What follows belongs to an exercise in optimizing a design on an open flow for small area; a production flow would make more cautious choices.
At most, simulation tests tie the RTL to the original design; equivalence was not proved.
The series may have gaps, and a smaller design here may also do less where the tests do not look.
The RTL of runs 3 to 5 was laid out without a check of its function.

$ cat flow/config.mk
export PLATFORM = sky130hd
export DESIGN_NAME = MatrixMultiplier
export DESIGN_NICKNAME = MatrixMultiplier
export VERILOG_FILES = /design/flow/design.v
export SDC_FILE = /design/flow/constraint.sdc
export NUM_CORES = 4
export LEC_CHECK = 0
export CAP_MARGIN = 20
export CORE_MARGIN = 2
export CORE_UTILIZATION = 40
export SLEW_MARGIN = 20
export SYNTH_HIERARCHICAL = 1
$ cat flow/constraint.sdc
create_clock -name core_clock -period 7.5 [get_ports {CLK}]
set_input_delay 1.5000 -clock core_clock [delete_from_list [all_inputs] [get_ports {CLK}]]
set_output_delay 1.5000 -clock core_clock [all_outputs]
set_load 0.01 [all_outputs]
$ cat flow/design.v
module mm_fa(input a, b, c, output s, co);
  assign s  = a ^ b ^ c;
  assign co = (a & b) | (c & (a ^ b));
endmodule
module mm_ha(input a, b, output s, co);
  assign s  = a ^ b;
  assign co = a & b;
endmodule
module MatrixMultiplier
    #(
        parameter WIDTH = 16
    )(
        input                            NRST,CLK,START,
        input      signed [WIDTH - 1: 0] A,B,
        output     signed [2*WIDTH  : 0] OUT,
        output                           OUT_STROBE
    );
  reg s1, s0;
  always @(posedge CLK or negedge NRST)
    if (!NRST) begin
      s1 <= 1'b0; s0 <= 1'b0;
    end else begin
      s1 <= s1 ^ s0;
      s0 <= s1 | (~s0 & START);
    end
  wire p1 = ~s1 & s0;
  assign OUT_STROBE = s1 & s0;
  reg [2*WIDTH:0] Q;
  wire [WIDTH-1:0] nA = ~A, nB = ~B;
  wire pp1 = nA[0] | nB[0];
  wire pp2 = nA[0] | nB[1];
  wire pp3 = nA[0] | nB[2];
  wire pp4 = nA[0] | nB[3];
  wire pp5 = nA[0] | nB[4];
  wire pp6 = nA[0] | nB[5];
  wire pp7 = nA[0] | nB[6];
  wire pp8 = nA[0] | nB[7];
  wire pp9 = nA[0] | nB[8];
  wire pp10 = nA[0] | nB[9];
  wire pp11 = nA[0] | nB[10];
  wire pp12 = nA[0] | nB[11];
  wire pp13 = nA[0] | nB[12];
  wire pp14 = nA[0] | nB[13];
  wire pp15 = nA[0] | nB[14];
  wire pp16 = A[0] & B[15];
  wire pp17 = nA[1] | nB[0];
  wire pp18 = nA[1] | nB[1];
  wire pp19 = nA[1] | nB[2];
  wire pp20 = nA[1] | nB[3];
  wire pp21 = nA[1] | nB[4];
  wire pp22 = nA[1] | nB[5];
  wire pp23 = nA[1] | nB[6];
  wire pp24 = nA[1] | nB[7];
  wire pp25 = nA[1] | nB[8];
  wire pp26 = nA[1] | nB[9];
  wire pp27 = nA[1] | nB[10];
  wire pp28 = nA[1] | nB[11];
  wire pp29 = nA[1] | nB[12];
  wire pp30 = nA[1] | nB[13];
  wire pp31 = nA[1] | nB[14];
  wire pp32 = A[1] & B[15];
  wire pp33 = nA[2] | nB[0];
  wire pp34 = nA[2] | nB[1];
  wire pp35 = nA[2] | nB[2];
  wire pp36 = nA[2] | nB[3];
  wire pp37 = nA[2] | nB[4];
  wire pp38 = nA[2] | nB[5];
  wire pp39 = nA[2] | nB[6];
  wire pp40 = nA[2] | nB[7];
  wire pp41 = nA[2] | nB[8];
  wire pp42 = nA[2] | nB[9];
  wire pp43 = nA[2] | nB[10];
  wire pp44 = nA[2] | nB[11];
  wire pp45 = nA[2] | nB[12];
  wire pp46 = nA[2] | nB[13];
  wire pp47 = nA[2] | nB[14];
  wire pp48 = A[2] & B[15];
  wire pp49 = nA[3] | nB[0];
  wire pp50 = nA[3] | nB[1];
  wire pp51 = nA[3] | nB[2];
  wire pp52 = nA[3] | nB[3];
  wire pp53 = nA[3] | nB[4];
  wire pp54 = nA[3] | nB[5];
  wire pp55 = nA[3] | nB[6];
  wire pp56 = nA[3] | nB[7];
  wire pp57 = nA[3] | nB[8];
  wire pp58 = nA[3] | nB[9];
  wire pp59 = nA[3] | nB[10];
  wire pp60 = nA[3] | nB[11];
  wire pp61 = nA[3] | nB[12];
  wire pp62 = nA[3] | nB[13];
  wire pp63 = nA[3] | nB[14];
  wire pp64 = A[3] & B[15];
  wire pp65 = nA[4] | nB[0];
  wire pp66 = nA[4] | nB[1];
  wire pp67 = nA[4] | nB[2];
  wire pp68 = nA[4] | nB[3];
  wire pp69 = nA[4] | nB[4];
  wire pp70 = nA[4] | nB[5];
  wire pp71 = nA[4] | nB[6];
  wire pp72 = nA[4] | nB[7];
  wire pp73 = nA[4] | nB[8];
  wire pp74 = nA[4] | nB[9];
  wire pp75 = nA[4] | nB[10];
  wire pp76 = nA[4] | nB[11];
  wire pp77 = nA[4] | nB[12];
  wire pp78 = nA[4] | nB[13];
  wire pp79 = nA[4] | nB[14];
  wire pp80 = A[4] & B[15];
  wire pp81 = nA[5] | nB[0];
  wire pp82 = nA[5] | nB[1];
  wire pp83 = nA[5] | nB[2];
  wire pp84 = nA[5] | nB[3];
  wire pp85 = nA[5] | nB[4];
  wire pp86 = nA[5] | nB[5];
  wire pp87 = nA[5] | nB[6];
  wire pp88 = nA[5] | nB[7];
  wire pp89 = nA[5] | nB[8];
  wire pp90 = nA[5] | nB[9];
  wire pp91 = nA[5] | nB[10];
  wire pp92 = nA[5] | nB[11];
  wire pp93 = nA[5] | nB[12];
  wire pp94 = nA[5] | nB[13];
  wire pp95 = nA[5] | nB[14];
  wire pp96 = A[5] & B[15];
  wire pp97 = nA[6] | nB[0];
  wire pp98 = nA[6] | nB[1];
  wire pp99 = nA[6] | nB[2];
  wire pp100 = nA[6] | nB[3];
  wire pp101 = nA[6] | nB[4];
  wire pp102 = nA[6] | nB[5];
  wire pp103 = nA[6] | nB[6];
  wire pp104 = nA[6] | nB[7];
  wire pp105 = nA[6] | nB[8];
  wire pp106 = nA[6] | nB[9];
  wire pp107 = nA[6] | nB[10];
  wire pp108 = nA[6] | nB[11];
  wire pp109 = nA[6] | nB[12];
  wire pp110 = nA[6] | nB[13];
  wire pp111 = nA[6] | nB[14];
  wire pp112 = A[6] & B[15];
  wire pp113 = nA[7] | nB[0];
  wire pp114 = nA[7] | nB[1];
  wire pp115 = nA[7] | nB[2];
  wire pp116 = nA[7] | nB[3];
  wire pp117 = nA[7] | nB[4];
  wire pp118 = nA[7] | nB[5];
  wire pp119 = nA[7] | nB[6];
  wire pp120 = nA[7] | nB[7];
  wire pp121 = nA[7] | nB[8];
  wire pp122 = nA[7] | nB[9];
  wire pp123 = nA[7] | nB[10];
  wire pp124 = nA[7] | nB[11];
  wire pp125 = nA[7] | nB[12];
  wire pp126 = nA[7] | nB[13];
  wire pp127 = nA[7] | nB[14];
  wire pp128 = A[7] & B[15];
  wire pp129 = nA[8] | nB[0];
  wire pp130 = nA[8] | nB[1];
  wire pp131 = nA[8] | nB[2];
  wire pp132 = nA[8] | nB[3];
  wire pp133 = nA[8] | nB[4];
  wire pp134 = nA[8] | nB[5];
  wire pp135 = nA[8] | nB[6];
  wire pp136 = nA[8] | nB[7];
  wire pp137 = nA[8] | nB[8];
  wire pp138 = nA[8] | nB[9];
  wire pp139 = nA[8] | nB[10];
  wire pp140 = nA[8] | nB[11];
  wire pp141 = nA[8] | nB[12];
  wire pp142 = nA[8] | nB[13];
  wire pp143 = nA[8] | nB[14];
  wire pp144 = A[8] & B[15];
  wire pp145 = nA[9] | nB[0];
  wire pp146 = nA[9] | nB[1];
  wire pp147 = nA[9] | nB[2];
  wire pp148 = nA[9] | nB[3];
  wire pp149 = nA[9] | nB[4];
  wire pp150 = nA[9] | nB[5];
  wire pp151 = nA[9] | nB[6];
  wire pp152 = nA[9] | nB[7];
  wire pp153 = nA[9] | nB[8];
  wire pp154 = nA[9] | nB[9];
  wire pp155 = nA[9] | nB[10];
  wire pp156 = nA[9] | nB[11];
  wire pp157 = nA[9] | nB[12];
  wire pp158 = nA[9] | nB[13];
  wire pp159 = nA[9] | nB[14];
  wire pp160 = A[9] & B[15];
  wire pp161 = nA[10] | nB[0];
  wire pp162 = nA[10] | nB[1];
  wire pp163 = nA[10] | nB[2];
  wire pp164 = nA[10] | nB[3];
  wire pp165 = nA[10] | nB[4];
  wire pp166 = nA[10] | nB[5];
  wire pp167 = nA[10] | nB[6];
  wire pp168 = nA[10] | nB[7];
  wire pp169 = nA[10] | nB[8];
  wire pp170 = nA[10] | nB[9];
  wire pp171 = nA[10] | nB[10];
  wire pp172 = nA[10] | nB[11];
  wire pp173 = nA[10] | nB[12];
  wire pp174 = nA[10] | nB[13];
  wire pp175 = nA[10] | nB[14];
  wire pp176 = A[10] & B[15];
  wire pp177 = nA[11] | nB[0];
  wire pp178 = nA[11] | nB[1];
  wire pp179 = nA[11] | nB[2];
  wire pp180 = nA[11] | nB[3];
  wire pp181 = nA[11] | nB[4];
  wire pp182 = nA[11] | nB[5];
  wire pp183 = nA[11] | nB[6];
  wire pp184 = nA[11] | nB[7];
  wire pp185 = nA[11] | nB[8];
  wire pp186 = nA[11] | nB[9];
  wire pp187 = nA[11] | nB[10];
  wire pp188 = nA[11] | nB[11];
  wire pp189 = nA[11] | nB[12];
  wire pp190 = nA[11] | nB[13];
  wire pp191 = nA[11] | nB[14];
  wire pp192 = A[11] & B[15];
  wire pp193 = nA[12] | nB[0];
  wire pp194 = nA[12] | nB[1];
  wire pp195 = nA[12] | nB[2];
  wire pp196 = nA[12] | nB[3];
  wire pp197 = nA[12] | nB[4];
  wire pp198 = nA[12] | nB[5];
  wire pp199 = nA[12] | nB[6];
  wire pp200 = nA[12] | nB[7];
  wire pp201 = nA[12] | nB[8];
  wire pp202 = nA[12] | nB[9];
  wire pp203 = nA[12] | nB[10];
  wire pp204 = nA[12] | nB[11];
  wire pp205 = nA[12] | nB[12];
  wire pp206 = nA[12] | nB[13];
  wire pp207 = nA[12] | nB[14];
  wire pp208 = A[12] & B[15];
  wire pp209 = nA[13] | nB[0];
  wire pp210 = nA[13] | nB[1];
  wire pp211 = nA[13] | nB[2];
  wire pp212 = nA[13] | nB[3];
  wire pp213 = nA[13] | nB[4];
  wire pp214 = nA[13] | nB[5];
  wire pp215 = nA[13] | nB[6];
  wire pp216 = nA[13] | nB[7];
  wire pp217 = nA[13] | nB[8];
  wire pp218 = nA[13] | nB[9];
  wire pp219 = nA[13] | nB[10];
  wire pp220 = nA[13] | nB[11];
  wire pp221 = nA[13] | nB[12];
  wire pp222 = nA[13] | nB[13];
  wire pp223 = nA[13] | nB[14];
  wire pp224 = A[13] & B[15];
  wire pp225 = nA[14] | nB[0];
  wire pp226 = nA[14] | nB[1];
  wire pp227 = nA[14] | nB[2];
  wire pp228 = nA[14] | nB[3];
  wire pp229 = nA[14] | nB[4];
  wire pp230 = nA[14] | nB[5];
  wire pp231 = nA[14] | nB[6];
  wire pp232 = nA[14] | nB[7];
  wire pp233 = nA[14] | nB[8];
  wire pp234 = nA[14] | nB[9];
  wire pp235 = nA[14] | nB[10];
  wire pp236 = nA[14] | nB[11];
  wire pp237 = nA[14] | nB[12];
  wire pp238 = nA[14] | nB[13];
  wire pp239 = nA[14] | nB[14];
  wire pp240 = A[14] & B[15];
  wire pp241 = A[15] & B[0];
  wire pp242 = A[15] & B[1];
  wire pp243 = A[15] & B[2];
  wire pp244 = A[15] & B[3];
  wire pp245 = A[15] & B[4];
  wire pp246 = A[15] & B[5];
  wire pp247 = A[15] & B[6];
  wire pp248 = A[15] & B[7];
  wire pp249 = A[15] & B[8];
  wire pp250 = A[15] & B[9];
  wire pp251 = A[15] & B[10];
  wire pp252 = A[15] & B[11];
  wire pp253 = A[15] & B[12];
  wire pp254 = A[15] & B[13];
  wire pp255 = A[15] & B[14];
  wire pp256 = nA[15] | nB[15];
  wire m257 = p1 | ~Q[0];
  wire m258 = ~(p1 | Q[1]);
  wire m259 = p1 | ~Q[2];
  wire m260 = p1 | ~Q[3];
  wire m261 = p1 | ~Q[4];
  wire m262 = p1 | ~Q[5];
  wire m263 = p1 | ~Q[6];
  wire m264 = p1 | ~Q[7];
  wire m265 = p1 | ~Q[8];
  wire m266 = p1 | ~Q[9];
  wire m267 = p1 | ~Q[10];
  wire m268 = p1 | ~Q[11];
  wire m269 = p1 | ~Q[12];
  wire m270 = p1 | ~Q[13];
  wire m271 = p1 | ~Q[14];
  wire m272 = p1 | ~Q[15];
  wire m273 = p1 | ~Q[16];
  wire m274 = ~(p1 | Q[17]);
  wire m275 = ~(p1 | Q[18]);
  wire m276 = ~(p1 | Q[19]);
  wire m277 = ~(p1 | Q[20]);
  wire m278 = ~(p1 | Q[21]);
  wire m279 = ~(p1 | Q[22]);
  wire m280 = ~(p1 | Q[23]);
  wire m281 = ~(p1 | Q[24]);
  wire m282 = ~(p1 | Q[25]);
  wire m283 = ~(p1 | Q[26]);
  wire m284 = ~(p1 | Q[27]);
  wire m285 = ~(p1 | Q[28]);
  wire m286 = ~(p1 | Q[29]);
  wire m287 = ~(p1 | Q[30]);
  wire m288 = ~(p1 | Q[31]);
  wire m289 = p1 | ~Q[32];
  wire s290, c291;
  mm_ha u_s290 (.a(m269), .b(pp103), .s(s290), .co(c291));
  wire s292, c293;
  mm_fa u_s292 (.a(m270), .b(pp104), .c(pp119), .s(s292), .co(c293));
  wire s294, c295;
  mm_ha u_s294 (.a(pp134), .b(pp14), .s(s294), .co(c295));
  wire s296, c297;
  mm_fa u_s296 (.a(m271), .b(pp105), .c(pp120), .s(s296), .co(c297));
  wire s298, c299;
  mm_fa u_s298 (.a(pp135), .b(pp15), .c(pp150), .s(s298), .co(c299));
  wire s300, c301;
  mm_ha u_s300 (.a(pp165), .b(pp180), .s(s300), .co(c301));
  wire s302, c303;
  mm_fa u_s302 (.a(m272), .b(pp106), .c(pp121), .s(s302), .co(c303));
  wire s304, c305;
  mm_fa u_s304 (.a(pp136), .b(pp151), .c(pp16), .s(s304), .co(c305));
  wire s306, c307;
  mm_fa u_s306 (.a(pp166), .b(pp181), .c(pp196), .s(s306), .co(c307));
  wire s308, c309;
  mm_ha u_s308 (.a(pp211), .b(pp226), .s(s308), .co(c309));
  wire s310, c311;
  mm_fa u_s310 (.a(m273), .b(pp107), .c(pp122), .s(s310), .co(c311));
  wire s312, c313;
  mm_fa u_s312 (.a(pp137), .b(pp152), .c(pp167), .s(s312), .co(c313));
  wire s314, c315;
  mm_fa u_s314 (.a(pp182), .b(pp197), .c(pp212), .s(s314), .co(c315));
  wire s316, c317;
  mm_ha u_s316 (.a(pp227), .b(pp242), .s(s316), .co(c317));
  wire s318, c319;
  mm_fa u_s318 (.a(m274), .b(pp108), .c(pp123), .s(s318), .co(c319));
  wire s320, c321;
  mm_fa u_s320 (.a(pp138), .b(pp153), .c(pp168), .s(s320), .co(c321));
  wire s322, c323;
  mm_fa u_s322 (.a(pp183), .b(pp198), .c(pp213), .s(s322), .co(c323));
  wire s324, c325;
  mm_fa u_s324 (.a(m275), .b(pp109), .c(pp124), .s(s324), .co(c325));
  wire s326, c327;
  mm_fa u_s326 (.a(pp139), .b(pp154), .c(pp169), .s(s326), .co(c327));
  wire s328, c329;
  mm_fa u_s328 (.a(m276), .b(pp110), .c(pp125), .s(s328), .co(c329));
  wire s330, c331;
  mm_ha u_s330 (.a(m265), .b(pp114), .s(s330), .co(c331));
  wire s332, c333;
  mm_fa u_s332 (.a(m266), .b(pp10), .c(pp100), .s(s332), .co(c333));
  wire s334, c335;
  mm_ha u_s334 (.a(pp115), .b(pp130), .s(s334), .co(c335));
  wire s336, c337;
  mm_fa u_s336 (.a(m267), .b(pp101), .c(pp11), .s(s336), .co(c337));
  wire s338, c339;
  mm_fa u_s338 (.a(pp116), .b(pp131), .c(pp146), .s(s338), .co(c339));
  wire s340, c341;
  mm_ha u_s340 (.a(pp161), .b(pp26), .s(s340), .co(c341));
  wire s342, c343;
  mm_fa u_s342 (.a(m268), .b(pp102), .c(pp117), .s(s342), .co(c343));
  wire s344, c345;
  mm_fa u_s344 (.a(pp12), .b(pp132), .c(pp147), .s(s344), .co(c345));
  wire s346, c347;
  mm_fa u_s346 (.a(pp162), .b(pp177), .c(pp27), .s(s346), .co(c347));
  wire s348, c349;
  mm_ha u_s348 (.a(pp42), .b(pp57), .s(s348), .co(c349));
  wire s350, c351;
  mm_fa u_s350 (.a(pp118), .b(pp13), .c(pp133), .s(s350), .co(c351));
  wire s352, c353;
  mm_fa u_s352 (.a(pp148), .b(pp163), .c(pp178), .s(s352), .co(c353));
  wire s354, c355;
  mm_fa u_s354 (.a(pp193), .b(pp28), .c(pp43), .s(s354), .co(c355));
  wire s356, c357;
  mm_fa u_s356 (.a(pp58), .b(pp73), .c(pp88), .s(s356), .co(c357));
  wire s358, c359;
  mm_fa u_s358 (.a(pp149), .b(pp164), .c(pp179), .s(s358), .co(c359));
  wire s360, c361;
  mm_fa u_s360 (.a(pp194), .b(pp209), .c(pp29), .s(s360), .co(c361));
  wire s362, c363;
  mm_fa u_s362 (.a(pp44), .b(pp59), .c(pp74), .s(s362), .co(c363));
  wire s364, c365;
  mm_fa u_s364 (.a(pp89), .b(c291), .c(s294), .s(s364), .co(c365));
  wire s366, c367;
  mm_fa u_s366 (.a(pp195), .b(pp210), .c(pp225), .s(s366), .co(c367));
  wire s368, c369;
  mm_fa u_s368 (.a(pp30), .b(pp45), .c(pp60), .s(s368), .co(c369));
  wire s370, c371;
  mm_fa u_s370 (.a(pp75), .b(pp90), .c(c295), .s(s370), .co(c371));
  wire s372, c373;
  mm_fa u_s372 (.a(s300), .b(c293), .c(s296), .s(s372), .co(c373));
  wire s374, c375;
  mm_fa u_s374 (.a(pp241), .b(pp31), .c(pp46), .s(s374), .co(c375));
  wire s376, c377;
  mm_fa u_s376 (.a(pp61), .b(pp76), .c(pp91), .s(s376), .co(c377));
  wire s378, c379;
  mm_fa u_s378 (.a(c301), .b(s308), .c(c297), .s(s378), .co(c379));
  wire s380, c381;
  mm_fa u_s380 (.a(c299), .b(s302), .c(s304), .s(s380), .co(c381));
  wire s382, c383;
  mm_fa u_s382 (.a(pp32), .b(pp47), .c(pp62), .s(s382), .co(c383));
  wire s384, c385;
  mm_fa u_s384 (.a(pp77), .b(pp92), .c(c309), .s(s384), .co(c385));
  wire s386, c387;
  mm_fa u_s386 (.a(s316), .b(c303), .c(c305), .s(s386), .co(c387));
  wire s388, c389;
  mm_fa u_s388 (.a(c307), .b(s310), .c(s312), .s(s388), .co(c389));
  wire s390, c391;
  mm_fa u_s390 (.a(pp228), .b(pp243), .c(pp48), .s(s390), .co(c391));
  wire s392, c393;
  mm_fa u_s392 (.a(pp63), .b(pp78), .c(pp93), .s(s392), .co(c393));
  wire s394, c395;
  mm_fa u_s394 (.a(c317), .b(c311), .c(c313), .s(s394), .co(c395));
  wire s396, c397;
  mm_fa u_s396 (.a(c315), .b(s318), .c(s320), .s(s396), .co(c397));
  wire s398, c399;
  mm_fa u_s398 (.a(pp184), .b(pp199), .c(pp214), .s(s398), .co(c399));
  wire s400, c401;
  mm_fa u_s400 (.a(pp229), .b(pp244), .c(pp64), .s(s400), .co(c401));
  wire s402, c403;
  mm_fa u_s402 (.a(pp79), .b(pp94), .c(c319), .s(s402), .co(c403));
  wire s404, c405;
  mm_fa u_s404 (.a(c321), .b(c323), .c(s324), .s(s404), .co(c405));
  wire s406, c407;
  mm_fa u_s406 (.a(pp140), .b(pp155), .c(pp170), .s(s406), .co(c407));
  wire s408, c409;
  mm_fa u_s408 (.a(pp185), .b(pp200), .c(pp215), .s(s408), .co(c409));
  wire s410, c411;
  mm_fa u_s410 (.a(pp230), .b(pp245), .c(pp80), .s(s410), .co(c411));
  wire s412, c413;
  mm_fa u_s412 (.a(pp95), .b(c325), .c(c327), .s(s412), .co(c413));
  wire s414, c415;
  mm_fa u_s414 (.a(m277), .b(pp111), .c(pp126), .s(s414), .co(c415));
  wire s416, c417;
  mm_fa u_s416 (.a(pp141), .b(pp156), .c(pp171), .s(s416), .co(c417));
  wire s418, c419;
  mm_fa u_s418 (.a(pp186), .b(pp201), .c(pp216), .s(s418), .co(c419));
  wire s420, c421;
  mm_fa u_s420 (.a(pp231), .b(pp246), .c(pp96), .s(s420), .co(c421));
  wire s422, c423;
  mm_fa u_s422 (.a(m278), .b(pp112), .c(pp127), .s(s422), .co(c423));
  wire s424, c425;
  mm_fa u_s424 (.a(pp142), .b(pp157), .c(pp172), .s(s424), .co(c425));
  wire s426, c427;
  mm_fa u_s426 (.a(pp187), .b(pp202), .c(pp217), .s(s426), .co(c427));
  wire s428, c429;
  mm_fa u_s428 (.a(m279), .b(pp128), .c(pp143), .s(s428), .co(c429));
  wire s430, c431;
  mm_fa u_s430 (.a(pp158), .b(pp173), .c(pp188), .s(s430), .co(c431));
  wire s432, c433;
  mm_fa u_s432 (.a(m280), .b(pp144), .c(pp159), .s(s432), .co(c433));
  wire s434, c435;
  mm_ha u_s434 (.a(m262), .b(pp21), .s(s434), .co(c435));
  wire s436, c437;
  mm_fa u_s436 (.a(m263), .b(pp22), .c(pp37), .s(s436), .co(c437));
  wire s438, c439;
  mm_ha u_s438 (.a(pp52), .b(pp67), .s(s438), .co(c439));
  wire s440, c441;
  mm_fa u_s440 (.a(m264), .b(pp113), .c(pp23), .s(s440), .co(c441));
  wire s442, c443;
  mm_fa u_s442 (.a(pp38), .b(pp53), .c(pp68), .s(s442), .co(c443));
  wire s444, c445;
  mm_ha u_s444 (.a(pp8), .b(pp83), .s(s444), .co(c445));
  wire s446, c447;
  mm_fa u_s446 (.a(pp129), .b(pp24), .c(pp39), .s(s446), .co(c447));
  wire s448, c449;
  mm_fa u_s448 (.a(pp54), .b(pp69), .c(pp84), .s(s448), .co(c449));
  wire s450, c451;
  mm_fa u_s450 (.a(pp9), .b(pp99), .c(s330), .s(s450), .co(c451));
  wire s452, c453;
  mm_fa u_s452 (.a(pp145), .b(pp25), .c(pp40), .s(s452), .co(c453));
  wire s454, c455;
  mm_fa u_s454 (.a(pp55), .b(pp70), .c(pp85), .s(s454), .co(c455));
  wire s456, c457;
  mm_fa u_s456 (.a(c331), .b(s334), .c(s332), .s(s456), .co(c457));
  wire s458, c459;
  mm_fa u_s458 (.a(pp41), .b(pp56), .c(pp71), .s(s458), .co(c459));
  wire s460, c461;
  mm_fa u_s460 (.a(pp86), .b(c335), .c(s340), .s(s460), .co(c461));
  wire s462, c463;
  mm_fa u_s462 (.a(c333), .b(s336), .c(s338), .s(s462), .co(c463));
  wire s464, c465;
  mm_fa u_s464 (.a(pp72), .b(pp87), .c(c341), .s(s464), .co(c465));
  wire s466, c467;
  mm_fa u_s466 (.a(s348), .b(c337), .c(c339), .s(s466), .co(c467));
  wire s468, c469;
  mm_fa u_s468 (.a(s342), .b(s344), .c(s346), .s(s468), .co(c469));
  wire s470, c471;
  mm_fa u_s470 (.a(c349), .b(s290), .c(c343), .s(s470), .co(c471));
  wire s472, c473;
  mm_fa u_s472 (.a(c345), .b(c347), .c(s350), .s(s472), .co(c473));
  wire s474, c475;
  mm_fa u_s474 (.a(s352), .b(s354), .c(s356), .s(s474), .co(c475));
  wire s476, c477;
  mm_fa u_s476 (.a(c351), .b(c353), .c(c355), .s(s476), .co(c477));
  wire s478, c479;
  mm_fa u_s478 (.a(c357), .b(s292), .c(s358), .s(s478), .co(c479));
  wire s480, c481;
  mm_fa u_s480 (.a(s360), .b(s362), .c(s364), .s(s480), .co(c481));
  wire s482, c483;
  mm_fa u_s482 (.a(c359), .b(c361), .c(c363), .s(s482), .co(c483));
  wire s484, c485;
  mm_fa u_s484 (.a(s298), .b(s366), .c(s368), .s(s484), .co(c485));
  wire s486, c487;
  mm_fa u_s486 (.a(c365), .b(s370), .c(s372), .s(s486), .co(c487));
  wire s488, c489;
  mm_fa u_s488 (.a(c367), .b(c369), .c(s306), .s(s488), .co(c489));
  wire s490, c491;
  mm_fa u_s490 (.a(s374), .b(s376), .c(c371), .s(s490), .co(c491));
  wire s492, c493;
  mm_fa u_s492 (.a(c373), .b(s378), .c(s380), .s(s492), .co(c493));
  wire s494, c495;
  mm_fa u_s494 (.a(c375), .b(c377), .c(s314), .s(s494), .co(c495));
  wire s496, c497;
  mm_fa u_s496 (.a(s382), .b(s384), .c(c379), .s(s496), .co(c497));
  wire s498, c499;
  mm_fa u_s498 (.a(c381), .b(s386), .c(s388), .s(s498), .co(c499));
  wire s500, c501;
  mm_fa u_s500 (.a(c383), .b(s322), .c(s390), .s(s500), .co(c501));
  wire s502, c503;
  mm_fa u_s502 (.a(s392), .b(c385), .c(c387), .s(s502), .co(c503));
  wire s504, c505;
  mm_fa u_s504 (.a(c389), .b(s394), .c(s396), .s(s504), .co(c505));
  wire s506, c507;
  mm_fa u_s506 (.a(c391), .b(c393), .c(s326), .s(s506), .co(c507));
  wire s508, c509;
  mm_fa u_s508 (.a(s398), .b(s400), .c(c395), .s(s508), .co(c509));
  wire s510, c511;
  mm_fa u_s510 (.a(c397), .b(s402), .c(s404), .s(s510), .co(c511));
  wire s512, c513;
  mm_fa u_s512 (.a(c399), .b(c401), .c(s328), .s(s512), .co(c513));
  wire s514, c515;
  mm_fa u_s514 (.a(s406), .b(s408), .c(s410), .s(s514), .co(c515));
  wire s516, c517;
  mm_fa u_s516 (.a(c403), .b(c405), .c(s412), .s(s516), .co(c517));
  wire s518, c519;
  mm_fa u_s518 (.a(c329), .b(c407), .c(c409), .s(s518), .co(c519));
  wire s520, c521;
  mm_fa u_s520 (.a(c411), .b(s414), .c(s416), .s(s520), .co(c521));
  wire s522, c523;
  mm_fa u_s522 (.a(s418), .b(s420), .c(c413), .s(s522), .co(c523));
  wire s524, c525;
  mm_fa u_s524 (.a(pp232), .b(pp247), .c(c415), .s(s524), .co(c525));
  wire s526, c527;
  mm_fa u_s526 (.a(c417), .b(c419), .c(c421), .s(s526), .co(c527));
  wire s528, c529;
  mm_fa u_s528 (.a(s422), .b(s424), .c(s426), .s(s528), .co(c529));
  wire s530, c531;
  mm_fa u_s530 (.a(pp203), .b(pp218), .c(pp233), .s(s530), .co(c531));
  wire s532, c533;
  mm_fa u_s532 (.a(pp248), .b(c423), .c(c425), .s(s532), .co(c533));
  wire s534, c535;
  mm_fa u_s534 (.a(c427), .b(s428), .c(s430), .s(s534), .co(c535));
  wire s536, c537;
  mm_fa u_s536 (.a(pp174), .b(pp189), .c(pp204), .s(s536), .co(c537));
  wire s538, c539;
  mm_fa u_s538 (.a(pp219), .b(pp234), .c(pp249), .s(s538), .co(c539));
  wire s540, c541;
  mm_fa u_s540 (.a(c429), .b(c431), .c(s432), .s(s540), .co(c541));
  wire s542, c543;
  mm_fa u_s542 (.a(m281), .b(pp160), .c(pp175), .s(s542), .co(c543));
  wire s544, c545;
  mm_fa u_s544 (.a(pp190), .b(pp205), .c(pp220), .s(s544), .co(c545));
  wire s546, c547;
  mm_fa u_s546 (.a(pp235), .b(pp250), .c(c433), .s(s546), .co(c547));
  wire s548, c549;
  mm_fa u_s548 (.a(m282), .b(pp176), .c(pp191), .s(s548), .co(c549));
  wire s550, c551;
  mm_fa u_s550 (.a(pp206), .b(pp221), .c(pp236), .s(s550), .co(c551));
  wire s552, c553;
  mm_fa u_s552 (.a(m283), .b(pp192), .c(pp207), .s(s552), .co(c553));
  wire s554, c555;
  mm_ha u_s554 (.a(m260), .b(pp19), .s(s554), .co(c555));
  wire s556, c557;
  mm_fa u_s556 (.a(m261), .b(pp20), .c(pp35), .s(s556), .co(c557));
  wire s558, c559;
  mm_ha u_s558 (.a(pp5), .b(pp50), .s(s558), .co(c559));
  wire s560, c561;
  mm_fa u_s560 (.a(pp36), .b(pp51), .c(pp6), .s(s560), .co(c561));
  wire s562, c563;
  mm_fa u_s562 (.a(pp66), .b(pp81), .c(s434), .s(s562), .co(c563));
  wire s564, c565;
  mm_fa u_s564 (.a(pp7), .b(pp82), .c(pp97), .s(s564), .co(c565));
  wire s566, c567;
  mm_fa u_s566 (.a(c435), .b(s438), .c(s436), .s(s566), .co(c567));
  wire s568, c569;
  mm_fa u_s568 (.a(pp98), .b(c439), .c(s444), .s(s568), .co(c569));
  wire s570, c571;
  mm_fa u_s570 (.a(c437), .b(s440), .c(s442), .s(s570), .co(c571));
  wire s572, c573;
  mm_fa u_s572 (.a(c445), .b(c441), .c(c443), .s(s572), .co(c573));
  wire s574, c575;
  mm_fa u_s574 (.a(s446), .b(s448), .c(s450), .s(s574), .co(c575));
  wire s576, c577;
  mm_fa u_s576 (.a(c447), .b(c449), .c(s452), .s(s576), .co(c577));
  wire s578, c579;
  mm_fa u_s578 (.a(s454), .b(c451), .c(s456), .s(s578), .co(c579));
  wire s580, c581;
  mm_fa u_s580 (.a(c453), .b(c455), .c(s458), .s(s580), .co(c581));
  wire s582, c583;
  mm_fa u_s582 (.a(s460), .b(c457), .c(s462), .s(s582), .co(c583));
  wire s584, c585;
  mm_fa u_s584 (.a(c459), .b(c461), .c(s464), .s(s584), .co(c585));
  wire s586, c587;
  mm_fa u_s586 (.a(c463), .b(s466), .c(s468), .s(s586), .co(c587));
  wire s588, c589;
  mm_fa u_s588 (.a(c465), .b(c467), .c(c469), .s(s588), .co(c589));
  wire s590, c591;
  mm_fa u_s590 (.a(s470), .b(s472), .c(s474), .s(s590), .co(c591));
  wire s592, c593;
  mm_fa u_s592 (.a(c471), .b(c473), .c(c475), .s(s592), .co(c593));
  wire s594, c595;
  mm_fa u_s594 (.a(s476), .b(s478), .c(s480), .s(s594), .co(c595));
  wire s596, c597;
  mm_fa u_s596 (.a(c477), .b(c479), .c(s482), .s(s596), .co(c597));
  wire s598, c599;
  mm_fa u_s598 (.a(s484), .b(c481), .c(s486), .s(s598), .co(c599));
  wire s600, c601;
  mm_fa u_s600 (.a(c483), .b(c485), .c(s488), .s(s600), .co(c601));
  wire s602, c603;
  mm_fa u_s602 (.a(s490), .b(c487), .c(s492), .s(s602), .co(c603));
  wire s604, c605;
  mm_fa u_s604 (.a(c489), .b(s494), .c(c491), .s(s604), .co(c605));
  wire s606, c607;
  mm_fa u_s606 (.a(s496), .b(c493), .c(s498), .s(s606), .co(c607));
  wire s608, c609;
  mm_fa u_s608 (.a(c495), .b(s500), .c(c497), .s(s608), .co(c609));
  wire s610, c611;
  mm_fa u_s610 (.a(s502), .b(c499), .c(s504), .s(s610), .co(c611));
  wire s612, c613;
  mm_fa u_s612 (.a(c501), .b(s506), .c(c503), .s(s612), .co(c613));
  wire s614, c615;
  mm_fa u_s614 (.a(s508), .b(c505), .c(s510), .s(s614), .co(c615));
  wire s616, c617;
  mm_fa u_s616 (.a(c507), .b(s512), .c(s514), .s(s616), .co(c617));
  wire s618, c619;
  mm_fa u_s618 (.a(c509), .b(c511), .c(s516), .s(s618), .co(c619));
  wire s620, c621;
  mm_fa u_s620 (.a(c513), .b(c515), .c(s518), .s(s620), .co(c621));
  wire s622, c623;
  mm_fa u_s622 (.a(s520), .b(c517), .c(s522), .s(s622), .co(c623));
  wire s624, c625;
  mm_fa u_s624 (.a(c519), .b(c521), .c(s524), .s(s624), .co(c625));
  wire s626, c627;
  mm_fa u_s626 (.a(s526), .b(s528), .c(c523), .s(s626), .co(c627));
  wire s628, c629;
  mm_fa u_s628 (.a(s530), .b(c525), .c(c527), .s(s628), .co(c629));
  wire s630, c631;
  mm_fa u_s630 (.a(c529), .b(s532), .c(s534), .s(s630), .co(c631));
  wire s632, c633;
  mm_fa u_s632 (.a(c531), .b(s536), .c(s538), .s(s632), .co(c633));
  wire s634, c635;
  mm_fa u_s634 (.a(c533), .b(c535), .c(s540), .s(s634), .co(c635));
  wire s636, c637;
  mm_fa u_s636 (.a(c537), .b(c539), .c(s542), .s(s636), .co(c637));
  wire s638, c639;
  mm_fa u_s638 (.a(s544), .b(c541), .c(s546), .s(s638), .co(c639));
  wire s640, c641;
  mm_fa u_s640 (.a(pp251), .b(c543), .c(c545), .s(s640), .co(c641));
  wire s642, c643;
  mm_fa u_s642 (.a(s548), .b(s550), .c(c547), .s(s642), .co(c643));
  wire s644, c645;
  mm_fa u_s644 (.a(pp222), .b(pp237), .c(pp252), .s(s644), .co(c645));
  wire s646, c647;
  mm_fa u_s646 (.a(c549), .b(c551), .c(s552), .s(s646), .co(c647));
  wire s648, c649;
  mm_fa u_s648 (.a(m284), .b(pp208), .c(pp223), .s(s648), .co(c649));
  wire s650, c651;
  mm_fa u_s650 (.a(pp238), .b(pp253), .c(c553), .s(s650), .co(c651));
  wire s652, c653;
  mm_fa u_s652 (.a(m285), .b(pp224), .c(pp239), .s(s652), .co(c653));
  wire s654, c655;
  mm_ha u_s654 (.a(m259), .b(pp18), .s(s654), .co(c655));
  wire s656, c657;
  mm_fa u_s656 (.a(pp34), .b(pp4), .c(pp49), .s(s656), .co(c657));
  wire s658, c659;
  mm_fa u_s658 (.a(pp65), .b(c555), .c(s558), .s(s658), .co(c659));
  wire s660, c661;
  mm_fa u_s660 (.a(c559), .b(c557), .c(s560), .s(s660), .co(c661));
  wire s662, c663;
  mm_fa u_s662 (.a(c561), .b(s564), .c(c563), .s(s662), .co(c663));
  wire s664, c665;
  mm_fa u_s664 (.a(c565), .b(s568), .c(c567), .s(s664), .co(c665));
  wire s666, c667;
  mm_fa u_s666 (.a(c569), .b(c571), .c(s572), .s(s666), .co(c667));
  wire s668, c669;
  mm_fa u_s668 (.a(c573), .b(s576), .c(c575), .s(s668), .co(c669));
  wire s670, c671;
  mm_fa u_s670 (.a(c577), .b(s580), .c(c579), .s(s670), .co(c671));
  wire s672, c673;
  mm_fa u_s672 (.a(c581), .b(s584), .c(c583), .s(s672), .co(c673));
  wire s674, c675;
  mm_fa u_s674 (.a(c585), .b(c587), .c(s588), .s(s674), .co(c675));
  wire s676, c677;
  mm_fa u_s676 (.a(c589), .b(c591), .c(s592), .s(s676), .co(c677));
  wire s678, c679;
  mm_fa u_s678 (.a(c593), .b(s596), .c(c595), .s(s678), .co(c679));
  wire s680, c681;
  mm_fa u_s680 (.a(c597), .b(s600), .c(c599), .s(s680), .co(c681));
  wire s682, c683;
  mm_fa u_s682 (.a(c601), .b(s604), .c(c603), .s(s682), .co(c683));
  wire s684, c685;
  mm_fa u_s684 (.a(c605), .b(s608), .c(c607), .s(s684), .co(c685));
  wire s686, c687;
  mm_fa u_s686 (.a(c609), .b(s612), .c(c611), .s(s686), .co(c687));
  wire s688, c689;
  mm_fa u_s688 (.a(s616), .b(c613), .c(c615), .s(s688), .co(c689));
  wire s690, c691;
  mm_fa u_s690 (.a(c617), .b(s620), .c(c619), .s(s690), .co(c691));
  wire s692, c693;
  mm_fa u_s692 (.a(c621), .b(s624), .c(c623), .s(s692), .co(c693));
  wire s694, c695;
  mm_fa u_s694 (.a(c625), .b(s628), .c(s630), .s(s694), .co(c695));
  wire s696, c697;
  mm_fa u_s696 (.a(s632), .b(c629), .c(c631), .s(s696), .co(c697));
  wire s698, c699;
  mm_fa u_s698 (.a(c633), .b(s636), .c(c635), .s(s698), .co(c699));
  wire s700, c701;
  mm_fa u_s700 (.a(c637), .b(s640), .c(c639), .s(s700), .co(c701));
  wire s702, c703;
  mm_fa u_s702 (.a(s644), .b(c641), .c(s646), .s(s702), .co(c703));
  wire s704, c705;
  mm_fa u_s704 (.a(c645), .b(s648), .c(c647), .s(s704), .co(c705));
  wire s706, c707;
  mm_fa u_s706 (.a(pp254), .b(c649), .c(s652), .s(s706), .co(c707));
  wire s708, c709;
  mm_fa u_s708 (.a(m286), .b(pp240), .c(pp255), .s(s708), .co(c709));
  wire s710, c711;
  mm_ha u_s710 (.a(m258), .b(pp17), .s(s710), .co(c711));
  wire s712, c713;
  mm_fa u_s712 (.a(pp3), .b(pp33), .c(s654), .s(s712), .co(c713));
  wire s714, c715;
  mm_fa u_s714 (.a(c655), .b(s554), .c(s656), .s(s714), .co(c715));
  wire s716, c717;
  mm_fa u_s716 (.a(c657), .b(s556), .c(s658), .s(s716), .co(c717));
  wire s718, c719;
  mm_fa u_s718 (.a(c659), .b(s562), .c(s660), .s(s718), .co(c719));
  wire s720, c721;
  mm_fa u_s720 (.a(c661), .b(s566), .c(s662), .s(s720), .co(c721));
  wire s722, c723;
  mm_fa u_s722 (.a(s570), .b(c663), .c(s664), .s(s722), .co(c723));
  wire s724, c725;
  mm_fa u_s724 (.a(s574), .b(c665), .c(s666), .s(s724), .co(c725));
  wire s726, c727;
  mm_fa u_s726 (.a(c667), .b(s578), .c(s668), .s(s726), .co(c727));
  wire s728, c729;
  mm_fa u_s728 (.a(s582), .b(c669), .c(s670), .s(s728), .co(c729));
  wire s730, c731;
  mm_fa u_s730 (.a(s586), .b(c671), .c(s672), .s(s730), .co(c731));
  wire s732, c733;
  mm_fa u_s732 (.a(s590), .b(c673), .c(s674), .s(s732), .co(c733));
  wire s734, c735;
  mm_fa u_s734 (.a(s594), .b(c675), .c(s676), .s(s734), .co(c735));
  wire s736, c737;
  mm_fa u_s736 (.a(c677), .b(s598), .c(s678), .s(s736), .co(c737));
  wire s738, c739;
  mm_fa u_s738 (.a(s602), .b(c679), .c(s680), .s(s738), .co(c739));
  wire s740, c741;
  mm_fa u_s740 (.a(s606), .b(c681), .c(s682), .s(s740), .co(c741));
  wire s742, c743;
  mm_fa u_s742 (.a(s610), .b(c683), .c(s684), .s(s742), .co(c743));
  wire s744, c745;
  mm_fa u_s744 (.a(s614), .b(c685), .c(s686), .s(s744), .co(c745));
  wire s746, c747;
  mm_fa u_s746 (.a(s618), .b(c687), .c(s688), .s(s746), .co(c747));
  wire s748, c749;
  mm_fa u_s748 (.a(s622), .b(c689), .c(s690), .s(s748), .co(c749));
  wire s750, c751;
  mm_fa u_s750 (.a(s626), .b(c691), .c(s692), .s(s750), .co(c751));
  wire s752, c753;
  mm_fa u_s752 (.a(c627), .b(s694), .c(c693), .s(s752), .co(c753));
  wire s754, c755;
  mm_fa u_s754 (.a(s634), .b(c695), .c(s696), .s(s754), .co(c755));
  wire s756, c757;
  mm_fa u_s756 (.a(s638), .b(c697), .c(s698), .s(s756), .co(c757));
  wire s758, c759;
  mm_fa u_s758 (.a(s642), .b(c699), .c(s700), .s(s758), .co(c759));
  wire s760, c761;
  mm_fa u_s760 (.a(c643), .b(s702), .c(c701), .s(s760), .co(c761));
  wire s762, c763;
  mm_fa u_s762 (.a(s650), .b(c703), .c(s704), .s(s762), .co(c763));
  wire s764, c765;
  mm_fa u_s764 (.a(c651), .b(s706), .c(c705), .s(s764), .co(c765));
  wire s766, c767;
  mm_fa u_s766 (.a(c653), .b(s708), .c(c707), .s(s766), .co(c767));
  wire s768, c769;
  mm_fa u_s768 (.a(m287), .b(pp256), .c(c709), .s(s768), .co(c769));
  wire s770, c771;
  mm_ha u_s770 (.a(m257), .b(pp1), .s(s770), .co(c771));
  wire s772, c773;
  mm_ha u_s772 (.a(s710), .b(pp2), .s(s772), .co(c773));
  wire s774, c775;
  mm_ha u_s774 (.a(c711), .b(s712), .s(s774), .co(c775));
  wire s776, c777;
  mm_ha u_s776 (.a(c713), .b(s714), .s(s776), .co(c777));
  wire s778, c779;
  mm_ha u_s778 (.a(c715), .b(s716), .s(s778), .co(c779));
  wire s780, c781;
  mm_ha u_s780 (.a(c717), .b(s718), .s(s780), .co(c781));
  wire s782, c783;
  mm_ha u_s782 (.a(c719), .b(s720), .s(s782), .co(c783));
  wire s784, c785;
  mm_ha u_s784 (.a(c721), .b(s722), .s(s784), .co(c785));
  wire s786, c787;
  mm_ha u_s786 (.a(c723), .b(s724), .s(s786), .co(c787));
  wire s788, c789;
  mm_ha u_s788 (.a(c725), .b(s726), .s(s788), .co(c789));
  wire s790, c791;
  mm_ha u_s790 (.a(c727), .b(s728), .s(s790), .co(c791));
  wire s792, c793;
  mm_ha u_s792 (.a(c729), .b(s730), .s(s792), .co(c793));
  wire s794, c795;
  mm_ha u_s794 (.a(c731), .b(s732), .s(s794), .co(c795));
  wire s796, c797;
  mm_ha u_s796 (.a(c733), .b(s734), .s(s796), .co(c797));
  wire s798, c799;
  mm_ha u_s798 (.a(c735), .b(s736), .s(s798), .co(c799));
  wire s800, c801;
  mm_ha u_s800 (.a(c737), .b(s738), .s(s800), .co(c801));
  wire s802, c803;
  mm_ha u_s802 (.a(c739), .b(s740), .s(s802), .co(c803));
  wire s804, c805;
  mm_ha u_s804 (.a(c741), .b(s742), .s(s804), .co(c805));
  wire s806, c807;
  mm_ha u_s806 (.a(c743), .b(s744), .s(s806), .co(c807));
  wire s808, c809;
  mm_ha u_s808 (.a(c745), .b(s746), .s(s808), .co(c809));
  wire s810, c811;
  mm_ha u_s810 (.a(c747), .b(s748), .s(s810), .co(c811));
  wire s812, c813;
  mm_ha u_s812 (.a(c749), .b(s750), .s(s812), .co(c813));
  wire s814, c815;
  mm_ha u_s814 (.a(c751), .b(s752), .s(s814), .co(c815));
  wire s816, c817;
  mm_ha u_s816 (.a(c753), .b(s754), .s(s816), .co(c817));
  wire s818, c819;
  mm_ha u_s818 (.a(c755), .b(s756), .s(s818), .co(c819));
  wire s820, c821;
  mm_ha u_s820 (.a(c757), .b(s758), .s(s820), .co(c821));
  wire s822, c823;
  mm_ha u_s822 (.a(c759), .b(s760), .s(s822), .co(c823));
  wire s824, c825;
  mm_ha u_s824 (.a(c761), .b(s762), .s(s824), .co(c825));
  wire s826, c827;
  mm_ha u_s826 (.a(c763), .b(s764), .s(s826), .co(c827));
  wire s828, c829;
  mm_ha u_s828 (.a(c765), .b(s766), .s(s828), .co(c829));
  wire s830, c831;
  mm_ha u_s830 (.a(c767), .b(s768), .s(s830), .co(c831));
  wire s832, c833;
  mm_ha u_s832 (.a(c769), .b(m288), .s(s832), .co(c833));
  wire G834 = c773 | (s772 & c771);
  wire G835 = c777 | (s776 & c775);
  wire P836 = s776 & s774;
  wire G837 = c781 | (s780 & c779);
  wire P838 = s780 & s778;
  wire G839 = c785 | (s784 & c783);
  wire P840 = s784 & s782;
  wire G841 = c789 | (s788 & c787);
  wire P842 = s788 & s786;
  wire G843 = c793 | (s792 & c791);
  wire P844 = s792 & s790;
  wire G845 = c797 | (s796 & c795);
  wire P846 = s796 & s794;
  wire G847 = c801 | (s800 & c799);
  wire P848 = s800 & s798;
  wire G849 = c805 | (s804 & c803);
  wire P850 = s804 & s802;
  wire G851 = c809 | (s808 & c807);
  wire P852 = s808 & s806;
  wire G853 = c813 | (s812 & c811);
  wire P854 = s812 & s810;
  wire G855 = c817 | (s816 & c815);
  wire P856 = s816 & s814;
  wire G857 = c821 | (s820 & c819);
  wire P858 = s820 & s818;
  wire G859 = c825 | (s824 & c823);
  wire P860 = s824 & s822;
  wire G861 = c829 | (s828 & c827);
  wire P862 = s828 & s826;
  wire G863 = c833 | (s832 & c831);
  wire P864 = s832 & s830;
  wire G865 = c775 | (s774 & G834);
  wire G866 = G835 | (P836 & G834);
  wire G867 = c783 | (s782 & G837);
  wire P868 = s782 & P838;
  wire G869 = G839 | (P840 & G837);
  wire P870 = P840 & P838;
  wire G871 = c791 | (s790 & G841);
  wire P872 = s790 & P842;
  wire G873 = G843 | (P844 & G841);
  wire P874 = P844 & P842;
  wire G875 = c799 | (s798 & G845);
  wire P876 = s798 & P846;
  wire G877 = G847 | (P848 & G845);
  wire P878 = P848 & P846;
  wire G879 = c807 | (s806 & G849);
  wire P880 = s806 & P850;
  wire G881 = G851 | (P852 & G849);
  wire P882 = P852 & P850;
  wire G883 = c815 | (s814 & G853);
  wire P884 = s814 & P854;
  wire G885 = G855 | (P856 & G853);
  wire P886 = P856 & P854;
  wire G887 = c823 | (s822 & G857);
  wire P888 = s822 & P858;
  wire G889 = G859 | (P860 & G857);
  wire P890 = P860 & P858;
  wire G891 = c831 | (s830 & G861);
  wire P892 = s830 & P862;
  wire G893 = G863 | (P864 & G861);
  wire P894 = P864 & P862;
  wire G895 = c779 | (s778 & G866);
  wire G896 = G837 | (P838 & G866);
  wire G897 = G867 | (P868 & G866);
  wire G898 = G869 | (P870 & G866);
  wire G899 = c795 | (s794 & G873);
  wire P900 = s794 & P874;
  wire G901 = G845 | (P846 & G873);
  wire P902 = P846 & P874;
  wire G903 = G875 | (P876 & G873);
  wire P904 = P876 & P874;
  wire G905 = G877 | (P878 & G873);
  wire P906 = P878 & P874;
  wire G907 = c811 | (s810 & G881);
  wire P908 = s810 & P882;
  wire G909 = G853 | (P854 & G881);
  wire P910 = P854 & P882;
  wire G911 = G883 | (P884 & G881);
  wire P912 = P884 & P882;
  wire G913 = G885 | (P886 & G881);
  wire P914 = P886 & P882;
  wire G915 = c827 | (s826 & G889);
  wire P916 = s826 & P890;
  wire G917 = G861 | (P862 & G889);
  wire P918 = P862 & P890;
  wire G919 = G891 | (P892 & G889);
  wire P920 = P892 & P890;
  wire G921 = G893 | (P894 & G889);
  wire P922 = P894 & P890;
  wire G923 = c787 | (s786 & G898);
  wire G924 = G841 | (P842 & G898);
  wire G925 = G871 | (P872 & G898);
  wire G926 = G873 | (P874 & G898);
  wire G927 = G899 | (P900 & G898);
  wire G928 = G901 | (P902 & G898);
  wire G929 = G903 | (P904 & G898);
  wire G930 = G905 | (P906 & G898);
  wire G931 = c819 | (s818 & G913);
  wire P932 = s818 & P914;
  wire G933 = G857 | (P858 & G913);
  wire P934 = P858 & P914;
  wire G935 = G887 | (P888 & G913);
  wire P936 = P888 & P914;
  wire G937 = G889 | (P890 & G913);
  wire P938 = P890 & P914;
  wire G939 = G915 | (P916 & G913);
  wire P940 = P916 & P914;
  wire G941 = G917 | (P918 & G913);
  wire P942 = P918 & P914;
  wire G943 = G919 | (P920 & G913);
  wire P944 = P920 & P914;
  wire G945 = G921 | (P922 & G913);
  wire P946 = P922 & P914;
  wire G947 = c803 | (s802 & G930);
  wire G948 = G849 | (P850 & G930);
  wire G949 = G879 | (P880 & G930);
  wire G950 = G881 | (P882 & G930);
  wire G951 = G907 | (P908 & G930);
  wire G952 = G909 | (P910 & G930);
  wire G953 = G911 | (P912 & G930);
  wire G954 = G913 | (P914 & G930);
  wire G955 = G931 | (P932 & G930);
  wire G956 = G933 | (P934 & G930);
  wire G957 = G935 | (P936 & G930);
  wire G958 = G937 | (P938 & G930);
  wire G959 = G939 | (P940 & G930);
  wire G960 = G941 | (P942 & G930);
  wire G961 = G943 | (P944 & G930);
  wire G962 = G945 | (P946 & G930);
  wire G963 = 1'b0 | (m289 & G962);
  wire S964 = s772 ^ c771;
  wire S965 = s774 ^ G834;
  wire S966 = s776 ^ G865;
  wire S967 = s778 ^ G866;
  wire S968 = s780 ^ G895;
  wire S969 = s782 ^ G896;
  wire S970 = s784 ^ G897;
  wire S971 = s786 ^ G898;
  wire S972 = s788 ^ G923;
  wire S973 = s790 ^ G924;
  wire S974 = s792 ^ G925;
  wire S975 = s794 ^ G926;
  wire S976 = s796 ^ G927;
  wire S977 = s798 ^ G928;
  wire S978 = s800 ^ G929;
  wire S979 = s802 ^ G930;
  wire S980 = s804 ^ G947;
  wire S981 = s806 ^ G948;
  wire S982 = s808 ^ G949;
  wire S983 = s810 ^ G950;
  wire S984 = s812 ^ G951;
  wire S985 = s814 ^ G952;
  wire S986 = s816 ^ G953;
  wire S987 = s818 ^ G954;
  wire S988 = s820 ^ G955;
  wire S989 = s822 ^ G956;
  wire S990 = s824 ^ G957;
  wire S991 = s826 ^ G958;
  wire S992 = s828 ^ G959;
  wire S993 = s830 ^ G960;
  wire S994 = s832 ^ G961;
  wire S995 = m289 ^ G962;
  wire [2*WIDTH:0] S = {S995, S994, S993, S992, S991, S990, S989, S988, S987, S986, S985, S984, S983, S982, S981, S980, S979, S978, S977, S976, S975, S974, S973, S972, S971, S970, S969, S968, S967, S966, S965, S964, s770};
  always @(posedge CLK)
    Q <= ~S;
  assign OUT = Q;
endmodule
$ cat flow/run.sh
#!/bin/bash
# synth_recipe.tcl (not shown) runs the flow's synth.tcl, then flattens the netlist and writes it again
# the make line also repeats each setting of config.mk as NAME=value (left out here)
make -C /OpenROAD-flow-scripts/flow DESIGN_CONFIG=/design/flow/config.mk WORK_HOME=/design/flow/orfs CLKGATE_MAP_FILE= SYNTH_SCRIPT=/design/flow/synth_recipe.tcl finish
Fig. 1: run 1, clock distribution
Scale bar: 50 um.
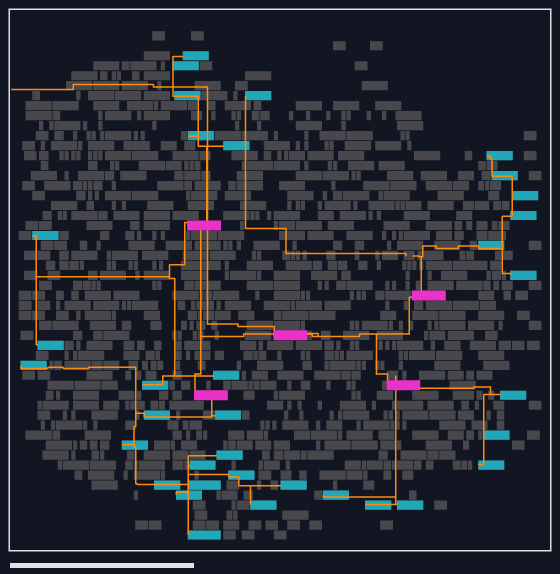
[magenta] clock drivers | count: 5
[cyan] flip-flops | count: 35
[orange] clock wires | length: 967 um
routed clock nets: 6

Fig. 2: run 1, ports around the boundary
Scale bar: 50 um. Pins as bars across the die edge, other pins in gray.
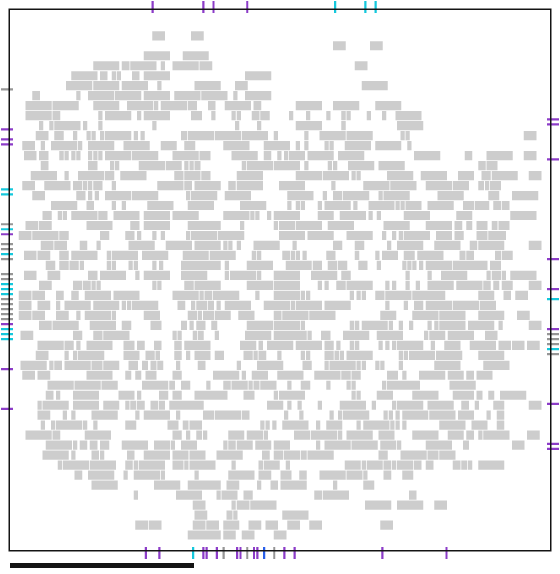
[cyan] `A` | pins: 16 | direction: input | edge: 10 left, 3 top, 2 right, 1 bottom
[blue] `OUT_STROBE` | pins: 1 | direction: output | edge: bottom
[purple] `OUT` | pins: 33 | direction: output | edge: 13 bottom, 9 right, 7 left, 4 top

==> summary.txt, run 1 <==
status finished clean; vias in the first global route roughly 7000; GP Congestion around 0.90; Max Slew Vio Count 0; final setup vio count 0; Worst Setup SP A[6]; CP Max Fanout 8; critical path required time ~7700 ps; Relative slew margins roughly 57%; RSZ-0062 raised after global routing false; row cnt 52; Max stage delay on crit path ~790 ps; Hold/Removal Path Class reg2reg; fraction of area in multi-input gates between 70 and 80%; Max-area cell class multi-input combinational cells; non-clock inverter count 14; post-detail-place hpwl between 15000 and 20000 um; Initial Util just over 40%; Vias slightly above 6000; RR Endpoint Q[25]$_DFF_P_; Max clock buf depth 2; grt ovf 0; clk sinks 35; I/O pins between 60 and 70; n_taps 270; Multi-In Gates 699; Crit path top cell by count fa_1; sequential share of cell area around 7.4%; GR Util met1 between 30% and 40%; initial antenna violation count 0; hold path start s0$_DFF_PN0_; worst-margin pin slew 650 ps; # nets final roughly 1200; biggest area consumer among synthesized cells fa_1; CP endpoint kind flop; synthesis-to-layout area growth 17.5%; # port buffers just under 70; Pre-antenna DRT Iters 5; register area share after synthesis under 10%; cell area after placement approximately 9500 um2; largest net degree at the start of global routing 34; final antenna-violating net count 0; clk_skew between 10 and 15 ps; CLK BUF 5; CP Depth 17; met2 WL around 12000 um; worst hold endpoint s0$_DFF_PN0_; Top Family by Delay on Critical Path adder cells; Buf/Inv on CP 2; Core Area 20200 um2; TritonCTS Buffers 5; met2 Use GR slightly above 40%; # Max-Cap Violations 0; hold slack 505 ps; Final WS setup 577 ps; CTS clk-pin slew, worst paths roughly 70 ps; Fillers 1970; fin area 9630 um2; Synth top area share a little over half; PostCTS Resize Cnt 0; cts hold-fix bufs 0; Layout Utilization a little under half; vias per inst 5.31; Worst R2R Setup Slack 1640 ps; ant diodes 0; Met3 Routed Length 1510 um; die area ~22000 um2; first-pass GRT wire length about 39000 um; most frequent cells in the layout nand2_1, fa_1, clkdlybuf4s50_1, ha_1, buf_4; CTS root buf clkbuf_16; H-tree depth 2; TNS Setup 0 ps; Worst Hold Depth 1; DIE WIDTH ~150 um; NonClk Buf Share roughly 11%; bufs w/o clock around 120; uppermost layer routed met4; Mean Syn Cell Area around 10 um2; post-synthesis cell type count between 40 and 50; highest clock rate 144 MHz; Mapped Cells between 700 and 800; Post-CTS Setup Inserts 0; gr busiest metal met2; fraction of layout instances using a drive strength above 1 about 8.6%; Worst EP arrival roughly 7000 ps; Synth Cell Area approximately 8000 um2; WL per Instance 21.2 um; Metal-1 WL approximately 10000 um; register bit total from synthesis 35; footprint of the multi-input gates 7290 um2; worst r2r src s1$_DFF_PN0_; register area roughly 710 um2; FFs & Latches 35
Fig. 3: run 1, I/O nets highlighted
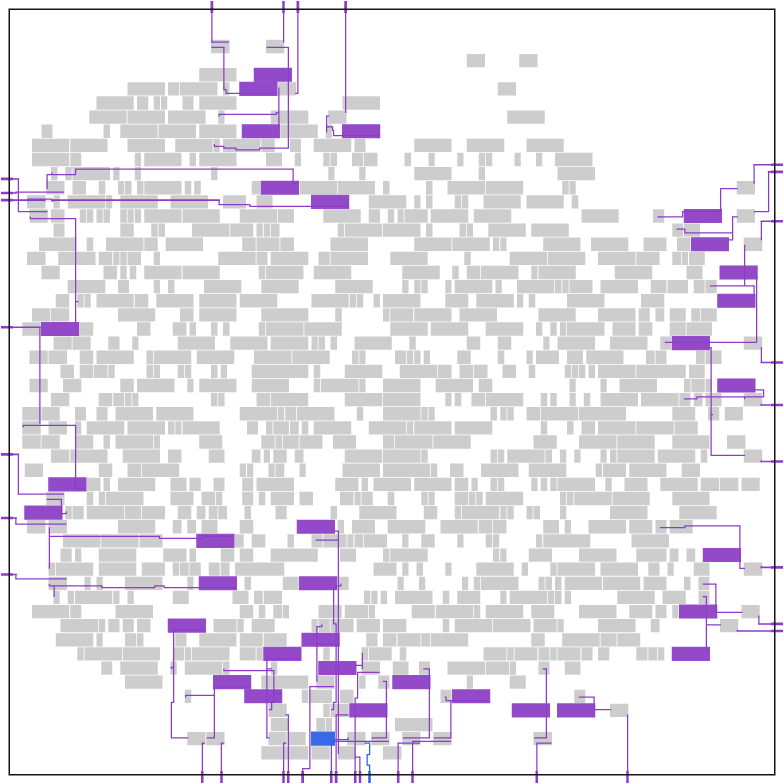
[blue] `OUT_STROBE` | bits: 1 | direction: output | edge: bottom | end cells: 1 | wire: 10.6 um
[purple] `OUT` | bits: 33 | direction: output | edge: 13 bottom, 9 right, 7 left, 4 top | end cells: 33 | wire: 1160 um

## run 1: Yosys cell counts, types with 3 or more instances
master / number
a21o_1: 5
and2_1: 30
xnor2_1: 13
nor2b_1: 3
clkbuf_1: 35
xor2_1: 10
nor2_1: 27
ha_1: 55
a21oi_1: 14
inv_1: 14
fa_1: 224
o21ai_0: 4
nand2b_1: 20
o21ai_1: 4
or2_2: 4
nand3_1: 3
nor3_1: 4
nand2_1: 243
dfxtp_1: 33
## run 1: modules after synthesis (local to each module, per instance)
module / flip-flops and latches / area [um2] / cells
MatrixMultiplier: 35 / 3110 / 512
mm_fa: 0 / 20.0 / 1
mm_ha: 0 / 12.5 / 1
## run 1: kinds of logic (layout without fill, tap and decap cells)
group / after synthesis / after routing / synth area share [%]
compound gates: 53 / 53 / 5.25
xor+xnor: 23 / 23 / 2.46
fa+ha+maj: 279 / 279 / 63.1
buf+inv: 50 / 140 / 2.38
flops: 35 / 35 / 8.68
simple gates: 344 / 344 / 18.1
## run 1: state kept, by name, summed over array words and instances, names as in the netlist
name,cells
Q,33
s0,1
s1,1
==> run 2, diff against run 1 <==
--- a/flow/design.v
+++ b/flow/design.v
@@ -799,15 +799,15 @@
   wire s770, c771;
   mm_ha u_s770 (.a(m257), .b(pp1), .s(s770), .co(c771));
   wire s772, c773;
-  mm_ha u_s772 (.a(s710), .b(pp2), .s(s772), .co(c773));
+  mm_fa u_s772 (.a(pp2), .b(c771), .c(s710), .s(s772), .co(c773));
   wire s774, c775;
-  mm_ha u_s774 (.a(c711), .b(s712), .s(s774), .co(c775));
+  mm_fa u_s774 (.a(c711), .b(c773), .c(s712), .s(s774), .co(c775));
   wire s776, c777;
-  mm_ha u_s776 (.a(c713), .b(s714), .s(s776), .co(c777));
+  mm_fa u_s776 (.a(c713), .b(s714), .c(c775), .s(s776), .co(c777));
   wire s778, c779;
-  mm_ha u_s778 (.a(c715), .b(s716), .s(s778), .co(c779));
+  mm_fa u_s778 (.a(c715), .b(s716), .c(c777), .s(s778), .co(c779));
   wire s780, c781;
-  mm_ha u_s780 (.a(c717), .b(s718), .s(s780), .co(c781));
+  mm_fa u_s780 (.a(c717), .b(s718), .c(c779), .s(s780), .co(c781));
   wire s782, c783;
   mm_ha u_s782 (.a(c719), .b(s720), .s(s782), .co(c783));
   wire s784, c785;
@@ -860,169 +860,103 @@
   mm_ha u_s830 (.a(c767), .b(s768), .s(s830), .co(c831));
   wire s832, c833;
   mm_ha u_s832 (.a(c769), .b(m288), .s(s832), .co(c833));
-  wire G834 = c773 | (s772 & c771);
-  wire G835 = c777 | (s776 & c775);
-  wire P836 = s776 & s774;
-  wire G837 = c781 | (s780 & c779);
-  wire P838 = s780 & s778;
-  wire G839 = c785 | (s784 & c783);
-  wire P840 = s784 & s782;
-  wire G841 = c789 | (s788 & c787);
-  wire P842 = s788 & s786;
-  wire G843 = c793 | (s792 & c791);
-  wire P844 = s792 & s790;
-  wire G845 = c797 | (s796 & c795);
-  wire P846 = s796 & s794;
-  wire G847 = c801 | (s800 & c799);
-  wire P848 = s800 & s798;
-  wire G849 = c805 | (s804 & c803);
-  wire P850 = s804 & s802;
-  wire G851 = c809 | (s808 & c807);
-  wire P852 = s808 & s806;
-  wire G853 = c813 | (s812 & c811);
-  wire P854 = s812 & s810;
-  wire G855 = c817 | (s816 & c815);
-  wire P856 = s816 & s814;
-  wire G857 = c821 | (s820 & c819);
-  wire P858 = s820 & s818;
-  wire G859 = c825 | (s824 & c823);
-  wire P860 = s824 & s822;
-  wire G861 = c829 | (s828 & c827);
-  wire P862 = s828 & s826;
-  wire G863 = c833 | (s832 & c831);
-  wire P864 = s832 & s830;
-  wire G865 = c775 | (s774 & G834);
-  wire G866 = G835 | (P836 & G834);
-  wire G867 = c783 | (s782 & G837);
-  wire P868 = s782 & P838;
-  wire G869 = G839 | (P840 & G837);
-  wire P870 = P840 & P838;
-  wire G871 = c791 | (s790 & G841);
-  wire P872 = s790 & P842;
-  wire G873 = G843 | (P844 & G841);
-  wire P874 = P844 & P842;
-  wire G875 = c799 | (s798 & G845);
-  wire P876 = s798 & P846;
-  wire G877 = G847 | (P848 & G845);
-  wire P878 = P848 & P846;
-  wire G879 = c807 | (s806 & G849);
-  wire P880 = s806 & P850;
-  wire G881 = G851 | (P852 & G849);
-  wire P882 = P852 & P850;
-  wire G883 = c815 | (s814 & G853);
-  wire P884 = s814 & P854;
-  wire G885 = G855 | (P856 & G853);
-  wire P886 = P856 & P854;
-  wire G887 = c823 | (s822 & G857);
-  wire P888 = s822 & P858;
-  wire G889 = G859 | (P860 & G857);
-  wire P890 = P860 & P858;
-  wire G891 = c831 | (s830 & G861);
-  wire P892 = s830 & P862;
-  wire G893 = G863 | (P864 & G861);
-  wire P894 = P864 & P862;
-  wire G895 = c779 | (s778 & G866);
-  wire G896 = G837 | (P838 & G866);
-  wire G897 = G867 | (P868 & G866);
-  wire G898 = G869 | (P870 & G866);
-  wire G899 = c795 | (s794 & G873);
-  wire P900 = s794 & P874;
-  wire G901 = G845 | (P846 & G873);
-  wire P902 = P846 & P874;
-  wire G903 = G875 | (P876 & G873);
-  wire P904 = P876 & P874;
-  wire G905 = G877 | (P878 & G873);
-  wire P906 = P878 & P874;
-  wire G907 = c811 | (s810 & G881);
-  wire P908 = s810 & P882;
-  wire G909 = G853 | (P854 & G881);
-  wire P910 = P854 & P882;
-  wire G911 = G883 | (P884 & G881);
-  wire P912 = P884 & P882;
-  wire G913 = G885 | (P886 & G881);
-  wire P914 = P886 & P882;
-  wire G915 = c827 | (s826 & G889);
-  wire P916 = s826 & P890;
-  wire G917 = G861 | (P862 & G889);
-  wire P918 = P862 & P890;
-  wire G919 = G891 | (P892 & G889);
-  wire P920 = P892 & P890;
-  wire G921 = G893 | (P894 & G889);
-  wire P922 = P894 & P890;
-  wire G923 = c787 | (s786 & G898);
-  wire G924 = G841 | (P842 & G898);
-  wire G925 = G871 | (P872 & G898);
-  wire G926 = G873 | (P874 & G898);
-  wire G927 = G899 | (P900 & G898);
-  wire G928 = G901 | (P902 & G898);
-  wire G929 = G903 | (P904 & G898);
-  wire G930 = G905 | (P906 & G898);
-  wire G931 = c819 | (s818 & G913);
-  wire P932 = s818 & P914;
-  wire G933 = G857 | (P858 & G913);
-  wire P934 = P858 & P914;
-  wire G935 = G887 | (P888 & G913);
-  wire P936 = P888 & P914;
-  wire G937 = G889 | (P890 & G913);
-  wire P938 = P890 & P914;
-  wire G939 = G915 | (P916 & G913);
-  wire P940 = P916 & P914;
-  wire G941 = G917 | (P918 & G913);
-  wire P942 = P918 & P914;
-  wire G943 = G919 | (P920 & G913);
-  wire P944 = P920 & P914;
-  wire G945 = G921 | (P922 & G913);
-  wire P946 = P922 & P914;
-  wire G947 = c803 | (s802 & G930);
-  wire G948 = G849 | (P850 & G930);
-  wire G949 = G879 | (P880 & G930);
-  wire G950 = G881 | (P882 & G930);
-  wire G951 = G907 | (P908 & G930);
-  wire G952 = G909 | (P910 & G930);
-  wire G953 = G911 | (P912 & G930);
-  wire G954 = G913 | (P914 & G930);
-  wire G955 = G931 | (P932 & G930);
-  wire G956 = G933 | (P934 & G930);
-  wire G957 = G935 | (P936 & G930);
-  wire G958 = G937 | (P938 & G930);
-  wire G959 = G939 | (P940 & G930);
-  wire G960 = G941 | (P942 & G930);
-  wire G961 = G943 | (P944 & G930);
-  wire G962 = G945 | (P946 & G930);
-  wire G963 = 1'b0 | (m289 & G962);
-  wire S964 = s772 ^ c771;
-  wire S965 = s774 ^ G834;
-  wire S966 = s776 ^ G865;
-  wire S967 = s778 ^ G866;
-  wire S968 = s780 ^ G895;
-  wire S969 = s782 ^ G896;
-  wire S970 = s784 ^ G897;
-  wire S971 = s786 ^ G898;
-  wire S972 = s788 ^ G923;
-  wire S973 = s790 ^ G924;
-  wire S974 = s792 ^ G925;
-  wire S975 = s794 ^ G926;
-  wire S976 = s796 ^ G927;
-  wire S977 = s798 ^ G928;
-  wire S978 = s800 ^ G929;
-  wire S979 = s802 ^ G930;
-  wire S980 = s804 ^ G947;
-  wire S981 = s806 ^ G948;
-  wire S982 = s808 ^ G949;
-  wire S983 = s810 ^ G950;
-  wire S984 = s812 ^ G951;
-  wire S985 = s814 ^ G952;
-  wire S986 = s816 ^ G953;
-  wire S987 = s818 ^ G954;
-  wire S988 = s820 ^ G955;
-  wire S989 = s822 ^ G956;
-  wire S990 = s824 ^ G957;
-  wire S991 = s826 ^ G958;
-  wire S992 = s828 ^ G959;
-  wire S993 = s830 ^ G960;
-  wire S994 = s832 ^ G961;
-  wire S995 = m289 ^ G962;
-  wire [2*WIDTH:0] S = {S995, S994, S993, S992, S991, S990, S989, S988, S987, S986, S985, S984, S983, S982, S981, S980, S979, S978, S977, S976, S975, S974, S973, S972, S971, S970, S969, S968, S967, S966, S965, S964, s770};
+  wire G834 = c783 | (s782 & c781);
+  wire G835 = c787 | (s786 & c785);
+  wire P836 = s786 & s784;
+  wire G837 = c791 | (s790 & c789);
+  wire P838 = s790 & s788;
+  wire G839 = c795 | (s794 & c793);
+  wire P840 = s794 & s792;
+  wire G841 = c799 | (s798 & c797);
+  wire P842 = s798 & s796;
+  wire G843 = c803 | (s802 & c801);
+  wire P844 = s802 & s800;
+  wire G845 = c807 | (s806 & c805);
+  wire P846 = s806 & s804;
+  wire G847 = c811 | (s810 & c809);
+  wire P848 = s810 & s808;
+  wire G849 = c815 | (s814 & c813);
+  wire P850 = s814 & s812;
+  wire G851 = c819 | (s818 & c817);
+  wire P852 = s818 & s816;
+  wire G853 = c823 | (s822 & c821);
+  wire P854 = s822 & s820;
+  wire G855 = c827 | (s826 & c825);
+  wire P856 = s826 & s824;
+  wire G857 = c831 | (s830 & c829);
+  wire P858 = s830 & s828;
+  wire G859 = 1'b0 | (m289 & c833);
+  wire P860 = m289 & s832;
+  wire G861 = G835 | (P836 & G834);
+  wire G862 = G839 | (P840 & G837);
+  wire P863 = P840 & P838;
+  wire G864 = G843 | (P844 & G841);
+  wire P865 = P844 & P842;
+  wire G866 = G847 | (P848 & G845);
+  wire P867 = P848 & P846;
+  wire G868 = G851 | (P852 & G849);
+  wire P869 = P852 & P850;
+  wire G870 = G855 | (P856 & G853);
+  wire P871 = P856 & P854;
+  wire G872 = G859 | (P860 & G857);
+  wire P873 = P860 & P858;
+  wire G874 = G862 | (P863 & G861);
+  wire G875 = G866 | (P867 & G864);
+  wire P876 = P867 & P865;
+  wire G877 = G870 | (P871 & G868);
+  wire P878 = P871 & P869;
+  wire G879 = G875 | (P876 & G874);
+  wire G880 = G877 | (P878 & G879);
+  wire G881 = G864 | (P865 & G874);
+  wire G882 = G868 | (P869 & G879);
+  wire G883 = G872 | (P873 & G880);
+  wire G884 = G837 | (P838 & G861);
+  wire G885 = G841 | (P842 & G874);
+  wire G886 = G845 | (P846 & G881);
+  wire G887 = G849 | (P850 & G879);
+  wire G888 = G853 | (P854 & G882);
+  wire G889 = G857 | (P858 & G880);
+  wire G890 = c785 | (s784 & G834);
+  wire G891 = c789 | (s788 & G861);
+  wire G892 = c793 | (s792 & G884);
+  wire G893 = c797 | (s796 & G874);
+  wire G894 = c801 | (s800 & G885);
+  wire G895 = c805 | (s804 & G881);
+  wire G896 = c809 | (s808 & G886);
+  wire G897 = c813 | (s812 & G879);
+  wire G898 = c817 | (s816 & G887);
+  wire G899 = c821 | (s820 & G882);
+  wire G900 = c825 | (s824 & G888);
+  wire G901 = c829 | (s828 & G880);
+  wire G902 = c833 | (s832 & G889);
+  wire S903 = s782 ^ c781;
+  wire S904 = s784 ^ G834;
+  wire S905 = s786 ^ G890;
+  wire S906 = s788 ^ G861;
+  wire S907 = s790 ^ G891;
+  wire S908 = s792 ^ G884;
+  wire S909 = s794 ^ G892;
+  wire S910 = s796 ^ G874;
+  wire S911 = s798 ^ G893;
+  wire S912 = s800 ^ G885;
+  wire S913 = s802 ^ G894;
+  wire S914 = s804 ^ G881;
+  wire S915 = s806 ^ G895;
+  wire S916 = s808 ^ G886;
+  wire S917 = s810 ^ G896;
+  wire S918 = s812 ^ G879;
+  wire S919 = s814 ^ G897;
+  wire S920 = s816 ^ G887;
+  wire S921 = s818 ^ G898;
+  wire S922 = s820 ^ G882;
+  wire S923 = s822 ^ G899;
+  wire S924 = s824 ^ G888;
+  wire S925 = s826 ^ G900;
+  wire S926 = s828 ^ G880;
+  wire S927 = s830 ^ G901;
+  wire S928 = s832 ^ G889;
+  wire S929 = m289 ^ G902;
+  wire [2*WIDTH:0] S = {S929, S928, S927, S926, S925, S924, S923, S922, S921, S920, S919, S918, S917, S916, S915, S914, S913, S912, S911, S910, S909, S908, S907, S906, S905, S904, S903, s780, s778, s776, s774, s772, s770};
   always @(posedge CLK)
     Q <= ~S;
   assign OUT = Q;
==> flow/flow/run.sh (new file) <==
#!/bin/bash
# The standard ORFS layout (standard.sh, standard synthesis unchanged), except that
# buffer_ports gives every input and output port a sky130_fd_sc_hd__buf_2 instead of the
# delay buffer it picks by default. The full make output goes to standard_flow.log here.
set -euo pipefail
bash standard.sh "BUFFER_PORTS_ARGS=-buffer_cell sky130_fd_sc_hd__buf_2" finish > standard_flow.log 2>&1
==> flow/standard.sh (new file) <==
#!/bin/bash
# synth_recipe.tcl (not shown) runs the flow's synth.tcl, then flattens the netlist and writes it again
# the make line also repeats each setting of config.mk as NAME=value (left out here)
make -C /OpenROAD-flow-scripts/flow DESIGN_CONFIG=/design/flow/config.mk WORK_HOME=/design/flow/orfs CLKGATE_MAP_FILE= SYNTH_SCRIPT=/design/flow/synth_recipe.tcl "${@:-finish}"
--- a/flow/config.mk
+++ b/flow/config.mk
@@ -8,5 +8,6 @@
 export CAP_MARGIN = 20
 export CORE_MARGIN = 2
 export CORE_UTILIZATION = 40
+export CTS_BUF_LIST = sky130_fd_sc_hd__clkbuf_4 sky130_fd_sc_hd__clkbuf_8
 export SLEW_MARGIN = 20
 export SYNTH_HIERARCHICAL = 1
removed: flow/run.sh
Fig. 4: run 2, I/O nets highlighted
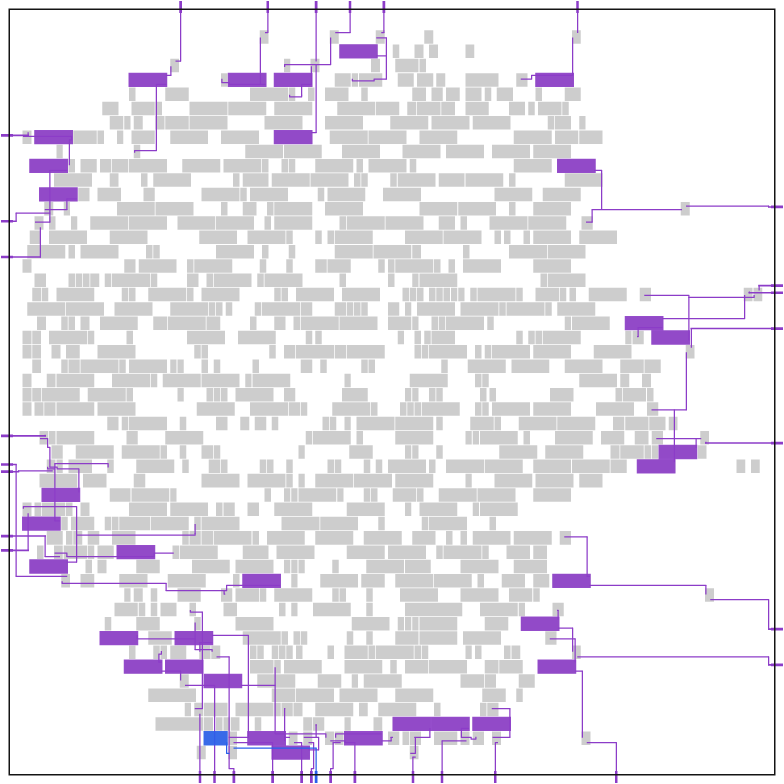
[blue] `OUT_STROBE` | bits: 1 | direction: output | edge: bottom | end cells: 1 | wire: 22.7 um
[purple] `OUT` | bits: 33 | direction: output | edge: 12 bottom, 8 left, 7 right, 6 top | end cells: 33 | wire: 1050 um

Fig. 5: run 2, clock distribution
Scale bar: 50 um.
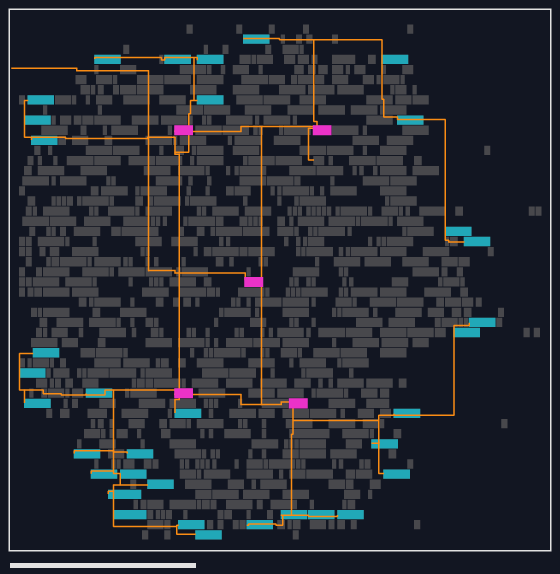
[magenta] clock drivers | count: 5
[orange] clock wires | length: 931 um
[cyan] flip-flops | count: 35
routed clock nets: 6

Fig. 6: run 2, ports around the boundary
Scale bar: 50 um. Pins as bars across the die edge, other pins in gray.
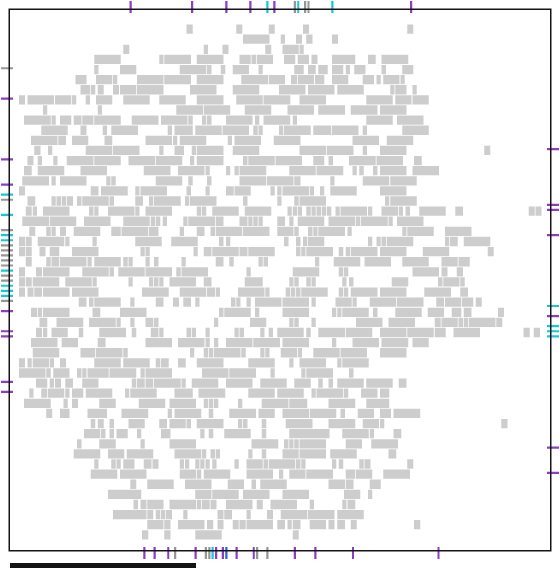
[purple] `OUT` | pins: 33 | direction: output | edge: 12 bottom, 8 left, 7 right, 6 top
[cyan] `A` | pins: 16 | direction: input | edge: 8 left, 4 right, 3 top, 1 bottom
[blue] `OUT_STROBE` | pins: 1 | direction: output | edge: bottom
all pins by edge: 27 left, 19 bottom, 12 top, 11 right

==> run 2 against run 1 <==
Compared with the run above:
- still clean on timing, DRC and antenna
- first-iteration DRC count shrank 40%
- sequential share of layout area grew 0.82 points
- global-route usage shrank 2.5 points
- sequential cell count is the same
- cell area shrank 10%
- critical path depth grew 1
==> summary.txt, run 2 <==
met2 WL around 10000 um; fraction of layout instances using a drive strength above 1 a little under an eighth; critical path required time 7770 ps; Metal-1 WL between 8000 and 9000 um; Post-Synth Adder-Cell Area about 67%; CTS root buf clkbuf_8; Mapped Cells about 750; Synth Cell Area between 7000 and 8000 um2; Vias between 5000 and 6000; vias per inst roughly 5.3; non-clock inverter count 28; row cnt 51; fraction of area in multi-input gates 81.1%; top post-synthesis cells by count nand2_1, fa_1, ha_1; CTS clk-pin slew, worst paths 100 ps; Synth top area share a little under three fifths; # port buffers roughly 70; initial antenna violation count 1; Initial Util roughly two fifths; Compound-Gate Fraction of Synth Area under 10%; Post-CTS Setup Inserts 0; synthesis-to-layout area growth 8.60%; worst-margin pin slew 802 ps; post-detail-place hpwl about 17000 um; met2 Use GR roughly 35%; ant diodes 0; Hold/Removal Path Class reg2reg; clk sinks 35; vias in the first global route 6372; Met3 Routed Length roughly 1200 um; final setup vio count 0; Pre-antenna DRT Iters 5; CLK BUF 5; Buf/Inv on CP 1; Crit path top cell by count fa_1; register area 711 um2; footprint of the multi-input gates 7030 um2; H-tree depth 2; post-synthesis cell type count 34; largest family of logic cells by synthesized area adder cells; Layout Utilization approximately 44%; die area 21100 um2; post-synthesis mux area share 0%; cts hold-fix bufs 0; GP Congestion between 0.8 and 0.9; max reg flops 33; Final WS setup approximately 1100 ps; PostCTS Resize Cnt 0; register area share after synthesis under 10%; cell area after placement around 8500 um2; clk_skew 17.7 ps; sequential share of cell area just over 8%; I/O pins 69; TNS Setup 0 ps; CP Max Fanout 16; NonClk Buf Share around 4.3%; Max clock buf depth 2; Post-Synth XOR/XNOR Area approximately 1.4%; Max stage delay on crit path roughly 560 ps; fin area about 8700 um2; grt ovf 0; DIE WIDTH ~150 um; Mean Syn Cell Area roughly 11 um2; WL per Instance around 20 um; # Max-Cap Violations 0; register bit total from synthesis 35; n_taps between 200 and 300; # nets final 1118; largest net degree at the start of global routing 22; uppermost layer routed met5; FFs & Latches 35; status finished clean; most common cell in the netlist nand2_1; most frequent cells in the layout nand2_1, fa_1, buf_2, ha_1, nor2_1; Core Area a little under 20000 um2; first-pass GRT wire length 34800 um; CP endpoint kind flop
run 2: changes by cell type after synthesis, moves of 4 or more:
| cell | before | now |
|---|---|---|
| nor2_1 | 27 | 34 |
| inv_1 | 14 | 28 |
| a21oi_1 | 14 | 8 |
| nand2b_1 | 20 | 16 |
| ha_1 | 55 | 59 |
| xnor2_1 | 13 | 1 |
| fa_1 | 224 | 229 |
| nand2_1 | 243 | 232 |
run 2: per-module statistics from Yosys, one instance, submodules excluded:
module / flip-flops and latches / times used / cells inside / cell area (um2)
mm_ha: 0 / 43 / 1 / 12.5
MatrixMultiplier: 35 / 1 / 479 / 2850
mm_fa: 0 / 229 / 1 / 20.0
run 2: worst paths after layout:
check	endpoint	start	slack [ps]	cells after the start
max reg2reg	Q[28]$_DFF_P_	s1$_DFF_PN0_	1440	19
min reg2reg	s0$_DFF_PN0_	s0$_DFF_PN0_	510	1
min in group asynchronous	s1$_DFF_PN0_	NRST	930	1
max	Q[28]$_DFF_P_	A[0]	1110	18
max in group asynchronous	s0$_DFF_PN0_	NRST	6470	1
min	s0$_DFF_PN0_	s0$_DFF_PN0_	510	1
## Run 3: files that changed since run 2, shown whole
removed: flow/flow/run.sh
removed: flow/standard.sh
==> flow/design.v <==
module flip_flop
    #(
        parameter N = 16
    )(
        input  CLK,EN,NRST,
        input  [ N - 1 :0 ] in,
        output reg [ N - 1 : 0] out_reg
    );
        always@(posedge CLK or negedge NRST)
            if(!NRST) 
                out_reg <= 'b0;
            else if(EN)
                out_reg <= in  ;
            else
                out_reg <= out_reg;
endmodule
module MUL_sign 
#(
        parameter WIDTH = 16
)(
    input  signed  [ WIDTH   - 1 : 0 ] i_MUL_A,i_MUL_B,
    output signed  [ 2*WIDTH - 1 : 0 ] o_PRODUCT
);
    assign o_PRODUCT = i_MUL_A * i_MUL_B ;
endmodule
module Adder_sign#
    (
        parameter  WIDTH = 16
    )(
        input  signed [WIDTH -1 : 0 ] i_ADD_A,i_ADD_B,
        output signed [WIDTH -1 : 0 ] o_SUM
    );
    assign o_SUM =  i_ADD_A + i_ADD_B;
endmodule
module MatrixMultiplier
    #(
        parameter WIDTH = 16
    )(
        input                            NRST,CLK,START,
        input      signed [WIDTH - 1: 0] A,B,
        output     signed [2*WIDTH  : 0] OUT,
        output                           OUT_STROBE
    );
    localparam IDLE       = 4'b0000;
    localparam MUL_STAGE1 = 4'b0010;
    localparam MUL_STAGE2 = 4'b0100;
    localparam OUT_STAGE  = 4'b1000;
    reg [3:0] Current_State,Next_State;
    reg EN1,EN2,EN3 ;
    wire signed  [2*WIDTH - 1 : 0] MUL_PRODUCT ;
    wire signed  [2*WIDTH     : 0] SUM         ;
    wire  signed  [2*WIDTH - 1 : 0] MUL_PRODUCT_REG0,MUL_PRODUCT_REG1;
    reg out_valid ;
    reg out_strobe_q ;
    always@( posedge CLK or negedge NRST ) begin:Strobe_reg
        if(!NRST)
            out_strobe_q <= 1'b0 ;
        else
            out_strobe_q <= out_valid ;
    end
    assign OUT_STROBE = out_strobe_q;
    always@( posedge CLK or negedge NRST ) begin:State_transfer
        if(!NRST)
            Current_State <= IDLE ;
        else
            Current_State <= Next_State;
    end
    always @(*) begin:State_Comb
        case(Current_State)
        IDLE       : begin Next_State    = START ? MUL_STAGE1 : IDLE ;
            {EN1,EN2,EN3} = 3'b000 ;
            out_valid = 1'b0;
        end
        MUL_STAGE1 : begin Next_State    = MUL_STAGE2 ;
            {EN1,EN2,EN3} =  3'b100 ;
            out_valid = 1'b0;
        end
        MUL_STAGE2 :begin Next_State = OUT_STAGE ;
            {EN1,EN2,EN3} =  3'b110 ;
            out_valid = 1'b0;
        end
        OUT_STAGE  :begin Next_State = MUL_STAGE1 ;
            {EN1,EN2,EN3} =  3'b001 ;
            out_valid = 1'b1;
        end
        default    :begin Next_State = IDLE ;
            {EN1,EN2,EN3} =  3'b000 ;
            out_valid = 1'b0;
        end
        endcase
        end
    wire [ WIDTH   - 1 : 0 ] i_MUL_A;
    wire [ WIDTH   - 1 : 0 ] i_MUL_B;
    wire [ 2*WIDTH - 1 : 0 ] o_PRODUCT;
    assign {i_MUL_A,i_MUL_B} = {A,B};
    MUL_sign #(
        .WIDTH(WIDTH)
    )
    u_MUL_sign (
        .i_MUL_A  (i_MUL_A[WIDTH-1:0]),
        .i_MUL_B  (i_MUL_B[WIDTH-1:0]),
        .o_PRODUCT(o_PRODUCT[2*WIDTH-1:0])
    );
    assign MUL_PRODUCT = o_PRODUCT;
    localparam MUL_REG_N = 2*WIDTH;
    flip_flop #(
        .N(MUL_REG_N)
    )
    u_filp_flop_mulreg0 (
        .CLK    (CLK),
        .EN     (EN1),
        .NRST   (NRST),
        .in     (MUL_PRODUCT),
        .out_reg(MUL_PRODUCT_REG0)
    );
    flip_flop #(
        .N(MUL_REG_N)
    )
    u_filp_flop_mulreg1 (
        .CLK    (CLK),
        .EN     (EN2),
        .NRST   (NRST),
        .in     (MUL_PRODUCT_REG0),
        .out_reg(MUL_PRODUCT_REG1)
    );
    localparam ADD_WIDTH = 2*WIDTH + 1;
    Adder_sign #(
        .WIDTH(ADD_WIDTH)
    )
    u_Adder_sign (
        .i_ADD_A({MUL_PRODUCT_REG0[MUL_REG_N-1],MUL_PRODUCT_REG0}),
        .i_ADD_B({MUL_PRODUCT_REG1[MUL_REG_N-1],MUL_PRODUCT_REG1}),
        .o_SUM  (SUM)
    );
    flip_flop #(
        .N(ADD_WIDTH)
    )
    u_flip_flop (
        .CLK    (CLK),
        .EN     (EN3),
        .NRST   (NRST),
        .in     (SUM),
        .out_reg(OUT)
    );
endmodule
==> flow/run.sh <==
#!/bin/bash
# synth_recipe.tcl (not shown) runs the flow's synth.tcl, then flattens the netlist and writes it again
# the make line also repeats each setting of config.mk as NAME=value (left out here)
make -C /OpenROAD-flow-scripts/flow DESIGN_CONFIG=/design/flow/config.mk WORK_HOME=/design/flow/orfs CLKGATE_MAP_FILE= SYNTH_SCRIPT=/design/flow/synth_recipe.tcl finish
==> flow/config.mk <==
export PLATFORM = sky130hd
export DESIGN_NAME = MatrixMultiplier
export DESIGN_NICKNAME = MatrixMultiplier
export VERILOG_FILES = /design/flow/design.v
export SDC_FILE = /design/flow/constraint.sdc
export NUM_CORES = 4
export LEC_CHECK = 0
export CAP_MARGIN = 20
export CORE_MARGIN = 2
export CORE_UTILIZATION = 40
export SLEW_MARGIN = 20
Fig. 7: run 3, clock distribution
Scale bar: 50 um.
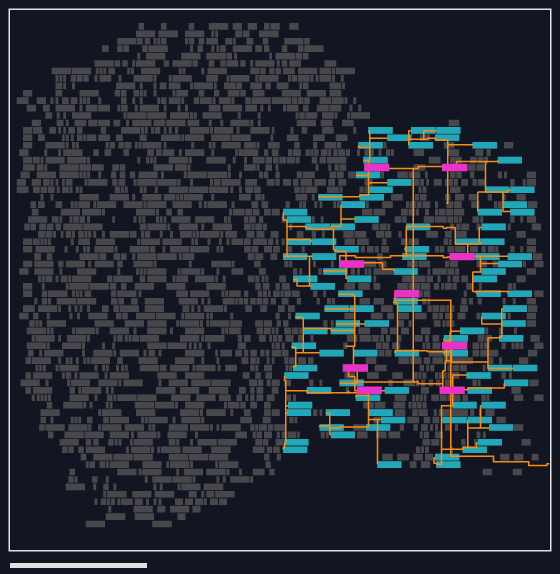
[cyan] flip-flops | count: 101
[magenta] clock drivers | count: 9
[orange] clock wires | length: 1290 um
routed clock nets: 10

Fig. 8: run 3, I/O nets highlighted
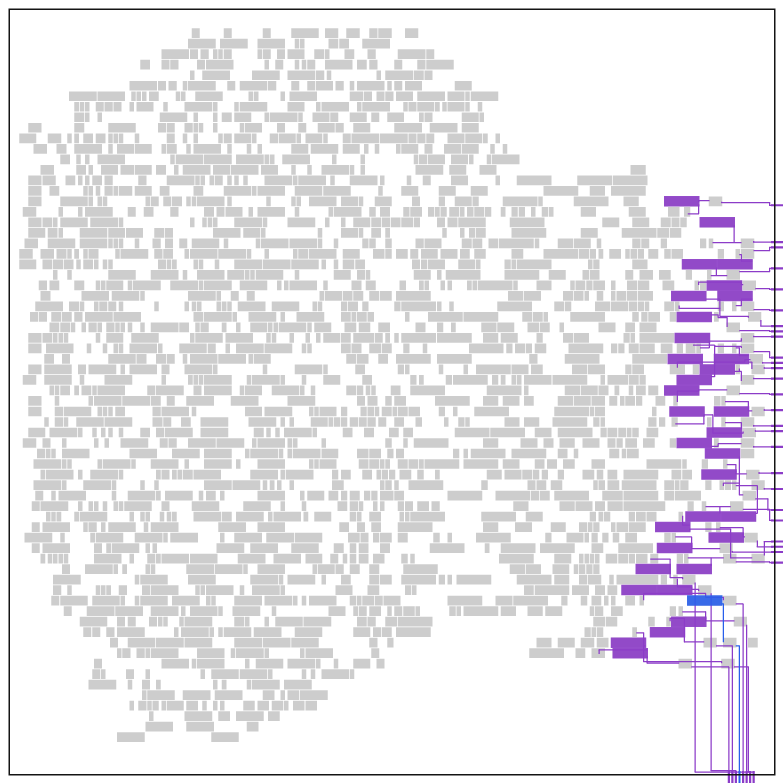
[purple] `OUT` | bits: 33 | direction: output | edge: 26 right, 7 bottom | end cells: 33 | wire: 920 um
[blue] `OUT_STROBE` | bits: 1 | direction: output | edge: bottom | end cells: 1 | wire: 44.0 um
# port buffers: 68
I/O pins: 69

Fig. 9: run 3, ports around the boundary
Scale bar: 50 um. Pins as bars across the die edge, other pins in gray.
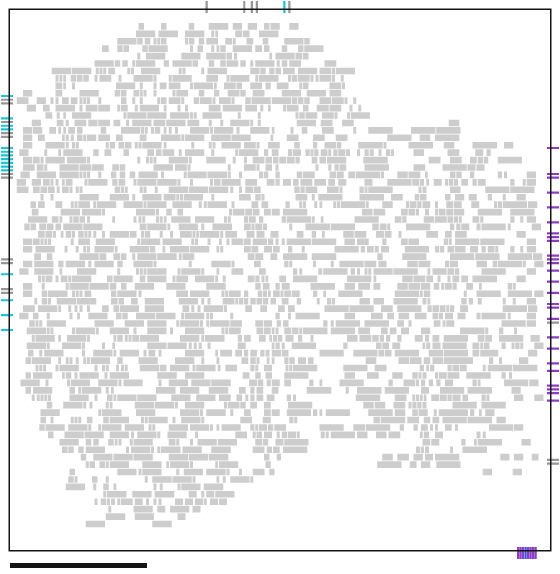
[cyan] `A` | pins: 16 | direction: input | edge: 15 left, 1 top
[blue] `OUT_STROBE` | pins: 1 | direction: output | edge: bottom
[purple] `OUT` | pins: 33 | direction: output | edge: 26 right, 7 bottom
all pins by edge: 29 right, 26 left, 8 bottom, 6 top
DIE WIDTH: 198 um
Die Y: 198 um

==> run 3 against run 2 <==
Compared with the run above:
- clock skew decreased by 9.5 ps
- via count increased by 95%
==> summary.txt, run 3 <==
highest clock rate approximately 140 MHz; status finished clean; top post-synthesis cells by count inv_1, fa_1, nand2_1; Core Area approximately 37000 um2; vias in the first global route roughly 12000; Post-synth ARST share 100%; first-pass GRT wire length slightly below 60000 um; Worst R2R Setup Slack 4710 ps; TritonCTS clock tree yes; Buf/Inv on CP 6; Layout Utilization 46.8%; Synth Cell Area ~15000 um2; CP Depth 22; max reg flops 33; Pre-antenna DRT Iters 6; Max Slew Vio Count 0; Setup WS pre-CTS -181 ps; Final WS setup about 260 ps; # nets final roughly 2100; worst hold endpoint u_flip_flop.out_reg[0]$_DFFE_PN0P_; TNS Setup 0 ps; clk sinks 101; EDFF count, synth 0; fraction of layout instances using a drive strength above 1 under 10%; Post-Place Cells ~2200; TritonCTS Buffers 9; register bit total from synthesis approximately 100; minimum clock period 7240 ps; Reg2Reg Depth 11; post-detail-place hpwl between 20000 and 30000 um; WL per Instance about 15 um; DRC violations left 0; Final Hold Fails 0; post-synthesis cell type count 65; Initial Util 40.8%; largest net degree at the start of global routing between 60 and 70; hold slack around 470 ps; RR Endpoint u_flip_flop.out_reg[30]$_DFFE_PN0P_; commonest non-fill, non-tap cell in the layout inv_1; Mean Syn Cell Area ~9.5 um2; initial antenna violation count 0; cell area after placement 16800 um2; # Max-Cap Violations 0; most common cell in the netlist inv_1; Vias approximately 11000; critical-path cell list clkdlybuf4s50_1, buf_12, nand2_1, fa_1, fa_1, fa_1, inv_1, fa_1, fa_1, inv_1, fa_1, inv_1, ha_1, a21o_1, a21o_1, a221oi_2, o211ai_1, buf_4, a211o_1, a21oi_1, xnor2_1, o21ai_1; GP Congestion around 0.88; total routed wirelength ~34000 um; Setup Crit Path Kind in2reg; CP endpoint kind flop; Synth top area share between 30% and 40%; Synth area leaders fa_1, dfrtp_1, ha_1; initial DRC count just under 500; synthesis-to-layout area growth 14.5%; worst-margin pin slew about 660 ps; Worst Hold Depth 2; ant diodes 0; grt ovf 0; worst r2r src u_filp_flop_mulreg0.out_reg[0]$_DFFE_PN0P_; register area share after synthesis approximately 17%; critical path required time between 7000 and 8000 ps; Finished Layout Cells roughly 2200; Top Family by Delay on Critical Path adder cells; ys flop type dfrtp_1; Worst Setup SP B[1]; CTS clk-pin slew, worst paths ~70 ps; Max stage delay on crit path around 540 ps; row cnt 70; GRT Util Overall between 10% and 20%; Mapped Cells approximately 1600; slowest stage cell, crit path fa_1; Worst EP arrival around 7500 ps; hold path start u_flip_flop.out_reg[0]$_DFFE_PN0P_; vias per inst 4.97; clk_skew ~8.2 ps; die area ~40000 um2; fin crit share 96.6%; Hold/Removal Path Class reg2reg; most frequent cells in the layout inv_1, fa_1, nand2_1, and2_1, ha_1; final setup vio count 0; CP Capture Point u_filp_flop_mulreg0.out_reg[22]$_DFFE_PN0P_; final antenna-violating net count 0; CP Max Fanout 10; H-tree depth 3; worst skew pair latency roughly 340 ps; CTS root buf clkbuf_16; Max clock buf depth 2; Crit path top cell by count fa_1; biggest area consumer among synthesized cells fa_1; cts hold-fix bufs 0; Relative slew margins a little under three fifths; Synth Warn # 3; fin area ~17000 um2; startpoint types primary input
run 3: logic make-up (layout without fill, tap and decap cells):
group,count (synthesis),in the layout,synth area share [%]
flip-flops,101,101,16.8
adder cells (fa/ha/maj),377,377,44.6
AO/OA/AOI/OAI,223,223,9.67
buffers and inverters,354,484,8.87
AND/OR/NAND/NOR,452,452,14.8
XOR/XNOR,50,50,2.92
multiplexers,32,32,2.40
run 3: what timing repair did:
action	CTS	global route
endpoints found under the setup margin	0	7
setup buffers	0	2
resized for setup	0	9
run 3: tightest hold or removal path, cell delays in order, from the launching register on:
cell,delay [ps]
dfrtp_1,340
nand2_1,50
nand2_1,50
run 3: metal layers:
layer	global-route usage, %	vias to the layer above	share of wire, %
met1	26.1	5420	50
met5	0	-	0
li1	-	5234	-
met2	30.2	182	46
met4	3.06	0	1.1
met3	1.92	24	3.0
run 3: area by class of cell:
type	count	area (um2)
clock buffer	10	229
clock inverter	6	86.3
timing repair buffer	166	1450
inverter	302	1130
tap	468	586
fill	3606	19600
multi-input combinational	1134	11200
sequential	101	2530
--- run 4 (changed files replaced; the others as in run 3) ---
==> flow/design.v <==
module MatrixMultiplier
    #(
        parameter WIDTH = 16
    )(
        input                            NRST,CLK,START,
        input      signed [WIDTH - 1: 0] A,B,
        output     signed [2*WIDTH  : 0] OUT,
        output                           OUT_STROBE
    );
  reg s1, s0;
  always @(posedge CLK or negedge NRST)
    if (!NRST) begin
      s1 <= 1'b0; s0 <= 1'b0;
    end else begin
      s1 <= s1 ^ s0;
      s0 <= s1 | (~s0 & START);
    end
  wire p1 = ~s1 & s0;
  assign OUT_STROBE = s1 & s0;
  reg [2*WIDTH:0] Q;
  wire pp1 = ~(A[0] & B[0]);
  wire pp2 = ~(A[0] & B[1]);
  wire pp3 = ~(A[0] & B[2]);
  wire pp4 = ~(A[0] & B[3]);
  wire pp5 = ~(A[0] & B[4]);
  wire pp6 = ~(A[0] & B[5]);
  wire pp7 = ~(A[0] & B[6]);
  wire pp8 = ~(A[0] & B[7]);
  wire pp9 = ~(A[0] & B[8]);
  wire pp10 = ~(A[0] & B[9]);
  wire pp11 = ~(A[0] & B[10]);
  wire pp12 = ~(A[0] & B[11]);
  wire pp13 = ~(A[0] & B[12]);
  wire pp14 = ~(A[0] & B[13]);
  wire pp15 = ~(A[0] & B[14]);
  wire pp16 = A[0] & B[15];
  wire pp17 = ~(A[1] & B[0]);
  wire pp18 = ~(A[1] & B[1]);
  wire pp19 = ~(A[1] & B[2]);
  wire pp20 = ~(A[1] & B[3]);
  wire pp21 = ~(A[1] & B[4]);
  wire pp22 = ~(A[1] & B[5]);
  wire pp23 = ~(A[1] & B[6]);
  wire pp24 = ~(A[1] & B[7]);
  wire pp25 = ~(A[1] & B[8]);
  wire pp26 = ~(A[1] & B[9]);
  wire pp27 = ~(A[1] & B[10]);
  wire pp28 = ~(A[1] & B[11]);
  wire pp29 = ~(A[1] & B[12]);
  wire pp30 = ~(A[1] & B[13]);
  wire pp31 = ~(A[1] & B[14]);
  wire pp32 = A[1] & B[15];
  wire pp33 = ~(A[2] & B[0]);
  wire pp34 = ~(A[2] & B[1]);
  wire pp35 = ~(A[2] & B[2]);
  wire pp36 = ~(A[2] & B[3]);
  wire pp37 = ~(A[2] & B[4]);
  wire pp38 = ~(A[2] & B[5]);
  wire pp39 = ~(A[2] & B[6]);
  wire pp40 = ~(A[2] & B[7]);
  wire pp41 = ~(A[2] & B[8]);
  wire pp42 = ~(A[2] & B[9]);
  wire pp43 = ~(A[2] & B[10]);
  wire pp44 = ~(A[2] & B[11]);
  wire pp45 = ~(A[2] & B[12]);
  wire pp46 = ~(A[2] & B[13]);
  wire pp47 = ~(A[2] & B[14]);
  wire pp48 = A[2] & B[15];
  wire pp49 = ~(A[3] & B[0]);
  wire pp50 = ~(A[3] & B[1]);
  wire pp51 = ~(A[3] & B[2]);
  wire pp52 = ~(A[3] & B[3]);
  wire pp53 = ~(A[3] & B[4]);
  wire pp54 = ~(A[3] & B[5]);
  wire pp55 = ~(A[3] & B[6]);
  wire pp56 = ~(A[3] & B[7]);
  wire pp57 = ~(A[3] & B[8]);
  wire pp58 = ~(A[3] & B[9]);
  wire pp59 = ~(A[3] & B[10]);
  wire pp60 = ~(A[3] & B[11]);
  wire pp61 = ~(A[3] & B[12]);
  wire pp62 = ~(A[3] & B[13]);
  wire pp63 = ~(A[3] & B[14]);
  wire pp64 = A[3] & B[15];
  wire pp65 = ~(A[4] & B[0]);
  wire pp66 = ~(A[4] & B[1]);
  wire pp67 = ~(A[4] & B[2]);
  wire pp68 = ~(A[4] & B[3]);
  wire pp69 = ~(A[4] & B[4]);
  wire pp70 = ~(A[4] & B[5]);
  wire pp71 = ~(A[4] & B[6]);
  wire pp72 = ~(A[4] & B[7]);
  wire pp73 = ~(A[4] & B[8]);
  wire pp74 = ~(A[4] & B[9]);
  wire pp75 = ~(A[4] & B[10]);
  wire pp76 = ~(A[4] & B[11]);
  wire pp77 = ~(A[4] & B[12]);
  wire pp78 = ~(A[4] & B[13]);
  wire pp79 = ~(A[4] & B[14]);
  wire pp80 = A[4] & B[15];
  wire pp81 = ~(A[5] & B[0]);
  wire pp82 = ~(A[5] & B[1]);
  wire pp83 = ~(A[5] & B[2]);
  wire pp84 = ~(A[5] & B[3]);
  wire pp85 = ~(A[5] & B[4]);
  wire pp86 = ~(A[5] & B[5]);
  wire pp87 = ~(A[5] & B[6]);
  wire pp88 = ~(A[5] & B[7]);
  wire pp89 = ~(A[5] & B[8]);
  wire pp90 = ~(A[5] & B[9]);
  wire pp91 = ~(A[5] & B[10]);
  wire pp92 = ~(A[5] & B[11]);
  wire pp93 = ~(A[5] & B[12]);
  wire pp94 = ~(A[5] & B[13]);
  wire pp95 = ~(A[5] & B[14]);
  wire pp96 = A[5] & B[15];
  wire pp97 = ~(A[6] & B[0]);
  wire pp98 = ~(A[6] & B[1]);
  wire pp99 = ~(A[6] & B[2]);
  wire pp100 = ~(A[6] & B[3]);
  wire pp101 = ~(A[6] & B[4]);
  wire pp102 = ~(A[6] & B[5]);
  wire pp103 = ~(A[6] & B[6]);
  wire pp104 = ~(A[6] & B[7]);
  wire pp105 = ~(A[6] & B[8]);
  wire pp106 = ~(A[6] & B[9]);
  wire pp107 = ~(A[6] & B[10]);
  wire pp108 = ~(A[6] & B[11]);
  wire pp109 = ~(A[6] & B[12]);
  wire pp110 = ~(A[6] & B[13]);
  wire pp111 = ~(A[6] & B[14]);
  wire pp112 = A[6] & B[15];
  wire pp113 = ~(A[7] & B[0]);
  wire pp114 = ~(A[7] & B[1]);
  wire pp115 = ~(A[7] & B[2]);
  wire pp116 = ~(A[7] & B[3]);
  wire pp117 = ~(A[7] & B[4]);
  wire pp118 = ~(A[7] & B[5]);
  wire pp119 = ~(A[7] & B[6]);
  wire pp120 = ~(A[7] & B[7]);
  wire pp121 = ~(A[7] & B[8]);
  wire pp122 = ~(A[7] & B[9]);
  wire pp123 = ~(A[7] & B[10]);
  wire pp124 = ~(A[7] & B[11]);
  wire pp125 = ~(A[7] & B[12]);
  wire pp126 = ~(A[7] & B[13]);
  wire pp127 = ~(A[7] & B[14]);
  wire pp128 = A[7] & B[15];
  wire pp129 = ~(A[8] & B[0]);
  wire pp130 = ~(A[8] & B[1]);
  wire pp131 = ~(A[8] & B[2]);
  wire pp132 = ~(A[8] & B[3]);
  wire pp133 = ~(A[8] & B[4]);
  wire pp134 = ~(A[8] & B[5]);
  wire pp135 = ~(A[8] & B[6]);
  wire pp136 = ~(A[8] & B[7]);
  wire pp137 = ~(A[8] & B[8]);
  wire pp138 = ~(A[8] & B[9]);
  wire pp139 = ~(A[8] & B[10]);
  wire pp140 = ~(A[8] & B[11]);
  wire pp141 = ~(A[8] & B[12]);
  wire pp142 = ~(A[8] & B[13]);
  wire pp143 = ~(A[8] & B[14]);
  wire pp144 = A[8] & B[15];
  wire pp145 = ~(A[9] & B[0]);
  wire pp146 = ~(A[9] & B[1]);
  wire pp147 = ~(A[9] & B[2]);
  wire pp148 = ~(A[9] & B[3]);
  wire pp149 = ~(A[9] & B[4]);
  wire pp150 = ~(A[9] & B[5]);
  wire pp151 = ~(A[9] & B[6]);
  wire pp152 = ~(A[9] & B[7]);
  wire pp153 = ~(A[9] & B[8]);
  wire pp154 = ~(A[9] & B[9]);
  wire pp155 = ~(A[9] & B[10]);
  wire pp156 = ~(A[9] & B[11]);
  wire pp157 = ~(A[9] & B[12]);
  wire pp158 = ~(A[9] & B[13]);
  wire pp159 = ~(A[9] & B[14]);
  wire pp160 = A[9] & B[15];
  wire pp161 = ~(A[10] & B[0]);
  wire pp162 = ~(A[10] & B[1]);
  wire pp163 = ~(A[10] & B[2]);
  wire pp164 = ~(A[10] & B[3]);
  wire pp165 = ~(A[10] & B[4]);
  wire pp166 = ~(A[10] & B[5]);
  wire pp167 = ~(A[10] & B[6]);
  wire pp168 = ~(A[10] & B[7]);
  wire pp169 = ~(A[10] & B[8]);
  wire pp170 = ~(A[10] & B[9]);
  wire pp171 = ~(A[10] & B[10]);
  wire pp172 = ~(A[10] & B[11]);
  wire pp173 = ~(A[10] & B[12]);
  wire pp174 = ~(A[10] & B[13]);
  wire pp175 = ~(A[10] & B[14]);
  wire pp176 = A[10] & B[15];
  wire pp177 = ~(A[11] & B[0]);
  wire pp178 = ~(A[11] & B[1]);
  wire pp179 = ~(A[11] & B[2]);
  wire pp180 = ~(A[11] & B[3]);
  wire pp181 = ~(A[11] & B[4]);
  wire pp182 = ~(A[11] & B[5]);
  wire pp183 = ~(A[11] & B[6]);
  wire pp184 = ~(A[11] & B[7]);
  wire pp185 = ~(A[11] & B[8]);
  wire pp186 = ~(A[11] & B[9]);
  wire pp187 = ~(A[11] & B[10]);
  wire pp188 = ~(A[11] & B[11]);
  wire pp189 = ~(A[11] & B[12]);
  wire pp190 = ~(A[11] & B[13]);
  wire pp191 = ~(A[11] & B[14]);
  wire pp192 = A[11] & B[15];
  wire pp193 = ~(A[12] & B[0]);
  wire pp194 = ~(A[12] & B[1]);
  wire pp195 = ~(A[12] & B[2]);
  wire pp196 = ~(A[12] & B[3]);
  wire pp197 = ~(A[12] & B[4]);
  wire pp198 = ~(A[12] & B[5]);
  wire pp199 = ~(A[12] & B[6]);
  wire pp200 = ~(A[12] & B[7]);
  wire pp201 = ~(A[12] & B[8]);
  wire pp202 = ~(A[12] & B[9]);
  wire pp203 = ~(A[12] & B[10]);
  wire pp204 = ~(A[12] & B[11]);
  wire pp205 = ~(A[12] & B[12]);
  wire pp206 = ~(A[12] & B[13]);
  wire pp207 = ~(A[12] & B[14]);
  wire pp208 = A[12] & B[15];
  wire pp209 = ~(A[13] & B[0]);
  wire pp210 = ~(A[13] & B[1]);
  wire pp211 = ~(A[13] & B[2]);
  wire pp212 = ~(A[13] & B[3]);
  wire pp213 = ~(A[13] & B[4]);
  wire pp214 = ~(A[13] & B[5]);
  wire pp215 = ~(A[13] & B[6]);
  wire pp216 = ~(A[13] & B[7]);
  wire pp217 = ~(A[13] & B[8]);
  wire pp218 = ~(A[13] & B[9]);
  wire pp219 = ~(A[13] & B[10]);
  wire pp220 = ~(A[13] & B[11]);
  wire pp221 = ~(A[13] & B[12]);
  wire pp222 = ~(A[13] & B[13]);
  wire pp223 = ~(A[13] & B[14]);
  wire pp224 = A[13] & B[15];
  wire pp225 = ~(A[14] & B[0]);
  wire pp226 = ~(A[14] & B[1]);
  wire pp227 = ~(A[14] & B[2]);
  wire pp228 = ~(A[14] & B[3]);
  wire pp229 = ~(A[14] & B[4]);
  wire pp230 = ~(A[14] & B[5]);
  wire pp231 = ~(A[14] & B[6]);
  wire pp232 = ~(A[14] & B[7]);
  wire pp233 = ~(A[14] & B[8]);
  wire pp234 = ~(A[14] & B[9]);
  wire pp235 = ~(A[14] & B[10]);
  wire pp236 = ~(A[14] & B[11]);
  wire pp237 = ~(A[14] & B[12]);
  wire pp238 = ~(A[14] & B[13]);
  wire pp239 = ~(A[14] & B[14]);
  wire pp240 = A[14] & B[15];
  wire pp241 = A[15] & B[0];
  wire pp242 = A[15] & B[1];
  wire pp243 = A[15] & B[2];
  wire pp244 = A[15] & B[3];
  wire pp245 = A[15] & B[4];
  wire pp246 = A[15] & B[5];
  wire pp247 = A[15] & B[6];
  wire pp248 = A[15] & B[7];
  wire pp249 = A[15] & B[8];
  wire pp250 = A[15] & B[9];
  wire pp251 = A[15] & B[10];
  wire pp252 = A[15] & B[11];
  wire pp253 = A[15] & B[12];
  wire pp254 = A[15] & B[13];
  wire pp255 = A[15] & B[14];
  wire pp256 = ~(A[15] & B[15]);
  wire m257 = p1 | ~Q[0];
  wire m258 = ~(p1 | Q[1]);
  wire m259 = p1 | ~Q[2];
  wire m260 = p1 | ~Q[3];
  wire m261 = p1 | ~Q[4];
  wire m262 = p1 | ~Q[5];
  wire m263 = p1 | ~Q[6];
  wire m264 = p1 | ~Q[7];
  wire m265 = p1 | ~Q[8];
  wire m266 = p1 | ~Q[9];
  wire m267 = p1 | ~Q[10];
  wire m268 = p1 | ~Q[11];
  wire m269 = p1 | ~Q[12];
  wire m270 = p1 | ~Q[13];
  wire m271 = p1 | ~Q[14];
  wire m272 = p1 | ~Q[15];
  wire m273 = p1 | ~Q[16];
  wire m274 = ~(p1 | Q[17]);
  wire m275 = ~(p1 | Q[18]);
  wire m276 = ~(p1 | Q[19]);
  wire m277 = ~(p1 | Q[20]);
  wire m278 = ~(p1 | Q[21]);
  wire m279 = ~(p1 | Q[22]);
  wire m280 = ~(p1 | Q[23]);
  wire m281 = ~(p1 | Q[24]);
  wire m282 = ~(p1 | Q[25]);
  wire m283 = ~(p1 | Q[26]);
  wire m284 = ~(p1 | Q[27]);
  wire m285 = ~(p1 | Q[28]);
  wire m286 = ~(p1 | Q[29]);
  wire m287 = ~(p1 | Q[30]);
  wire m288 = ~(p1 | Q[31]);
  wire m289 = p1 | ~Q[32];
  wire s290 = m269 ^ pp103;
  wire c291 = m269 & pp103;
  wire s292 = m270 ^ pp104 ^ pp119;
  wire c293 = (m270 & pp104) | (pp119 & (m270 ^ pp104));
  wire s294 = pp134 ^ pp14;
  wire c295 = pp134 & pp14;
  wire s296 = m271 ^ pp105 ^ pp120;
  wire c297 = (m271 & pp105) | (pp120 & (m271 ^ pp105));
  wire s298 = pp135 ^ pp15 ^ pp150;
  wire c299 = (pp135 & pp15) | (pp150 & (pp135 ^ pp15));
  wire s300 = pp165 ^ pp180;
  wire c301 = pp165 & pp180;
  wire s302 = m272 ^ pp106 ^ pp121;
  wire c303 = (m272 & pp106) | (pp121 & (m272 ^ pp106));
  wire s304 = pp136 ^ pp151 ^ pp16;
  wire c305 = (pp136 & pp151) | (pp16 & (pp136 ^ pp151));
  wire s306 = pp166 ^ pp181 ^ pp196;
  wire c307 = (pp166 & pp181) | (pp196 & (pp166 ^ pp181));
  wire s308 = pp211 ^ pp226;
  wire c309 = pp211 & pp226;
  wire s310 = m273 ^ pp107 ^ pp122;
  wire c311 = (m273 & pp107) | (pp122 & (m273 ^ pp107));
  wire s312 = pp137 ^ pp152 ^ pp167;
  wire c313 = (pp137 & pp152) | (pp167 & (pp137 ^ pp152));
  wire s314 = pp182 ^ pp197 ^ pp212;
  wire c315 = (pp182 & pp197) | (pp212 & (pp182 ^ pp197));
  wire s316 = pp227 ^ pp242;
  wire c317 = pp227 & pp242;
  wire s318 = m274 ^ pp108 ^ pp123;
  wire c319 = (m274 & pp108) | (pp123 & (m274 ^ pp108));
  wire s320 = pp138 ^ pp153 ^ pp168;
  wire c321 = (pp138 & pp153) | (pp168 & (pp138 ^ pp153));
  wire s322 = pp183 ^ pp198 ^ pp213;
  wire c323 = (pp183 & pp198) | (pp213 & (pp183 ^ pp198));
  wire s324 = m275 ^ pp109 ^ pp124;
  wire c325 = (m275 & pp109) | (pp124 & (m275 ^ pp109));
  wire s326 = pp139 ^ pp154 ^ pp169;
  wire c327 = (pp139 & pp154) | (pp169 & (pp139 ^ pp154));
  wire s328 = m276 ^ pp110 ^ pp125;
  wire c329 = (m276 & pp110) | (pp125 & (m276 ^ pp110));
  wire s330 = m265 ^ pp114;
  wire c331 = m265 & pp114;
  wire s332 = m266 ^ pp10 ^ pp100;
  wire c333 = (m266 & pp10) | (pp100 & (m266 ^ pp10));
  wire s334 = pp115 ^ pp130;
  wire c335 = pp115 & pp130;
  wire s336 = m267 ^ pp101 ^ pp11;
  wire c337 = (m267 & pp101) | (pp11 & (m267 ^ pp101));
  wire s338 = pp116 ^ pp131 ^ pp146;
  wire c339 = (pp116 & pp131) | (pp146 & (pp116 ^ pp131));
  wire s340 = pp161 ^ pp26;
  wire c341 = pp161 & pp26;
  wire s342 = m268 ^ pp102 ^ pp117;
  wire c343 = (m268 & pp102) | (pp117 & (m268 ^ pp102));
  wire s344 = pp12 ^ pp132 ^ pp147;
  wire c345 = (pp12 & pp132) | (pp147 & (pp12 ^ pp132));
  wire s346 = pp162 ^ pp177 ^ pp27;
  wire c347 = (pp162 & pp177) | (pp27 & (pp162 ^ pp177));
  wire s348 = pp42 ^ pp57;
  wire c349 = pp42 & pp57;
  wire s350 = pp118 ^ pp13 ^ pp133;
  wire c351 = (pp118 & pp13) | (pp133 & (pp118 ^ pp13));
  wire s352 = pp148 ^ pp163 ^ pp178;
  wire c353 = (pp148 & pp163) | (pp178 & (pp148 ^ pp163));
  wire s354 = pp193 ^ pp28 ^ pp43;
  wire c355 = (pp193 & pp28) | (pp43 & (pp193 ^ pp28));
  wire s356 = pp58 ^ pp73 ^ pp88;
  wire c357 = (pp58 & pp73) | (pp88 & (pp58 ^ pp73));
  wire s358 = pp149 ^ pp164 ^ pp179;
  wire c359 = (pp149 & pp164) | (pp179 & (pp149 ^ pp164));
  wire s360 = pp194 ^ pp209 ^ pp29;
  wire c361 = (pp194 & pp209) | (pp29 & (pp194 ^ pp209));
  wire s362 = pp44 ^ pp59 ^ pp74;
  wire c363 = (pp44 & pp59) | (pp74 & (pp44 ^ pp59));
  wire s364 = pp89 ^ c291 ^ s294;
  wire c365 = (pp89 & c291) | (s294 & (pp89 ^ c291));
  wire s366 = pp195 ^ pp210 ^ pp225;
  wire c367 = (pp195 & pp210) | (pp225 & (pp195 ^ pp210));
  wire s368 = pp30 ^ pp45 ^ pp60;
  wire c369 = (pp30 & pp45) | (pp60 & (pp30 ^ pp45));
  wire s370 = pp75 ^ pp90 ^ c295;
  wire c371 = (pp75 & pp90) | (c295 & (pp75 ^ pp90));
  wire s372 = s300 ^ c293 ^ s296;
  wire c373 = (s300 & c293) | (s296 & (s300 ^ c293));
  wire s374 = pp241 ^ pp31 ^ pp46;
  wire c375 = (pp241 & pp31) | (pp46 & (pp241 ^ pp31));
  wire s376 = pp61 ^ pp76 ^ pp91;
  wire c377 = (pp61 & pp76) | (pp91 & (pp61 ^ pp76));
  wire s378 = c301 ^ s308 ^ c297;
  wire c379 = (c301 & s308) | (c297 & (c301 ^ s308));
  wire s380 = c299 ^ s302 ^ s304;
  wire c381 = (c299 & s302) | (s304 & (c299 ^ s302));
  wire s382 = pp32 ^ pp47 ^ pp62;
  wire c383 = (pp32 & pp47) | (pp62 & (pp32 ^ pp47));
  wire s384 = pp77 ^ pp92 ^ c309;
  wire c385 = (pp77 & pp92) | (c309 & (pp77 ^ pp92));
  wire s386 = s316 ^ c303 ^ c305;
  wire c387 = (s316 & c303) | (c305 & (s316 ^ c303));
  wire s388 = c307 ^ s310 ^ s312;
  wire c389 = (c307 & s310) | (s312 & (c307 ^ s310));
  wire s390 = pp228 ^ pp243 ^ pp48;
  wire c391 = (pp228 & pp243) | (pp48 & (pp228 ^ pp243));
  wire s392 = pp63 ^ pp78 ^ pp93;
  wire c393 = (pp63 & pp78) | (pp93 & (pp63 ^ pp78));
  wire s394 = c317 ^ c311 ^ c313;
  wire c395 = (c317 & c311) | (c313 & (c317 ^ c311));
  wire s396 = c315 ^ s318 ^ s320;
  wire c397 = (c315 & s318) | (s320 & (c315 ^ s318));
  wire s398 = pp184 ^ pp199 ^ pp214;
  wire c399 = (pp184 & pp199) | (pp214 & (pp184 ^ pp199));
  wire s400 = pp229 ^ pp244 ^ pp64;
  wire c401 = (pp229 & pp244) | (pp64 & (pp229 ^ pp244));
  wire s402 = pp79 ^ pp94 ^ c319;
  wire c403 = (pp79 & pp94) | (c319 & (pp79 ^ pp94));
  wire s404 = c321 ^ c323 ^ s324;
  wire c405 = (c321 & c323) | (s324 & (c321 ^ c323));
  wire s406 = pp140 ^ pp155 ^ pp170;
  wire c407 = (pp140 & pp155) | (pp170 & (pp140 ^ pp155));
  wire s408 = pp185 ^ pp200 ^ pp215;
  wire c409 = (pp185 & pp200) | (pp215 & (pp185 ^ pp200));
  wire s410 = pp230 ^ pp245 ^ pp80;
  wire c411 = (pp230 & pp245) | (pp80 & (pp230 ^ pp245));
  wire s412 = pp95 ^ c325 ^ c327;
  wire c413 = (pp95 & c325) | (c327 & (pp95 ^ c325));
  wire s414 = m277 ^ pp111 ^ pp126;
  wire c415 = (m277 & pp111) | (pp126 & (m277 ^ pp111));
  wire s416 = pp141 ^ pp156 ^ pp171;
  wire c417 = (pp141 & pp156) | (pp171 & (pp141 ^ pp156));
  wire s418 = pp186 ^ pp201 ^ pp216;
  wire c419 = (pp186 & pp201) | (pp216 & (pp186 ^ pp201));
  wire s420 = pp231 ^ pp246 ^ pp96;
  wire c421 = (pp231 & pp246) | (pp96 & (pp231 ^ pp246));
  wire s422 = m278 ^ pp112 ^ pp127;
  wire c423 = (m278 & pp112) | (pp127 & (m278 ^ pp112));
  wire s424 = pp142 ^ pp157 ^ pp172;
  wire c425 = (pp142 & pp157) | (pp172 & (pp142 ^ pp157));
  wire s426 = pp187 ^ pp202 ^ pp217;
  wire c427 = (pp187 & pp202) | (pp217 & (pp187 ^ pp202));
  wire s428 = m279 ^ pp128 ^ pp143;
  wire c429 = (m279 & pp128) | (pp143 & (m279 ^ pp128));
  wire s430 = pp158 ^ pp173 ^ pp188;
  wire c431 = (pp158 & pp173) | (pp188 & (pp158 ^ pp173));
  wire s432 = m280 ^ pp144 ^ pp159;
  wire c433 = (m280 & pp144) | (pp159 & (m280 ^ pp144));
  wire s434 = m262 ^ pp21;
  wire c435 = m262 & pp21;
  wire s436 = m263 ^ pp22 ^ pp37;
  wire c437 = (m263 & pp22) | (pp37 & (m263 ^ pp22));
  wire s438 = pp52 ^ pp67;
  wire c439 = pp52 & pp67;
  wire s440 = m264 ^ pp113 ^ pp23;
  wire c441 = (m264 & pp113) | (pp23 & (m264 ^ pp113));
  wire s442 = pp38 ^ pp53 ^ pp68;
  wire c443 = (pp38 & pp53) | (pp68 & (pp38 ^ pp53));
  wire s444 = pp8 ^ pp83;
  wire c445 = pp8 & pp83;
  wire s446 = pp129 ^ pp24 ^ pp39;
  wire c447 = (pp129 & pp24) | (pp39 & (pp129 ^ pp24));
  wire s448 = pp54 ^ pp69 ^ pp84;
  wire c449 = (pp54 & pp69) | (pp84 & (pp54 ^ pp69));
  wire s450 = pp9 ^ pp99 ^ s330;
  wire c451 = (pp9 & pp99) | (s330 & (pp9 ^ pp99));
  wire s452 = pp145 ^ pp25 ^ pp40;
  wire c453 = (pp145 & pp25) | (pp40 & (pp145 ^ pp25));
  wire s454 = pp55 ^ pp70 ^ pp85;
  wire c455 = (pp55 & pp70) | (pp85 & (pp55 ^ pp70));
  wire s456 = c331 ^ s334 ^ s332;
  wire c457 = (c331 & s334) | (s332 & (c331 ^ s334));
  wire s458 = pp41 ^ pp56 ^ pp71;
  wire c459 = (pp41 & pp56) | (pp71 & (pp41 ^ pp56));
  wire s460 = pp86 ^ c335 ^ s340;
  wire c461 = (pp86 & c335) | (s340 & (pp86 ^ c335));
  wire s462 = c333 ^ s336 ^ s338;
  wire c463 = (c333 & s336) | (s338 & (c333 ^ s336));
  wire s464 = pp72 ^ pp87 ^ c341;
  wire c465 = (pp72 & pp87) | (c341 & (pp72 ^ pp87));
  wire s466 = s348 ^ c337 ^ c339;
  wire c467 = (s348 & c337) | (c339 & (s348 ^ c337));
  wire s468 = s342 ^ s344 ^ s346;
  wire c469 = (s342 & s344) | (s346 & (s342 ^ s344));
  wire s470 = c349 ^ s290 ^ c343;
  wire c471 = (c349 & s290) | (c343 & (c349 ^ s290));
  wire s472 = c345 ^ c347 ^ s350;
  wire c473 = (c345 & c347) | (s350 & (c345 ^ c347));
  wire s474 = s352 ^ s354 ^ s356;
  wire c475 = (s352 & s354) | (s356 & (s352 ^ s354));
  wire s476 = c351 ^ c353 ^ c355;
  wire c477 = (c351 & c353) | (c355 & (c351 ^ c353));
  wire s478 = c357 ^ s292 ^ s358;
  wire c479 = (c357 & s292) | (s358 & (c357 ^ s292));
  wire s480 = s360 ^ s362 ^ s364;
  wire c481 = (s360 & s362) | (s364 & (s360 ^ s362));
  wire s482 = c359 ^ c361 ^ c363;
  wire c483 = (c359 & c361) | (c363 & (c359 ^ c361));
  wire s484 = s298 ^ s366 ^ s368;
  wire c485 = (s298 & s366) | (s368 & (s298 ^ s366));
  wire s486 = c365 ^ s370 ^ s372;
  wire c487 = (c365 & s370) | (s372 & (c365 ^ s370));
  wire s488 = c367 ^ c369 ^ s306;
  wire c489 = (c367 & c369) | (s306 & (c367 ^ c369));
  wire s490 = s374 ^ s376 ^ c371;
  wire c491 = (s374 & s376) | (c371 & (s374 ^ s376));
  wire s492 = c373 ^ s378 ^ s380;
  wire c493 = (c373 & s378) | (s380 & (c373 ^ s378));
  wire s494 = c375 ^ c377 ^ s314;
  wire c495 = (c375 & c377) | (s314 & (c375 ^ c377));
  wire s496 = s382 ^ s384 ^ c379;
  wire c497 = (s382 & s384) | (c379 & (s382 ^ s384));
  wire s498 = c381 ^ s386 ^ s388;
  wire c499 = (c381 & s386) | (s388 & (c381 ^ s386));
  wire s500 = c383 ^ s322 ^ s390;
  wire c501 = (c383 & s322) | (s390 & (c383 ^ s322));
  wire s502 = s392 ^ c385 ^ c387;
  wire c503 = (s392 & c385) | (c387 & (s392 ^ c385));
  wire s504 = c389 ^ s394 ^ s396;
  wire c505 = (c389 & s394) | (s396 & (c389 ^ s394));
  wire s506 = c391 ^ c393 ^ s326;
  wire c507 = (c391 & c393) | (s326 & (c391 ^ c393));
  wire s508 = s398 ^ s400 ^ c395;
  wire c509 = (s398 & s400) | (c395 & (s398 ^ s400));
  wire s510 = c397 ^ s402 ^ s404;
  wire c511 = (c397 & s402) | (s404 & (c397 ^ s402));
  wire s512 = c399 ^ c401 ^ s328;
  wire c513 = (c399 & c401) | (s328 & (c399 ^ c401));
  wire s514 = s406 ^ s408 ^ s410;
  wire c515 = (s406 & s408) | (s410 & (s406 ^ s408));
  wire s516 = c403 ^ c405 ^ s412;
  wire c517 = (c403 & c405) | (s412 & (c403 ^ c405));
  wire s518 = c329 ^ c407 ^ c409;
  wire c519 = (c329 & c407) | (c409 & (c329 ^ c407));
  wire s520 = c411 ^ s414 ^ s416;
  wire c521 = (c411 & s414) | (s416 & (c411 ^ s414));
  wire s522 = s418 ^ s420 ^ c413;
  wire c523 = (s418 & s420) | (c413 & (s418 ^ s420));
  wire s524 = pp232 ^ pp247 ^ c415;
  wire c525 = (pp232 & pp247) | (c415 & (pp232 ^ pp247));
  wire s526 = c417 ^ c419 ^ c421;
  wire c527 = (c417 & c419) | (c421 & (c417 ^ c419));
  wire s528 = s422 ^ s424 ^ s426;
  wire c529 = (s422 & s424) | (s426 & (s422 ^ s424));
  wire s530 = pp203 ^ pp218 ^ pp233;
  wire c531 = (pp203 & pp218) | (pp233 & (pp203 ^ pp218));
  wire s532 = pp248 ^ c423 ^ c425;
  wire c533 = (pp248 & c423) | (c425 & (pp248 ^ c423));
  wire s534 = c427 ^ s428 ^ s430;
  wire c535 = (c427 & s428) | (s430 & (c427 ^ s428));
  wire s536 = pp174 ^ pp189 ^ pp204;
  wire c537 = (pp174 & pp189) | (pp204 & (pp174 ^ pp189));
  wire s538 = pp219 ^ pp234 ^ pp249;
  wire c539 = (pp219 & pp234) | (pp249 & (pp219 ^ pp234));
  wire s540 = c429 ^ c431 ^ s432;
  wire c541 = (c429 & c431) | (s432 & (c429 ^ c431));
  wire s542 = m281 ^ pp160 ^ pp175;
  wire c543 = (m281 & pp160) | (pp175 & (m281 ^ pp160));
  wire s544 = pp190 ^ pp205 ^ pp220;
  wire c545 = (pp190 & pp205) | (pp220 & (pp190 ^ pp205));
  wire s546 = pp235 ^ pp250 ^ c433;
  wire c547 = (pp235 & pp250) | (c433 & (pp235 ^ pp250));
  wire s548 = m282 ^ pp176 ^ pp191;
  wire c549 = (m282 & pp176) | (pp191 & (m282 ^ pp176));
  wire s550 = pp206 ^ pp221 ^ pp236;
  wire c551 = (pp206 & pp221) | (pp236 & (pp206 ^ pp221));
  wire s552 = m283 ^ pp192 ^ pp207;
  wire c553 = (m283 & pp192) | (pp207 & (m283 ^ pp192));
  wire s554 = m260 ^ pp19;
  wire c555 = m260 & pp19;
  wire s556 = m261 ^ pp20 ^ pp35;
  wire c557 = (m261 & pp20) | (pp35 & (m261 ^ pp20));
  wire s558 = pp5 ^ pp50;
  wire c559 = pp5 & pp50;
  wire s560 = pp36 ^ pp51 ^ pp6;
  wire c561 = (pp36 & pp51) | (pp6 & (pp36 ^ pp51));
  wire s562 = pp66 ^ pp81 ^ s434;
  wire c563 = (pp66 & pp81) | (s434 & (pp66 ^ pp81));
  wire s564 = pp7 ^ pp82 ^ pp97;
  wire c565 = (pp7 & pp82) | (pp97 & (pp7 ^ pp82));
  wire s566 = c435 ^ s438 ^ s436;
  wire c567 = (c435 & s438) | (s436 & (c435 ^ s438));
  wire s568 = pp98 ^ c439 ^ s444;
  wire c569 = (pp98 & c439) | (s444 & (pp98 ^ c439));
  wire s570 = c437 ^ s440 ^ s442;
  wire c571 = (c437 & s440) | (s442 & (c437 ^ s440));
  wire s572 = c445 ^ c441 ^ c443;
  wire c573 = (c445 & c441) | (c443 & (c445 ^ c441));
  wire s574 = s446 ^ s448 ^ s450;
  wire c575 = (s446 & s448) | (s450 & (s446 ^ s448));
  wire s576 = c447 ^ c449 ^ s452;
  wire c577 = (c447 & c449) | (s452 & (c447 ^ c449));
  wire s578 = s454 ^ c451 ^ s456;
  wire c579 = (s454 & c451) | (s456 & (s454 ^ c451));
  wire s580 = c453 ^ c455 ^ s458;
  wire c581 = (c453 & c455) | (s458 & (c453 ^ c455));
  wire s582 = s460 ^ c457 ^ s462;
  wire c583 = (s460 & c457) | (s462 & (s460 ^ c457));
  wire s584 = c459 ^ c461 ^ s464;
  wire c585 = (c459 & c461) | (s464 & (c459 ^ c461));
  wire s586 = c463 ^ s466 ^ s468;
  wire c587 = (c463 & s466) | (s468 & (c463 ^ s466));
  wire s588 = c465 ^ c467 ^ c469;
  wire c589 = (c465 & c467) | (c469 & (c465 ^ c467));
  wire s590 = s470 ^ s472 ^ s474;
  wire c591 = (s470 & s472) | (s474 & (s470 ^ s472));
  wire s592 = c471 ^ c473 ^ c475;
  wire c593 = (c471 & c473) | (c475 & (c471 ^ c473));
  wire s594 = s476 ^ s478 ^ s480;
  wire c595 = (s476 & s478) | (s480 & (s476 ^ s478));
  wire s596 = c477 ^ c479 ^ s482;
  wire c597 = (c477 & c479) | (s482 & (c477 ^ c479));
  wire s598 = s484 ^ c481 ^ s486;
  wire c599 = (s484 & c481) | (s486 & (s484 ^ c481));
  wire s600 = c483 ^ c485 ^ s488;
  wire c601 = (c483 & c485) | (s488 & (c483 ^ c485));
  wire s602 = s490 ^ c487 ^ s492;
  wire c603 = (s490 & c487) | (s492 & (s490 ^ c487));
  wire s604 = c489 ^ s494 ^ c491;
  wire c605 = (c489 & s494) | (c491 & (c489 ^ s494));
  wire s606 = s496 ^ c493 ^ s498;
  wire c607 = (s496 & c493) | (s498 & (s496 ^ c493));
  wire s608 = c495 ^ s500 ^ c497;
  wire c609 = (c495 & s500) | (c497 & (c495 ^ s500));
  wire s610 = s502 ^ c499 ^ s504;
  wire c611 = (s502 & c499) | (s504 & (s502 ^ c499));
  wire s612 = c501 ^ s506 ^ c503;
  wire c613 = (c501 & s506) | (c503 & (c501 ^ s506));
  wire s614 = s508 ^ c505 ^ s510;
  wire c615 = (s508 & c505) | (s510 & (s508 ^ c505));
  wire s616 = c507 ^ s512 ^ s514;
  wire c617 = (c507 & s512) | (s514 & (c507 ^ s512));
  wire s618 = c509 ^ c511 ^ s516;
  wire c619 = (c509 & c511) | (s516 & (c509 ^ c511));
  wire s620 = c513 ^ c515 ^ s518;
  wire c621 = (c513 & c515) | (s518 & (c513 ^ c515));
  wire s622 = s520 ^ c517 ^ s522;
  wire c623 = (s520 & c517) | (s522 & (s520 ^ c517));
  wire s624 = c519 ^ c521 ^ s524;
  wire c625 = (c519 & c521) | (s524 & (c519 ^ c521));
  wire s626 = s526 ^ s528 ^ c523;
  wire c627 = (s526 & s528) | (c523 & (s526 ^ s528));
  wire s628 = s530 ^ c525 ^ c527;
  wire c629 = (s530 & c525) | (c527 & (s530 ^ c525));
  wire s630 = c529 ^ s532 ^ s534;
  wire c631 = (c529 & s532) | (s534 & (c529 ^ s532));
  wire s632 = c531 ^ s536 ^ s538;
  wire c633 = (c531 & s536) | (s538 & (c531 ^ s536));
  wire s634 = c533 ^ c535 ^ s540;
  wire c635 = (c533 & c535) | (s540 & (c533 ^ c535));
  wire s636 = c537 ^ c539 ^ s542;
  wire c637 = (c537 & c539) | (s542 & (c537 ^ c539));
  wire s638 = s544 ^ c541 ^ s546;
  wire c639 = (s544 & c541) | (s546 & (s544 ^ c541));
  wire s640 = pp251 ^ c543 ^ c545;
  wire c641 = (pp251 & c543) | (c545 & (pp251 ^ c543));
  wire s642 = s548 ^ s550 ^ c547;
  wire c643 = (s548 & s550) | (c547 & (s548 ^ s550));
  wire s644 = pp222 ^ pp237 ^ pp252;
  wire c645 = (pp222 & pp237) | (pp252 & (pp222 ^ pp237));
  wire s646 = c549 ^ c551 ^ s552;
  wire c647 = (c549 & c551) | (s552 & (c549 ^ c551));
  wire s648 = m284 ^ pp208 ^ pp223;
  wire c649 = (m284 & pp208) | (pp223 & (m284 ^ pp208));
  wire s650 = pp238 ^ pp253 ^ c553;
  wire c651 = (pp238 & pp253) | (c553 & (pp238 ^ pp253));
  wire s652 = m285 ^ pp224 ^ pp239;
  wire c653 = (m285 & pp224) | (pp239 & (m285 ^ pp224));
  wire s654 = m259 ^ pp18;
  wire c655 = m259 & pp18;
  wire s656 = pp34 ^ pp4 ^ pp49;
  wire c657 = (pp34 & pp4) | (pp49 & (pp34 ^ pp4));
  wire s658 = pp65 ^ c555 ^ s558;
  wire c659 = (pp65 & c555) | (s558 & (pp65 ^ c555));
  wire s660 = c559 ^ c557 ^ s560;
  wire c661 = (c559 & c557) | (s560 & (c559 ^ c557));
  wire s662 = c561 ^ s564 ^ c563;
  wire c663 = (c561 & s564) | (c563 & (c561 ^ s564));
  wire s664 = c565 ^ s568 ^ c567;
  wire c665 = (c565 & s568) | (c567 & (c565 ^ s568));
  wire s666 = c569 ^ c571 ^ s572;
  wire c667 = (c569 & c571) | (s572 & (c569 ^ c571));
  wire s668 = c573 ^ s576 ^ c575;
  wire c669 = (c573 & s576) | (c575 & (c573 ^ s576));
  wire s670 = c577 ^ s580 ^ c579;
  wire c671 = (c577 & s580) | (c579 & (c577 ^ s580));
  wire s672 = c581 ^ s584 ^ c583;
  wire c673 = (c581 & s584) | (c583 & (c581 ^ s584));
  wire s674 = c585 ^ c587 ^ s588;
  wire c675 = (c585 & c587) | (s588 & (c585 ^ c587));
  wire s676 = c589 ^ c591 ^ s592;
  wire c677 = (c589 & c591) | (s592 & (c589 ^ c591));
  wire s678 = c593 ^ s596 ^ c595;
  wire c679 = (c593 & s596) | (c595 & (c593 ^ s596));
  wire s680 = c597 ^ s600 ^ c599;
  wire c681 = (c597 & s600) | (c599 & (c597 ^ s600));
  wire s682 = c601 ^ s604 ^ c603;
  wire c683 = (c601 & s604) | (c603 & (c601 ^ s604));
  wire s684 = c605 ^ s608 ^ c607;
  wire c685 = (c605 & s608) | (c607 & (c605 ^ s608));
  wire s686 = c609 ^ s612 ^ c611;
  wire c687 = (c609 & s612) | (c611 & (c609 ^ s612));
  wire s688 = s616 ^ c613 ^ c615;
  wire c689 = (s616 & c613) | (c615 & (s616 ^ c613));
  wire s690 = c617 ^ s620 ^ c619;
  wire c691 = (c617 & s620) | (c619 & (c617 ^ s620));
  wire s692 = c621 ^ s624 ^ c623;
  wire c693 = (c621 & s624) | (c623 & (c621 ^ s624));
  wire s694 = c625 ^ s628 ^ s630;
  wire c695 = (c625 & s628) | (s630 & (c625 ^ s628));
  wire s696 = s632 ^ c629 ^ c631;
  wire c697 = (s632 & c629) | (c631 & (s632 ^ c629));
  wire s698 = c633 ^ s636 ^ c635;
  wire c699 = (c633 & s636) | (c635 & (c633 ^ s636));
  wire s700 = c637 ^ s640 ^ c639;
  wire c701 = (c637 & s640) | (c639 & (c637 ^ s640));
  wire s702 = s644 ^ c641 ^ s646;
  wire c703 = (s644 & c641) | (s646 & (s644 ^ c641));
  wire s704 = c645 ^ s648 ^ c647;
  wire c705 = (c645 & s648) | (c647 & (c645 ^ s648));
  wire s706 = pp254 ^ c649 ^ s652;
  wire c707 = (pp254 & c649) | (s652 & (pp254 ^ c649));
  wire s708 = m286 ^ pp240 ^ pp255;
  wire c709 = (m286 & pp240) | (pp255 & (m286 ^ pp240));
  wire s710 = m258 ^ pp17;
  wire c711 = m258 & pp17;
  wire s712 = pp3 ^ pp33 ^ s654;
  wire c713 = (pp3 & pp33) | (s654 & (pp3 ^ pp33));
  wire s714 = c655 ^ s554 ^ s656;
  wire c715 = (c655 & s554) | (s656 & (c655 ^ s554));
  wire s716 = c657 ^ s556 ^ s658;
  wire c717 = (c657 & s556) | (s658 & (c657 ^ s556));
  wire s718 = c659 ^ s562 ^ s660;
  wire c719 = (c659 & s562) | (s660 & (c659 ^ s562));
  wire s720 = c661 ^ s566 ^ s662;
  wire c721 = (c661 & s566) | (s662 & (c661 ^ s566));
  wire s722 = s570 ^ c663 ^ s664;
  wire c723 = (s570 & c663) | (s664 & (s570 ^ c663));
  wire s724 = s574 ^ c665 ^ s666;
  wire c725 = (s574 & c665) | (s666 & (s574 ^ c665));
  wire s726 = c667 ^ s578 ^ s668;
  wire c727 = (c667 & s578) | (s668 & (c667 ^ s578));
  wire s728 = s582 ^ c669 ^ s670;
  wire c729 = (s582 & c669) | (s670 & (s582 ^ c669));
  wire s730 = s586 ^ c671 ^ s672;
  wire c731 = (s586 & c671) | (s672 & (s586 ^ c671));
  wire s732 = s590 ^ c673 ^ s674;
  wire c733 = (s590 & c673) | (s674 & (s590 ^ c673));
  wire s734 = s594 ^ c675 ^ s676;
  wire c735 = (s594 & c675) | (s676 & (s594 ^ c675));
  wire s736 = c677 ^ s598 ^ s678;
  wire c737 = (c677 & s598) | (s678 & (c677 ^ s598));
  wire s738 = s602 ^ c679 ^ s680;
  wire c739 = (s602 & c679) | (s680 & (s602 ^ c679));
  wire s740 = s606 ^ c681 ^ s682;
  wire c741 = (s606 & c681) | (s682 & (s606 ^ c681));
  wire s742 = s610 ^ c683 ^ s684;
  wire c743 = (s610 & c683) | (s684 & (s610 ^ c683));
  wire s744 = s614 ^ c685 ^ s686;
  wire c745 = (s614 & c685) | (s686 & (s614 ^ c685));
  wire s746 = s618 ^ c687 ^ s688;
  wire c747 = (s618 & c687) | (s688 & (s618 ^ c687));
  wire s748 = s622 ^ c689 ^ s690;
  wire c749 = (s622 & c689) | (s690 & (s622 ^ c689));
  wire s750 = s626 ^ c691 ^ s692;
  wire c751 = (s626 & c691) | (s692 & (s626 ^ c691));
  wire s752 = c627 ^ s694 ^ c693;
  wire c753 = (c627 & s694) | (c693 & (c627 ^ s694));
  wire s754 = s634 ^ c695 ^ s696;
  wire c755 = (s634 & c695) | (s696 & (s634 ^ c695));
  wire s756 = s638 ^ c697 ^ s698;
  wire c757 = (s638 & c697) | (s698 & (s638 ^ c697));
  wire s758 = s642 ^ c699 ^ s700;
  wire c759 = (s642 & c699) | (s700 & (s642 ^ c699));
  wire s760 = c643 ^ s702 ^ c701;
  wire c761 = (c643 & s702) | (c701 & (c643 ^ s702));
  wire s762 = s650 ^ c703 ^ s704;
  wire c763 = (s650 & c703) | (s704 & (s650 ^ c703));
  wire s764 = c651 ^ s706 ^ c705;
  wire c765 = (c651 & s706) | (c705 & (c651 ^ s706));
  wire s766 = c653 ^ s708 ^ c707;
  wire c767 = (c653 & s708) | (c707 & (c653 ^ s708));
  wire s768 = m287 ^ pp256 ^ c709;
  wire c769 = (m287 & pp256) | (c709 & (m287 ^ pp256));
  wire s770 = m257 ^ pp1;
  wire c771 = m257 & pp1;
  wire s772 = s710 ^ pp2;
  wire c773 = s710 & pp2;
  wire s774 = c711 ^ s712;
  wire c775 = c711 & s712;
  wire s776 = c713 ^ s714;
  wire c777 = c713 & s714;
  wire s778 = c715 ^ s716;
  wire c779 = c715 & s716;
  wire s780 = c717 ^ s718;
  wire c781 = c717 & s718;
  wire s782 = c719 ^ s720;
  wire c783 = c719 & s720;
  wire s784 = c721 ^ s722;
  wire c785 = c721 & s722;
  wire s786 = c723 ^ s724;
  wire c787 = c723 & s724;
  wire s788 = c725 ^ s726;
  wire c789 = c725 & s726;
  wire s790 = c727 ^ s728;
  wire c791 = c727 & s728;
  wire s792 = c729 ^ s730;
  wire c793 = c729 & s730;
  wire s794 = c731 ^ s732;
  wire c795 = c731 & s732;
  wire s796 = c733 ^ s734;
  wire c797 = c733 & s734;
  wire s798 = c735 ^ s736;
  wire c799 = c735 & s736;
  wire s800 = c737 ^ s738;
  wire c801 = c737 & s738;
  wire s802 = c739 ^ s740;
  wire c803 = c739 & s740;
  wire s804 = c741 ^ s742;
  wire c805 = c741 & s742;
  wire s806 = c743 ^ s744;
  wire c807 = c743 & s744;
  wire s808 = c745 ^ s746;
  wire c809 = c745 & s746;
  wire s810 = c747 ^ s748;
  wire c811 = c747 & s748;
  wire s812 = c749 ^ s750;
  wire c813 = c749 & s750;
  wire s814 = c751 ^ s752;
  wire c815 = c751 & s752;
  wire s816 = c753 ^ s754;
  wire c817 = c753 & s754;
  wire s818 = c755 ^ s756;
  wire c819 = c755 & s756;
  wire s820 = c757 ^ s758;
  wire c821 = c757 & s758;
  wire s822 = c759 ^ s760;
  wire c823 = c759 & s760;
  wire s824 = c761 ^ s762;
  wire c825 = c761 & s762;
  wire s826 = c763 ^ s764;
  wire c827 = c763 & s764;
  wire s828 = c765 ^ s766;
  wire c829 = c765 & s766;
  wire s830 = c767 ^ s768;
  wire c831 = c767 & s768;
  wire s832 = c769 ^ m288;
  wire c833 = c769 & m288;
  wire G834 = c773 | (s772 & c771);
  wire G835 = c777 | (s776 & c775);
  wire P836 = s776 & s774;
  wire G837 = c781 | (s780 & c779);
  wire P838 = s780 & s778;
  wire G839 = c785 | (s784 & c783);
  wire P840 = s784 & s782;
  wire G841 = c789 | (s788 & c787);
  wire P842 = s788 & s786;
  wire G843 = c793 | (s792 & c791);
  wire P844 = s792 & s790;
  wire G845 = c797 | (s796 & c795);
  wire P846 = s796 & s794;
  wire G847 = c801 | (s800 & c799);
  wire P848 = s800 & s798;
  wire G849 = c805 | (s804 & c803);
  wire P850 = s804 & s802;
  wire G851 = c809 | (s808 & c807);
  wire P852 = s808 & s806;
  wire G853 = c813 | (s812 & c811);
  wire P854 = s812 & s810;
  wire G855 = c817 | (s816 & c815);
  wire P856 = s816 & s814;
  wire G857 = c821 | (s820 & c819);
  wire P858 = s820 & s818;
  wire G859 = c825 | (s824 & c823);
  wire P860 = s824 & s822;
  wire G861 = c829 | (s828 & c827);
  wire P862 = s828 & s826;
  wire G863 = c833 | (s832 & c831);
  wire P864 = s832 & s830;
  wire G865 = c775 | (s774 & G834);
  wire G866 = G835 | (P836 & G834);
  wire G867 = c783 | (s782 & G837);
  wire P868 = s782 & P838;
  wire G869 = G839 | (P840 & G837);
  wire P870 = P840 & P838;
  wire G871 = c791 | (s790 & G841);
  wire P872 = s790 & P842;
  wire G873 = G843 | (P844 & G841);
  wire P874 = P844 & P842;
  wire G875 = c799 | (s798 & G845);
  wire P876 = s798 & P846;
  wire G877 = G847 | (P848 & G845);
  wire P878 = P848 & P846;
  wire G879 = c807 | (s806 & G849);
  wire P880 = s806 & P850;
  wire G881 = G851 | (P852 & G849);
  wire P882 = P852 & P850;
  wire G883 = c815 | (s814 & G853);
  wire P884 = s814 & P854;
  wire G885 = G855 | (P856 & G853);
  wire P886 = P856 & P854;
  wire G887 = c823 | (s822 & G857);
  wire P888 = s822 & P858;
  wire G889 = G859 | (P860 & G857);
  wire P890 = P860 & P858;
  wire G891 = c831 | (s830 & G861);
  wire P892 = s830 & P862;
  wire G893 = G863 | (P864 & G861);
  wire P894 = P864 & P862;
  wire G895 = c779 | (s778 & G866);
  wire G896 = G837 | (P838 & G866);
  wire G897 = G867 | (P868 & G866);
  wire G898 = G869 | (P870 & G866);
  wire G899 = c795 | (s794 & G873);
  wire P900 = s794 & P874;
  wire G901 = G845 | (P846 & G873);
  wire P902 = P846 & P874;
  wire G903 = G875 | (P876 & G873);
  wire P904 = P876 & P874;
  wire G905 = G877 | (P878 & G873);
  wire P906 = P878 & P874;
  wire G907 = c811 | (s810 & G881);
  wire P908 = s810 & P882;
  wire G909 = G853 | (P854 & G881);
  wire P910 = P854 & P882;
  wire G911 = G883 | (P884 & G881);
  wire P912 = P884 & P882;
  wire G913 = G885 | (P886 & G881);
  wire P914 = P886 & P882;
  wire G915 = c827 | (s826 & G889);
  wire P916 = s826 & P890;
  wire G917 = G861 | (P862 & G889);
  wire P918 = P862 & P890;
  wire G919 = G891 | (P892 & G889);
  wire P920 = P892 & P890;
  wire G921 = G893 | (P894 & G889);
  wire P922 = P894 & P890;
  wire G923 = c787 | (s786 & G898);
  wire G924 = G841 | (P842 & G898);
  wire G925 = G871 | (P872 & G898);
  wire G926 = G873 | (P874 & G898);
  wire G927 = G899 | (P900 & G898);
  wire G928 = G901 | (P902 & G898);
  wire G929 = G903 | (P904 & G898);
  wire G930 = G905 | (P906 & G898);
  wire G931 = c819 | (s818 & G913);
  wire P932 = s818 & P914;
  wire G933 = G857 | (P858 & G913);
  wire P934 = P858 & P914;
  wire G935 = G887 | (P888 & G913);
  wire P936 = P888 & P914;
  wire G937 = G889 | (P890 & G913);
  wire P938 = P890 & P914;
  wire G939 = G915 | (P916 & G913);
  wire P940 = P916 & P914;
  wire G941 = G917 | (P918 & G913);
  wire P942 = P918 & P914;
  wire G943 = G919 | (P920 & G913);
  wire P944 = P920 & P914;
  wire G945 = G921 | (P922 & G913);
  wire P946 = P922 & P914;
  wire G947 = c803 | (s802 & G930);
  wire G948 = G849 | (P850 & G930);
  wire G949 = G879 | (P880 & G930);
  wire G950 = G881 | (P882 & G930);
  wire G951 = G907 | (P908 & G930);
  wire G952 = G909 | (P910 & G930);
  wire G953 = G911 | (P912 & G930);
  wire G954 = G913 | (P914 & G930);
  wire G955 = G931 | (P932 & G930);
  wire G956 = G933 | (P934 & G930);
  wire G957 = G935 | (P936 & G930);
  wire G958 = G937 | (P938 & G930);
  wire G959 = G939 | (P940 & G930);
  wire G960 = G941 | (P942 & G930);
  wire G961 = G943 | (P944 & G930);
  wire G962 = G945 | (P946 & G930);
  wire G963 = 1'b0 | (m289 & G962);
  wire S964 = s772 ^ c771;
  wire S965 = s774 ^ G834;
  wire S966 = s776 ^ G865;
  wire S967 = s778 ^ G866;
  wire S968 = s780 ^ G895;
  wire S969 = s782 ^ G896;
  wire S970 = s784 ^ G897;
  wire S971 = s786 ^ G898;
  wire S972 = s788 ^ G923;
  wire S973 = s790 ^ G924;
  wire S974 = s792 ^ G925;
  wire S975 = s794 ^ G926;
  wire S976 = s796 ^ G927;
  wire S977 = s798 ^ G928;
  wire S978 = s800 ^ G929;
  wire S979 = s802 ^ G930;
  wire S980 = s804 ^ G947;
  wire S981 = s806 ^ G948;
  wire S982 = s808 ^ G949;
  wire S983 = s810 ^ G950;
  wire S984 = s812 ^ G951;
  wire S985 = s814 ^ G952;
  wire S986 = s816 ^ G953;
  wire S987 = s818 ^ G954;
  wire S988 = s820 ^ G955;
  wire S989 = s822 ^ G956;
  wire S990 = s824 ^ G957;
  wire S991 = s826 ^ G958;
  wire S992 = s828 ^ G959;
  wire S993 = s830 ^ G960;
  wire S994 = s832 ^ G961;
  wire S995 = m289 ^ G962;
  wire [2*WIDTH:0] S = {S995, S994, S993, S992, S991, S990, S989, S988, S987, S986, S985, S984, S983, S982, S981, S980, S979, S978, S977, S976, S975, S974, S973, S972, S971, S970, S969, S968, S967, S966, S965, S964, s770};
  always @(posedge CLK)
    Q <= ~S;
  assign OUT = Q;
endmodule
Fig. 10: run 4, a small window of the routed layout
Region (26, 104) to (51, 129) um. Cells in gray, sequential cells in the stronger gray; small squares are vias.
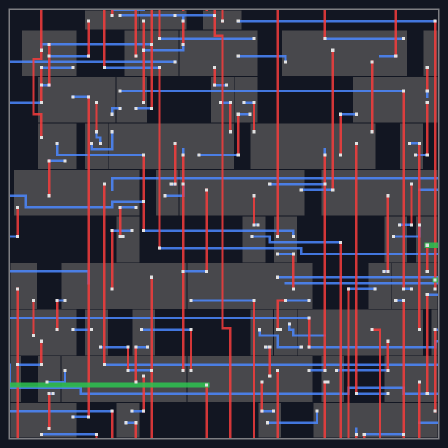
[blue] metal 1
[green] metal 3
[red] metal 2
cells with their middle in the window: 40
most frequent: inv_1 (17), fa_1 (15)
sequential cells in the window: 0

Fig. 11: run 4, clock distribution
Scale bar: 50 um.
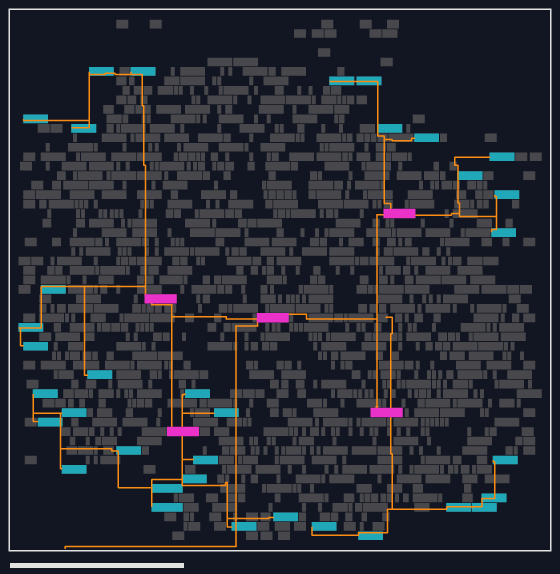
[orange] clock wires | length: 942 um
[cyan] flip-flops | count: 35
[magenta] clock drivers | count: 5
flops lie: spread over the die
routed clock nets: 6
worst skew pair latency: 310 ps
clk_skew: 12.3 ps

Fig. 12: run 4, I/O nets highlighted
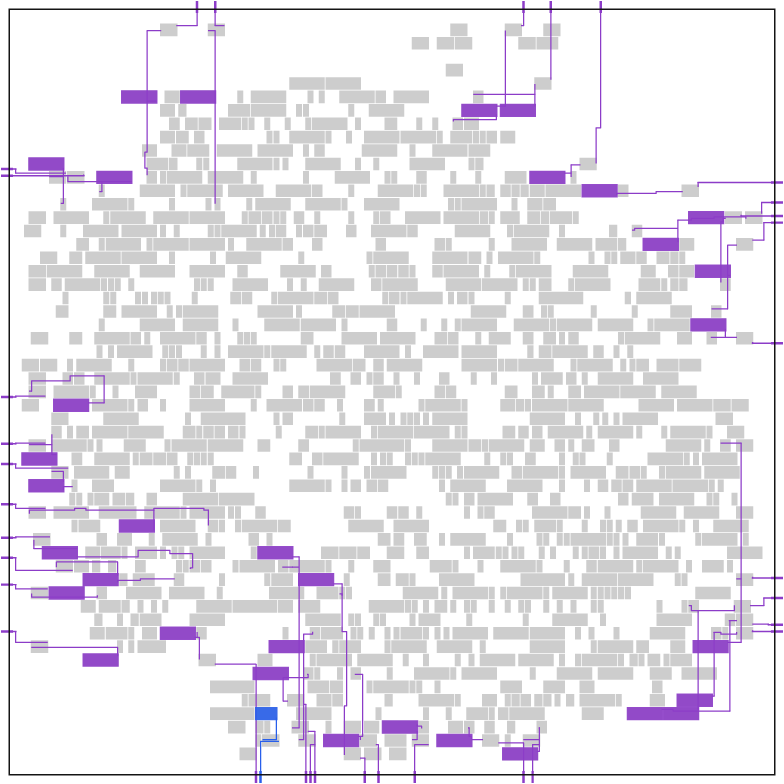
[blue] `OUT_STROBE` | bits: 1 | direction: output | edge: bottom | end cells: 1 | wire: 17.1 um
[purple] `OUT` | bits: 33 | direction: output | edge: 10 left, 9 bottom, 9 right, 5 top | end cells: 33 | wire: 1020 um

==> run 4 against run 3 <==
Compared with the run above:
- still clean
- synthesized cell count decreased by 37%
- global-route usage increased by 3.1 points
- critical path depth decreased by 1
- setup slack improved by 120 ps
- sequential cell count decreased by 66
- clock skew increased by 4.1 ps
- critical endpoint is now Q[31]$_DFF_P_
- largest cell class unchanged
==> summary.txt, run 4 <==
TNS Setup 0 ps; top post-synthesis cells by count inv_1, fa_1, nand2_1; CP Max Fanout 10; footprint of the multi-input gates roughly 7300 um2; critical-path cell list clkdlybuf4s50_1, and2_1, fa_1, fa_1, inv_1, fa_1, inv_1, fa_1, fa_1, fa_1, inv_1, ha_1, nand4_1, nor2_1, nand2_1, a211o_1, a21boi_4, a31oi_4, o211ai_2, a21oi_1, xor2_1; worst-margin pin slew 742 ps; final setup vio count 0; Final WS setup roughly 370 ps; first-pass GRT wire length approximately 40000 um; biggest area consumer among synthesized cells fa_1; Post-Place Cells around 1400; Synth top area share approximately half; # nets final between 1000 and 1500; clk sinks 35; H-tree depth 2; Mean Syn Cell Area about 9.1 um2; uppermost layer routed met4; register bit total from synthesis 35; Die Y 155 um; fraction of layout instances using a drive strength above 1 under 10%; Synth Warn # 1; most common cell in the netlist inv_1; initial DRC count roughly 250; DIE WIDTH approximately 150 um; TritonCTS Buffers 5; CTS clk-pin slew, worst paths around 70 ps; Setup Crit Path Kind in2reg; status finished clean; Synth area leaders fa_1, inv_1, dfxtp_1; worst hold endpoint s0$_DFF_PN0_; GRT Util Overall between 20% and 30%; ant diodes 0; GP Congestion about 0.84; Max Slew Vio Count 0; Worst R2R Setup Slack 1100 ps; row cnt 55; Worst Setup SP A[7]; slowest stage cell, crit path clkdlybuf4s50_1; Reg2Reg Depth 23; cell area after placement between 10000 and 15000 um2; initial antenna violation count 0; Pre-antenna DRT Iters 6; CTS root buf clkbuf_16; Vias ~6500; Synth Cell Area 9120 um2; max reg flops 33; # port buffers between 60 and 70; WL per Instance about 17 um; Mapped Cells 998; met2 WL roughly 12000 um; final antenna-violating net count 0; Setup WS pre-CTS about 12 ps; RSZ-0062 raised after global routing false; synthesis-to-layout area growth 15.6%; startpoint types primary input; critical path required time just under 8000 ps; Met3 Routed Length between 1000 and 1500 um; Crit path top cell by count fa_1; most frequent cells in the layout inv_1, fa_1, nand2_1, and2_1, clkdlybuf4s50_1; I/O pins 69; DRC violations left 0; register area share after synthesis under 10%; Final Hold Fails 0; Metal-1 WL slightly above 10000 um; post-synthesis cell type count 35; highest clock rate ~140 MHz; EDFF count, synth 0; Fillers 2198; Buf/Inv on CP 4; fin crit share between 90% and 100%; Relative slew margins between 50% and 60%; register area 711 um2; Layout Utilization a little under half; CP endpoint kind flop; Core Area around 23000 um2; commonest non-fill, non-tap cell in the layout inv_1; worst r2r src s1$_DFF_PN0_; Top Family by Delay on Critical Path adder cells; Hold/Removal Path Class reg2reg; Finished Layout Cells approximately 1400; Initial Util slightly above 40%; Post-CTS Setup Inserts 0; Max clock buf depth 2; CP Capture Point Q[31]$_DFF_P_; CP Depth 21; Worst Hold Depth 1; die area ~24000 um2; fin area 10500 um2
==> run 4: timing repair <==
item | CTS | global route
endpoints found under the setup margin | 0 | 1
hold buffers | 0 | 0
gates resized for setup | 0 | 1
==> run 4: cells by family (layout without fill, tap and decap cells) <==
family,Yosys count,in the layout,share of synthesized area (%)
AND/OR/NAND/NOR,321,321,17.0
flip-flops,35,35,7.79
AO/OA/AOI/OAI,47,47,3.73
adder cells (fa/ha/maj),278,278,57.0
XOR/XNOR,26,26,2.50
buffers and inverters,291,379,12.0
==> run 4: area by class of cell <==
type / instances / area share (%)
clock inverter: 3 / 0.225
sequential: 35 / 6.74
multi-input combinational: 672 / 69.4
tap: 285 / 3.38
inverter: 256 / 9.11
timing repair buffer: 115 / 9.95
clock buffer: 5 / 1.19
==> run 4: layer usage <==
layer | GRT usage [%] | up-vias
met5 | 0 | -
met4 | 5.16 | 0
met3 | 2.79 | 26
met2 | 36.3 | 164
met1 | 29.0 | 3339
li1 | - | 3010
==> run 5, diff against run 4 <==
--- a/flow/design.v
+++ b/flow/design.v
@@ -882,138 +882,92 @@
   wire P862 = s828 & s826;
   wire G863 = c833 | (s832 & c831);
   wire P864 = s832 & s830;
-  wire G865 = c775 | (s774 & G834);
-  wire G866 = G835 | (P836 & G834);
-  wire G867 = c783 | (s782 & G837);
-  wire P868 = s782 & P838;
-  wire G869 = G839 | (P840 & G837);
-  wire P870 = P840 & P838;
-  wire G871 = c791 | (s790 & G841);
-  wire P872 = s790 & P842;
-  wire G873 = G843 | (P844 & G841);
-  wire P874 = P844 & P842;
-  wire G875 = c799 | (s798 & G845);
-  wire P876 = s798 & P846;
-  wire G877 = G847 | (P848 & G845);
-  wire P878 = P848 & P846;
-  wire G879 = c807 | (s806 & G849);
-  wire P880 = s806 & P850;
-  wire G881 = G851 | (P852 & G849);
-  wire P882 = P852 & P850;
-  wire G883 = c815 | (s814 & G853);
-  wire P884 = s814 & P854;
-  wire G885 = G855 | (P856 & G853);
-  wire P886 = P856 & P854;
-  wire G887 = c823 | (s822 & G857);
-  wire P888 = s822 & P858;
-  wire G889 = G859 | (P860 & G857);
-  wire P890 = P860 & P858;
-  wire G891 = c831 | (s830 & G861);
-  wire P892 = s830 & P862;
-  wire G893 = G863 | (P864 & G861);
-  wire P894 = P864 & P862;
-  wire G895 = c779 | (s778 & G866);
-  wire G896 = G837 | (P838 & G866);
-  wire G897 = G867 | (P868 & G866);
-  wire G898 = G869 | (P870 & G866);
-  wire G899 = c795 | (s794 & G873);
-  wire P900 = s794 & P874;
-  wire G901 = G845 | (P846 & G873);
-  wire P902 = P846 & P874;
-  wire G903 = G875 | (P876 & G873);
-  wire P904 = P876 & P874;
-  wire G905 = G877 | (P878 & G873);
-  wire P906 = P878 & P874;
-  wire G907 = c811 | (s810 & G881);
-  wire P908 = s810 & P882;
-  wire G909 = G853 | (P854 & G881);
-  wire P910 = P854 & P882;
-  wire G911 = G883 | (P884 & G881);
-  wire P912 = P884 & P882;
-  wire G913 = G885 | (P886 & G881);
-  wire P914 = P886 & P882;
-  wire G915 = c827 | (s826 & G889);
-  wire P916 = s826 & P890;
-  wire G917 = G861 | (P862 & G889);
-  wire P918 = P862 & P890;
-  wire G919 = G891 | (P892 & G889);
-  wire P920 = P892 & P890;
-  wire G921 = G893 | (P894 & G889);
-  wire P922 = P894 & P890;
-  wire G923 = c787 | (s786 & G898);
-  wire G924 = G841 | (P842 & G898);
-  wire G925 = G871 | (P872 & G898);
-  wire G926 = G873 | (P874 & G898);
-  wire G927 = G899 | (P900 & G898);
-  wire G928 = G901 | (P902 & G898);
-  wire G929 = G903 | (P904 & G898);
-  wire G930 = G905 | (P906 & G898);
-  wire G931 = c819 | (s818 & G913);
-  wire P932 = s818 & P914;
-  wire G933 = G857 | (P858 & G913);
-  wire P934 = P858 & P914;
-  wire G935 = G887 | (P888 & G913);
-  wire P936 = P888 & P914;
-  wire G937 = G889 | (P890 & G913);
-  wire P938 = P890 & P914;
-  wire G939 = G915 | (P916 & G913);
-  wire P940 = P916 & P914;
-  wire G941 = G917 | (P918 & G913);
-  wire P942 = P918 & P914;
-  wire G943 = G919 | (P920 & G913);
-  wire P944 = P920 & P914;
-  wire G945 = G921 | (P922 & G913);
-  wire P946 = P922 & P914;
-  wire G947 = c803 | (s802 & G930);
-  wire G948 = G849 | (P850 & G930);
-  wire G949 = G879 | (P880 & G930);
-  wire G950 = G881 | (P882 & G930);
-  wire G951 = G907 | (P908 & G930);
-  wire G952 = G909 | (P910 & G930);
-  wire G953 = G911 | (P912 & G930);
-  wire G954 = G913 | (P914 & G930);
-  wire G955 = G931 | (P932 & G930);
-  wire G956 = G933 | (P934 & G930);
-  wire G957 = G935 | (P936 & G930);
-  wire G958 = G937 | (P938 & G930);
-  wire G959 = G939 | (P940 & G930);
-  wire G960 = G941 | (P942 & G930);
-  wire G961 = G943 | (P944 & G930);
-  wire G962 = G945 | (P946 & G930);
-  wire G963 = 1'b0 | (m289 & G962);
-  wire S964 = s772 ^ c771;
-  wire S965 = s774 ^ G834;
-  wire S966 = s776 ^ G865;
-  wire S967 = s778 ^ G866;
-  wire S968 = s780 ^ G895;
-  wire S969 = s782 ^ G896;
-  wire S970 = s784 ^ G897;
-  wire S971 = s786 ^ G898;
-  wire S972 = s788 ^ G923;
-  wire S973 = s790 ^ G924;
-  wire S974 = s792 ^ G925;
-  wire S975 = s794 ^ G926;
-  wire S976 = s796 ^ G927;
-  wire S977 = s798 ^ G928;
-  wire S978 = s800 ^ G929;
-  wire S979 = s802 ^ G930;
-  wire S980 = s804 ^ G947;
-  wire S981 = s806 ^ G948;
-  wire S982 = s808 ^ G949;
-  wire S983 = s810 ^ G950;
-  wire S984 = s812 ^ G951;
-  wire S985 = s814 ^ G952;
-  wire S986 = s816 ^ G953;
-  wire S987 = s818 ^ G954;
-  wire S988 = s820 ^ G955;
-  wire S989 = s822 ^ G956;
-  wire S990 = s824 ^ G957;
-  wire S991 = s826 ^ G958;
-  wire S992 = s828 ^ G959;
-  wire S993 = s830 ^ G960;
-  wire S994 = s832 ^ G961;
-  wire S995 = m289 ^ G962;
-  wire [2*WIDTH:0] S = {S995, S994, S993, S992, S991, S990, S989, S988, S987, S986, S985, S984, S983, S982, S981, S980, S979, S978, S977, S976, S975, S974, S973, S972, S971, S970, S969, S968, S967, S966, S965, S964, s770};
+  wire G865 = G835 | (P836 & G834);
+  wire G866 = G839 | (P840 & G837);
+  wire P867 = P840 & P838;
+  wire G868 = G843 | (P844 & G841);
+  wire P869 = P844 & P842;
+  wire G870 = G847 | (P848 & G845);
+  wire P871 = P848 & P846;
+  wire G872 = G851 | (P852 & G849);
+  wire P873 = P852 & P850;
+  wire G874 = G855 | (P856 & G853);
+  wire P875 = P856 & P854;
+  wire G876 = G859 | (P860 & G857);
+  wire P877 = P860 & P858;
+  wire G878 = G863 | (P864 & G861);
+  wire P879 = P864 & P862;
+  wire G880 = G866 | (P867 & G865);
+  wire G881 = G870 | (P871 & G868);
+  wire P882 = P871 & P869;
+  wire G883 = G874 | (P875 & G872);
+  wire P884 = P875 & P873;
+  wire G885 = G878 | (P879 & G876);
+  wire P886 = P879 & P877;
+  wire G887 = G881 | (P882 & G880);
+  wire G888 = G885 | (P886 & G883);
+  wire P889 = P886 & P884;
+  wire G890 = G888 | (P889 & G887);
+  wire G891 = G883 | (P884 & G887);
+  wire G892 = G868 | (P869 & G880);
+  wire G893 = G872 | (P873 & G887);
+  wire G894 = G876 | (P877 & G891);
+  wire G895 = G837 | (P838 & G865);
+  wire G896 = G841 | (P842 & G880);
+  wire G897 = G845 | (P846 & G892);
+  wire G898 = G849 | (P850 & G887);
+  wire G899 = G853 | (P854 & G893);
+  wire G900 = G857 | (P858 & G891);
+  wire G901 = G861 | (P862 & G894);
+  wire G902 = c775 | (s774 & G834);
+  wire G903 = c779 | (s778 & G865);
+  wire G904 = c783 | (s782 & G895);
+  wire G905 = c787 | (s786 & G880);
+  wire G906 = c791 | (s790 & G896);
+  wire G907 = c795 | (s794 & G892);
+  wire G908 = c799 | (s798 & G897);
+  wire G909 = c803 | (s802 & G887);
+  wire G910 = c807 | (s806 & G898);
+  wire G911 = c811 | (s810 & G893);
+  wire G912 = c815 | (s814 & G899);
+  wire G913 = c819 | (s818 & G891);
+  wire G914 = c823 | (s822 & G900);
+  wire G915 = c827 | (s826 & G894);
+  wire G916 = c831 | (s830 & G901);
+  wire G917 = 1'b0 | (m289 & G890);
+  wire S918 = s772 ^ c771;
+  wire S919 = s774 ^ G834;
+  wire S920 = s776 ^ G902;
+  wire S921 = s778 ^ G865;
+  wire S922 = s780 ^ G903;
+  wire S923 = s782 ^ G895;
+  wire S924 = s784 ^ G904;
+  wire S925 = s786 ^ G880;
+  wire S926 = s788 ^ G905;
+  wire S927 = s790 ^ G896;
+  wire S928 = s792 ^ G906;
+  wire S929 = s794 ^ G892;
+  wire S930 = s796 ^ G907;
+  wire S931 = s798 ^ G897;
+  wire S932 = s800 ^ G908;
+  wire S933 = s802 ^ G887;
+  wire S934 = s804 ^ G909;
+  wire S935 = s806 ^ G898;
+  wire S936 = s808 ^ G910;
+  wire S937 = s810 ^ G893;
+  wire S938 = s812 ^ G911;
+  wire S939 = s814 ^ G899;
+  wire S940 = s816 ^ G912;
+  wire S941 = s818 ^ G891;
+  wire S942 = s820 ^ G913;
+  wire S943 = s822 ^ G900;
+  wire S944 = s824 ^ G914;
+  wire S945 = s826 ^ G894;
+  wire S946 = s828 ^ G915;
+  wire S947 = s830 ^ G901;
+  wire S948 = s832 ^ G916;
+  wire S949 = m289 ^ G890;
+  wire [2*WIDTH:0] S = {S949, S948, S947, S946, S945, S944, S943, S942, S941, S940, S939, S938, S937, S936, S935, S934, S933, S932, S931, S930, S929, S928, S927, S926, S925, S924, S923, S922, S921, S920, S919, S918, s770};
   always @(posedge CLK)
     Q <= ~S;
   assign OUT = Q;
Fig. 13: run 5, a small window of the routed layout
Region (27, 105) to (52, 130) um. Cells in gray, sequential cells in the stronger gray; small squares are vias.
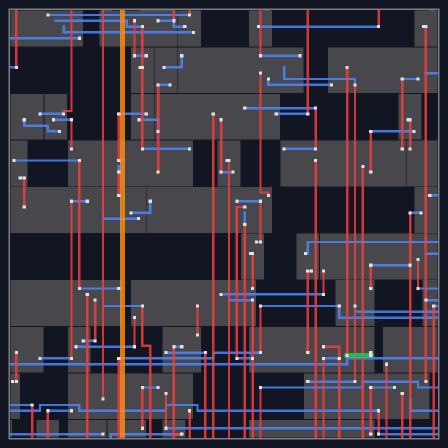
[green] metal 3
[red] metal 2
[orange] metal 4
[blue] metal 1
cells with their middle in the window: 32
sequential cells in the window: 0
most frequent: inv_1 (15), fa_1 (14), and2_1 (2)

Fig. 14: run 5, ports around the boundary
Scale bar: 50 um. Pins as bars across the die edge, other pins in gray.
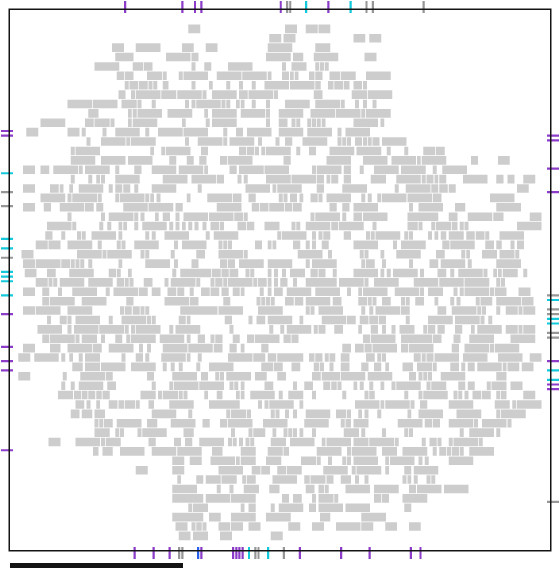
[cyan] `A` | pins: 16 | direction: input | edge: 7 left, 5 right, 2 bottom, 2 top
[purple] `OUT` | pins: 33 | direction: output | edge: 13 bottom, 7 right, 7 left, 6 top
[blue] `OUT_STROBE` | pins: 1 | direction: output | edge: bottom
all pins by edge: 21 bottom, 18 right, 17 left, 13 top

Fig. 15: run 5, I/O nets highlighted
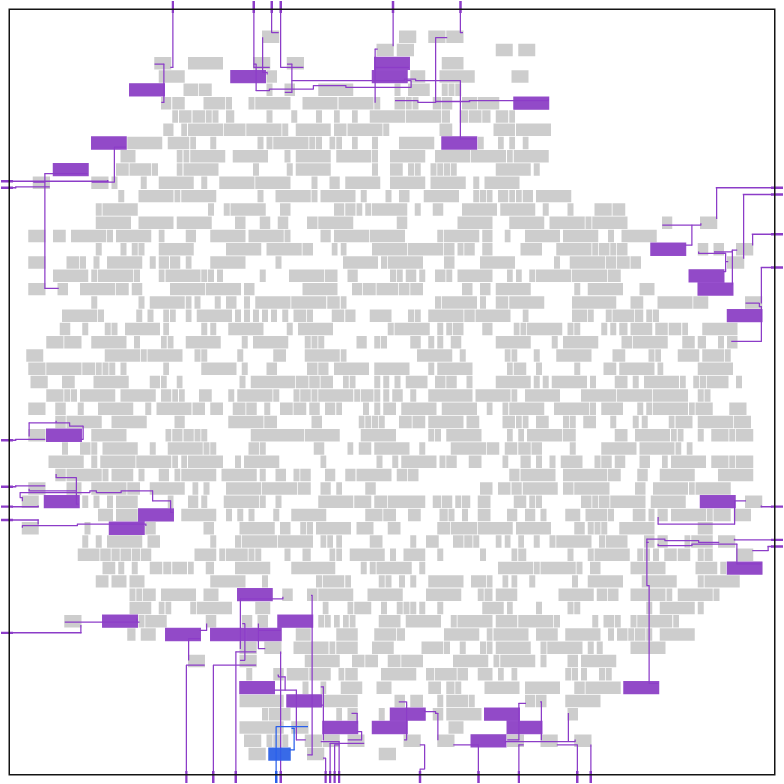
[blue] `OUT_STROBE` | bits: 1 | direction: output | edge: bottom | end cells: 1 | wire: 21.6 um
[purple] `OUT` | bits: 33 | direction: output | edge: 13 bottom, 7 right, 7 left, 6 top | end cells: 33 | wire: 1070 um

==> run 5 against run 4 <==
Compared with the run above:
- still clean on timing, DRC and antenna
- die area up 1.9%
- fmax decreased by 0.86%
- critical path depth decreased by 1
- critical endpoint is now Q[26]$_DFF_P_
==> summary.txt, run 5 <==
initial antenna violation count 1; GRT Util Overall between 20 and 25%; Post-CTS Setup Inserts 0; vias per inst between 4 and 5; TritonCTS clock tree yes; NonClk Buf Share 11.3%; Multi-In Gates approximately 670; Worst EP arrival approximately 7400 ps; fin area between 10000 and 15000 um2; met2 Use GR 36.9%; simple-gate share of the synthesized area between 10% and 20%; H-tree depth 2; clk_skew between 15 and 20 ps; most common cell in the netlist inv_1; hold path start s0$_DFF_PN0_; grt ovf 0; max reg flops 33; n_taps between 200 and 300; register area just over 700 um2; footprint of the multi-input gates between 7000 and 8000 um2; post-detail-place hpwl between 20000 and 25000 um; initial DRC count roughly 420; clk sinks 35; Layout Utilization 48.1%; GR Util met1 between 20% and 30%; Worst R2R Setup Slack roughly 1100 ps; total routed wirelength 25000 um; Max stage delay on crit path between 600 and 700 ps; Fillers about 2200; largest family of logic cells by synthesized area adder cells; worst-margin pin slew approximately 500 ps; clock network share of area roughly 1.6%; Max clock buf depth 2; Synth top area share approximately 52%; Final Hold Fails 0; first-pass GRT wire length around 41000 um; Max Slew Vio Count 0; Max-area cell class multi-input combinational cells; # nets final about 1400; worst skew pair latency just over 300 ps; Crit path top cell by count fa_1; Synth Cell Area 9290 um2; CP Capture Point Q[26]$_DFF_P_; post-synthesis mux area share 0%; Worst Hold Depth 1; final setup vio count 0; cell area after placement about 11000 um2; EDFF count, synth 0; Post-Place Cells 1399; post-synthesis cell type count 38; CP Max Fanout 8; DIE WIDTH 156 um; Vias about 6800; GP Congestion between 0.9 and 1; Post-Synth Adder-Cell Area roughly three fifths; TritonCTS Buffers 5; sequential share of cell area under 10%; Post-Synth XOR/XNOR Area under 10%; non-clock inverter count between 200 and 300; vias in the first global route between 7000 and 8000; Worst Setup SP A[11]; synthesis-to-layout area growth 17.6%; final antenna-violating net count 0; row cnt 55; Pre-antenna DRT Iters 5; RR Endpoint Q[26]$_DFF_P_; top post-synthesis cells by count inv_1, fa_1, nand2_1; # port buffers between 60 and 70; # Max-Cap Violations 0; worst r2r src s1$_DFF_PN0_; Synth area leaders fa_1, inv_1, dfxtp_1; ys flop type dfxtp_1; I/O pins 69; gr busiest metal met2; Compound-Gate Fraction of Synth Area approximately 3.4%; register bit total from synthesis 35; Mean Syn Cell Area a little over 9 um2; DRC violations left 0; Setup Crit Path Kind in2reg; cts hold-fix bufs 0; worst hold endpoint s0$_DFF_PN0_; TNS Setup 0 ps; Mapped Cells between 1000 and 1500; Die Y between 150 and 200 um; Core Area 22700 um2; CTS clk-pin slew, worst paths ~80 ps; fin crit share between 90% and 100%; PostCTS Resize Cnt 0; Post-synth ARST share about 5.7%; status finished clean; ant diodes 1; biggest area consumer among synthesized cells fa_1; most frequent cells in the layout inv_1, fa_1, nand2_1, and2_1, buf_4; Hold/Removal Path Class reg2reg; Reg2Reg Depth 22; fraction of layout instances using a drive strength above 1 under 10%; critical-path cell list clkdlybuf4s50_1, and2_1, fa_1, fa_1, inv_1, fa_1, fa_1, inv_1, fa_1, fa_1, inv_1, ha_1, a21oi_1, o21ai_1, a221oi_2, buf_4, o31ai_4, buf_4, a31oi_1, fa_1; bufs w/o clock 140; CLK BUF 5; commonest non-fill, non-tap cell in the layout inv_1; met3 usage under 10%; minimum clock period 7190 ps; largest net degree at the start of global routing 16; Initial Util 40.9%; FFs & Latches 35; slowest stage cell, crit path clkdlybuf4s50_1; RSZ-0062 raised after global routing false; Finished Layout Cells 1408; Synth Warn # 1; CP endpoint kind flop; register area share after synthesis 7.65%; WL per Instance 17.7 um; startpoint types primary input; die area roughly 24000 um2; critical path required time 7700 ps; Relative slew margins roughly two thirds; CTS root buf clkbuf_16; highest clock rate 139 MHz; fraction of area in multi-input gates roughly two thirds
-- run 5: logic make-up (layout without fill, tap and decap cells) --
kind of cell | count (synthesis) | in the layout
AOI/OAI and AO/OA | 45 | 45
xor gates and xnor gates | 16 | 16
adders and majority gates | 289 | 289
buffers and inverters | 305 | 418
DFF | 35 | 35
other | 0 | 1
and+or+nand+nor | 319 | 319
-- run 5: worst max-delay path: cells and delay by family --
kind	cells	cell delay [ps]
adders and majority gates	8	3500
AOI/OAI and AO/OA	5	920
buffers and inverters	6	1170
and+or+nand+nor	1	280
-- run 5: stage by stage --
step / worst slack, ps / hold WS (ps)
2_1_floorplan: 844 / 454
3_3_place_gp: 34.4 / 483
3_5_place_dp: 4.57 / 489
4_1_cts: 325 / 499
5_1_grt: 10.2 / 551
6_report: 313 / 495
-- run 5: per-layer routing --
| metal | routed length [um] | vias to the layer above |
|---|---|---|
| li1 | - | 3086 |
| met1 | 10800 | 3506 |
| met2 | 11900 | 201 |
| met3 | 1400 | 41 |
| met4 | 844 | 0 |
| met5 | 0 | - |
--- run 6: outline of the changes from run 5 ---
flow/design.v: 974 -> 1048 lines; modules unchanged: 0
  mm_fa: new, 4 lines
  mm_ha: new, 4 lines
  mm_benc: new, 7 lines
  mm_xnor: new, 3 lines
  mm_aoi: new, 3 lines
  MatrixMultiplier: edited, 974 -> 1027 lines
==> module mm_xnor as of run 6 <==
module mm_xnor(input a, b, output y);
  assign y = ~(a ^ b);
endmodule
==> module mm_benc as of run 6 <==
module mm_benc(input b1, b0, bm1, output one, two, neg, twop, ot);
  assign one  = b0 ^ bm1;
  assign two  = (b1 & ~b0 & ~bm1) | (~b1 & b0 & bm1);
  assign neg  = b1 | (~b0 & ~bm1);
  assign twop = ~b1 & b0 & bm1;
  assign ot   = one | two;
endmodule
==> module mm_fa as of run 6 <==
module mm_fa(input a, b, c, output s, co);
  assign s  = a ^ b ^ c;
  assign co = (a & b) | (c & (a ^ b));
endmodule
==> module mm_ha as of run 6 <==
module mm_ha(input a, b, output s, co);
  assign s  = a ^ b;
  assign co = a & b;
endmodule
==> module mm_aoi as of run 6 <==
module mm_aoi(input p, x, q, z, output v);
  assign v = ~((p & x) | (q & z));
endmodule
==> flow/flow/run.sh (new file) <==
#!/bin/bash
# Layout flow: the standard ORFS flow (standard.sh, standard synthesis unchanged) with two
# changes:
#  1. after synthesis, flow/downsize.py sets the combinational cells ABC upsized back to their
#     drive-strength-1 variant (same footprint and function); repair_design / repair_timing in
#     the later steps size up again where timing needs it. Flip-flops are not touched.
#  2. buffer_ports gives every input and output port a sky130_fd_sc_hd__buf_2 instead of the
#     delay buffer it picks by default.
# Each step's full output goes to a log file in this folder.
set -euo pipefail
ARGS=("BUFFER_PORTS_ARGS=-buffer_cell sky130_fd_sc_hd__buf_2")
R=orfs/results/${FLOW_PLATFORM:-sky130hd}/MatrixMultiplier/base
bash standard.sh "${ARGS[@]}" synth > flow_synth.log 2>&1
python3 flow/downsize.py "$FLOW_HOME/platforms/sky130hd/lib/sky130_fd_sc_hd__tt_025C_1v80.lib" \
  "$R/1_2_yosys.v" > flow_downsize.log 2>&1
rm -f "$R/1_synth.odb"
bash standard.sh "${ARGS[@]}" finish > flow_finish.log 2>&1
==> flow/flow/downsize.py (new file) <==
#!/usr/bin/env python3
"""Set every combinational cell of a Yosys netlist to the drive strength 1 (or 0) variant of
the same footprint in the liberty file: ABC sizes cells for a delay target far below the real
one. The flow's repair_design and repair_timing size cells up again where timing needs it.
Flip-flops, buffers, inverters and clock cells are left as they are.
usage: downsize.py LIBERTY NETLIST"""
import re, sys
lib, net = sys.argv[1], sys.argv[2]
txt = open(lib).read()
heads = list(re.finditer(r'\bcell\s*\(\s*"?(sky130_fd_sc_hd__\w+)"?\s*\)', txt))
foot = {}
for k, m in enumerate(heads):
    end = heads[k + 1].start() if k + 1 < len(heads) else len(txt)
    f = re.search(r'cell_footprint\s*:\s*"?([^";]+)', txt[m.end():end])
    if f:
        foot[m.group(1)] = f.group(1).strip()
SKIP = re.compile(r'sky130_fd_sc_hd__(df|sdf|edf|dl|sedf|clk|buf|inv|conb|tap|fill|decap|ha|fa)')
def smallest(cell):
    mm = re.match(r'(sky130_fd_sc_hd__[a-z0-9]+)_(\d+)$', cell)
    if not mm or cell not in foot or SKIP.match(cell):
        return cell
    for s in ('1', '0'):
        c = f"{mm.group(1)}_{s}"
        if int(s) < int(mm.group(2)) and c in foot and foot[c] == foot[cell]:
            return c
    return cell
src = open(net).read()
count = {}
def sub(m):
    c = m.group(2); n = smallest(c)
    if n != c:
        count[(c, n)] = count.get((c, n), 0) + 1
    return m.group(1) + n + m.group(3)
out = re.sub(r'^(\s*)(sky130_fd_sc_hd__\w+)(\s)', sub, src, flags=re.M)
for (c, n), k in sorted(count.items()):
    print(f"{c} -> {n}: {k}")
open(net, 'w').write(out)
==> flow/standard.sh (new file) <==
#!/bin/bash
# synth_recipe.tcl (not shown) runs the flow's synth.tcl, then flattens the netlist and writes it again
# the make line also repeats each setting of config.mk as NAME=value (left out here)
make -C /OpenROAD-flow-scripts/flow DESIGN_CONFIG=/design/flow/config.mk WORK_HOME=/design/flow/orfs CLKGATE_MAP_FILE= SYNTH_SCRIPT=/design/flow/synth_recipe.tcl "${@:-finish}"
--- a/flow/config.mk
+++ b/flow/config.mk
@@ -9,3 +9,5 @@
 export CORE_MARGIN = 2
 export CORE_UTILIZATION = 40
+export CTS_BUF_LIST = sky130_fd_sc_hd__clkbuf_4 sky130_fd_sc_hd__clkbuf_8
 export SLEW_MARGIN = 20
+export SYNTH_HIERARCHICAL = 1
removed: flow/run.sh
Fig. 16: run 6, I/O nets highlighted
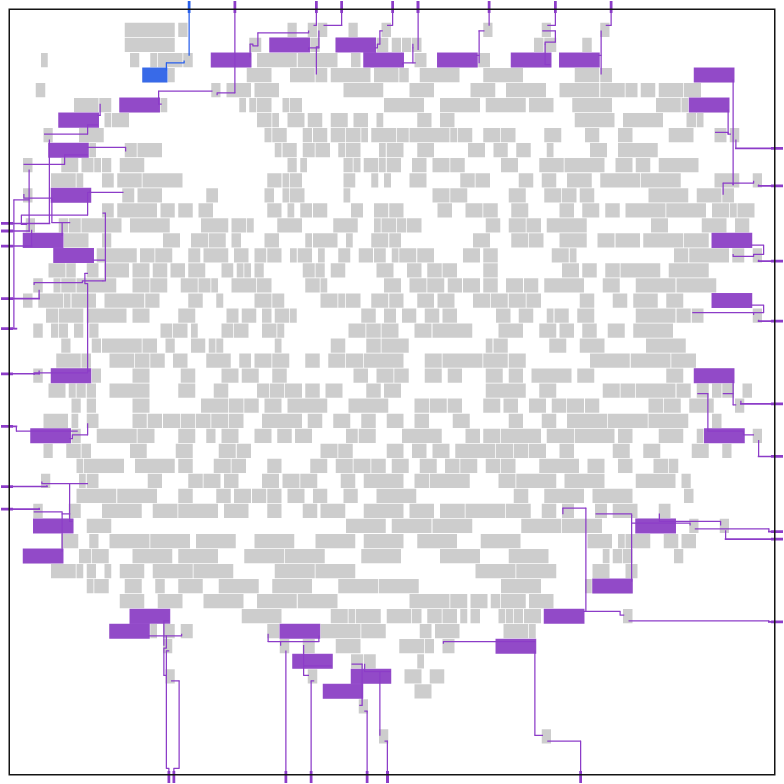
[blue] `OUT_STROBE` | bits: 1 | direction: output | edge: top | end cells: 1 | wire: 12.9 um
[purple] `OUT` | bits: 33 | direction: output | edge: 9 right, 9 left, 8 top, 7 bottom | end cells: 33 | wire: 847 um

Fig. 17: run 6, a small window of the routed layout
Region (22, 91) to (47, 116) um. Cells in gray, sequential cells in the stronger gray; small squares are vias.
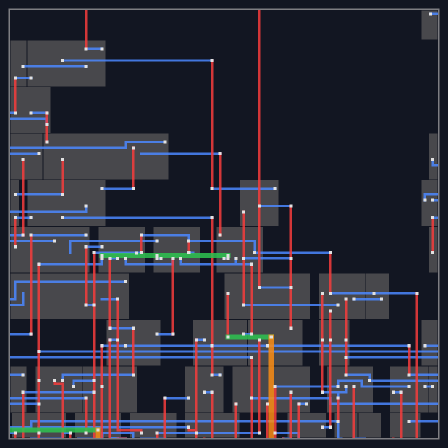
[red] metal 2
[orange] metal 4
[blue] metal 1
[green] metal 3
most frequent: a22oi_1 (6), xnor2_1 (6)
sequential cells in the window: 0
cells with their middle in the window: 33

Fig. 18: run 6, clock distribution
Scale bar: 50 um.
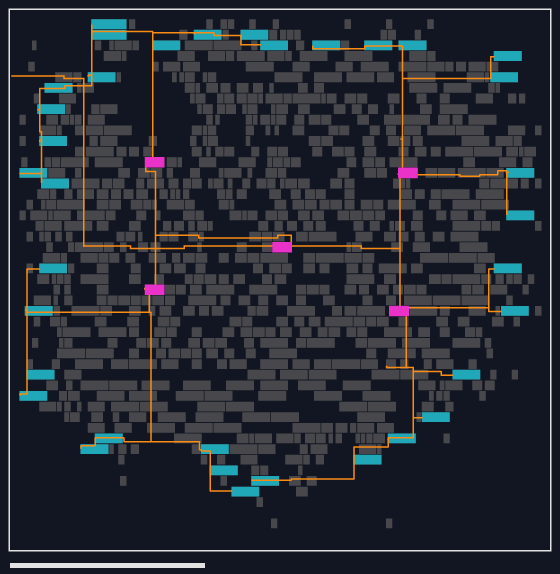
[cyan] flip-flops | count: 35
[magenta] clock drivers | count: 5
[orange] clock wires | length: 835 um
routed clock nets: 6
flops lie: spread over the die

==> run 6 against run 5 <==
Compared with the run above:
- clock skew decreased by 8.4 ps
- critical path depth up 2
- synthesized cell count decreased by 32%
- clock-buffer cell count unchanged
- via count fell by 18%
- critical endpoint is now Q[32]$_DFF_P_
- sequential share of layout area up 2.3 points
- cell area decreased by 26%
- fmax grew 6.5%
- wire length shrank 22%
- still clean on timing, DRC and antenna
- first-iteration DRC count grew 27%
==> summary.txt, run 6 <==
Worst Hold Depth 1; Max stage delay on crit path 510 ps; CTS root buf clkbuf_8; worst r2r src s1$_DFF_PN0_; final antenna-violating net count 0; minimum clock period approximately 6800 ps; worst skew pair latency about 320 ps; hold path start s0$_DFF_PN0_; TNS Setup 0 ps; RSZ-0062 raised after global routing false; Finished Layout Cells about 1000; Reg2Reg Depth 20; Die Y 138 um; clk sinks 35; Mean Syn Cell Area ~11 um2; hold slack between 400 and 500 ps; status finished clean; Max clock buf depth 2; first-pass GRT wire length approximately 32000 um; Buf/Inv on CP 3; RR Endpoint Q[32]$_DFF_P_; ant diodes 0; Mapped Cells between 600 and 700; Initial Util a little over 40%; DRC violations left 0; Relative slew margins about two fifths; total routed wirelength 19600 um; Synth Warn # 7; Setup WS pre-CTS between 400 and 500 ps; Worst R2R Setup Slack about 1600 ps; vias in the first global route 6080; # Max-Cap Violations 0; post-detail-place hpwl between 15000 and 20000 um; cts hold-fix bufs 0; DIE WIDTH about 140 um; clk_skew between 7 and 8 ps; TritonCTS clock tree yes; highest clock rate around 150 MHz; # nets final between 1000 and 1500; WL per Instance 19.3 um; fin crit share 90.0%; critical-path cell list buf_2, inv_1, ha_1, or2_0, buf_4, xnor2_1, a22oi_1, fa_1, fa_1, fa_1, fa_1, fa_1, ha_1, o211ai_1, nand2_1, a31o_1, a31o_1, a21oi_1, a31oi_1, ha_1, nor2_1, xor2_1; worst hold endpoint s0$_DFF_PN0_; startpoint types primary input; Worst EP arrival roughly 7000 ps; Vias 5600; initial DRC count roughly 530; Core Area ~18000 um2; grt ovf 0; final setup vio count 0; Metal-1 WL around 8800 um; Crit path top cell by count fa_1; I/O pins ~70
## run 6: worst max-delay path by stage
| stage | slack [ps] | endpoint | cells past startpoint | start |
|---|---|---|---|---|
| floorplan | 790 | Q[32]$_DFF_P_ | 21 | B[0] |
| global placement | 410 | Q[32]$_DFF_P_ | 21 | B[1] |
| detailed placement | 430 | Q[32]$_DFF_P_ | 21 | B[1] |
| CTS | 740 | Q[32]$_DFF_P_ | 21 | B[1] |
| global route | 410 | Q[32]$_DFF_P_ | 22 | B[0] |
| finish | 750 | Q[32]$_DFF_P_ | 22 | B[0] |
## run 6: cell type report
class	count	area, um2
Tap cell	229	287
Timing Repair Buffer	87	483
Clock inverter	3	20.0
Inverter	40	150
Clock buffer	5	68.8
Sequential cell	35	711
Multi-Input combinational cell	616	6370
Fill cell	1754	9750
## run 6: per-layer routing
layer | track usage [%] | up-vias
met5 | 0 | -
met3 | 3.60 | 27
li1 | - | 2643
met2 | 34.5 | 208
met4 | 5.37 | 2
met1 | 29.6 | 2720
==> run 7, diff against run 6 <==
--- a/flow/design.v
+++ b/flow/design.v
@@ -6,11 +6,11 @@
   assign s  = a ^ b;
   assign co = a & b;
 endmodule
-module mm_benc(input b1, b0, bm1, output one, two, neg, twop, ot);
+module mm_benc(input b1, b0, bm1, output one, two, neg, nneg, ot);
   assign one  = b0 ^ bm1;
   assign two  = (b1 & ~b0 & ~bm1) | (~b1 & b0 & bm1);
-  assign neg  = b1 | (~b0 & ~bm1);
-  assign twop = ~b1 & b0 & bm1;
+  assign neg  = ~b1 | (b0 & bm1);
+  assign nneg = b1 & ~(b0 & bm1);
   assign ot   = one | two;
 endmodule
 module mm_xnor(input a, b, output y);
@@ -19,6 +19,10 @@
 module mm_aoi(input p, x, q, z, output v);
   assign v = ~((p & x) | (q & z));
 endmodule
+module mm_phase(input s1, s0, output p1, np1);
+  assign p1  = ~s1 & s0;
+  assign np1 = ~p1;
+endmodule
 module MatrixMultiplier
     #(
         parameter WIDTH = 16
@@ -36,12 +40,16 @@
       s1 <= s1 ^ s0;
       s0 <= s1 | (~s0 & START);
     end
-  wire p1 = ~s1 & s0;
+  wire p1, np1;
+  mm_phase u_phase (.s1(s1), .s0(s0), .p1(p1), .np1(np1));
   assign OUT_STROBE = s1 & s0;
   reg [2*WIDTH:0] Q;
   wire [WIDTH-1:0] nA = ~A, nB = ~B;
-  wire one1, two2, neg3, twop4, ot5;
-  mm_benc u_one1 (.b1(B[1]), .b0(B[0]), .bm1(1'b0), .one(one1), .two(two2), .neg(neg3), .twop(twop4), .ot(ot5));
+  wire one1 = B[0];
+  wire two2 = B[1] & ~B[0];
+  wire neg3 = ~B[1];
+  wire twop4 = B[1];
+  wire ot5 = B[0] | B[1];
   wire y6;
   mm_xnor u_y6 (.a(A[0]), .b(neg3), .y(y6));
   wire y7;
@@ -74,8 +82,7 @@
   mm_xnor u_y20 (.a(A[14]), .b(neg3), .y(y20));
   wire y21;
   mm_xnor u_y21 (.a(A[15]), .b(neg3), .y(y21));
-  wire pp22;
-  mm_aoi u_pp22 (.p(one1), .x(y6), .q(twop4), .z(1'b1), .v(pp22));
+  wire pp22 = ~((one1 & y6) | (two2 & twop4));
   wire pp23;
   mm_aoi u_pp23 (.p(one1), .x(y7), .q(two2), .z(y6), .v(pp23));
   wire pp24;
@@ -108,7 +115,7 @@
   mm_aoi u_pp37 (.p(one1), .x(y21), .q(two2), .z(y20), .v(pp37));
   wire pp38 = y21 & ot5;
   wire one39, two40, neg41, twop42, ot43;
-  mm_benc u_one39 (.b1(B[3]), .b0(B[2]), .bm1(B[1]), .one(one39), .two(two40), .neg(neg41), .twop(twop42), .ot(ot43));
+  mm_benc u_one39 (.b1(B[3]), .b0(B[2]), .bm1(B[1]), .one(one39), .two(two40), .neg(neg41), .nneg(twop42), .ot(ot43));
   wire y44;
   mm_xnor u_y44 (.a(A[0]), .b(neg41), .y(y44));
   wire y45;
@@ -141,8 +148,7 @@
   mm_xnor u_y58 (.a(A[14]), .b(neg41), .y(y58));
   wire y59;
   mm_xnor u_y59 (.a(A[15]), .b(neg41), .y(y59));
-  wire pp60;
-  mm_aoi u_pp60 (.p(one39), .x(y44), .q(twop42), .z(1'b1), .v(pp60));
+  wire pp60 = ~((one39 & y44) | (two40 & twop42));
   wire pp61;
   mm_aoi u_pp61 (.p(one39), .x(y45), .q(two40), .z(y44), .v(pp61));
   wire pp62;
@@ -175,7 +181,7 @@
   mm_aoi u_pp75 (.p(one39), .x(y59), .q(two40), .z(y58), .v(pp75));
   wire pp76 = y59 & ot43;
   wire one77, two78, neg79, twop80, ot81;
-  mm_benc u_one77 (.b1(B[5]), .b0(B[4]), .bm1(B[3]), .one(one77), .two(two78), .neg(neg79), .twop(twop80), .ot(ot81));
+  mm_benc u_one77 (.b1(B[5]), .b0(B[4]), .bm1(B[3]), .one(one77), .two(two78), .neg(neg79), .nneg(twop80), .ot(ot81));
   wire y82;
   mm_xnor u_y82 (.a(A[0]), .b(neg79), .y(y82));
   wire y83;
@@ -208,8 +214,7 @@
   mm_xnor u_y96 (.a(A[14]), .b(neg79), .y(y96));
   wire y97;
   mm_xnor u_y97 (.a(A[15]), .b(neg79), .y(y97));
-  wire pp98;
-  mm_aoi u_pp98 (.p(one77), .x(y82), .q(twop80), .z(1'b1), .v(pp98));
+  wire pp98 = ~((one77 & y82) | (two78 & twop80));
   wire pp99;
   mm_aoi u_pp99 (.p(one77), .x(y83), .q(two78), .z(y82), .v(pp99));
   wire pp100;
@@ -242,7 +247,7 @@
   mm_aoi u_pp113 (.p(one77), .x(y97), .q(two78), .z(y96), .v(pp113));
   wire pp114 = y97 & ot81;
   wire one115, two116, neg117, twop118, ot119;
-  mm_benc u_one115 (.b1(B[7]), .b0(B[6]), .bm1(B[5]), .one(one115), .two(two116), .neg(neg117), .twop(twop118), .ot(ot119));
+  mm_benc u_one115 (.b1(B[7]), .b0(B[6]), .bm1(B[5]), .one(one115), .two(two116), .neg(neg117), .nneg(twop118), .ot(ot119));
   wire y120;
   mm_xnor u_y120 (.a(A[0]), .b(neg117), .y(y120));
   wire y121;
@@ -275,8 +280,7 @@
   mm_xnor u_y134 (.a(A[14]), .b(neg117), .y(y134));
   wire y135;
   mm_xnor u_y135 (.a(A[15]), .b(neg117), .y(y135));
-  wire pp136;
-  mm_aoi u_pp136 (.p(one115), .x(y120), .q(twop118), .z(1'b1), .v(pp136));
+  wire pp136 = ~((one115 & y120) | (two116 & twop118));
   wire pp137;
   mm_aoi u_pp137 (.p(one115), .x(y121), .q(two116), .z(y120), .v(pp137));
   wire pp138;
@@ -309,7 +313,7 @@
   mm_aoi u_pp151 (.p(one115), .x(y135), .q(two116), .z(y134), .v(pp151));
   wire pp152 = y135 & ot119;
   wire one153, two154, neg155, twop156, ot157;
-  mm_benc u_one153 (.b1(B[9]), .b0(B[8]), .bm1(B[7]), .one(one153), .two(two154), .neg(neg155), .twop(twop156), .ot(ot157));
+  mm_benc u_one153 (.b1(B[9]), .b0(B[8]), .bm1(B[7]), .one(one153), .two(two154), .neg(neg155), .nneg(twop156), .ot(ot157));
   wire y158;
   mm_xnor u_y158 (.a(A[0]), .b(neg155), .y(y158));
   wire y159;
@@ -342,8 +346,7 @@
   mm_xnor u_y172 (.a(A[14]), .b(neg155), .y(y172));
   wire y173;
   mm_xnor u_y173 (.a(A[15]), .b(neg155), .y(y173));
-  wire pp174;
-  mm_aoi u_pp174 (.p(one153), .x(y158), .q(twop156), .z(1'b1), .v(pp174));
+  wire pp174 = ~((one153 & y158) | (two154 & twop156));
   wire pp175;
   mm_aoi u_pp175 (.p(one153), .x(y159), .q(two154), .z(y158), .v(pp175));
   wire pp176;
@@ -376,7 +379,7 @@
   mm_aoi u_pp189 (.p(one153), .x(y173), .q(two154), .z(y172), .v(pp189));
   wire pp190 = y173 & ot157;
   wire one191, two192, neg193, twop194, ot195;
-  mm_benc u_one191 (.b1(B[11]), .b0(B[10]), .bm1(B[9]), .one(one191), .two(two192), .neg(neg193), .twop(twop194), .ot(ot195));
+  mm_benc u_one191 (.b1(B[11]), .b0(B[10]), .bm1(B[9]), .one(one191), .two(two192), .neg(neg193), .nneg(twop194), .ot(ot195));
   wire y196;
   mm_xnor u_y196 (.a(A[0]), .b(neg193), .y(y196));
   wire y197;
@@ -409,8 +412,7 @@
   mm_xnor u_y210 (.a(A[14]), .b(neg193), .y(y210));
   wire y211;
   mm_xnor u_y211 (.a(A[15]), .b(neg193), .y(y211));
-  wire pp212;
-  mm_aoi u_pp212 (.p(one191), .x(y196), .q(twop194), .z(1'b1), .v(pp212));
+  wire pp212 = ~((one191 & y196) | (two192 & twop194));
   wire pp213;
   mm_aoi u_pp213 (.p(one191), .x(y197), .q(two192), .z(y196), .v(pp213));
   wire pp214;
@@ -443,7 +445,7 @@
   mm_aoi u_pp227 (.p(one191), .x(y211), .q(two192), .z(y210), .v(pp227));
   wire pp228 = y211 & ot195;
   wire one229, two230, neg231, twop232, ot233;
-  mm_benc u_one229 (.b1(B[13]), .b0(B[12]), .bm1(B[11]), .one(one229), .two(two230), .neg(neg231), .twop(twop232), .ot(ot233));
+  mm_benc u_one229 (.b1(B[13]), .b0(B[12]), .bm1(B[11]), .one(one229), .two(two230), .neg(neg231), .nneg(twop232), .ot(ot233));
   wire y234;
   mm_xnor u_y234 (.a(A[0]), .b(neg231), .y(y234));
   wire y235;
@@ -476,8 +478,7 @@
   mm_xnor u_y248 (.a(A[14]), .b(neg231), .y(y248));
   wire y249;
   mm_xnor u_y249 (.a(A[15]), .b(neg231), .y(y249));
-  wire pp250;
-  mm_aoi u_pp250 (.p(one229), .x(y234), .q(twop232), .z(1'b1), .v(pp250));
+  wire pp250 = ~((one229 & y234) | (two230 & twop232));
   wire pp251;
   mm_aoi u_pp251 (.p(one229), .x(y235), .q(two230), .z(y234), .v(pp251));
   wire pp252;
@@ -510,7 +511,7 @@
   mm_aoi u_pp265 (.p(one229), .x(y249), .q(two230), .z(y248), .v(pp265));
   wire pp266 = y249 & ot233;
   wire one267, two268, neg269, twop270, ot271;
-  mm_benc u_one267 (.b1(B[15]), .b0(B[14]), .bm1(B[13]), .one(one267), .two(two268), .neg(neg269), .twop(twop270), .ot(ot271));
+  mm_benc u_one267 (.b1(B[15]), .b0(B[14]), .bm1(B[13]), .one(one267), .two(two268), .neg(neg269), .nneg(twop270), .ot(ot271));
   wire y272;
   mm_xnor u_y272 (.a(A[0]), .b(neg269), .y(y272));
   wire y273;
@@ -543,8 +544,7 @@
   mm_xnor u_y286 (.a(A[14]), .b(neg269), .y(y286));
   wire y287;
   mm_xnor u_y287 (.a(A[15]), .b(neg269), .y(y287));
-  wire pp288;
-  mm_aoi u_pp288 (.p(one267), .x(y272), .q(twop270), .z(1'b1), .v(pp288));
+  wire pp288 = ~((one267 & y272) | (two268 & twop270));
   wire pp289;
   mm_aoi u_pp289 (.p(one267), .x(y273), .q(two268), .z(y272), .v(pp289));
   wire pp290;
@@ -576,39 +576,39 @@
   wire pp303;
   mm_aoi u_pp303 (.p(one267), .x(y287), .q(two268), .z(y286), .v(pp303));
   wire pp304 = y287 & ot271;
-  wire m305 = ~p1 & Q[0];
-  wire m306 = ~p1 & Q[1];
-  wire m307 = ~p1 & Q[2];
-  wire m308 = ~p1 & Q[3];
-  wire m309 = ~p1 & Q[4];
-  wire m310 = ~p1 & Q[5];
-  wire m311 = ~p1 & Q[6];
-  wire m312 = ~p1 & Q[7];
-  wire m313 = ~p1 & Q[8];
-  wire m314 = ~p1 & Q[9];
-  wire m315 = ~p1 & Q[10];
-  wire m316 = ~p1 & Q[11];
-  wire m317 = ~p1 & Q[12];
-  wire m318 = ~p1 & Q[13];
-  wire m319 = ~p1 & Q[14];
-  wire m320 = ~p1 & Q[15];
-  wire m321 = ~p1 & Q[16];
-  wire m322 = p1 | Q[17];
-  wire m323 = p1 | Q[18];
-  wire m324 = ~p1 & Q[19];
-  wire m325 = p1 | Q[20];
-  wire m326 = ~p1 & Q[21];
-  wire m327 = p1 | Q[22];
-  wire m328 = ~p1 & Q[23];
-  wire m329 = p1 | Q[24];
-  wire m330 = ~p1 & Q[25];
-  wire m331 = p1 | Q[26];
-  wire m332 = ~p1 & Q[27];
-  wire m333 = p1 | Q[28];
-  wire m334 = ~p1 & Q[29];
-  wire m335 = p1 | Q[30];
-  wire m336 = ~p1 & Q[31];
-  wire m337 = p1 | Q[32];
+  wire m305 = ~(np1 & Q[0]);
+  wire m306 = ~(np1 & Q[1]);
+  wire m307 = ~(np1 & Q[2]);
+  wire m308 = ~(np1 & Q[3]);
+  wire m309 = ~(np1 & Q[4]);
+  wire m310 = ~(np1 & Q[5]);
+  wire m311 = ~(np1 & Q[6]);
+  wire m312 = ~(np1 & Q[7]);
+  wire m313 = ~(np1 & Q[8]);
+  wire m314 = ~(np1 & Q[9]);
+  wire m315 = ~(np1 & Q[10]);
+  wire m316 = ~(np1 & Q[11]);
+  wire m317 = ~(np1 & Q[12]);
+  wire m318 = ~(np1 & Q[13]);
+  wire m319 = ~(np1 & Q[14]);
+  wire m320 = ~(np1 & Q[15]);
+  wire m321 = ~(np1 & Q[16]);
+  wire m322 = ~(p1 | Q[17]);
+  wire m323 = ~(np1 & Q[18]);
+  wire m324 = ~(p1 | Q[19]);
+  wire m325 = ~(np1 & Q[20]);
+  wire m326 = ~(p1 | Q[21]);
+  wire m327 = ~(np1 & Q[22]);
+  wire m328 = ~(p1 | Q[23]);
+  wire m329 = ~(np1 & Q[24]);
+  wire m330 = ~(p1 | Q[25]);
+  wire m331 = ~(np1 & Q[26]);
+  wire m332 = ~(p1 | Q[27]);
+  wire m333 = ~(np1 & Q[28]);
+  wire m334 = ~(p1 | Q[29]);
+  wire m335 = ~(np1 & Q[30]);
+  wire m336 = ~(p1 | Q[31]);
+  wire m337 = ~(np1 & Q[32]);
   wire s338, c339;
   mm_ha u_s338 (.a(m319), .b(neg269), .s(s338), .co(c339));
   wire s340, c341;
@@ -1043,6 +1043,6 @@
   wire S769 = m337 ^ G742;
   wire [2*WIDTH:0] S = {S769, S768, S767, S766, S765, S764, S763, S762, S761, S760, S759, S758, S757, S756, S755, S754, S753, S752, S751, S750, S749, S748, S747, S746, S745, S744, S743, s620, s618, s616, s614, s612, s610};
   always @(posedge CLK)
-    Q <= S;
+    Q <= ~S;
   assign OUT = Q;
 endmodule
==> flow/flow/downsize.py (replaced) <==
#!/usr/bin/env python3
"""Set every combinational cell of a Yosys netlist to its drive strength 1 (or 0) variant of
the same footprint in the liberty file, where that variant is smaller: ABC sizes cells for a
delay target far below the real one. The flow's repair_design and repair_timing size cells up again where timing needs it.
Flip-flops, buffers, inverters and clock cells are left as they are.
usage: downsize.py LIBERTY NETLIST"""
import re, sys
lib, net = sys.argv[1], sys.argv[2]
txt = open(lib).read()
heads = list(re.finditer(r'\bcell\s*\(\s*"?(sky130_fd_sc_hd__\w+)"?\s*\)', txt))
foot = {}
area = {}
for k, m in enumerate(heads):
    end = heads[k + 1].start() if k + 1 < len(heads) else len(txt)
    f = re.search(r'cell_footprint\s*:\s*"?([^";]+)', txt[m.end():end])
    a = re.search(r'\barea\s*:\s*([0-9.]+)', txt[m.end():end])
    if f and a:
        foot[m.group(1)] = f.group(1).strip()
        area[m.group(1)] = float(a.group(1))
SKIP = re.compile(r'sky130_fd_sc_hd__(df|sdf|edf|dl|sedf|clk|buf|inv|conb|tap|fill|decap|ha|fa)')
def smallest(cell):
    mm = re.match(r'(sky130_fd_sc_hd__[a-z0-9]+)_(\d+)$', cell)
    if not mm or cell not in foot or SKIP.match(cell):
        return cell
    for s in ('1', '0'):
        c = f"{mm.group(1)}_{s}"
        if c in foot and foot[c] == foot[cell] and area[c] < area[cell]:
            return c
    return cell
src = open(net).read()
count = {}
def sub(m):
    c = m.group(2); n = smallest(c)
    if n != c:
        count[(c, n)] = count.get((c, n), 0) + 1
    return m.group(1) + n + m.group(3)
out = re.sub(r'^(\s*)(sky130_fd_sc_hd__\w+)(\s)', sub, src, flags=re.M)
for (c, n), k in sorted(count.items()):
    print(f"{c} -> {n}: {k}")
open(net, 'w').write(out)
Fig. 19: run 7, I/O nets highlighted
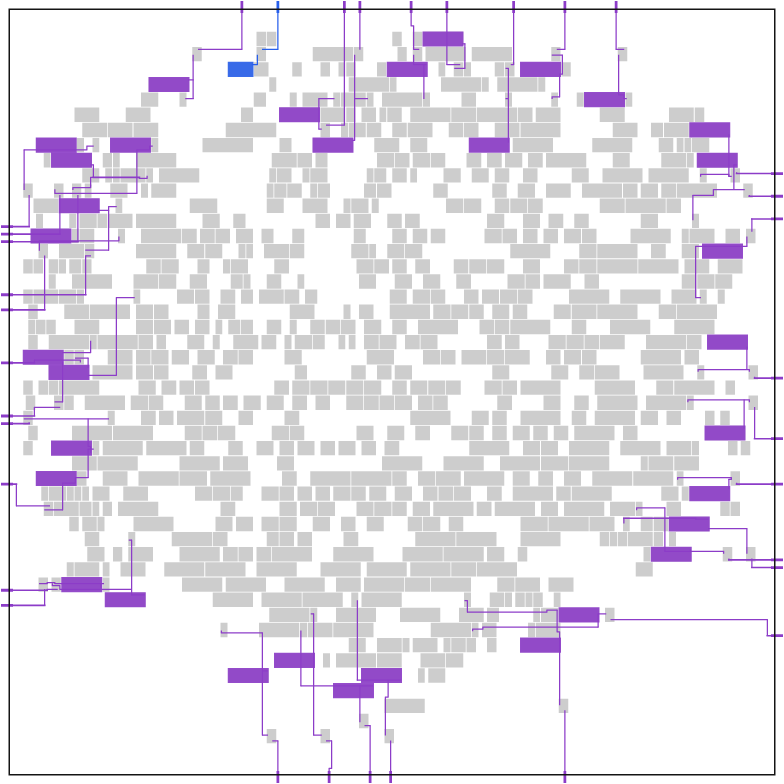
[purple] `OUT` | bits: 33 | direction: output | edge: 11 left, 9 right, 8 top, 5 bottom | end cells: 33 | wire: 980 um
[blue] `OUT_STROBE` | bits: 1 | direction: output | edge: top | end cells: 1 | wire: 12.2 um

Fig. 20: run 7, a small window of the routed layout
Region (22, 90) to (47, 115) um. Cells in gray, sequential cells in the stronger gray; small squares are vias.
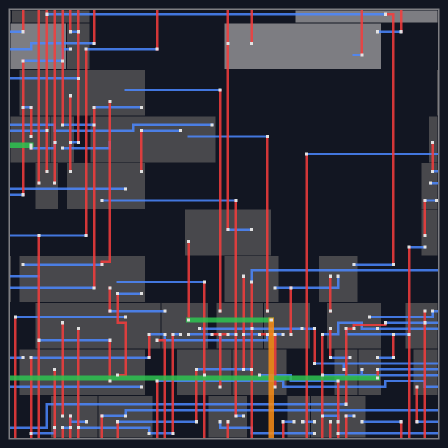
[red] metal 2
[green] metal 3
[blue] metal 1
[orange] metal 4
netlist names of flops here include: `s1` (1)
most frequent: fa_1 (5), a22oi_1 (4), xnor2_1 (4)
sequential cells in the window: 1
cells with their middle in the window: 29

Fig. 21: run 7, clock distribution
Scale bar: 50 um.
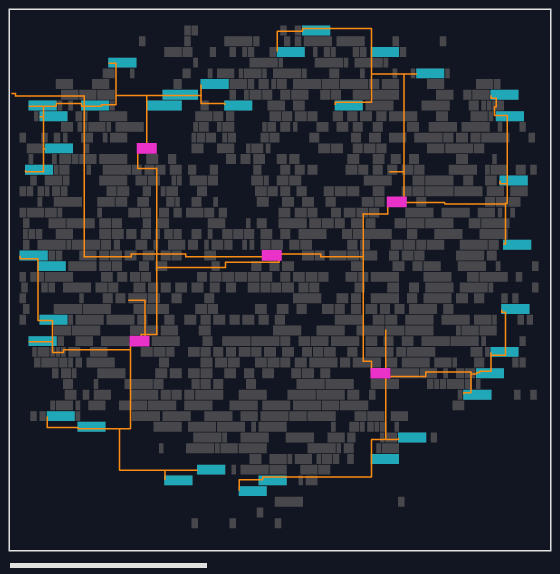
[orange] clock wires | length: 855 um
[cyan] flip-flops | count: 35
[magenta] clock drivers | count: 5
routed clock nets: 6

==> run 7 against run 6 <==
Compared with the run above:
- sequential share of layout area up 0.12 points
- hold slack got worse by 20 ps
- sequential cell count unchanged
- synthesized cell count decreased by 0.58%
- cell area is 1.4% lower
- highest routed layer is now met4
- die area fell by 1.6%
- critical endpoint unchanged
- wire length is 2.2% higher
- clock-buffer cell count up 3
- area after synthesis fell by 1.7%
- global-route usage increased by 1.2 points
- first-iteration DRC count grew 3.2%
==> summary.txt, run 7 <==
CP Depth 20; Max clock buf depth 2; GRT Util Overall about 22%; DRC violations left 0; Pre-antenna DRT Iters 6; Worst Setup SP B[7]; Die Y 137 um; met2 WL 9310 um; worst hold endpoint Q[32]$_DFF_P_; fraction of layout instances using a drive strength above 1 around 13%; TritonCTS clock tree yes; TNS Setup 0 ps; register area a little over 700 um2; Initial Util 41.0%; critical path required time 7750 ps; row cnt 48; Core Area 17300 um2; max reg flops 33; Met3 Routed Length ~1500 um; Crit path top cell by count fa_1; I/O pins just under 70; Reg2Reg Depth 19; worst r2r src s1$_DFF_PN0_; Fillers ~1700; DIE WIDTH around 140 um; Finished Layout Cells roughly 1000; ant diodes 0; CP Max Fanout 14; Max stage delay on crit path roughly 520 ps; Worst EP arrival 7060 ps; Metal-1 WL 8770 um; Worst Hold Depth 2; post-detail-place hpwl between 15000 and 20000 um; # Max-Cap Violations 0; Worst R2R Setup Slack 1630 ps; uppermost layer routed met4; highest clock rate roughly 150 MHz; vias in the first global route around 6000; Post-Place Cells 994; Buf/Inv on CP 2; clk sinks 35; minimum clock period between 6000 and 7000 ps; Hold/Removal Path Class reg2reg; fin area about 8000 um2; hold path start Q[32]$_DFF_P_; Synth Warn # 7; GP Congestion approximately 0.92; startpoint types primary input; # nets final approximately 1000; PostCTS Resize Cnt 0; RR Endpoint Q[32]$_DFF_P_; WL per Instance 20.0 um; first-pass GRT wire length ~32000 um; CTS clk-pin slew, worst paths 70 ps; cts hold-fix bufs 0; Post-CTS Setup Inserts 0; grt ovf 0; status finished clean; initial DRC count 544; H-tree depth 2; cell area after placement around 7900 um2; die area about 19000 um2; clk_skew roughly 16 ps; worst-margin pin slew ~880 ps; Setup Crit Path Kind in2reg; commonest non-fill, non-tap cell in the layout xnor2_1; worst skew pair latency between 300 and 400 ps; largest net degree at the start of global routing 19; fin crit share ~91%; total routed wirelength between 20000 and 25000 um; Mapped Cells between 600 and 700; Mean Syn Cell Area between 10 and 15 um2; slowest stage cell, crit path inv_1; Vias a little under 6000; synthesis-to-layout area growth 12.6%; RSZ-0062 raised after global routing false; CP Capture Point Q[32]$_DFF_P_; TritonCTS Buffers 5; Synth Cell Area 7090 um2; Layout Utilization approximately 46%; footprint of the multi-input gates about 6200 um2; final setup vio count 0; CTS root buf clkbuf_8; Top Family by Delay on Critical Path adder cells; vias per inst just under 6
-- run 7: layout make-up --
| type | count | area share (%) |
|---|---|---|
| clock buffer | 8 | 1.30 |
| inverter | 41 | 1.93 |
| multi-input combinational | 601 | 77.8 |
| sequential | 35 | 8.91 |
| tap | 225 | 3.53 |
| timing repair buffer | 92 | 6.52 |
-- run 7: per-stage QoR --
step           worst slack (ps)  hold slack [ps]
2_1_floorplan              1070              469
3_3_place_gp                469              471
3_5_place_dp                401              470
4_1_cts                     725              480
5_1_grt                     431              493
6_report                    693              474
-- run 7: routing by layer --
layer | vias to the layer above | global-route usage, %
li1 | 2623 | -
met1 | 2875 | 32.2
met2 | 280 | 35.5
met3 | 28 | 2.48
met4 | 0 | 6.47
met5 | - | 0
==> run 8: too many edits to list; what changed since run 7 <==
flow/design.v: 1048 -> 1092 lines; modules unchanged: 6
  MatrixMultiplier: edited, 1023 -> 1067 lines
--- a/flow/config.mk
+++ b/flow/config.mk
@@ -8,5 +8,5 @@
 export CAP_MARGIN = 20
 export CORE_MARGIN = 2
-export CORE_UTILIZATION = 40
+export CORE_UTILIZATION = 60
 export CTS_BUF_LIST = sky130_fd_sc_hd__clkbuf_4 sky130_fd_sc_hd__clkbuf_8
 export SLEW_MARGIN = 20
Fig. 22: run 8, I/O nets highlighted
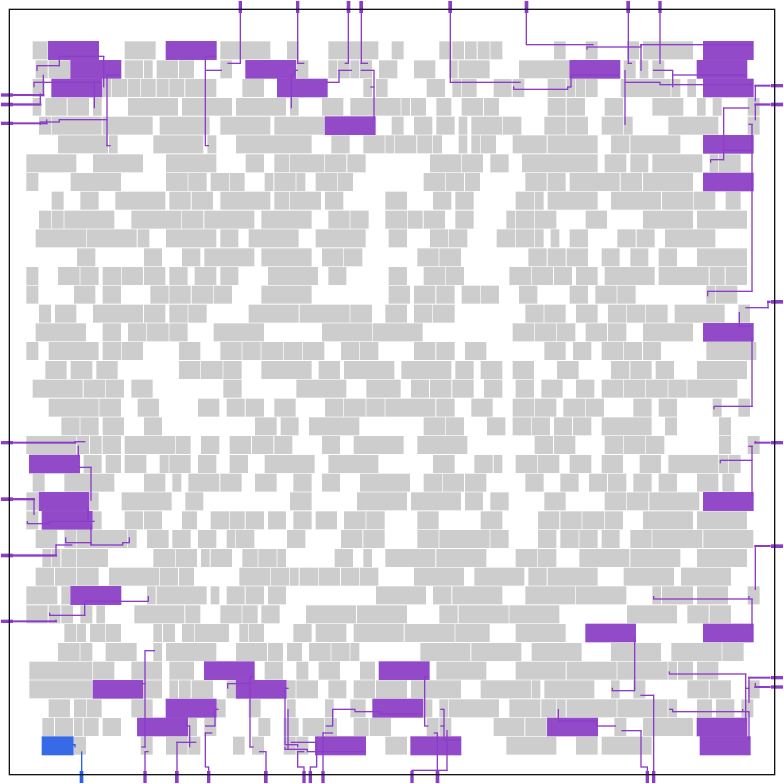
[blue] `OUT_STROBE` | bits: 1 | direction: output | edge: bottom | end cells: 1 | wire: 3.70 um
[purple] `OUT` | bits: 33 | direction: output | edge: 11 bottom, 8 top, 7 right, 7 left | end cells: 33 | wire: 738 um

Fig. 23: run 8, ports around the boundary
Scale bar: 20 um. Pins as bars across the die edge, other pins in gray.
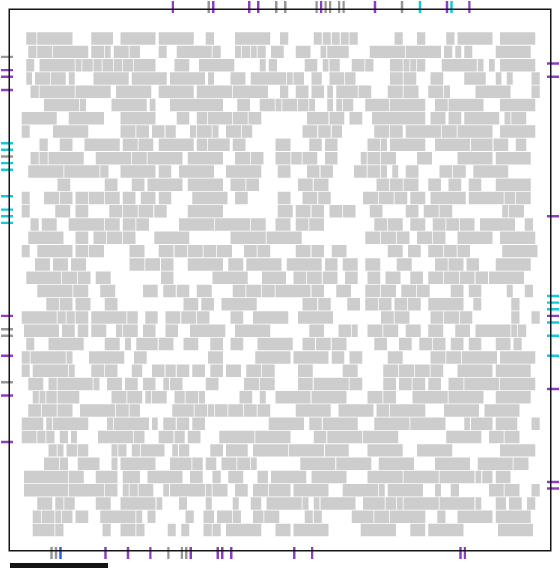
[purple] `OUT` | pins: 33 | direction: output | edge: 11 bottom, 8 top, 7 right, 7 left
[blue] `OUT_STROBE` | pins: 1 | direction: output | edge: bottom
[cyan] `A` | pins: 16 | direction: input | edge: 8 left, 6 right, 2 top
all pins by edge: 20 left, 19 top, 17 bottom, 13 right

Fig. 24: run 8, clock distribution
Scale bar: 20 um.
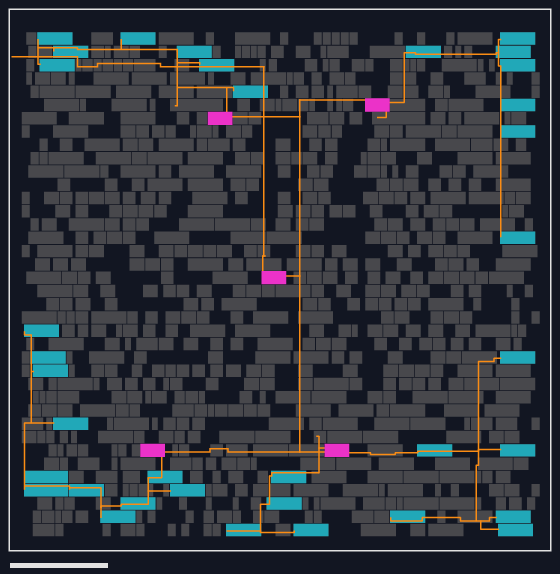
[orange] clock wires | length: 649 um
[magenta] clock drivers | count: 5
[cyan] flip-flops | count: 35
routed clock nets: 6
flops lie: spread over the die

==> run 8 against run 7 <==
Compared with the run above:
- die area decreased by 35%
- still clean
- core utilization increased by 24 points
- hold slack improved by 15 ps
- first-iteration DRC count decreased by 23%
- synthesized cell count decreased by 7.0%
==> summary.txt, run 8 <==
PostCTS Resize Cnt 0; DRC violations left 0; highest clock rate roughly 140 MHz; WL per Instance approximately 22 um; GP Congestion a little over 0.9; Max clock buf depth 2; fraction of layout instances using a drive strength above 1 approximately 16%; Met3 Routed Length 1030 um; RSZ-0062 raised after global routing false; row cnt 38; Vias roughly 5500; Crit path top cell by count fa_1; critical path required time roughly 7700 ps; TritonCTS clock tree yes; # nets final around 930; final antenna-violating net count 0; ant diodes 0; Finished Layout Cells 880; Relative slew margins about two fifths; DIE WIDTH ~110 um; Final Hold Fails 0; slowest stage cell, crit path o21ai_0; Mapped Cells roughly 630; Final WS setup about 290 ps; Max Slew Vio Count 0; status finished clean; TNS Setup 0 ps; minimum clock period roughly 7200 ps; Mean Syn Cell Area about 11 um2; Buf/Inv on CP 4; startpoint types primary input; initial DRC count 420; vias per inst about 6.3; total routed wirelength 19300 um; cts hold-fix bufs 0; Top Family by Delay on Critical Path adder cells; GRT Util Overall between 30% and 40%; first-pass GRT wire length approximately 31000 um; clk sinks 35; post-detail-place hpwl around 16000 um; I/O pins 69; Layout Utilization about 70%; fin area between 7000 and 8000 um2; Metal-1 WL around 8000 um; Core Area 11000 um2; TritonCTS Buffers 5; Hold/Removal Path Class reg2reg; worst-margin pin slew around 900 ps; CP Max Fanout 8; vias in the first global route slightly below 6000; die area between 10000 and 15000 um2; H-tree depth 2; Setup Crit Path Kind in2reg; synthesis-to-layout area growth 13.4%; largest net degree at the start of global routing 19; fin crit share a little under 100%; Pre-antenna DRT Iters 6
## run 8: area by class of cell
class                           count  area (um2)
Inverter                           26        97.6
Fill cell                         888        3260
Multi-Input combinational cell    568        5990
Clock inverter                      2        60.1
Tap cell                          140         175
Timing Repair Buffer              103         616
Clock buffer                        6        76.3
Sequential cell                    35         711
## run 8: per-layer routing
layer,track usage [%],up-vias
li1,-,2470
met3,4.23,38
met1,43.8,2791
met4,9.58,0
met2,57.8,217
met5,0,-
## run 8: final timing paths
kind,from,to,slack (ps),cells after the start
setup / recovery,B[10],Q[28]$_DFF_P_,290,21
hold / removal,Q[32]$_DFF_P_,Q[32]$_DFF_P_,490,2
setup reg to reg,s1$_DFF_PN0_,Q[24]$_DFF_P_,1330,18
hold reg to reg,Q[32]$_DFF_P_,Q[32]$_DFF_P_,490,2
max in group asynchronous,NRST,s0$_DFF_PN0_,6450,1
min in group asynchronous,NRST,s1$_DFF_PN0_,960,1
==> run 9: too many edits to list; what changed since run 8 <==
flow/design.v: 1092 -> 1085 lines; modules unchanged: 6
  mm_xor: new, 3 lines
  MatrixMultiplier: edited, 1067 -> 1057 lines
==> module mm_xor as of run 9 <==
module mm_xor(input a, b, output y);
  assign y = a ^ b;
endmodule
Fig. 25: run 9, clock distribution
Scale bar: 20 um.
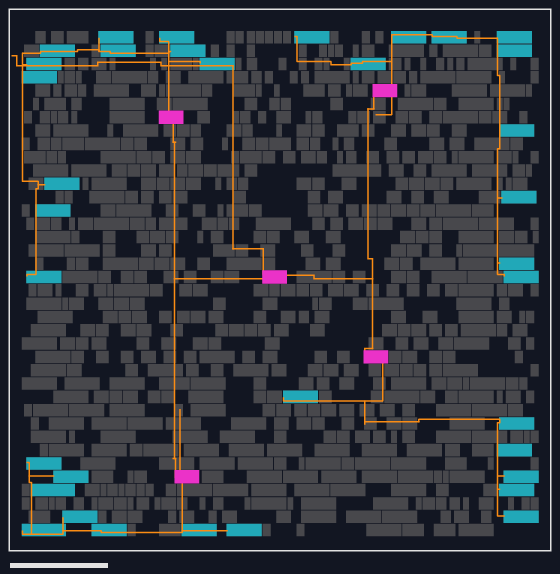
[orange] clock wires | length: 690 um
[magenta] clock drivers | count: 5
[cyan] flip-flops | count: 35
routed clock nets: 6
flops lie: spread over the die

Fig. 26: run 9, I/O nets highlighted
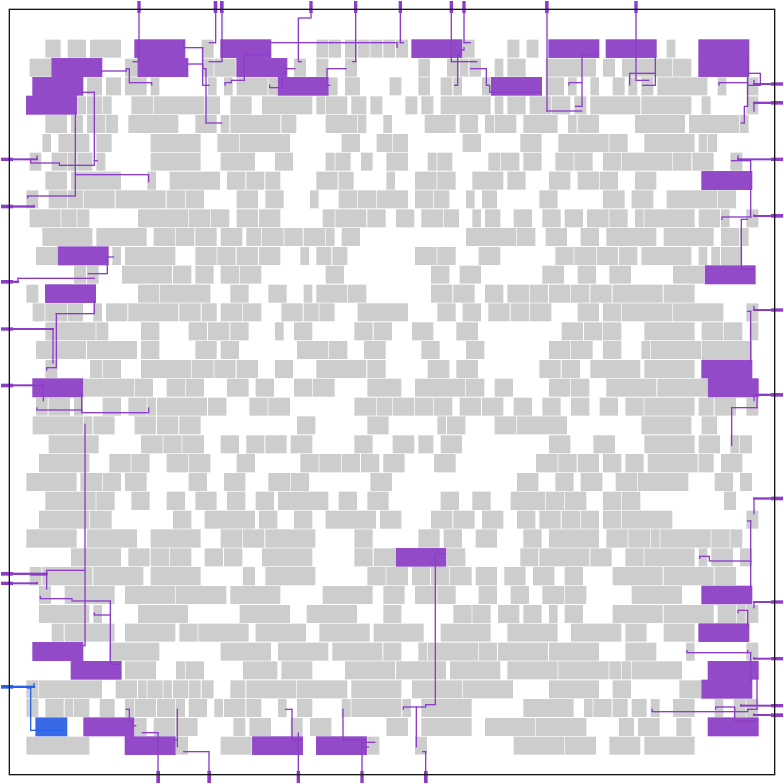
[blue] `OUT_STROBE` | bits: 1 | direction: output | edge: left | end cells: 1 | wire: 15.1 um
[purple] `OUT` | bits: 33 | direction: output | edge: 11 right, 10 top, 7 left, 5 bottom | end cells: 33 | wire: 680 um

Fig. 27: run 9, a small window of the routed layout
Region (15, 70) to (40, 95) um. Cells in gray, sequential cells in the stronger gray; small squares are vias.
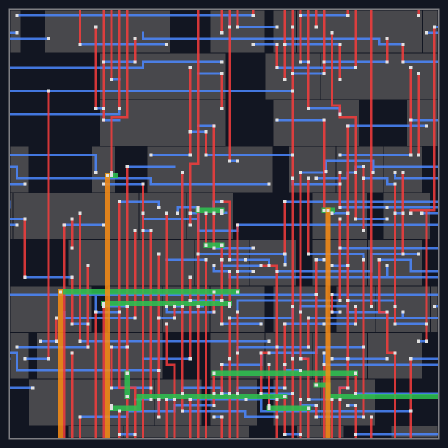
[red] metal 2
[orange] metal 4
[green] metal 3
[blue] metal 1
sequential cells in the window: 0
cells with their middle in the window: 43
most frequent: xor2_1 (12), a22oi_1 (11), fa_1 (11)

==> run 9 against run 8 <==
Compared with the run above:
- still clean on timing, DRC and antenna
- area after synthesis down 0.51%
- register-to-register slack gained 260 ps
- critical endpoint is now Q[21]$_DFF_P_
- critical path type unchanged
==> summary.txt, run 9 <==
status finished clean; DRC violations left 0; RSZ-0062 raised after global routing false; Post-CTS Setup Inserts 0; CP Max Fanout 10; minimum clock period between 7000 and 8000 ps; cts hold-fix bufs 0; Finished Layout Cells 870; vias in the first global route 5778; clk sinks 35; initial DRC count about 380; Worst EP arrival ~7400 ps; final setup vio count 0; critical path required time approximately 7800 ps; H-tree depth 2; max reg flops 33; Synth Warn # 7; post-detail-place hpwl 15300 um; critical-path cell list buf_2, ha_1, and2b_1, buf_4, xor2_1, a22oi_1, fa_1, fa_1, fa_1, fa_1, ha_1, fa_1, fa_1, ha_1, nand4_1, o211ai_1, a41oi_1, o21bai_1, and2_1, xnor2_1; first-pass GRT wire length 29900 um; fin crit share between 90 and 100%; WL per Instance approximately 21 um; Setup WS pre-CTS approximately 190 ps; CTS clk-pin slew, worst paths 80 ps; worst r2r src s1$_DFF_PN0_; DIE WIDTH around 110 um; Worst R2R Setup Slack 1590 ps; CTS root buf clkbuf_8; Mean Syn Cell Area approximately 11 um2; fin area around 7600 um2; Max stage delay on crit path 520 ps; hold path start Q[32]$_DFF_P_; startpoint types primary input; Synth Cell Area between 6000 and 7000 um2; highest clock rate 141 MHz; ant diodes 0; GP Congestion 0.988; clk_skew about 9.5 ps; worst hold endpoint Q[32]$_DFF_P_; TNS Setup 0 ps; Relative slew margins around 39%; die area roughly 12000 um2; Post-Place Cells around 860; I/O pins between 60 and 70; Max clock buf depth 2; Pre-antenna DRT Iters 5; RR Endpoint Q[32]$_DFF_P_; TritonCTS clock tree yes; Crit path top cell by count fa_1; # port buffers around 70; Final WS setup slightly above 400 ps; hold slack 503 ps; initial antenna violation count 0; # Max-Cap Violations 0; Final Hold Fails 0; Max Slew Vio Count 0; PostCTS Resize Cnt 0; Initial Util 62.0%; vias per inst 6.25; fraction of layout instances using a drive strength above 1 approximately 14%; CP Capture Point Q[21]$_DFF_P_; largest net degree at the start of global routing 22; Core Area roughly 11000 um2; commonest non-fill, non-tap cell in the layout fa_1; # nets final between 900 and 1000; Setup Crit Path Kind in2reg; TritonCTS Buffers 5; most frequent cells in the layout fa_1, xor2_1, a22oi_1, buf_2, nand2_1; final antenna-violating net count 0; GRT Util Overall between 30 and 40%; Worst Hold Depth 2; Mapped Cells 630; Layout Utilization between 60% and 70%; Worst Setup SP B[5]; Vias around 5400; cell area after placement roughly 7500 um2; grt ovf 0; row cnt 38; total routed wirelength about 19000 um; Die Y ~110 um; CP endpoint kind flop; synthesis-to-layout area growth 11.8%; Hold/Removal Path Class reg2reg; Reg2Reg Depth 17; slowest stage cell, crit path and2b_1; worst skew pair latency ~330 ps; worst-margin pin slew just over 900 ps
==> run 9: area by class of cell <==
cell class / instances / area, um2
Tap cell: 140 / 175
Timing Repair Buffer: 96 / 551
Multi-Input combinational cell: 564 / 5950
Clock buffer: 6 / 76.3
Fill cell: 892 / 3360
Inverter: 27 / 101
Sequential cell: 35 / 711
Clock inverter: 2 / 12.5
==> run 9: critical path: cells and delay by family <==
kind / cells / cell delay [ps]
AND/OR/NAND/NOR: 3 / 810
buffers and inverters: 2 / 370
XOR/XNOR: 2 / 330
AO/OA/AOI/OAI: 4 / 1050
adder cells (fa/ha/maj): 9 / 3270
==> run 9: per-layer routing <==
| metal | part of all wire, % | GRT usage [%] | vias to the layer above | wire (um) |
|---|---|---|---|---|
| met3 | 5.3 | 4.17 | 49 | 982 |
| li1 | - | - | 2422 | - |
| met4 | 3.6 | 14.1 | 0 | 675 |
| met1 | 40 | 43.2 | 2748 | 7490 |
| met5 | 0 | 0 | - | 0 |
| met2 | 51 | 57.4 | 217 | 9470 |
==> run 10, diff against run 9 <==
==> flow/flow/run.sh (replaced) <==
#!/bin/bash
# Layout flow: the standard ORFS flow (standard.sh, standard synthesis unchanged) with
# these changes:
#  1. after synthesis, flow/downsize.py sets the combinational cells ABC upsized back to their
#     drive-strength-1 variant (same footprint and function); repair_design / repair_timing in
#     the later steps size up again where timing needs it. Flip-flops are not touched.
#  2. buffer_ports gives every input and output port a sky130_fd_sc_hd__buf_2 instead of the
#     delay buffer it picks by default; after global placement, flow/portbuf.tcl sets the
#     output port buffers, and the input port buffers that feed few cells, to buf_1.
# Each step's full output goes to a log file in this folder.
set -euo pipefail
ARGS=("BUFFER_PORTS_ARGS=-buffer_cell sky130_fd_sc_hd__buf_2")
R=orfs/results/${FLOW_PLATFORM:-sky130hd}/MatrixMultiplier/base
bash standard.sh "${ARGS[@]}" synth > flow_synth.log 2>&1
python3 flow/downsize.py "$FLOW_HOME/platforms/sky130hd/lib/sky130_fd_sc_hd__tt_025C_1v80.lib" \
  "$R/1_2_yosys.v" > flow_downsize.log 2>&1
rm -f "$R/1_synth.odb"
bash standard.sh "${ARGS[@]}" 3_3_place_gp > flow_place_gp.log 2>&1
PORTBUF_ODB="$R/3_3_place_gp.odb" openroad -no_init -exit flow/portbuf.tcl > flow_portbuf.log 2>&1
bash standard.sh "${ARGS[@]}" finish > flow_finish.log 2>&1
==> flow/flow/portbuf.tcl (new file) <==
# Gives the port buffers that buffer_ports inserted (all sky130_fd_sc_hd__buf_2) a smaller
# drive where a smaller one does: sky130_fd_sc_hd__buf_1 on every output port (each drives only
# the port's load) and on the inputs that feed few cells. The following repair_design and
# repair_timing steps size them up again where needed. Every port keeps its buffer.
# usage: openroad -no_init -exit portbuf.tcl  (env PORTBUF_ODB = the odb to edit in place)
set odb $::env(PORTBUF_ODB)
read_db $odb
set db [ord::get_db]
set block [ord::get_db_block]
set small [$db findMaster sky130_fd_sc_hd__buf_1]
set n 0
foreach inst [$block getInsts] {
  set name [$inst getName]
  set master [[$inst getMaster] getName]
  if { $master ne "sky130_fd_sc_hd__buf_2" } { continue }
  if { [string match "output*" $name] } {
    $inst swapMaster $small
    incr n
  } elseif { [string match "input*" $name] } {
    set out [$inst findITerm X]
    set net [$out getNet]
    if { $net ne "NULL" && [llength [$net getITerms]] <= 5 } {
      $inst swapMaster $small
      incr n
    }
  }
}
puts "portbuf: $n port buffers set to sky130_fd_sc_hd__buf_1"
write_db $odb
Fig. 28: run 10, a small window of the routed layout
Region (15, 70) to (40, 95) um. Cells in gray, sequential cells in the stronger gray; small squares are vias.
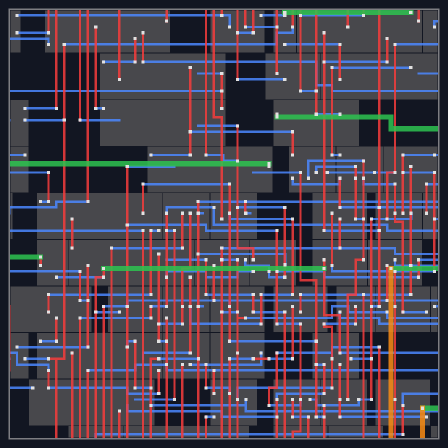
[orange] metal 4
[green] metal 3
[blue] metal 1
[red] metal 2
most frequent: a22oi_1 (12), fa_1 (11), xor2_1 (11)
sequential cells in the window: 0
cells with their middle in the window: 42

Fig. 29: run 10, clock distribution
Scale bar: 20 um.
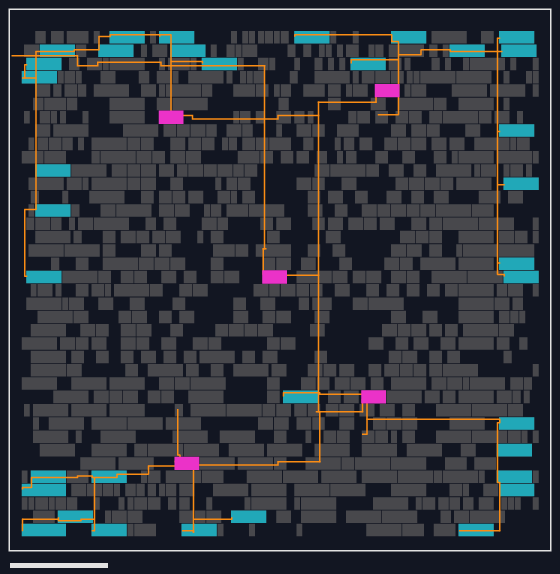
[orange] clock wires | length: 704 um
[cyan] flip-flops | count: 35
[magenta] clock drivers | count: 5
routed clock nets: 6
flops lie: spread over the die
worst skew pair latency: 330 ps

Fig. 30: run 10, I/O nets highlighted
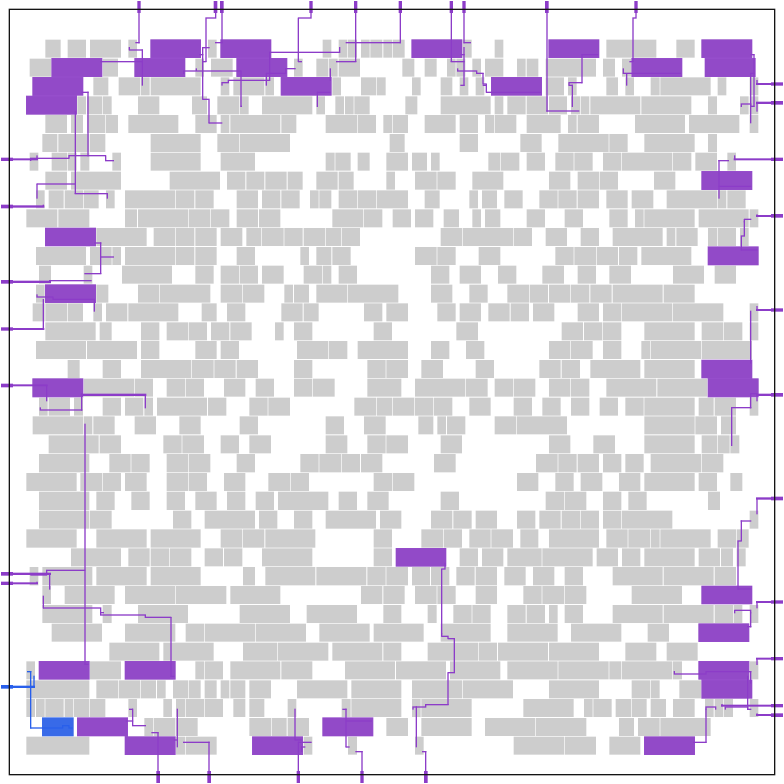
[blue] `OUT_STROBE` | bits: 1 | direction: output | edge: left | end cells: 1 | wire: 19.8 um
[purple] `OUT` | bits: 33 | direction: output | edge: 11 right, 10 top, 7 left, 5 bottom | end cells: 33 | wire: 658 um

==> run 10 against run 9 <==
Compared with the run above:
- still clean on timing, DRC and antenna
- global-route usage up 0.21 points
- cell area down 0.74%
- hold slack worse by 6.5 ps
- critical path type unchanged
==> summary.txt, run 10 <==
initial DRC count 431; met3 usage under 10%; GRT Util Overall between 30% and 40%; Max clock buf depth 2; # Max-Cap Violations 0; Hold/Removal Path Class reg2reg; Relative slew margins 40.6%; Mapped Cells 630; die area roughly 12000 um2; clk_skew roughly 8.5 ps; TritonCTS clock tree yes; vias in the first global route 5731; CP endpoint kind flop; Top Family by Delay on Critical Path adder cells; total routed wirelength about 19000 um; H-tree depth 2; status finished clean; gr busiest metal met2; Post-Place Cells roughly 860; first-pass GRT wire length 30000 um; cell area after placement between 7000 and 8000 um2; Die Y ~110 um; CTS clk-pin slew, worst paths 80 ps; cts hold-fix bufs 0; CP Capture Point Q[21]$_DFF_P_; most frequent cells in the layout fa_1, xor2_1, a22oi_1, buf_1, nand2_1; Vias 5514; Buf/Inv on CP 2; CTS root buf clkbuf_8; row cnt 38; critical path required time just under 8000 ps; DIE WIDTH 110 um; Crit path top cell by count fa_1; CP Max Fanout 10; Pre-antenna DRT Iters 5; Max Slew Vio Count 0; ant diodes 0; grt ovf 0; Initial Util 62.0%; Metal-1 WL approximately 7600 um; Max stage delay on crit path approximately 510 ps; max reg flops 33; Worst Setup SP B[5]; clk sinks 35; post-detail-place hpwl 15300 um; RR Endpoint Q[32]$_DFF_P_; slowest stage cell, crit path and2b_1; Setup Crit Path Kind in2reg; Core Area approximately 11000 um2; critical-path cell list buf_2, ha_1, and2b_1, buf_4, xor2_1, a22oi_1, fa_1, fa_1, fa_1, fa_1, ha_1, fa_1, fa_1, ha_1, nand4_1, o211ai_1, a41oi_1, o21bai_1, and2_1, xnor2_1; uppermost layer routed met4; Reg2Reg Depth 17; startpoint types primary input; # port buffers 68; largest net degree at the start of global routing 22; PostCTS Resize Cnt 0; Post-CTS Setup Inserts 0; Final Hold Fails 0; met2 WL between 9000 and 10000 um; GP Congestion about 1; initial antenna violation count 0; hold path start Q[32]$_DFF_P_; TNS Setup 0 ps; Worst EP arrival around 7300 ps; commonest non-fill, non-tap cell in the layout fa_1; Met3 Routed Length roughly 1100 um; CP Depth 20; hold slack ~500 ps; Synth Cell Area ~6800 um2; final setup vio count 0; highest clock rate 141 MHz; synthesis-to-layout area growth 11.0%; worst r2r src s1$_DFF_PN0_; RSZ-0062 raised after global routing false; Worst R2R Setup Slack between 1500 and 2000 ps; fraction of layout instances using a drive strength above 1 under 10%; Synth Warn # 7; final antenna-violating net count 0; WL per Instance 21.6 um; I/O pins 69; # nets final 919; DRC violations left 0; GR Util met1 43.5%; TritonCTS Buffers 5; fin area about 7500 um2; minimum clock period 7080 ps; Worst Hold Depth 2; fin crit share 94.4%; worst-margin pin slew a little under 900 ps; worst hold endpoint Q[32]$_DFF_P_; Mean Syn Cell Area 10.8 um2; vias per inst ~6.3; met2 Use GR 56.6%; Finished Layout Cells 870
-- run 10: cell type report --
type | count | area [um2]
multi-input cells | 564 | 5950
clock buffers | 6 | 76.3
well taps | 140 | 175
fillers | 918 | 3410
clock inverters | 2 | 12.5
repair buffers | 96 | 494
flip-flops and latches | 35 | 711
inverters | 27 | 101
-- run 10: stage by stage --
step	util, %	worst slack (ps)
finish	68.8	421
global route	68.8	149
CTS	68.8	487
detailed placement	68.0	162
global placement	68.5	335
floorplan	-	443
-- run 10: worst register-to-register path: cells and delay by family (launching register included) --
family	cells	cell delay, ps
AOI/OAI and AO/OA	4	800
adders and majority gates	8	3170
and+or+nand+nor	3	1120
buffers and inverters	1	200
DFF	1	390
xor gates and xnor gates	1	120
==> run 11, diff against run 10 <==
--- a/flow/config.mk
+++ b/flow/config.mk
@@ -9,5 +9,6 @@
 export CORE_MARGIN = 2
 export CORE_UTILIZATION = 60
 export CTS_BUF_LIST = sky130_fd_sc_hd__clkbuf_4 sky130_fd_sc_hd__clkbuf_8
+export GPL_TIMING_DRIVEN = 0
 export SLEW_MARGIN = 20
 export SYNTH_HIERARCHICAL = 1
Fig. 31: run 11, I/O nets highlighted
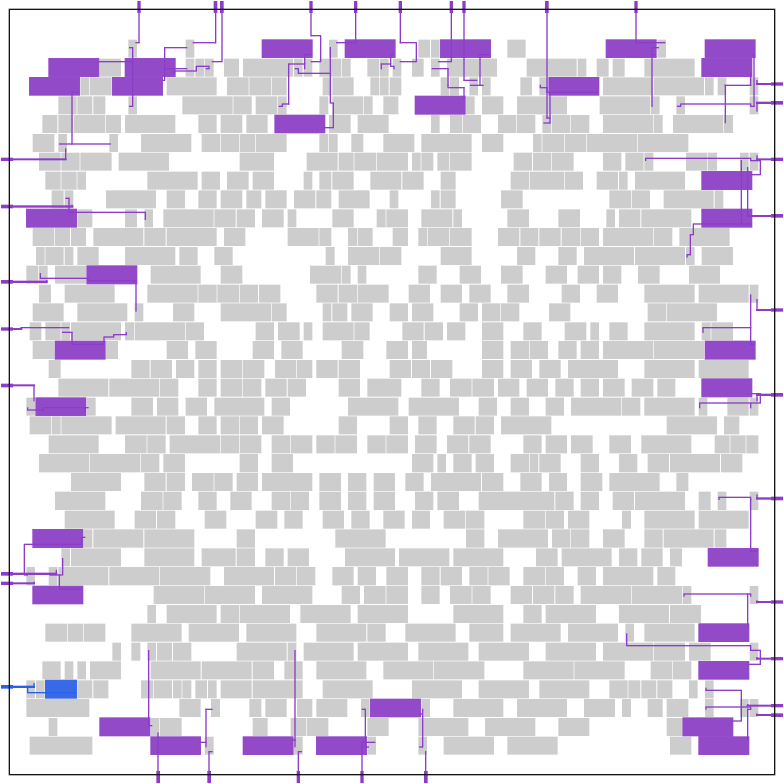
[purple] `OUT` | bits: 33 | direction: output | edge: 11 right, 10 top, 7 left, 5 bottom | end cells: 33 | wire: 631 um
[blue] `OUT_STROBE` | bits: 1 | direction: output | edge: left | end cells: 1 | wire: 11.1 um

Fig. 32: run 11, a small window of the routed layout
Region (15, 70) to (40, 95) um. Cells in gray, sequential cells in the stronger gray; small squares are vias.
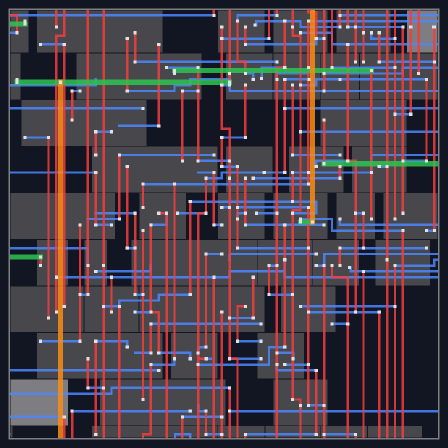
[red] metal 2
[green] metal 3
[blue] metal 1
[orange] metal 4
most frequent: fa_1 (10), a22oi_1 (9), xor2_1 (9)
cells with their middle in the window: 36
sequential cells in the window: 0

Fig. 33: run 11, clock distribution
Scale bar: 20 um.
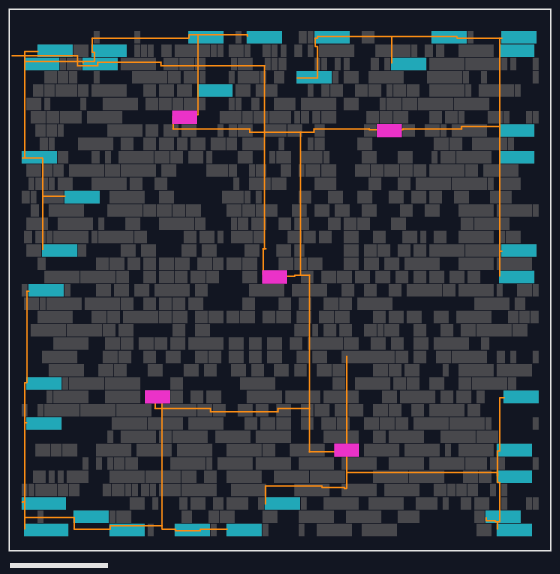
[orange] clock wires | length: 742 um
[cyan] flip-flops | count: 35
[magenta] clock drivers | count: 5
flops lie: spread over the die
routed clock nets: 6

==> run 11 against run 10 <==
Compared with the run above:
- sequential share of layout area up 0.14 points
- global-route usage down 2.5 points
- setup slack worse by 100 ps
- first-iteration DRC count up 39%
- fmax down 1.4%
- clock-buffer cell count unchanged
- via count down 4.0%
- synthesized cell count unchanged
- register-to-register slack worse by 410 ps
- wire length down 6.4%
- clock skew down 4.8 ps
- critical endpoint is now Q[32]$_DFF_P_
- largest cell class unchanged
- highest routed layer unchanged
==> summary.txt, run 11 <==
TritonCTS Buffers 5; critical path required time 7710 ps; CP endpoint kind flop; GP Congestion a little over 0.9; startpoint types primary input; Relative slew margins 39.8%; vias in the first global route about 5600; Worst R2R Setup Slack around 1200 ps; post-detail-place hpwl roughly 14000 um; clk_skew 3.62 ps; total routed wirelength between 15000 and 20000 um; largest net degree at the start of global routing 23; worst skew pair latency about 320 ps; cts hold-fix bufs 0; synthesis-to-layout area growth 9.39%; RSZ-0062 raised after global routing false; die area ~12000 um2; PostCTS Resize Cnt 5; Initial Util just over 60%; slowest stage cell, crit path and2b_2; # nets final 895; Final WS setup ~320 ps; Synth Warn # 7; footprint of the multi-input gates between 6000 and 7000 um2; initial antenna violation count 0; Mean Syn Cell Area roughly 11 um2; Final Hold Fails 0; Max Slew Vio Count 0; Buf/Inv on CP 1; Max clock buf depth 2; fin area between 7000 and 8000 um2; TritonCTS clock tree yes; most frequent cells in the layout fa_1, xor2_1, a22oi_1, buf_1, nand2_1; TNS Setup 0 ps; H-tree depth 2; Die Y roughly 110 um; Finished Layout Cells ~850; Setup WS pre-CTS -877 ps; # Max-Cap Violations 0; WL per Instance between 20 and 25 um; Worst EP arrival 7390 ps; Core Area between 10000 and 15000 um2; commonest non-fill, non-tap cell in the layout fa_1; final setup vio count 0; Mapped Cells 630; initial DRC count roughly 600; max reg flops 33; worst-margin pin slew between 900 and 1000 ps; CP Max Fanout 22; critical-path cell list clkbuf_4, ha_1, and2b_2, xor2_1, a22oi_1, fa_1, fa_1, fa_1, ha_1, fa_1, fa_1, fa_1, ha_1, nand4_1, o21ai_1, a211oi_4, o21ai_1, a31o_1, xnor2_1; cell area after placement 7270 um2; final antenna-violating net count 0; CTS clk-pin slew, worst paths ~80 ps; # port buffers 68; Hold/Removal Path Class reg2reg; GRT Util Overall 31.2%; hold slack around 490 ps; register area 711 um2; Max stage delay on crit path ~500 ps; vias per inst between 6 and 7; ant diodes 0; highest clock rate 139 MHz; status finished clean; clk sinks 35; Synth Cell Area ~6800 um2; Top Family by Delay on Critical Path adder cells; Pre-antenna DRT Iters 7; Post-Place Cells 838; fin crit share a little over nine tenths; Layout Utilization 67.8%; Crit path top cell by count fa_1; Fillers 912; I/O pins 69; fraction of layout instances using a drive strength above 1 6.81%; grt ovf 0; Vias 5296; minimum clock period ~7200 ps; DRC violations left 0; first-pass GRT wire length 28000 um; Setup Crit Path Kind in2reg; CTS root buf clkbuf_8; DIE WIDTH approximately 110 um; row cnt 38; Post-CTS Setup Inserts 0
run 11: path summary, 6_finish.rpt:
check | startpoint | endpoint | depth (start not counted)
worst max-delay path | B[1] | Q[32]$_DFF_P_ | 19
worst min-delay path | Q[32]$_DFF_P_ | Q[32]$_DFF_P_ | 2
worst max register to register | s1$_DFF_PN0_ | Q[32]$_DFF_P_ | 18
worst min register to register | Q[32]$_DFF_P_ | Q[32]$_DFF_P_ | 2
max in group asynchronous | NRST | s1$_DFF_PN0_ | 1
min in group asynchronous | NRST | s0$_DFF_PN0_ | 1
run 11: per-layer routing:
metal / track usage [%] / up-vias / share of wire, %
met5: 0 / - / 0
met4: 11.2 / 0 / 3.1
met3: 5.23 / 47 / 6.5
met2: 52.9 / 220 / 50
met1: 40.5 / 2655 / 40
li1: - / 2374 / -
run 11: area by class of cell:
| type | count | share of cell area (%) |
|---|---|---|
| inverter | 27 | 1.37 |
| tap | 140 | 2.36 |
| sequential | 35 | 9.58 |
| multi-input combinational | 564 | 81.2 |
| clock inverter | 1 | 0.405 |
| clock buffer | 6 | 1.03 |
| buffer | 4 | 0.202 |
| timing repair buffer | 68 | 3.88 |
==> run 12, diff against run 11 <==
--- a/flow/config.mk
+++ b/flow/config.mk
@@ -10,5 +10,6 @@
 export CORE_UTILIZATION = 60
 export CTS_BUF_LIST = sky130_fd_sc_hd__clkbuf_4 sky130_fd_sc_hd__clkbuf_8
 export GPL_TIMING_DRIVEN = 0
+export PLACE_DENSITY = 0.8
 export SLEW_MARGIN = 20
 export SYNTH_HIERARCHICAL = 1
Fig. 34: run 12, clock distribution
Scale bar: 20 um.
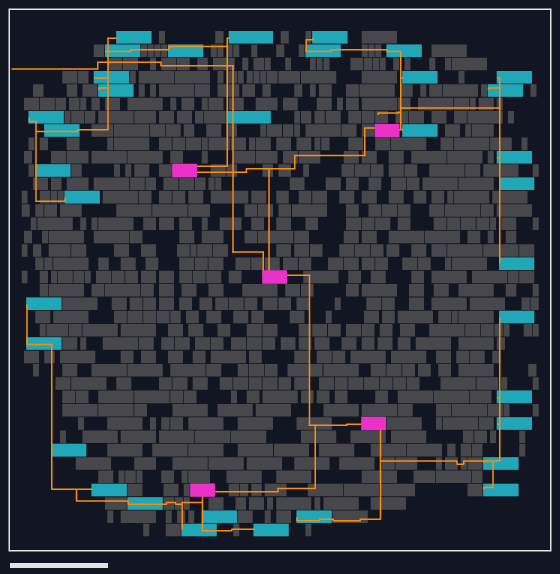
[cyan] flip-flops | count: 35
[magenta] clock drivers | count: 5
[orange] clock wires | length: 704 um
flops lie: spread over the die
clk_skew: 9.89 ps

Fig. 35: run 12, I/O nets highlighted
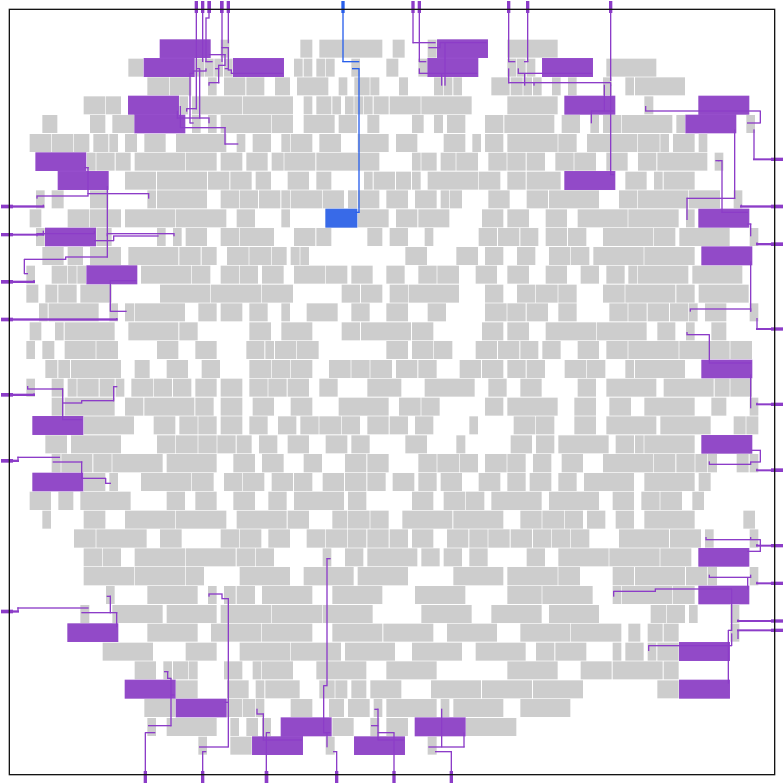
[blue] `OUT_STROBE` | bits: 1 | direction: output | edge: top | end cells: 1 | wire: 31.4 um
[purple] `OUT` | bits: 33 | direction: output | edge: 10 top, 10 right, 7 left, 6 bottom | end cells: 33 | wire: 743 um

Fig. 36: run 12, a small window of the routed layout
Region (15, 70) to (40, 95) um. Cells in gray, sequential cells in the stronger gray; small squares are vias.
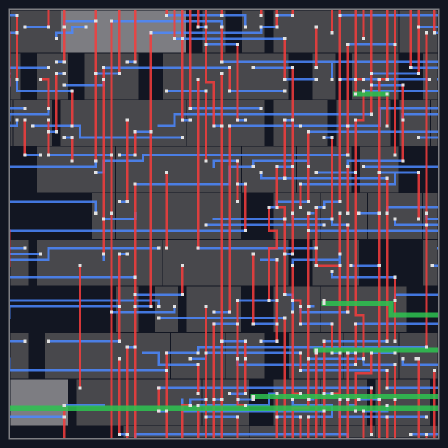
[green] metal 3
[blue] metal 1
[red] metal 2
netlist names of flops here include: `Q` (1)
sequential cells in the window: 1
cells with their middle in the window: 49
most frequent: xor2_1 (11), fa_1 (9), a22oi_1 (8)

==> run 12 against run 11 <==
Compared with the run above:
- still clean
- register-to-register slack got worse by 20 ps
- clock-buffer cell count unchanged
- area after synthesis unchanged
- setup slack got worse by 120 ps
- cell area decreased by 0.34%
- largest cell class unchanged
==> summary.txt, run 12 <==
status finished clean; CLK BUF 6; Die Y 110 um; sequential share of cell area 9.61%; minimum clock period roughly 7300 ps; # port buffers just under 70; Relative slew margins 43.9%; Post-CTS Setup Inserts 0; Pre-antenna DRT Iters 7; TNS Setup 0 ps; fin crit share between 90% and 100%; H-tree depth 2; most frequent cells in the layout fa_1, xor2_1, a22oi_1, buf_1, nand2_1; gr busiest metal met2; met3 usage 6.82%; startpoint types primary input; GP Congestion approximately 0.95; critical path required time 7720 ps; TritonCTS Buffers 5; synthesis-to-layout area growth 9.02%; met2 WL between 9000 and 10000 um; Mapped Cells 630; Setup Crit Path Kind in2reg; commonest non-fill, non-tap cell in the layout fa_1; clk sinks 35; slowest stage cell, crit path a211oi_2; worst r2r src s1$_DFF_PN0_; Metal-1 WL roughly 6900 um; fraction of area in multi-input gates between 80% and 90%; non-clock inverter count 27; CP endpoint kind flop; total routed wirelength between 15000 and 20000 um; row cnt 38; DRC violations left 0; WL per Instance between 20 and 25 um; Final Hold Fails 0; CTS clk-pin slew, worst paths 80 ps; critical-path cell list clkbuf_4, ha_1, and2b_2, xor2_1, a22oi_1, fa_1, fa_1, fa_1, fa_1, ha_1, fa_1, fa_1, ha_1, nand3_1, nor3_1, a211oi_2, o21ai_1, a31o_1, xnor2_1; Max Slew Vio Count 0; Buf/Inv on CP 1; first-pass GRT wire length between 20000 and 30000 um; Crit path top cell by count fa_1; Fillers 890; footprint of the multi-input gates roughly 6000 um2; Vias 5541; Core Area approximately 11000 um2; Final WS setup 202 ps; worst skew pair latency about 320 ps; cts hold-fix bufs 0; Max clock buf depth 2; Synth Warn # 7; uppermost layer routed met4; Top Family by Delay on Critical Path adder cells; Met3 Routed Length approximately 1500 um; final setup vio count 0; Mean Syn Cell Area ~11 um2; Max stage delay on crit path around 560 ps; Synth Cell Area a little under 7000 um2; max reg flops 33; vias per inst ~6.5; initial DRC count approximately 650; # nets final roughly 900; met2 Use GR between 50% and 60%; n_taps 140; vias in the first global route between 5000 and 6000; clock network share of area under 10%; Hold/Removal Path Class reg2reg; FFs & Latches 35; GR Util met1 between 30% and 40%; worst-margin pin slew between 800 and 900 ps; bufs w/o clock 72; RSZ-0062 raised after global routing false; largest net degree at the start of global routing 23; die area 12200 um2; Setup WS pre-CTS -851 ps; I/O pins 69; grt ovf 0; Initial Util between 60% and 70%; CTS root buf clkbuf_8; GRT Util Overall around a third; Multi-In Gates 564; final antenna-violating net count 0; Worst EP arrival roughly 7500 ps; DIE WIDTH roughly 110 um; post-detail-place hpwl 14400 um; cell area after placement 7270 um2; hold path start Q[32]$_DFF_P_; Max-area cell class multi-input combinational cells; hold slack 486 ps; TritonCTS clock tree yes; fin area 7390 um2; register area approximately 710 um2; # Max-Cap Violations 0; NonClk Buf Share about 4.1%; fraction of layout instances using a drive strength above 1 ~6.9%; highest clock rate around 140 MHz; CP Max Fanout 22; initial antenna violation count 0; ant diodes 0; Worst Setup SP B[1]
-- run 12: cell types whose count changed in the layout (fill, tap and decap cells not counted), sizes merged --
| cell | before | now |
|---|---|---|
| clkinvlp | 0 | 1 |
| bufinv | 1 | 0 |
| clkinv | 0 | 1 |
-- run 12: metrics by stage --
stage                     instances  util (%)
after floorplan                 630         -
after global placement          838      66.7
after detailed placement        838      66.4
after CTS                       846      67.4
after global routing            846      67.6
final                           846      67.6
-- run 12: final timing paths --
check,end,slack (ps),depth (start not counted)
setup reg to reg,Q[32]$_DFF_P_,1140,18
max in group asynchronous,s1$_DFF_PN0_,6420,1
setup / recovery,Q[32]$_DFF_P_,200,19
min in group asynchronous,s0$_DFF_PN0_,950,1
hold reg to reg,Q[32]$_DFF_P_,490,2
hold / removal,Q[32]$_DFF_P_,490,2
-- run 12: what timing repair did --
item | 4_1_cts | 5_1_grt
endpoints found under the hold margin | 0 | 0
endpoints found under the setup margin | 11 | 13
gates resized for setup | 5 | 6
pin swaps | 0 | 0

## Gallery

Ports around the boundary.
Plate I
Scale bar: 20 um. Pins as bars across the die edge, other pins in gray.
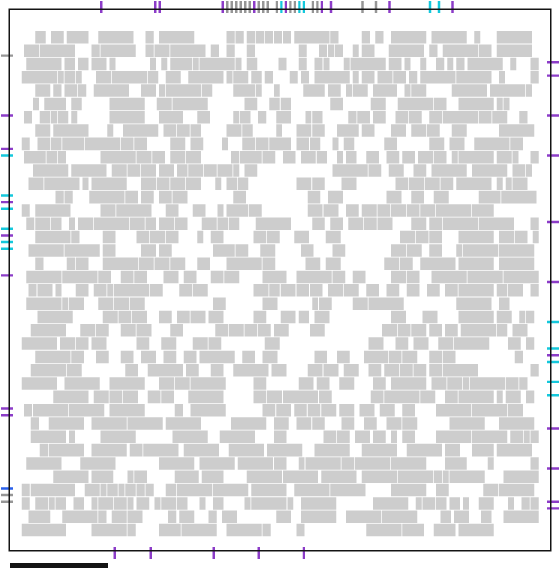
Plate II
Scale bar: 50 um. Pins as bars across the die edge, other pins in gray.
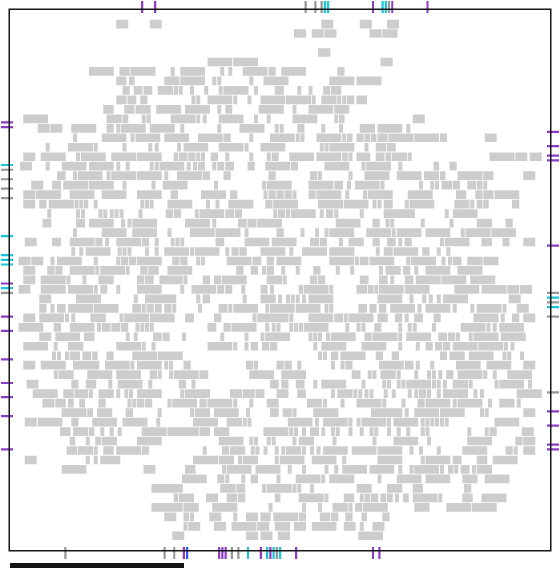
Plate III
Scale bar: 50 um. Pins as bars across the die edge, other pins in gray.
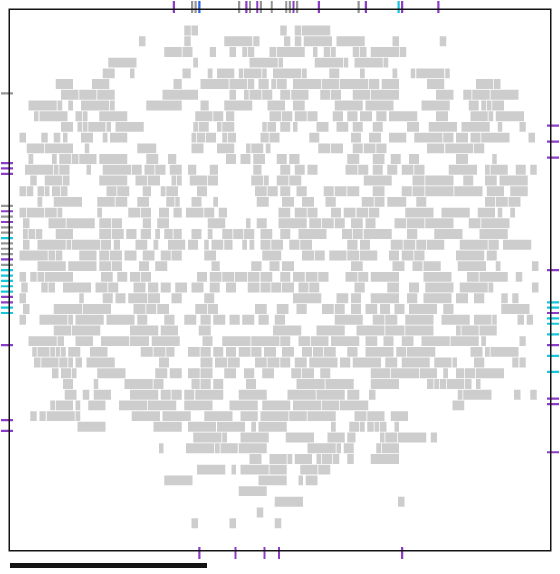
Plate IV
Scale bar: 20 um. Pins as bars across the die edge, other pins in gray.
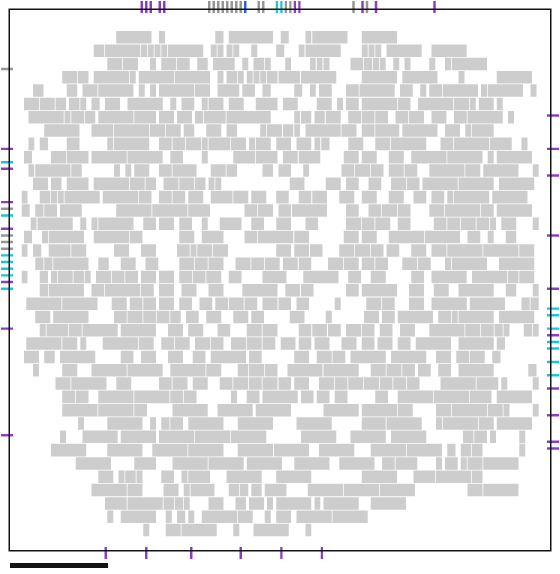
Of these, largest die: Plate II
Run 7 is Plate III.
Run 12 is Plate IV.
Run 4 is Plate II.
Run 9 is Plate I.


==> layout pictures side by side <==
A small window of the routed layout.
(a)
Region (24, 96) to (49, 121) um. Cells in gray, sequential cells in the stronger gray; small squares are vias.
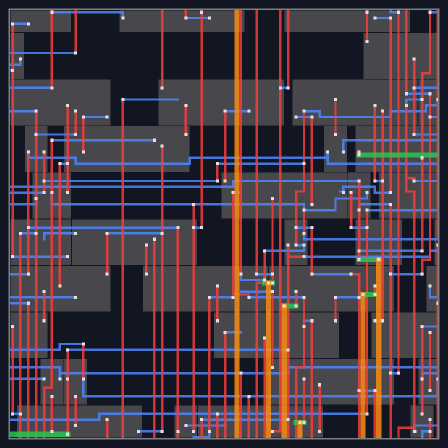
(b)
Region (15, 70) to (40, 95) um. Cells in gray, sequential cells in the stronger gray; small squares are vias.
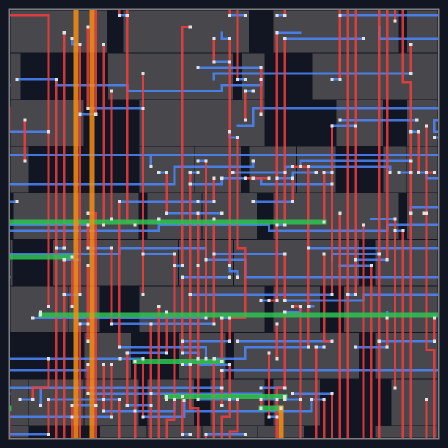
(c)
Region (24, 98) to (49, 123) um. Cells in gray, sequential cells in the stronger gray; small squares are vias.
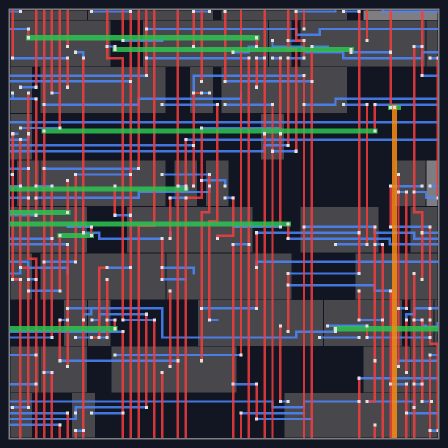
(c) -> run 1
(b) -> run 8
(a) -> run 2

Key to (b):
[green] metal 3
[blue] metal 1
[red] metal 2
[orange] metal 4
most frequent: fa_1 (13), a22oi_1 (7), xnor2_1 (7)
sequential cells in the window: 0
cells with their middle in the window: 36

## re-timing with driven ports
How much do the figures lean on ideal ports? The routed layouts below were timed once more, with nothing changed but the port constraints.
Step 1 (the two cells are an assumption about what drives the block):
set clk [get_ports {CLK}]
set_driving_cell -lib_cell sky130_fd_sc_hd__clkbuf_16 $clk
set_driving_cell -lib_cell sky130_fd_sc_hd__buf_2 [delete_from_list [all_inputs] $clk]
Step 2 times the ports against the registers' clock, not the clock port: input delays grow and output delays shrink by t, the midpoint of the rising clock arrivals with the driver on.
a / b / c = ideal ports / drivers / drivers and shift; a / b = the first two.
run | shift t [ns] | setup slack, ns | worst slew at a driven data input, ns
run 1 | 0.347 | 0.577 / 0.602 / 0.255 | 0.04
run 2 | 0.366 | 1.115 / 1.129 / 0.762 | 0.06
run 3 | 0.383 | 0.258 / 0.276 / -0.107 | 0.05
run 4 | 0.344 | 0.375 / 0.387 / 0.044 | 0.05
run 5 | 0.352 | 0.313 / 0.336 / -0.016 | 0.07
run 6 | 0.357 | 0.749 / 0.753 / 0.396 | 0.06
run 7 | 0.359 | 0.693 / 0.705 / 0.346 | 0.04
run 8 | 0.351 | 0.295 / 0.303 / -0.047 | 0.04
run 9 | 0.358 | 0.402 / 0.414 / 0.056 | 0.04
run 10 | 0.356 | 0.421 / 0.432 / 0.075 | 0.04
run 11 | 0.351 | 0.317 / 0.332 / -0.019 | 0.05
run 12 | 0.350 | 0.202 / 0.211 / -0.139 | 0.04
Met with ideal ports but missed after step 2: setup timing in 5 of these runs. The setup slack of run 3, which loses most, moves by +0.018 ns with the drivers and by -0.365 ns with both steps.
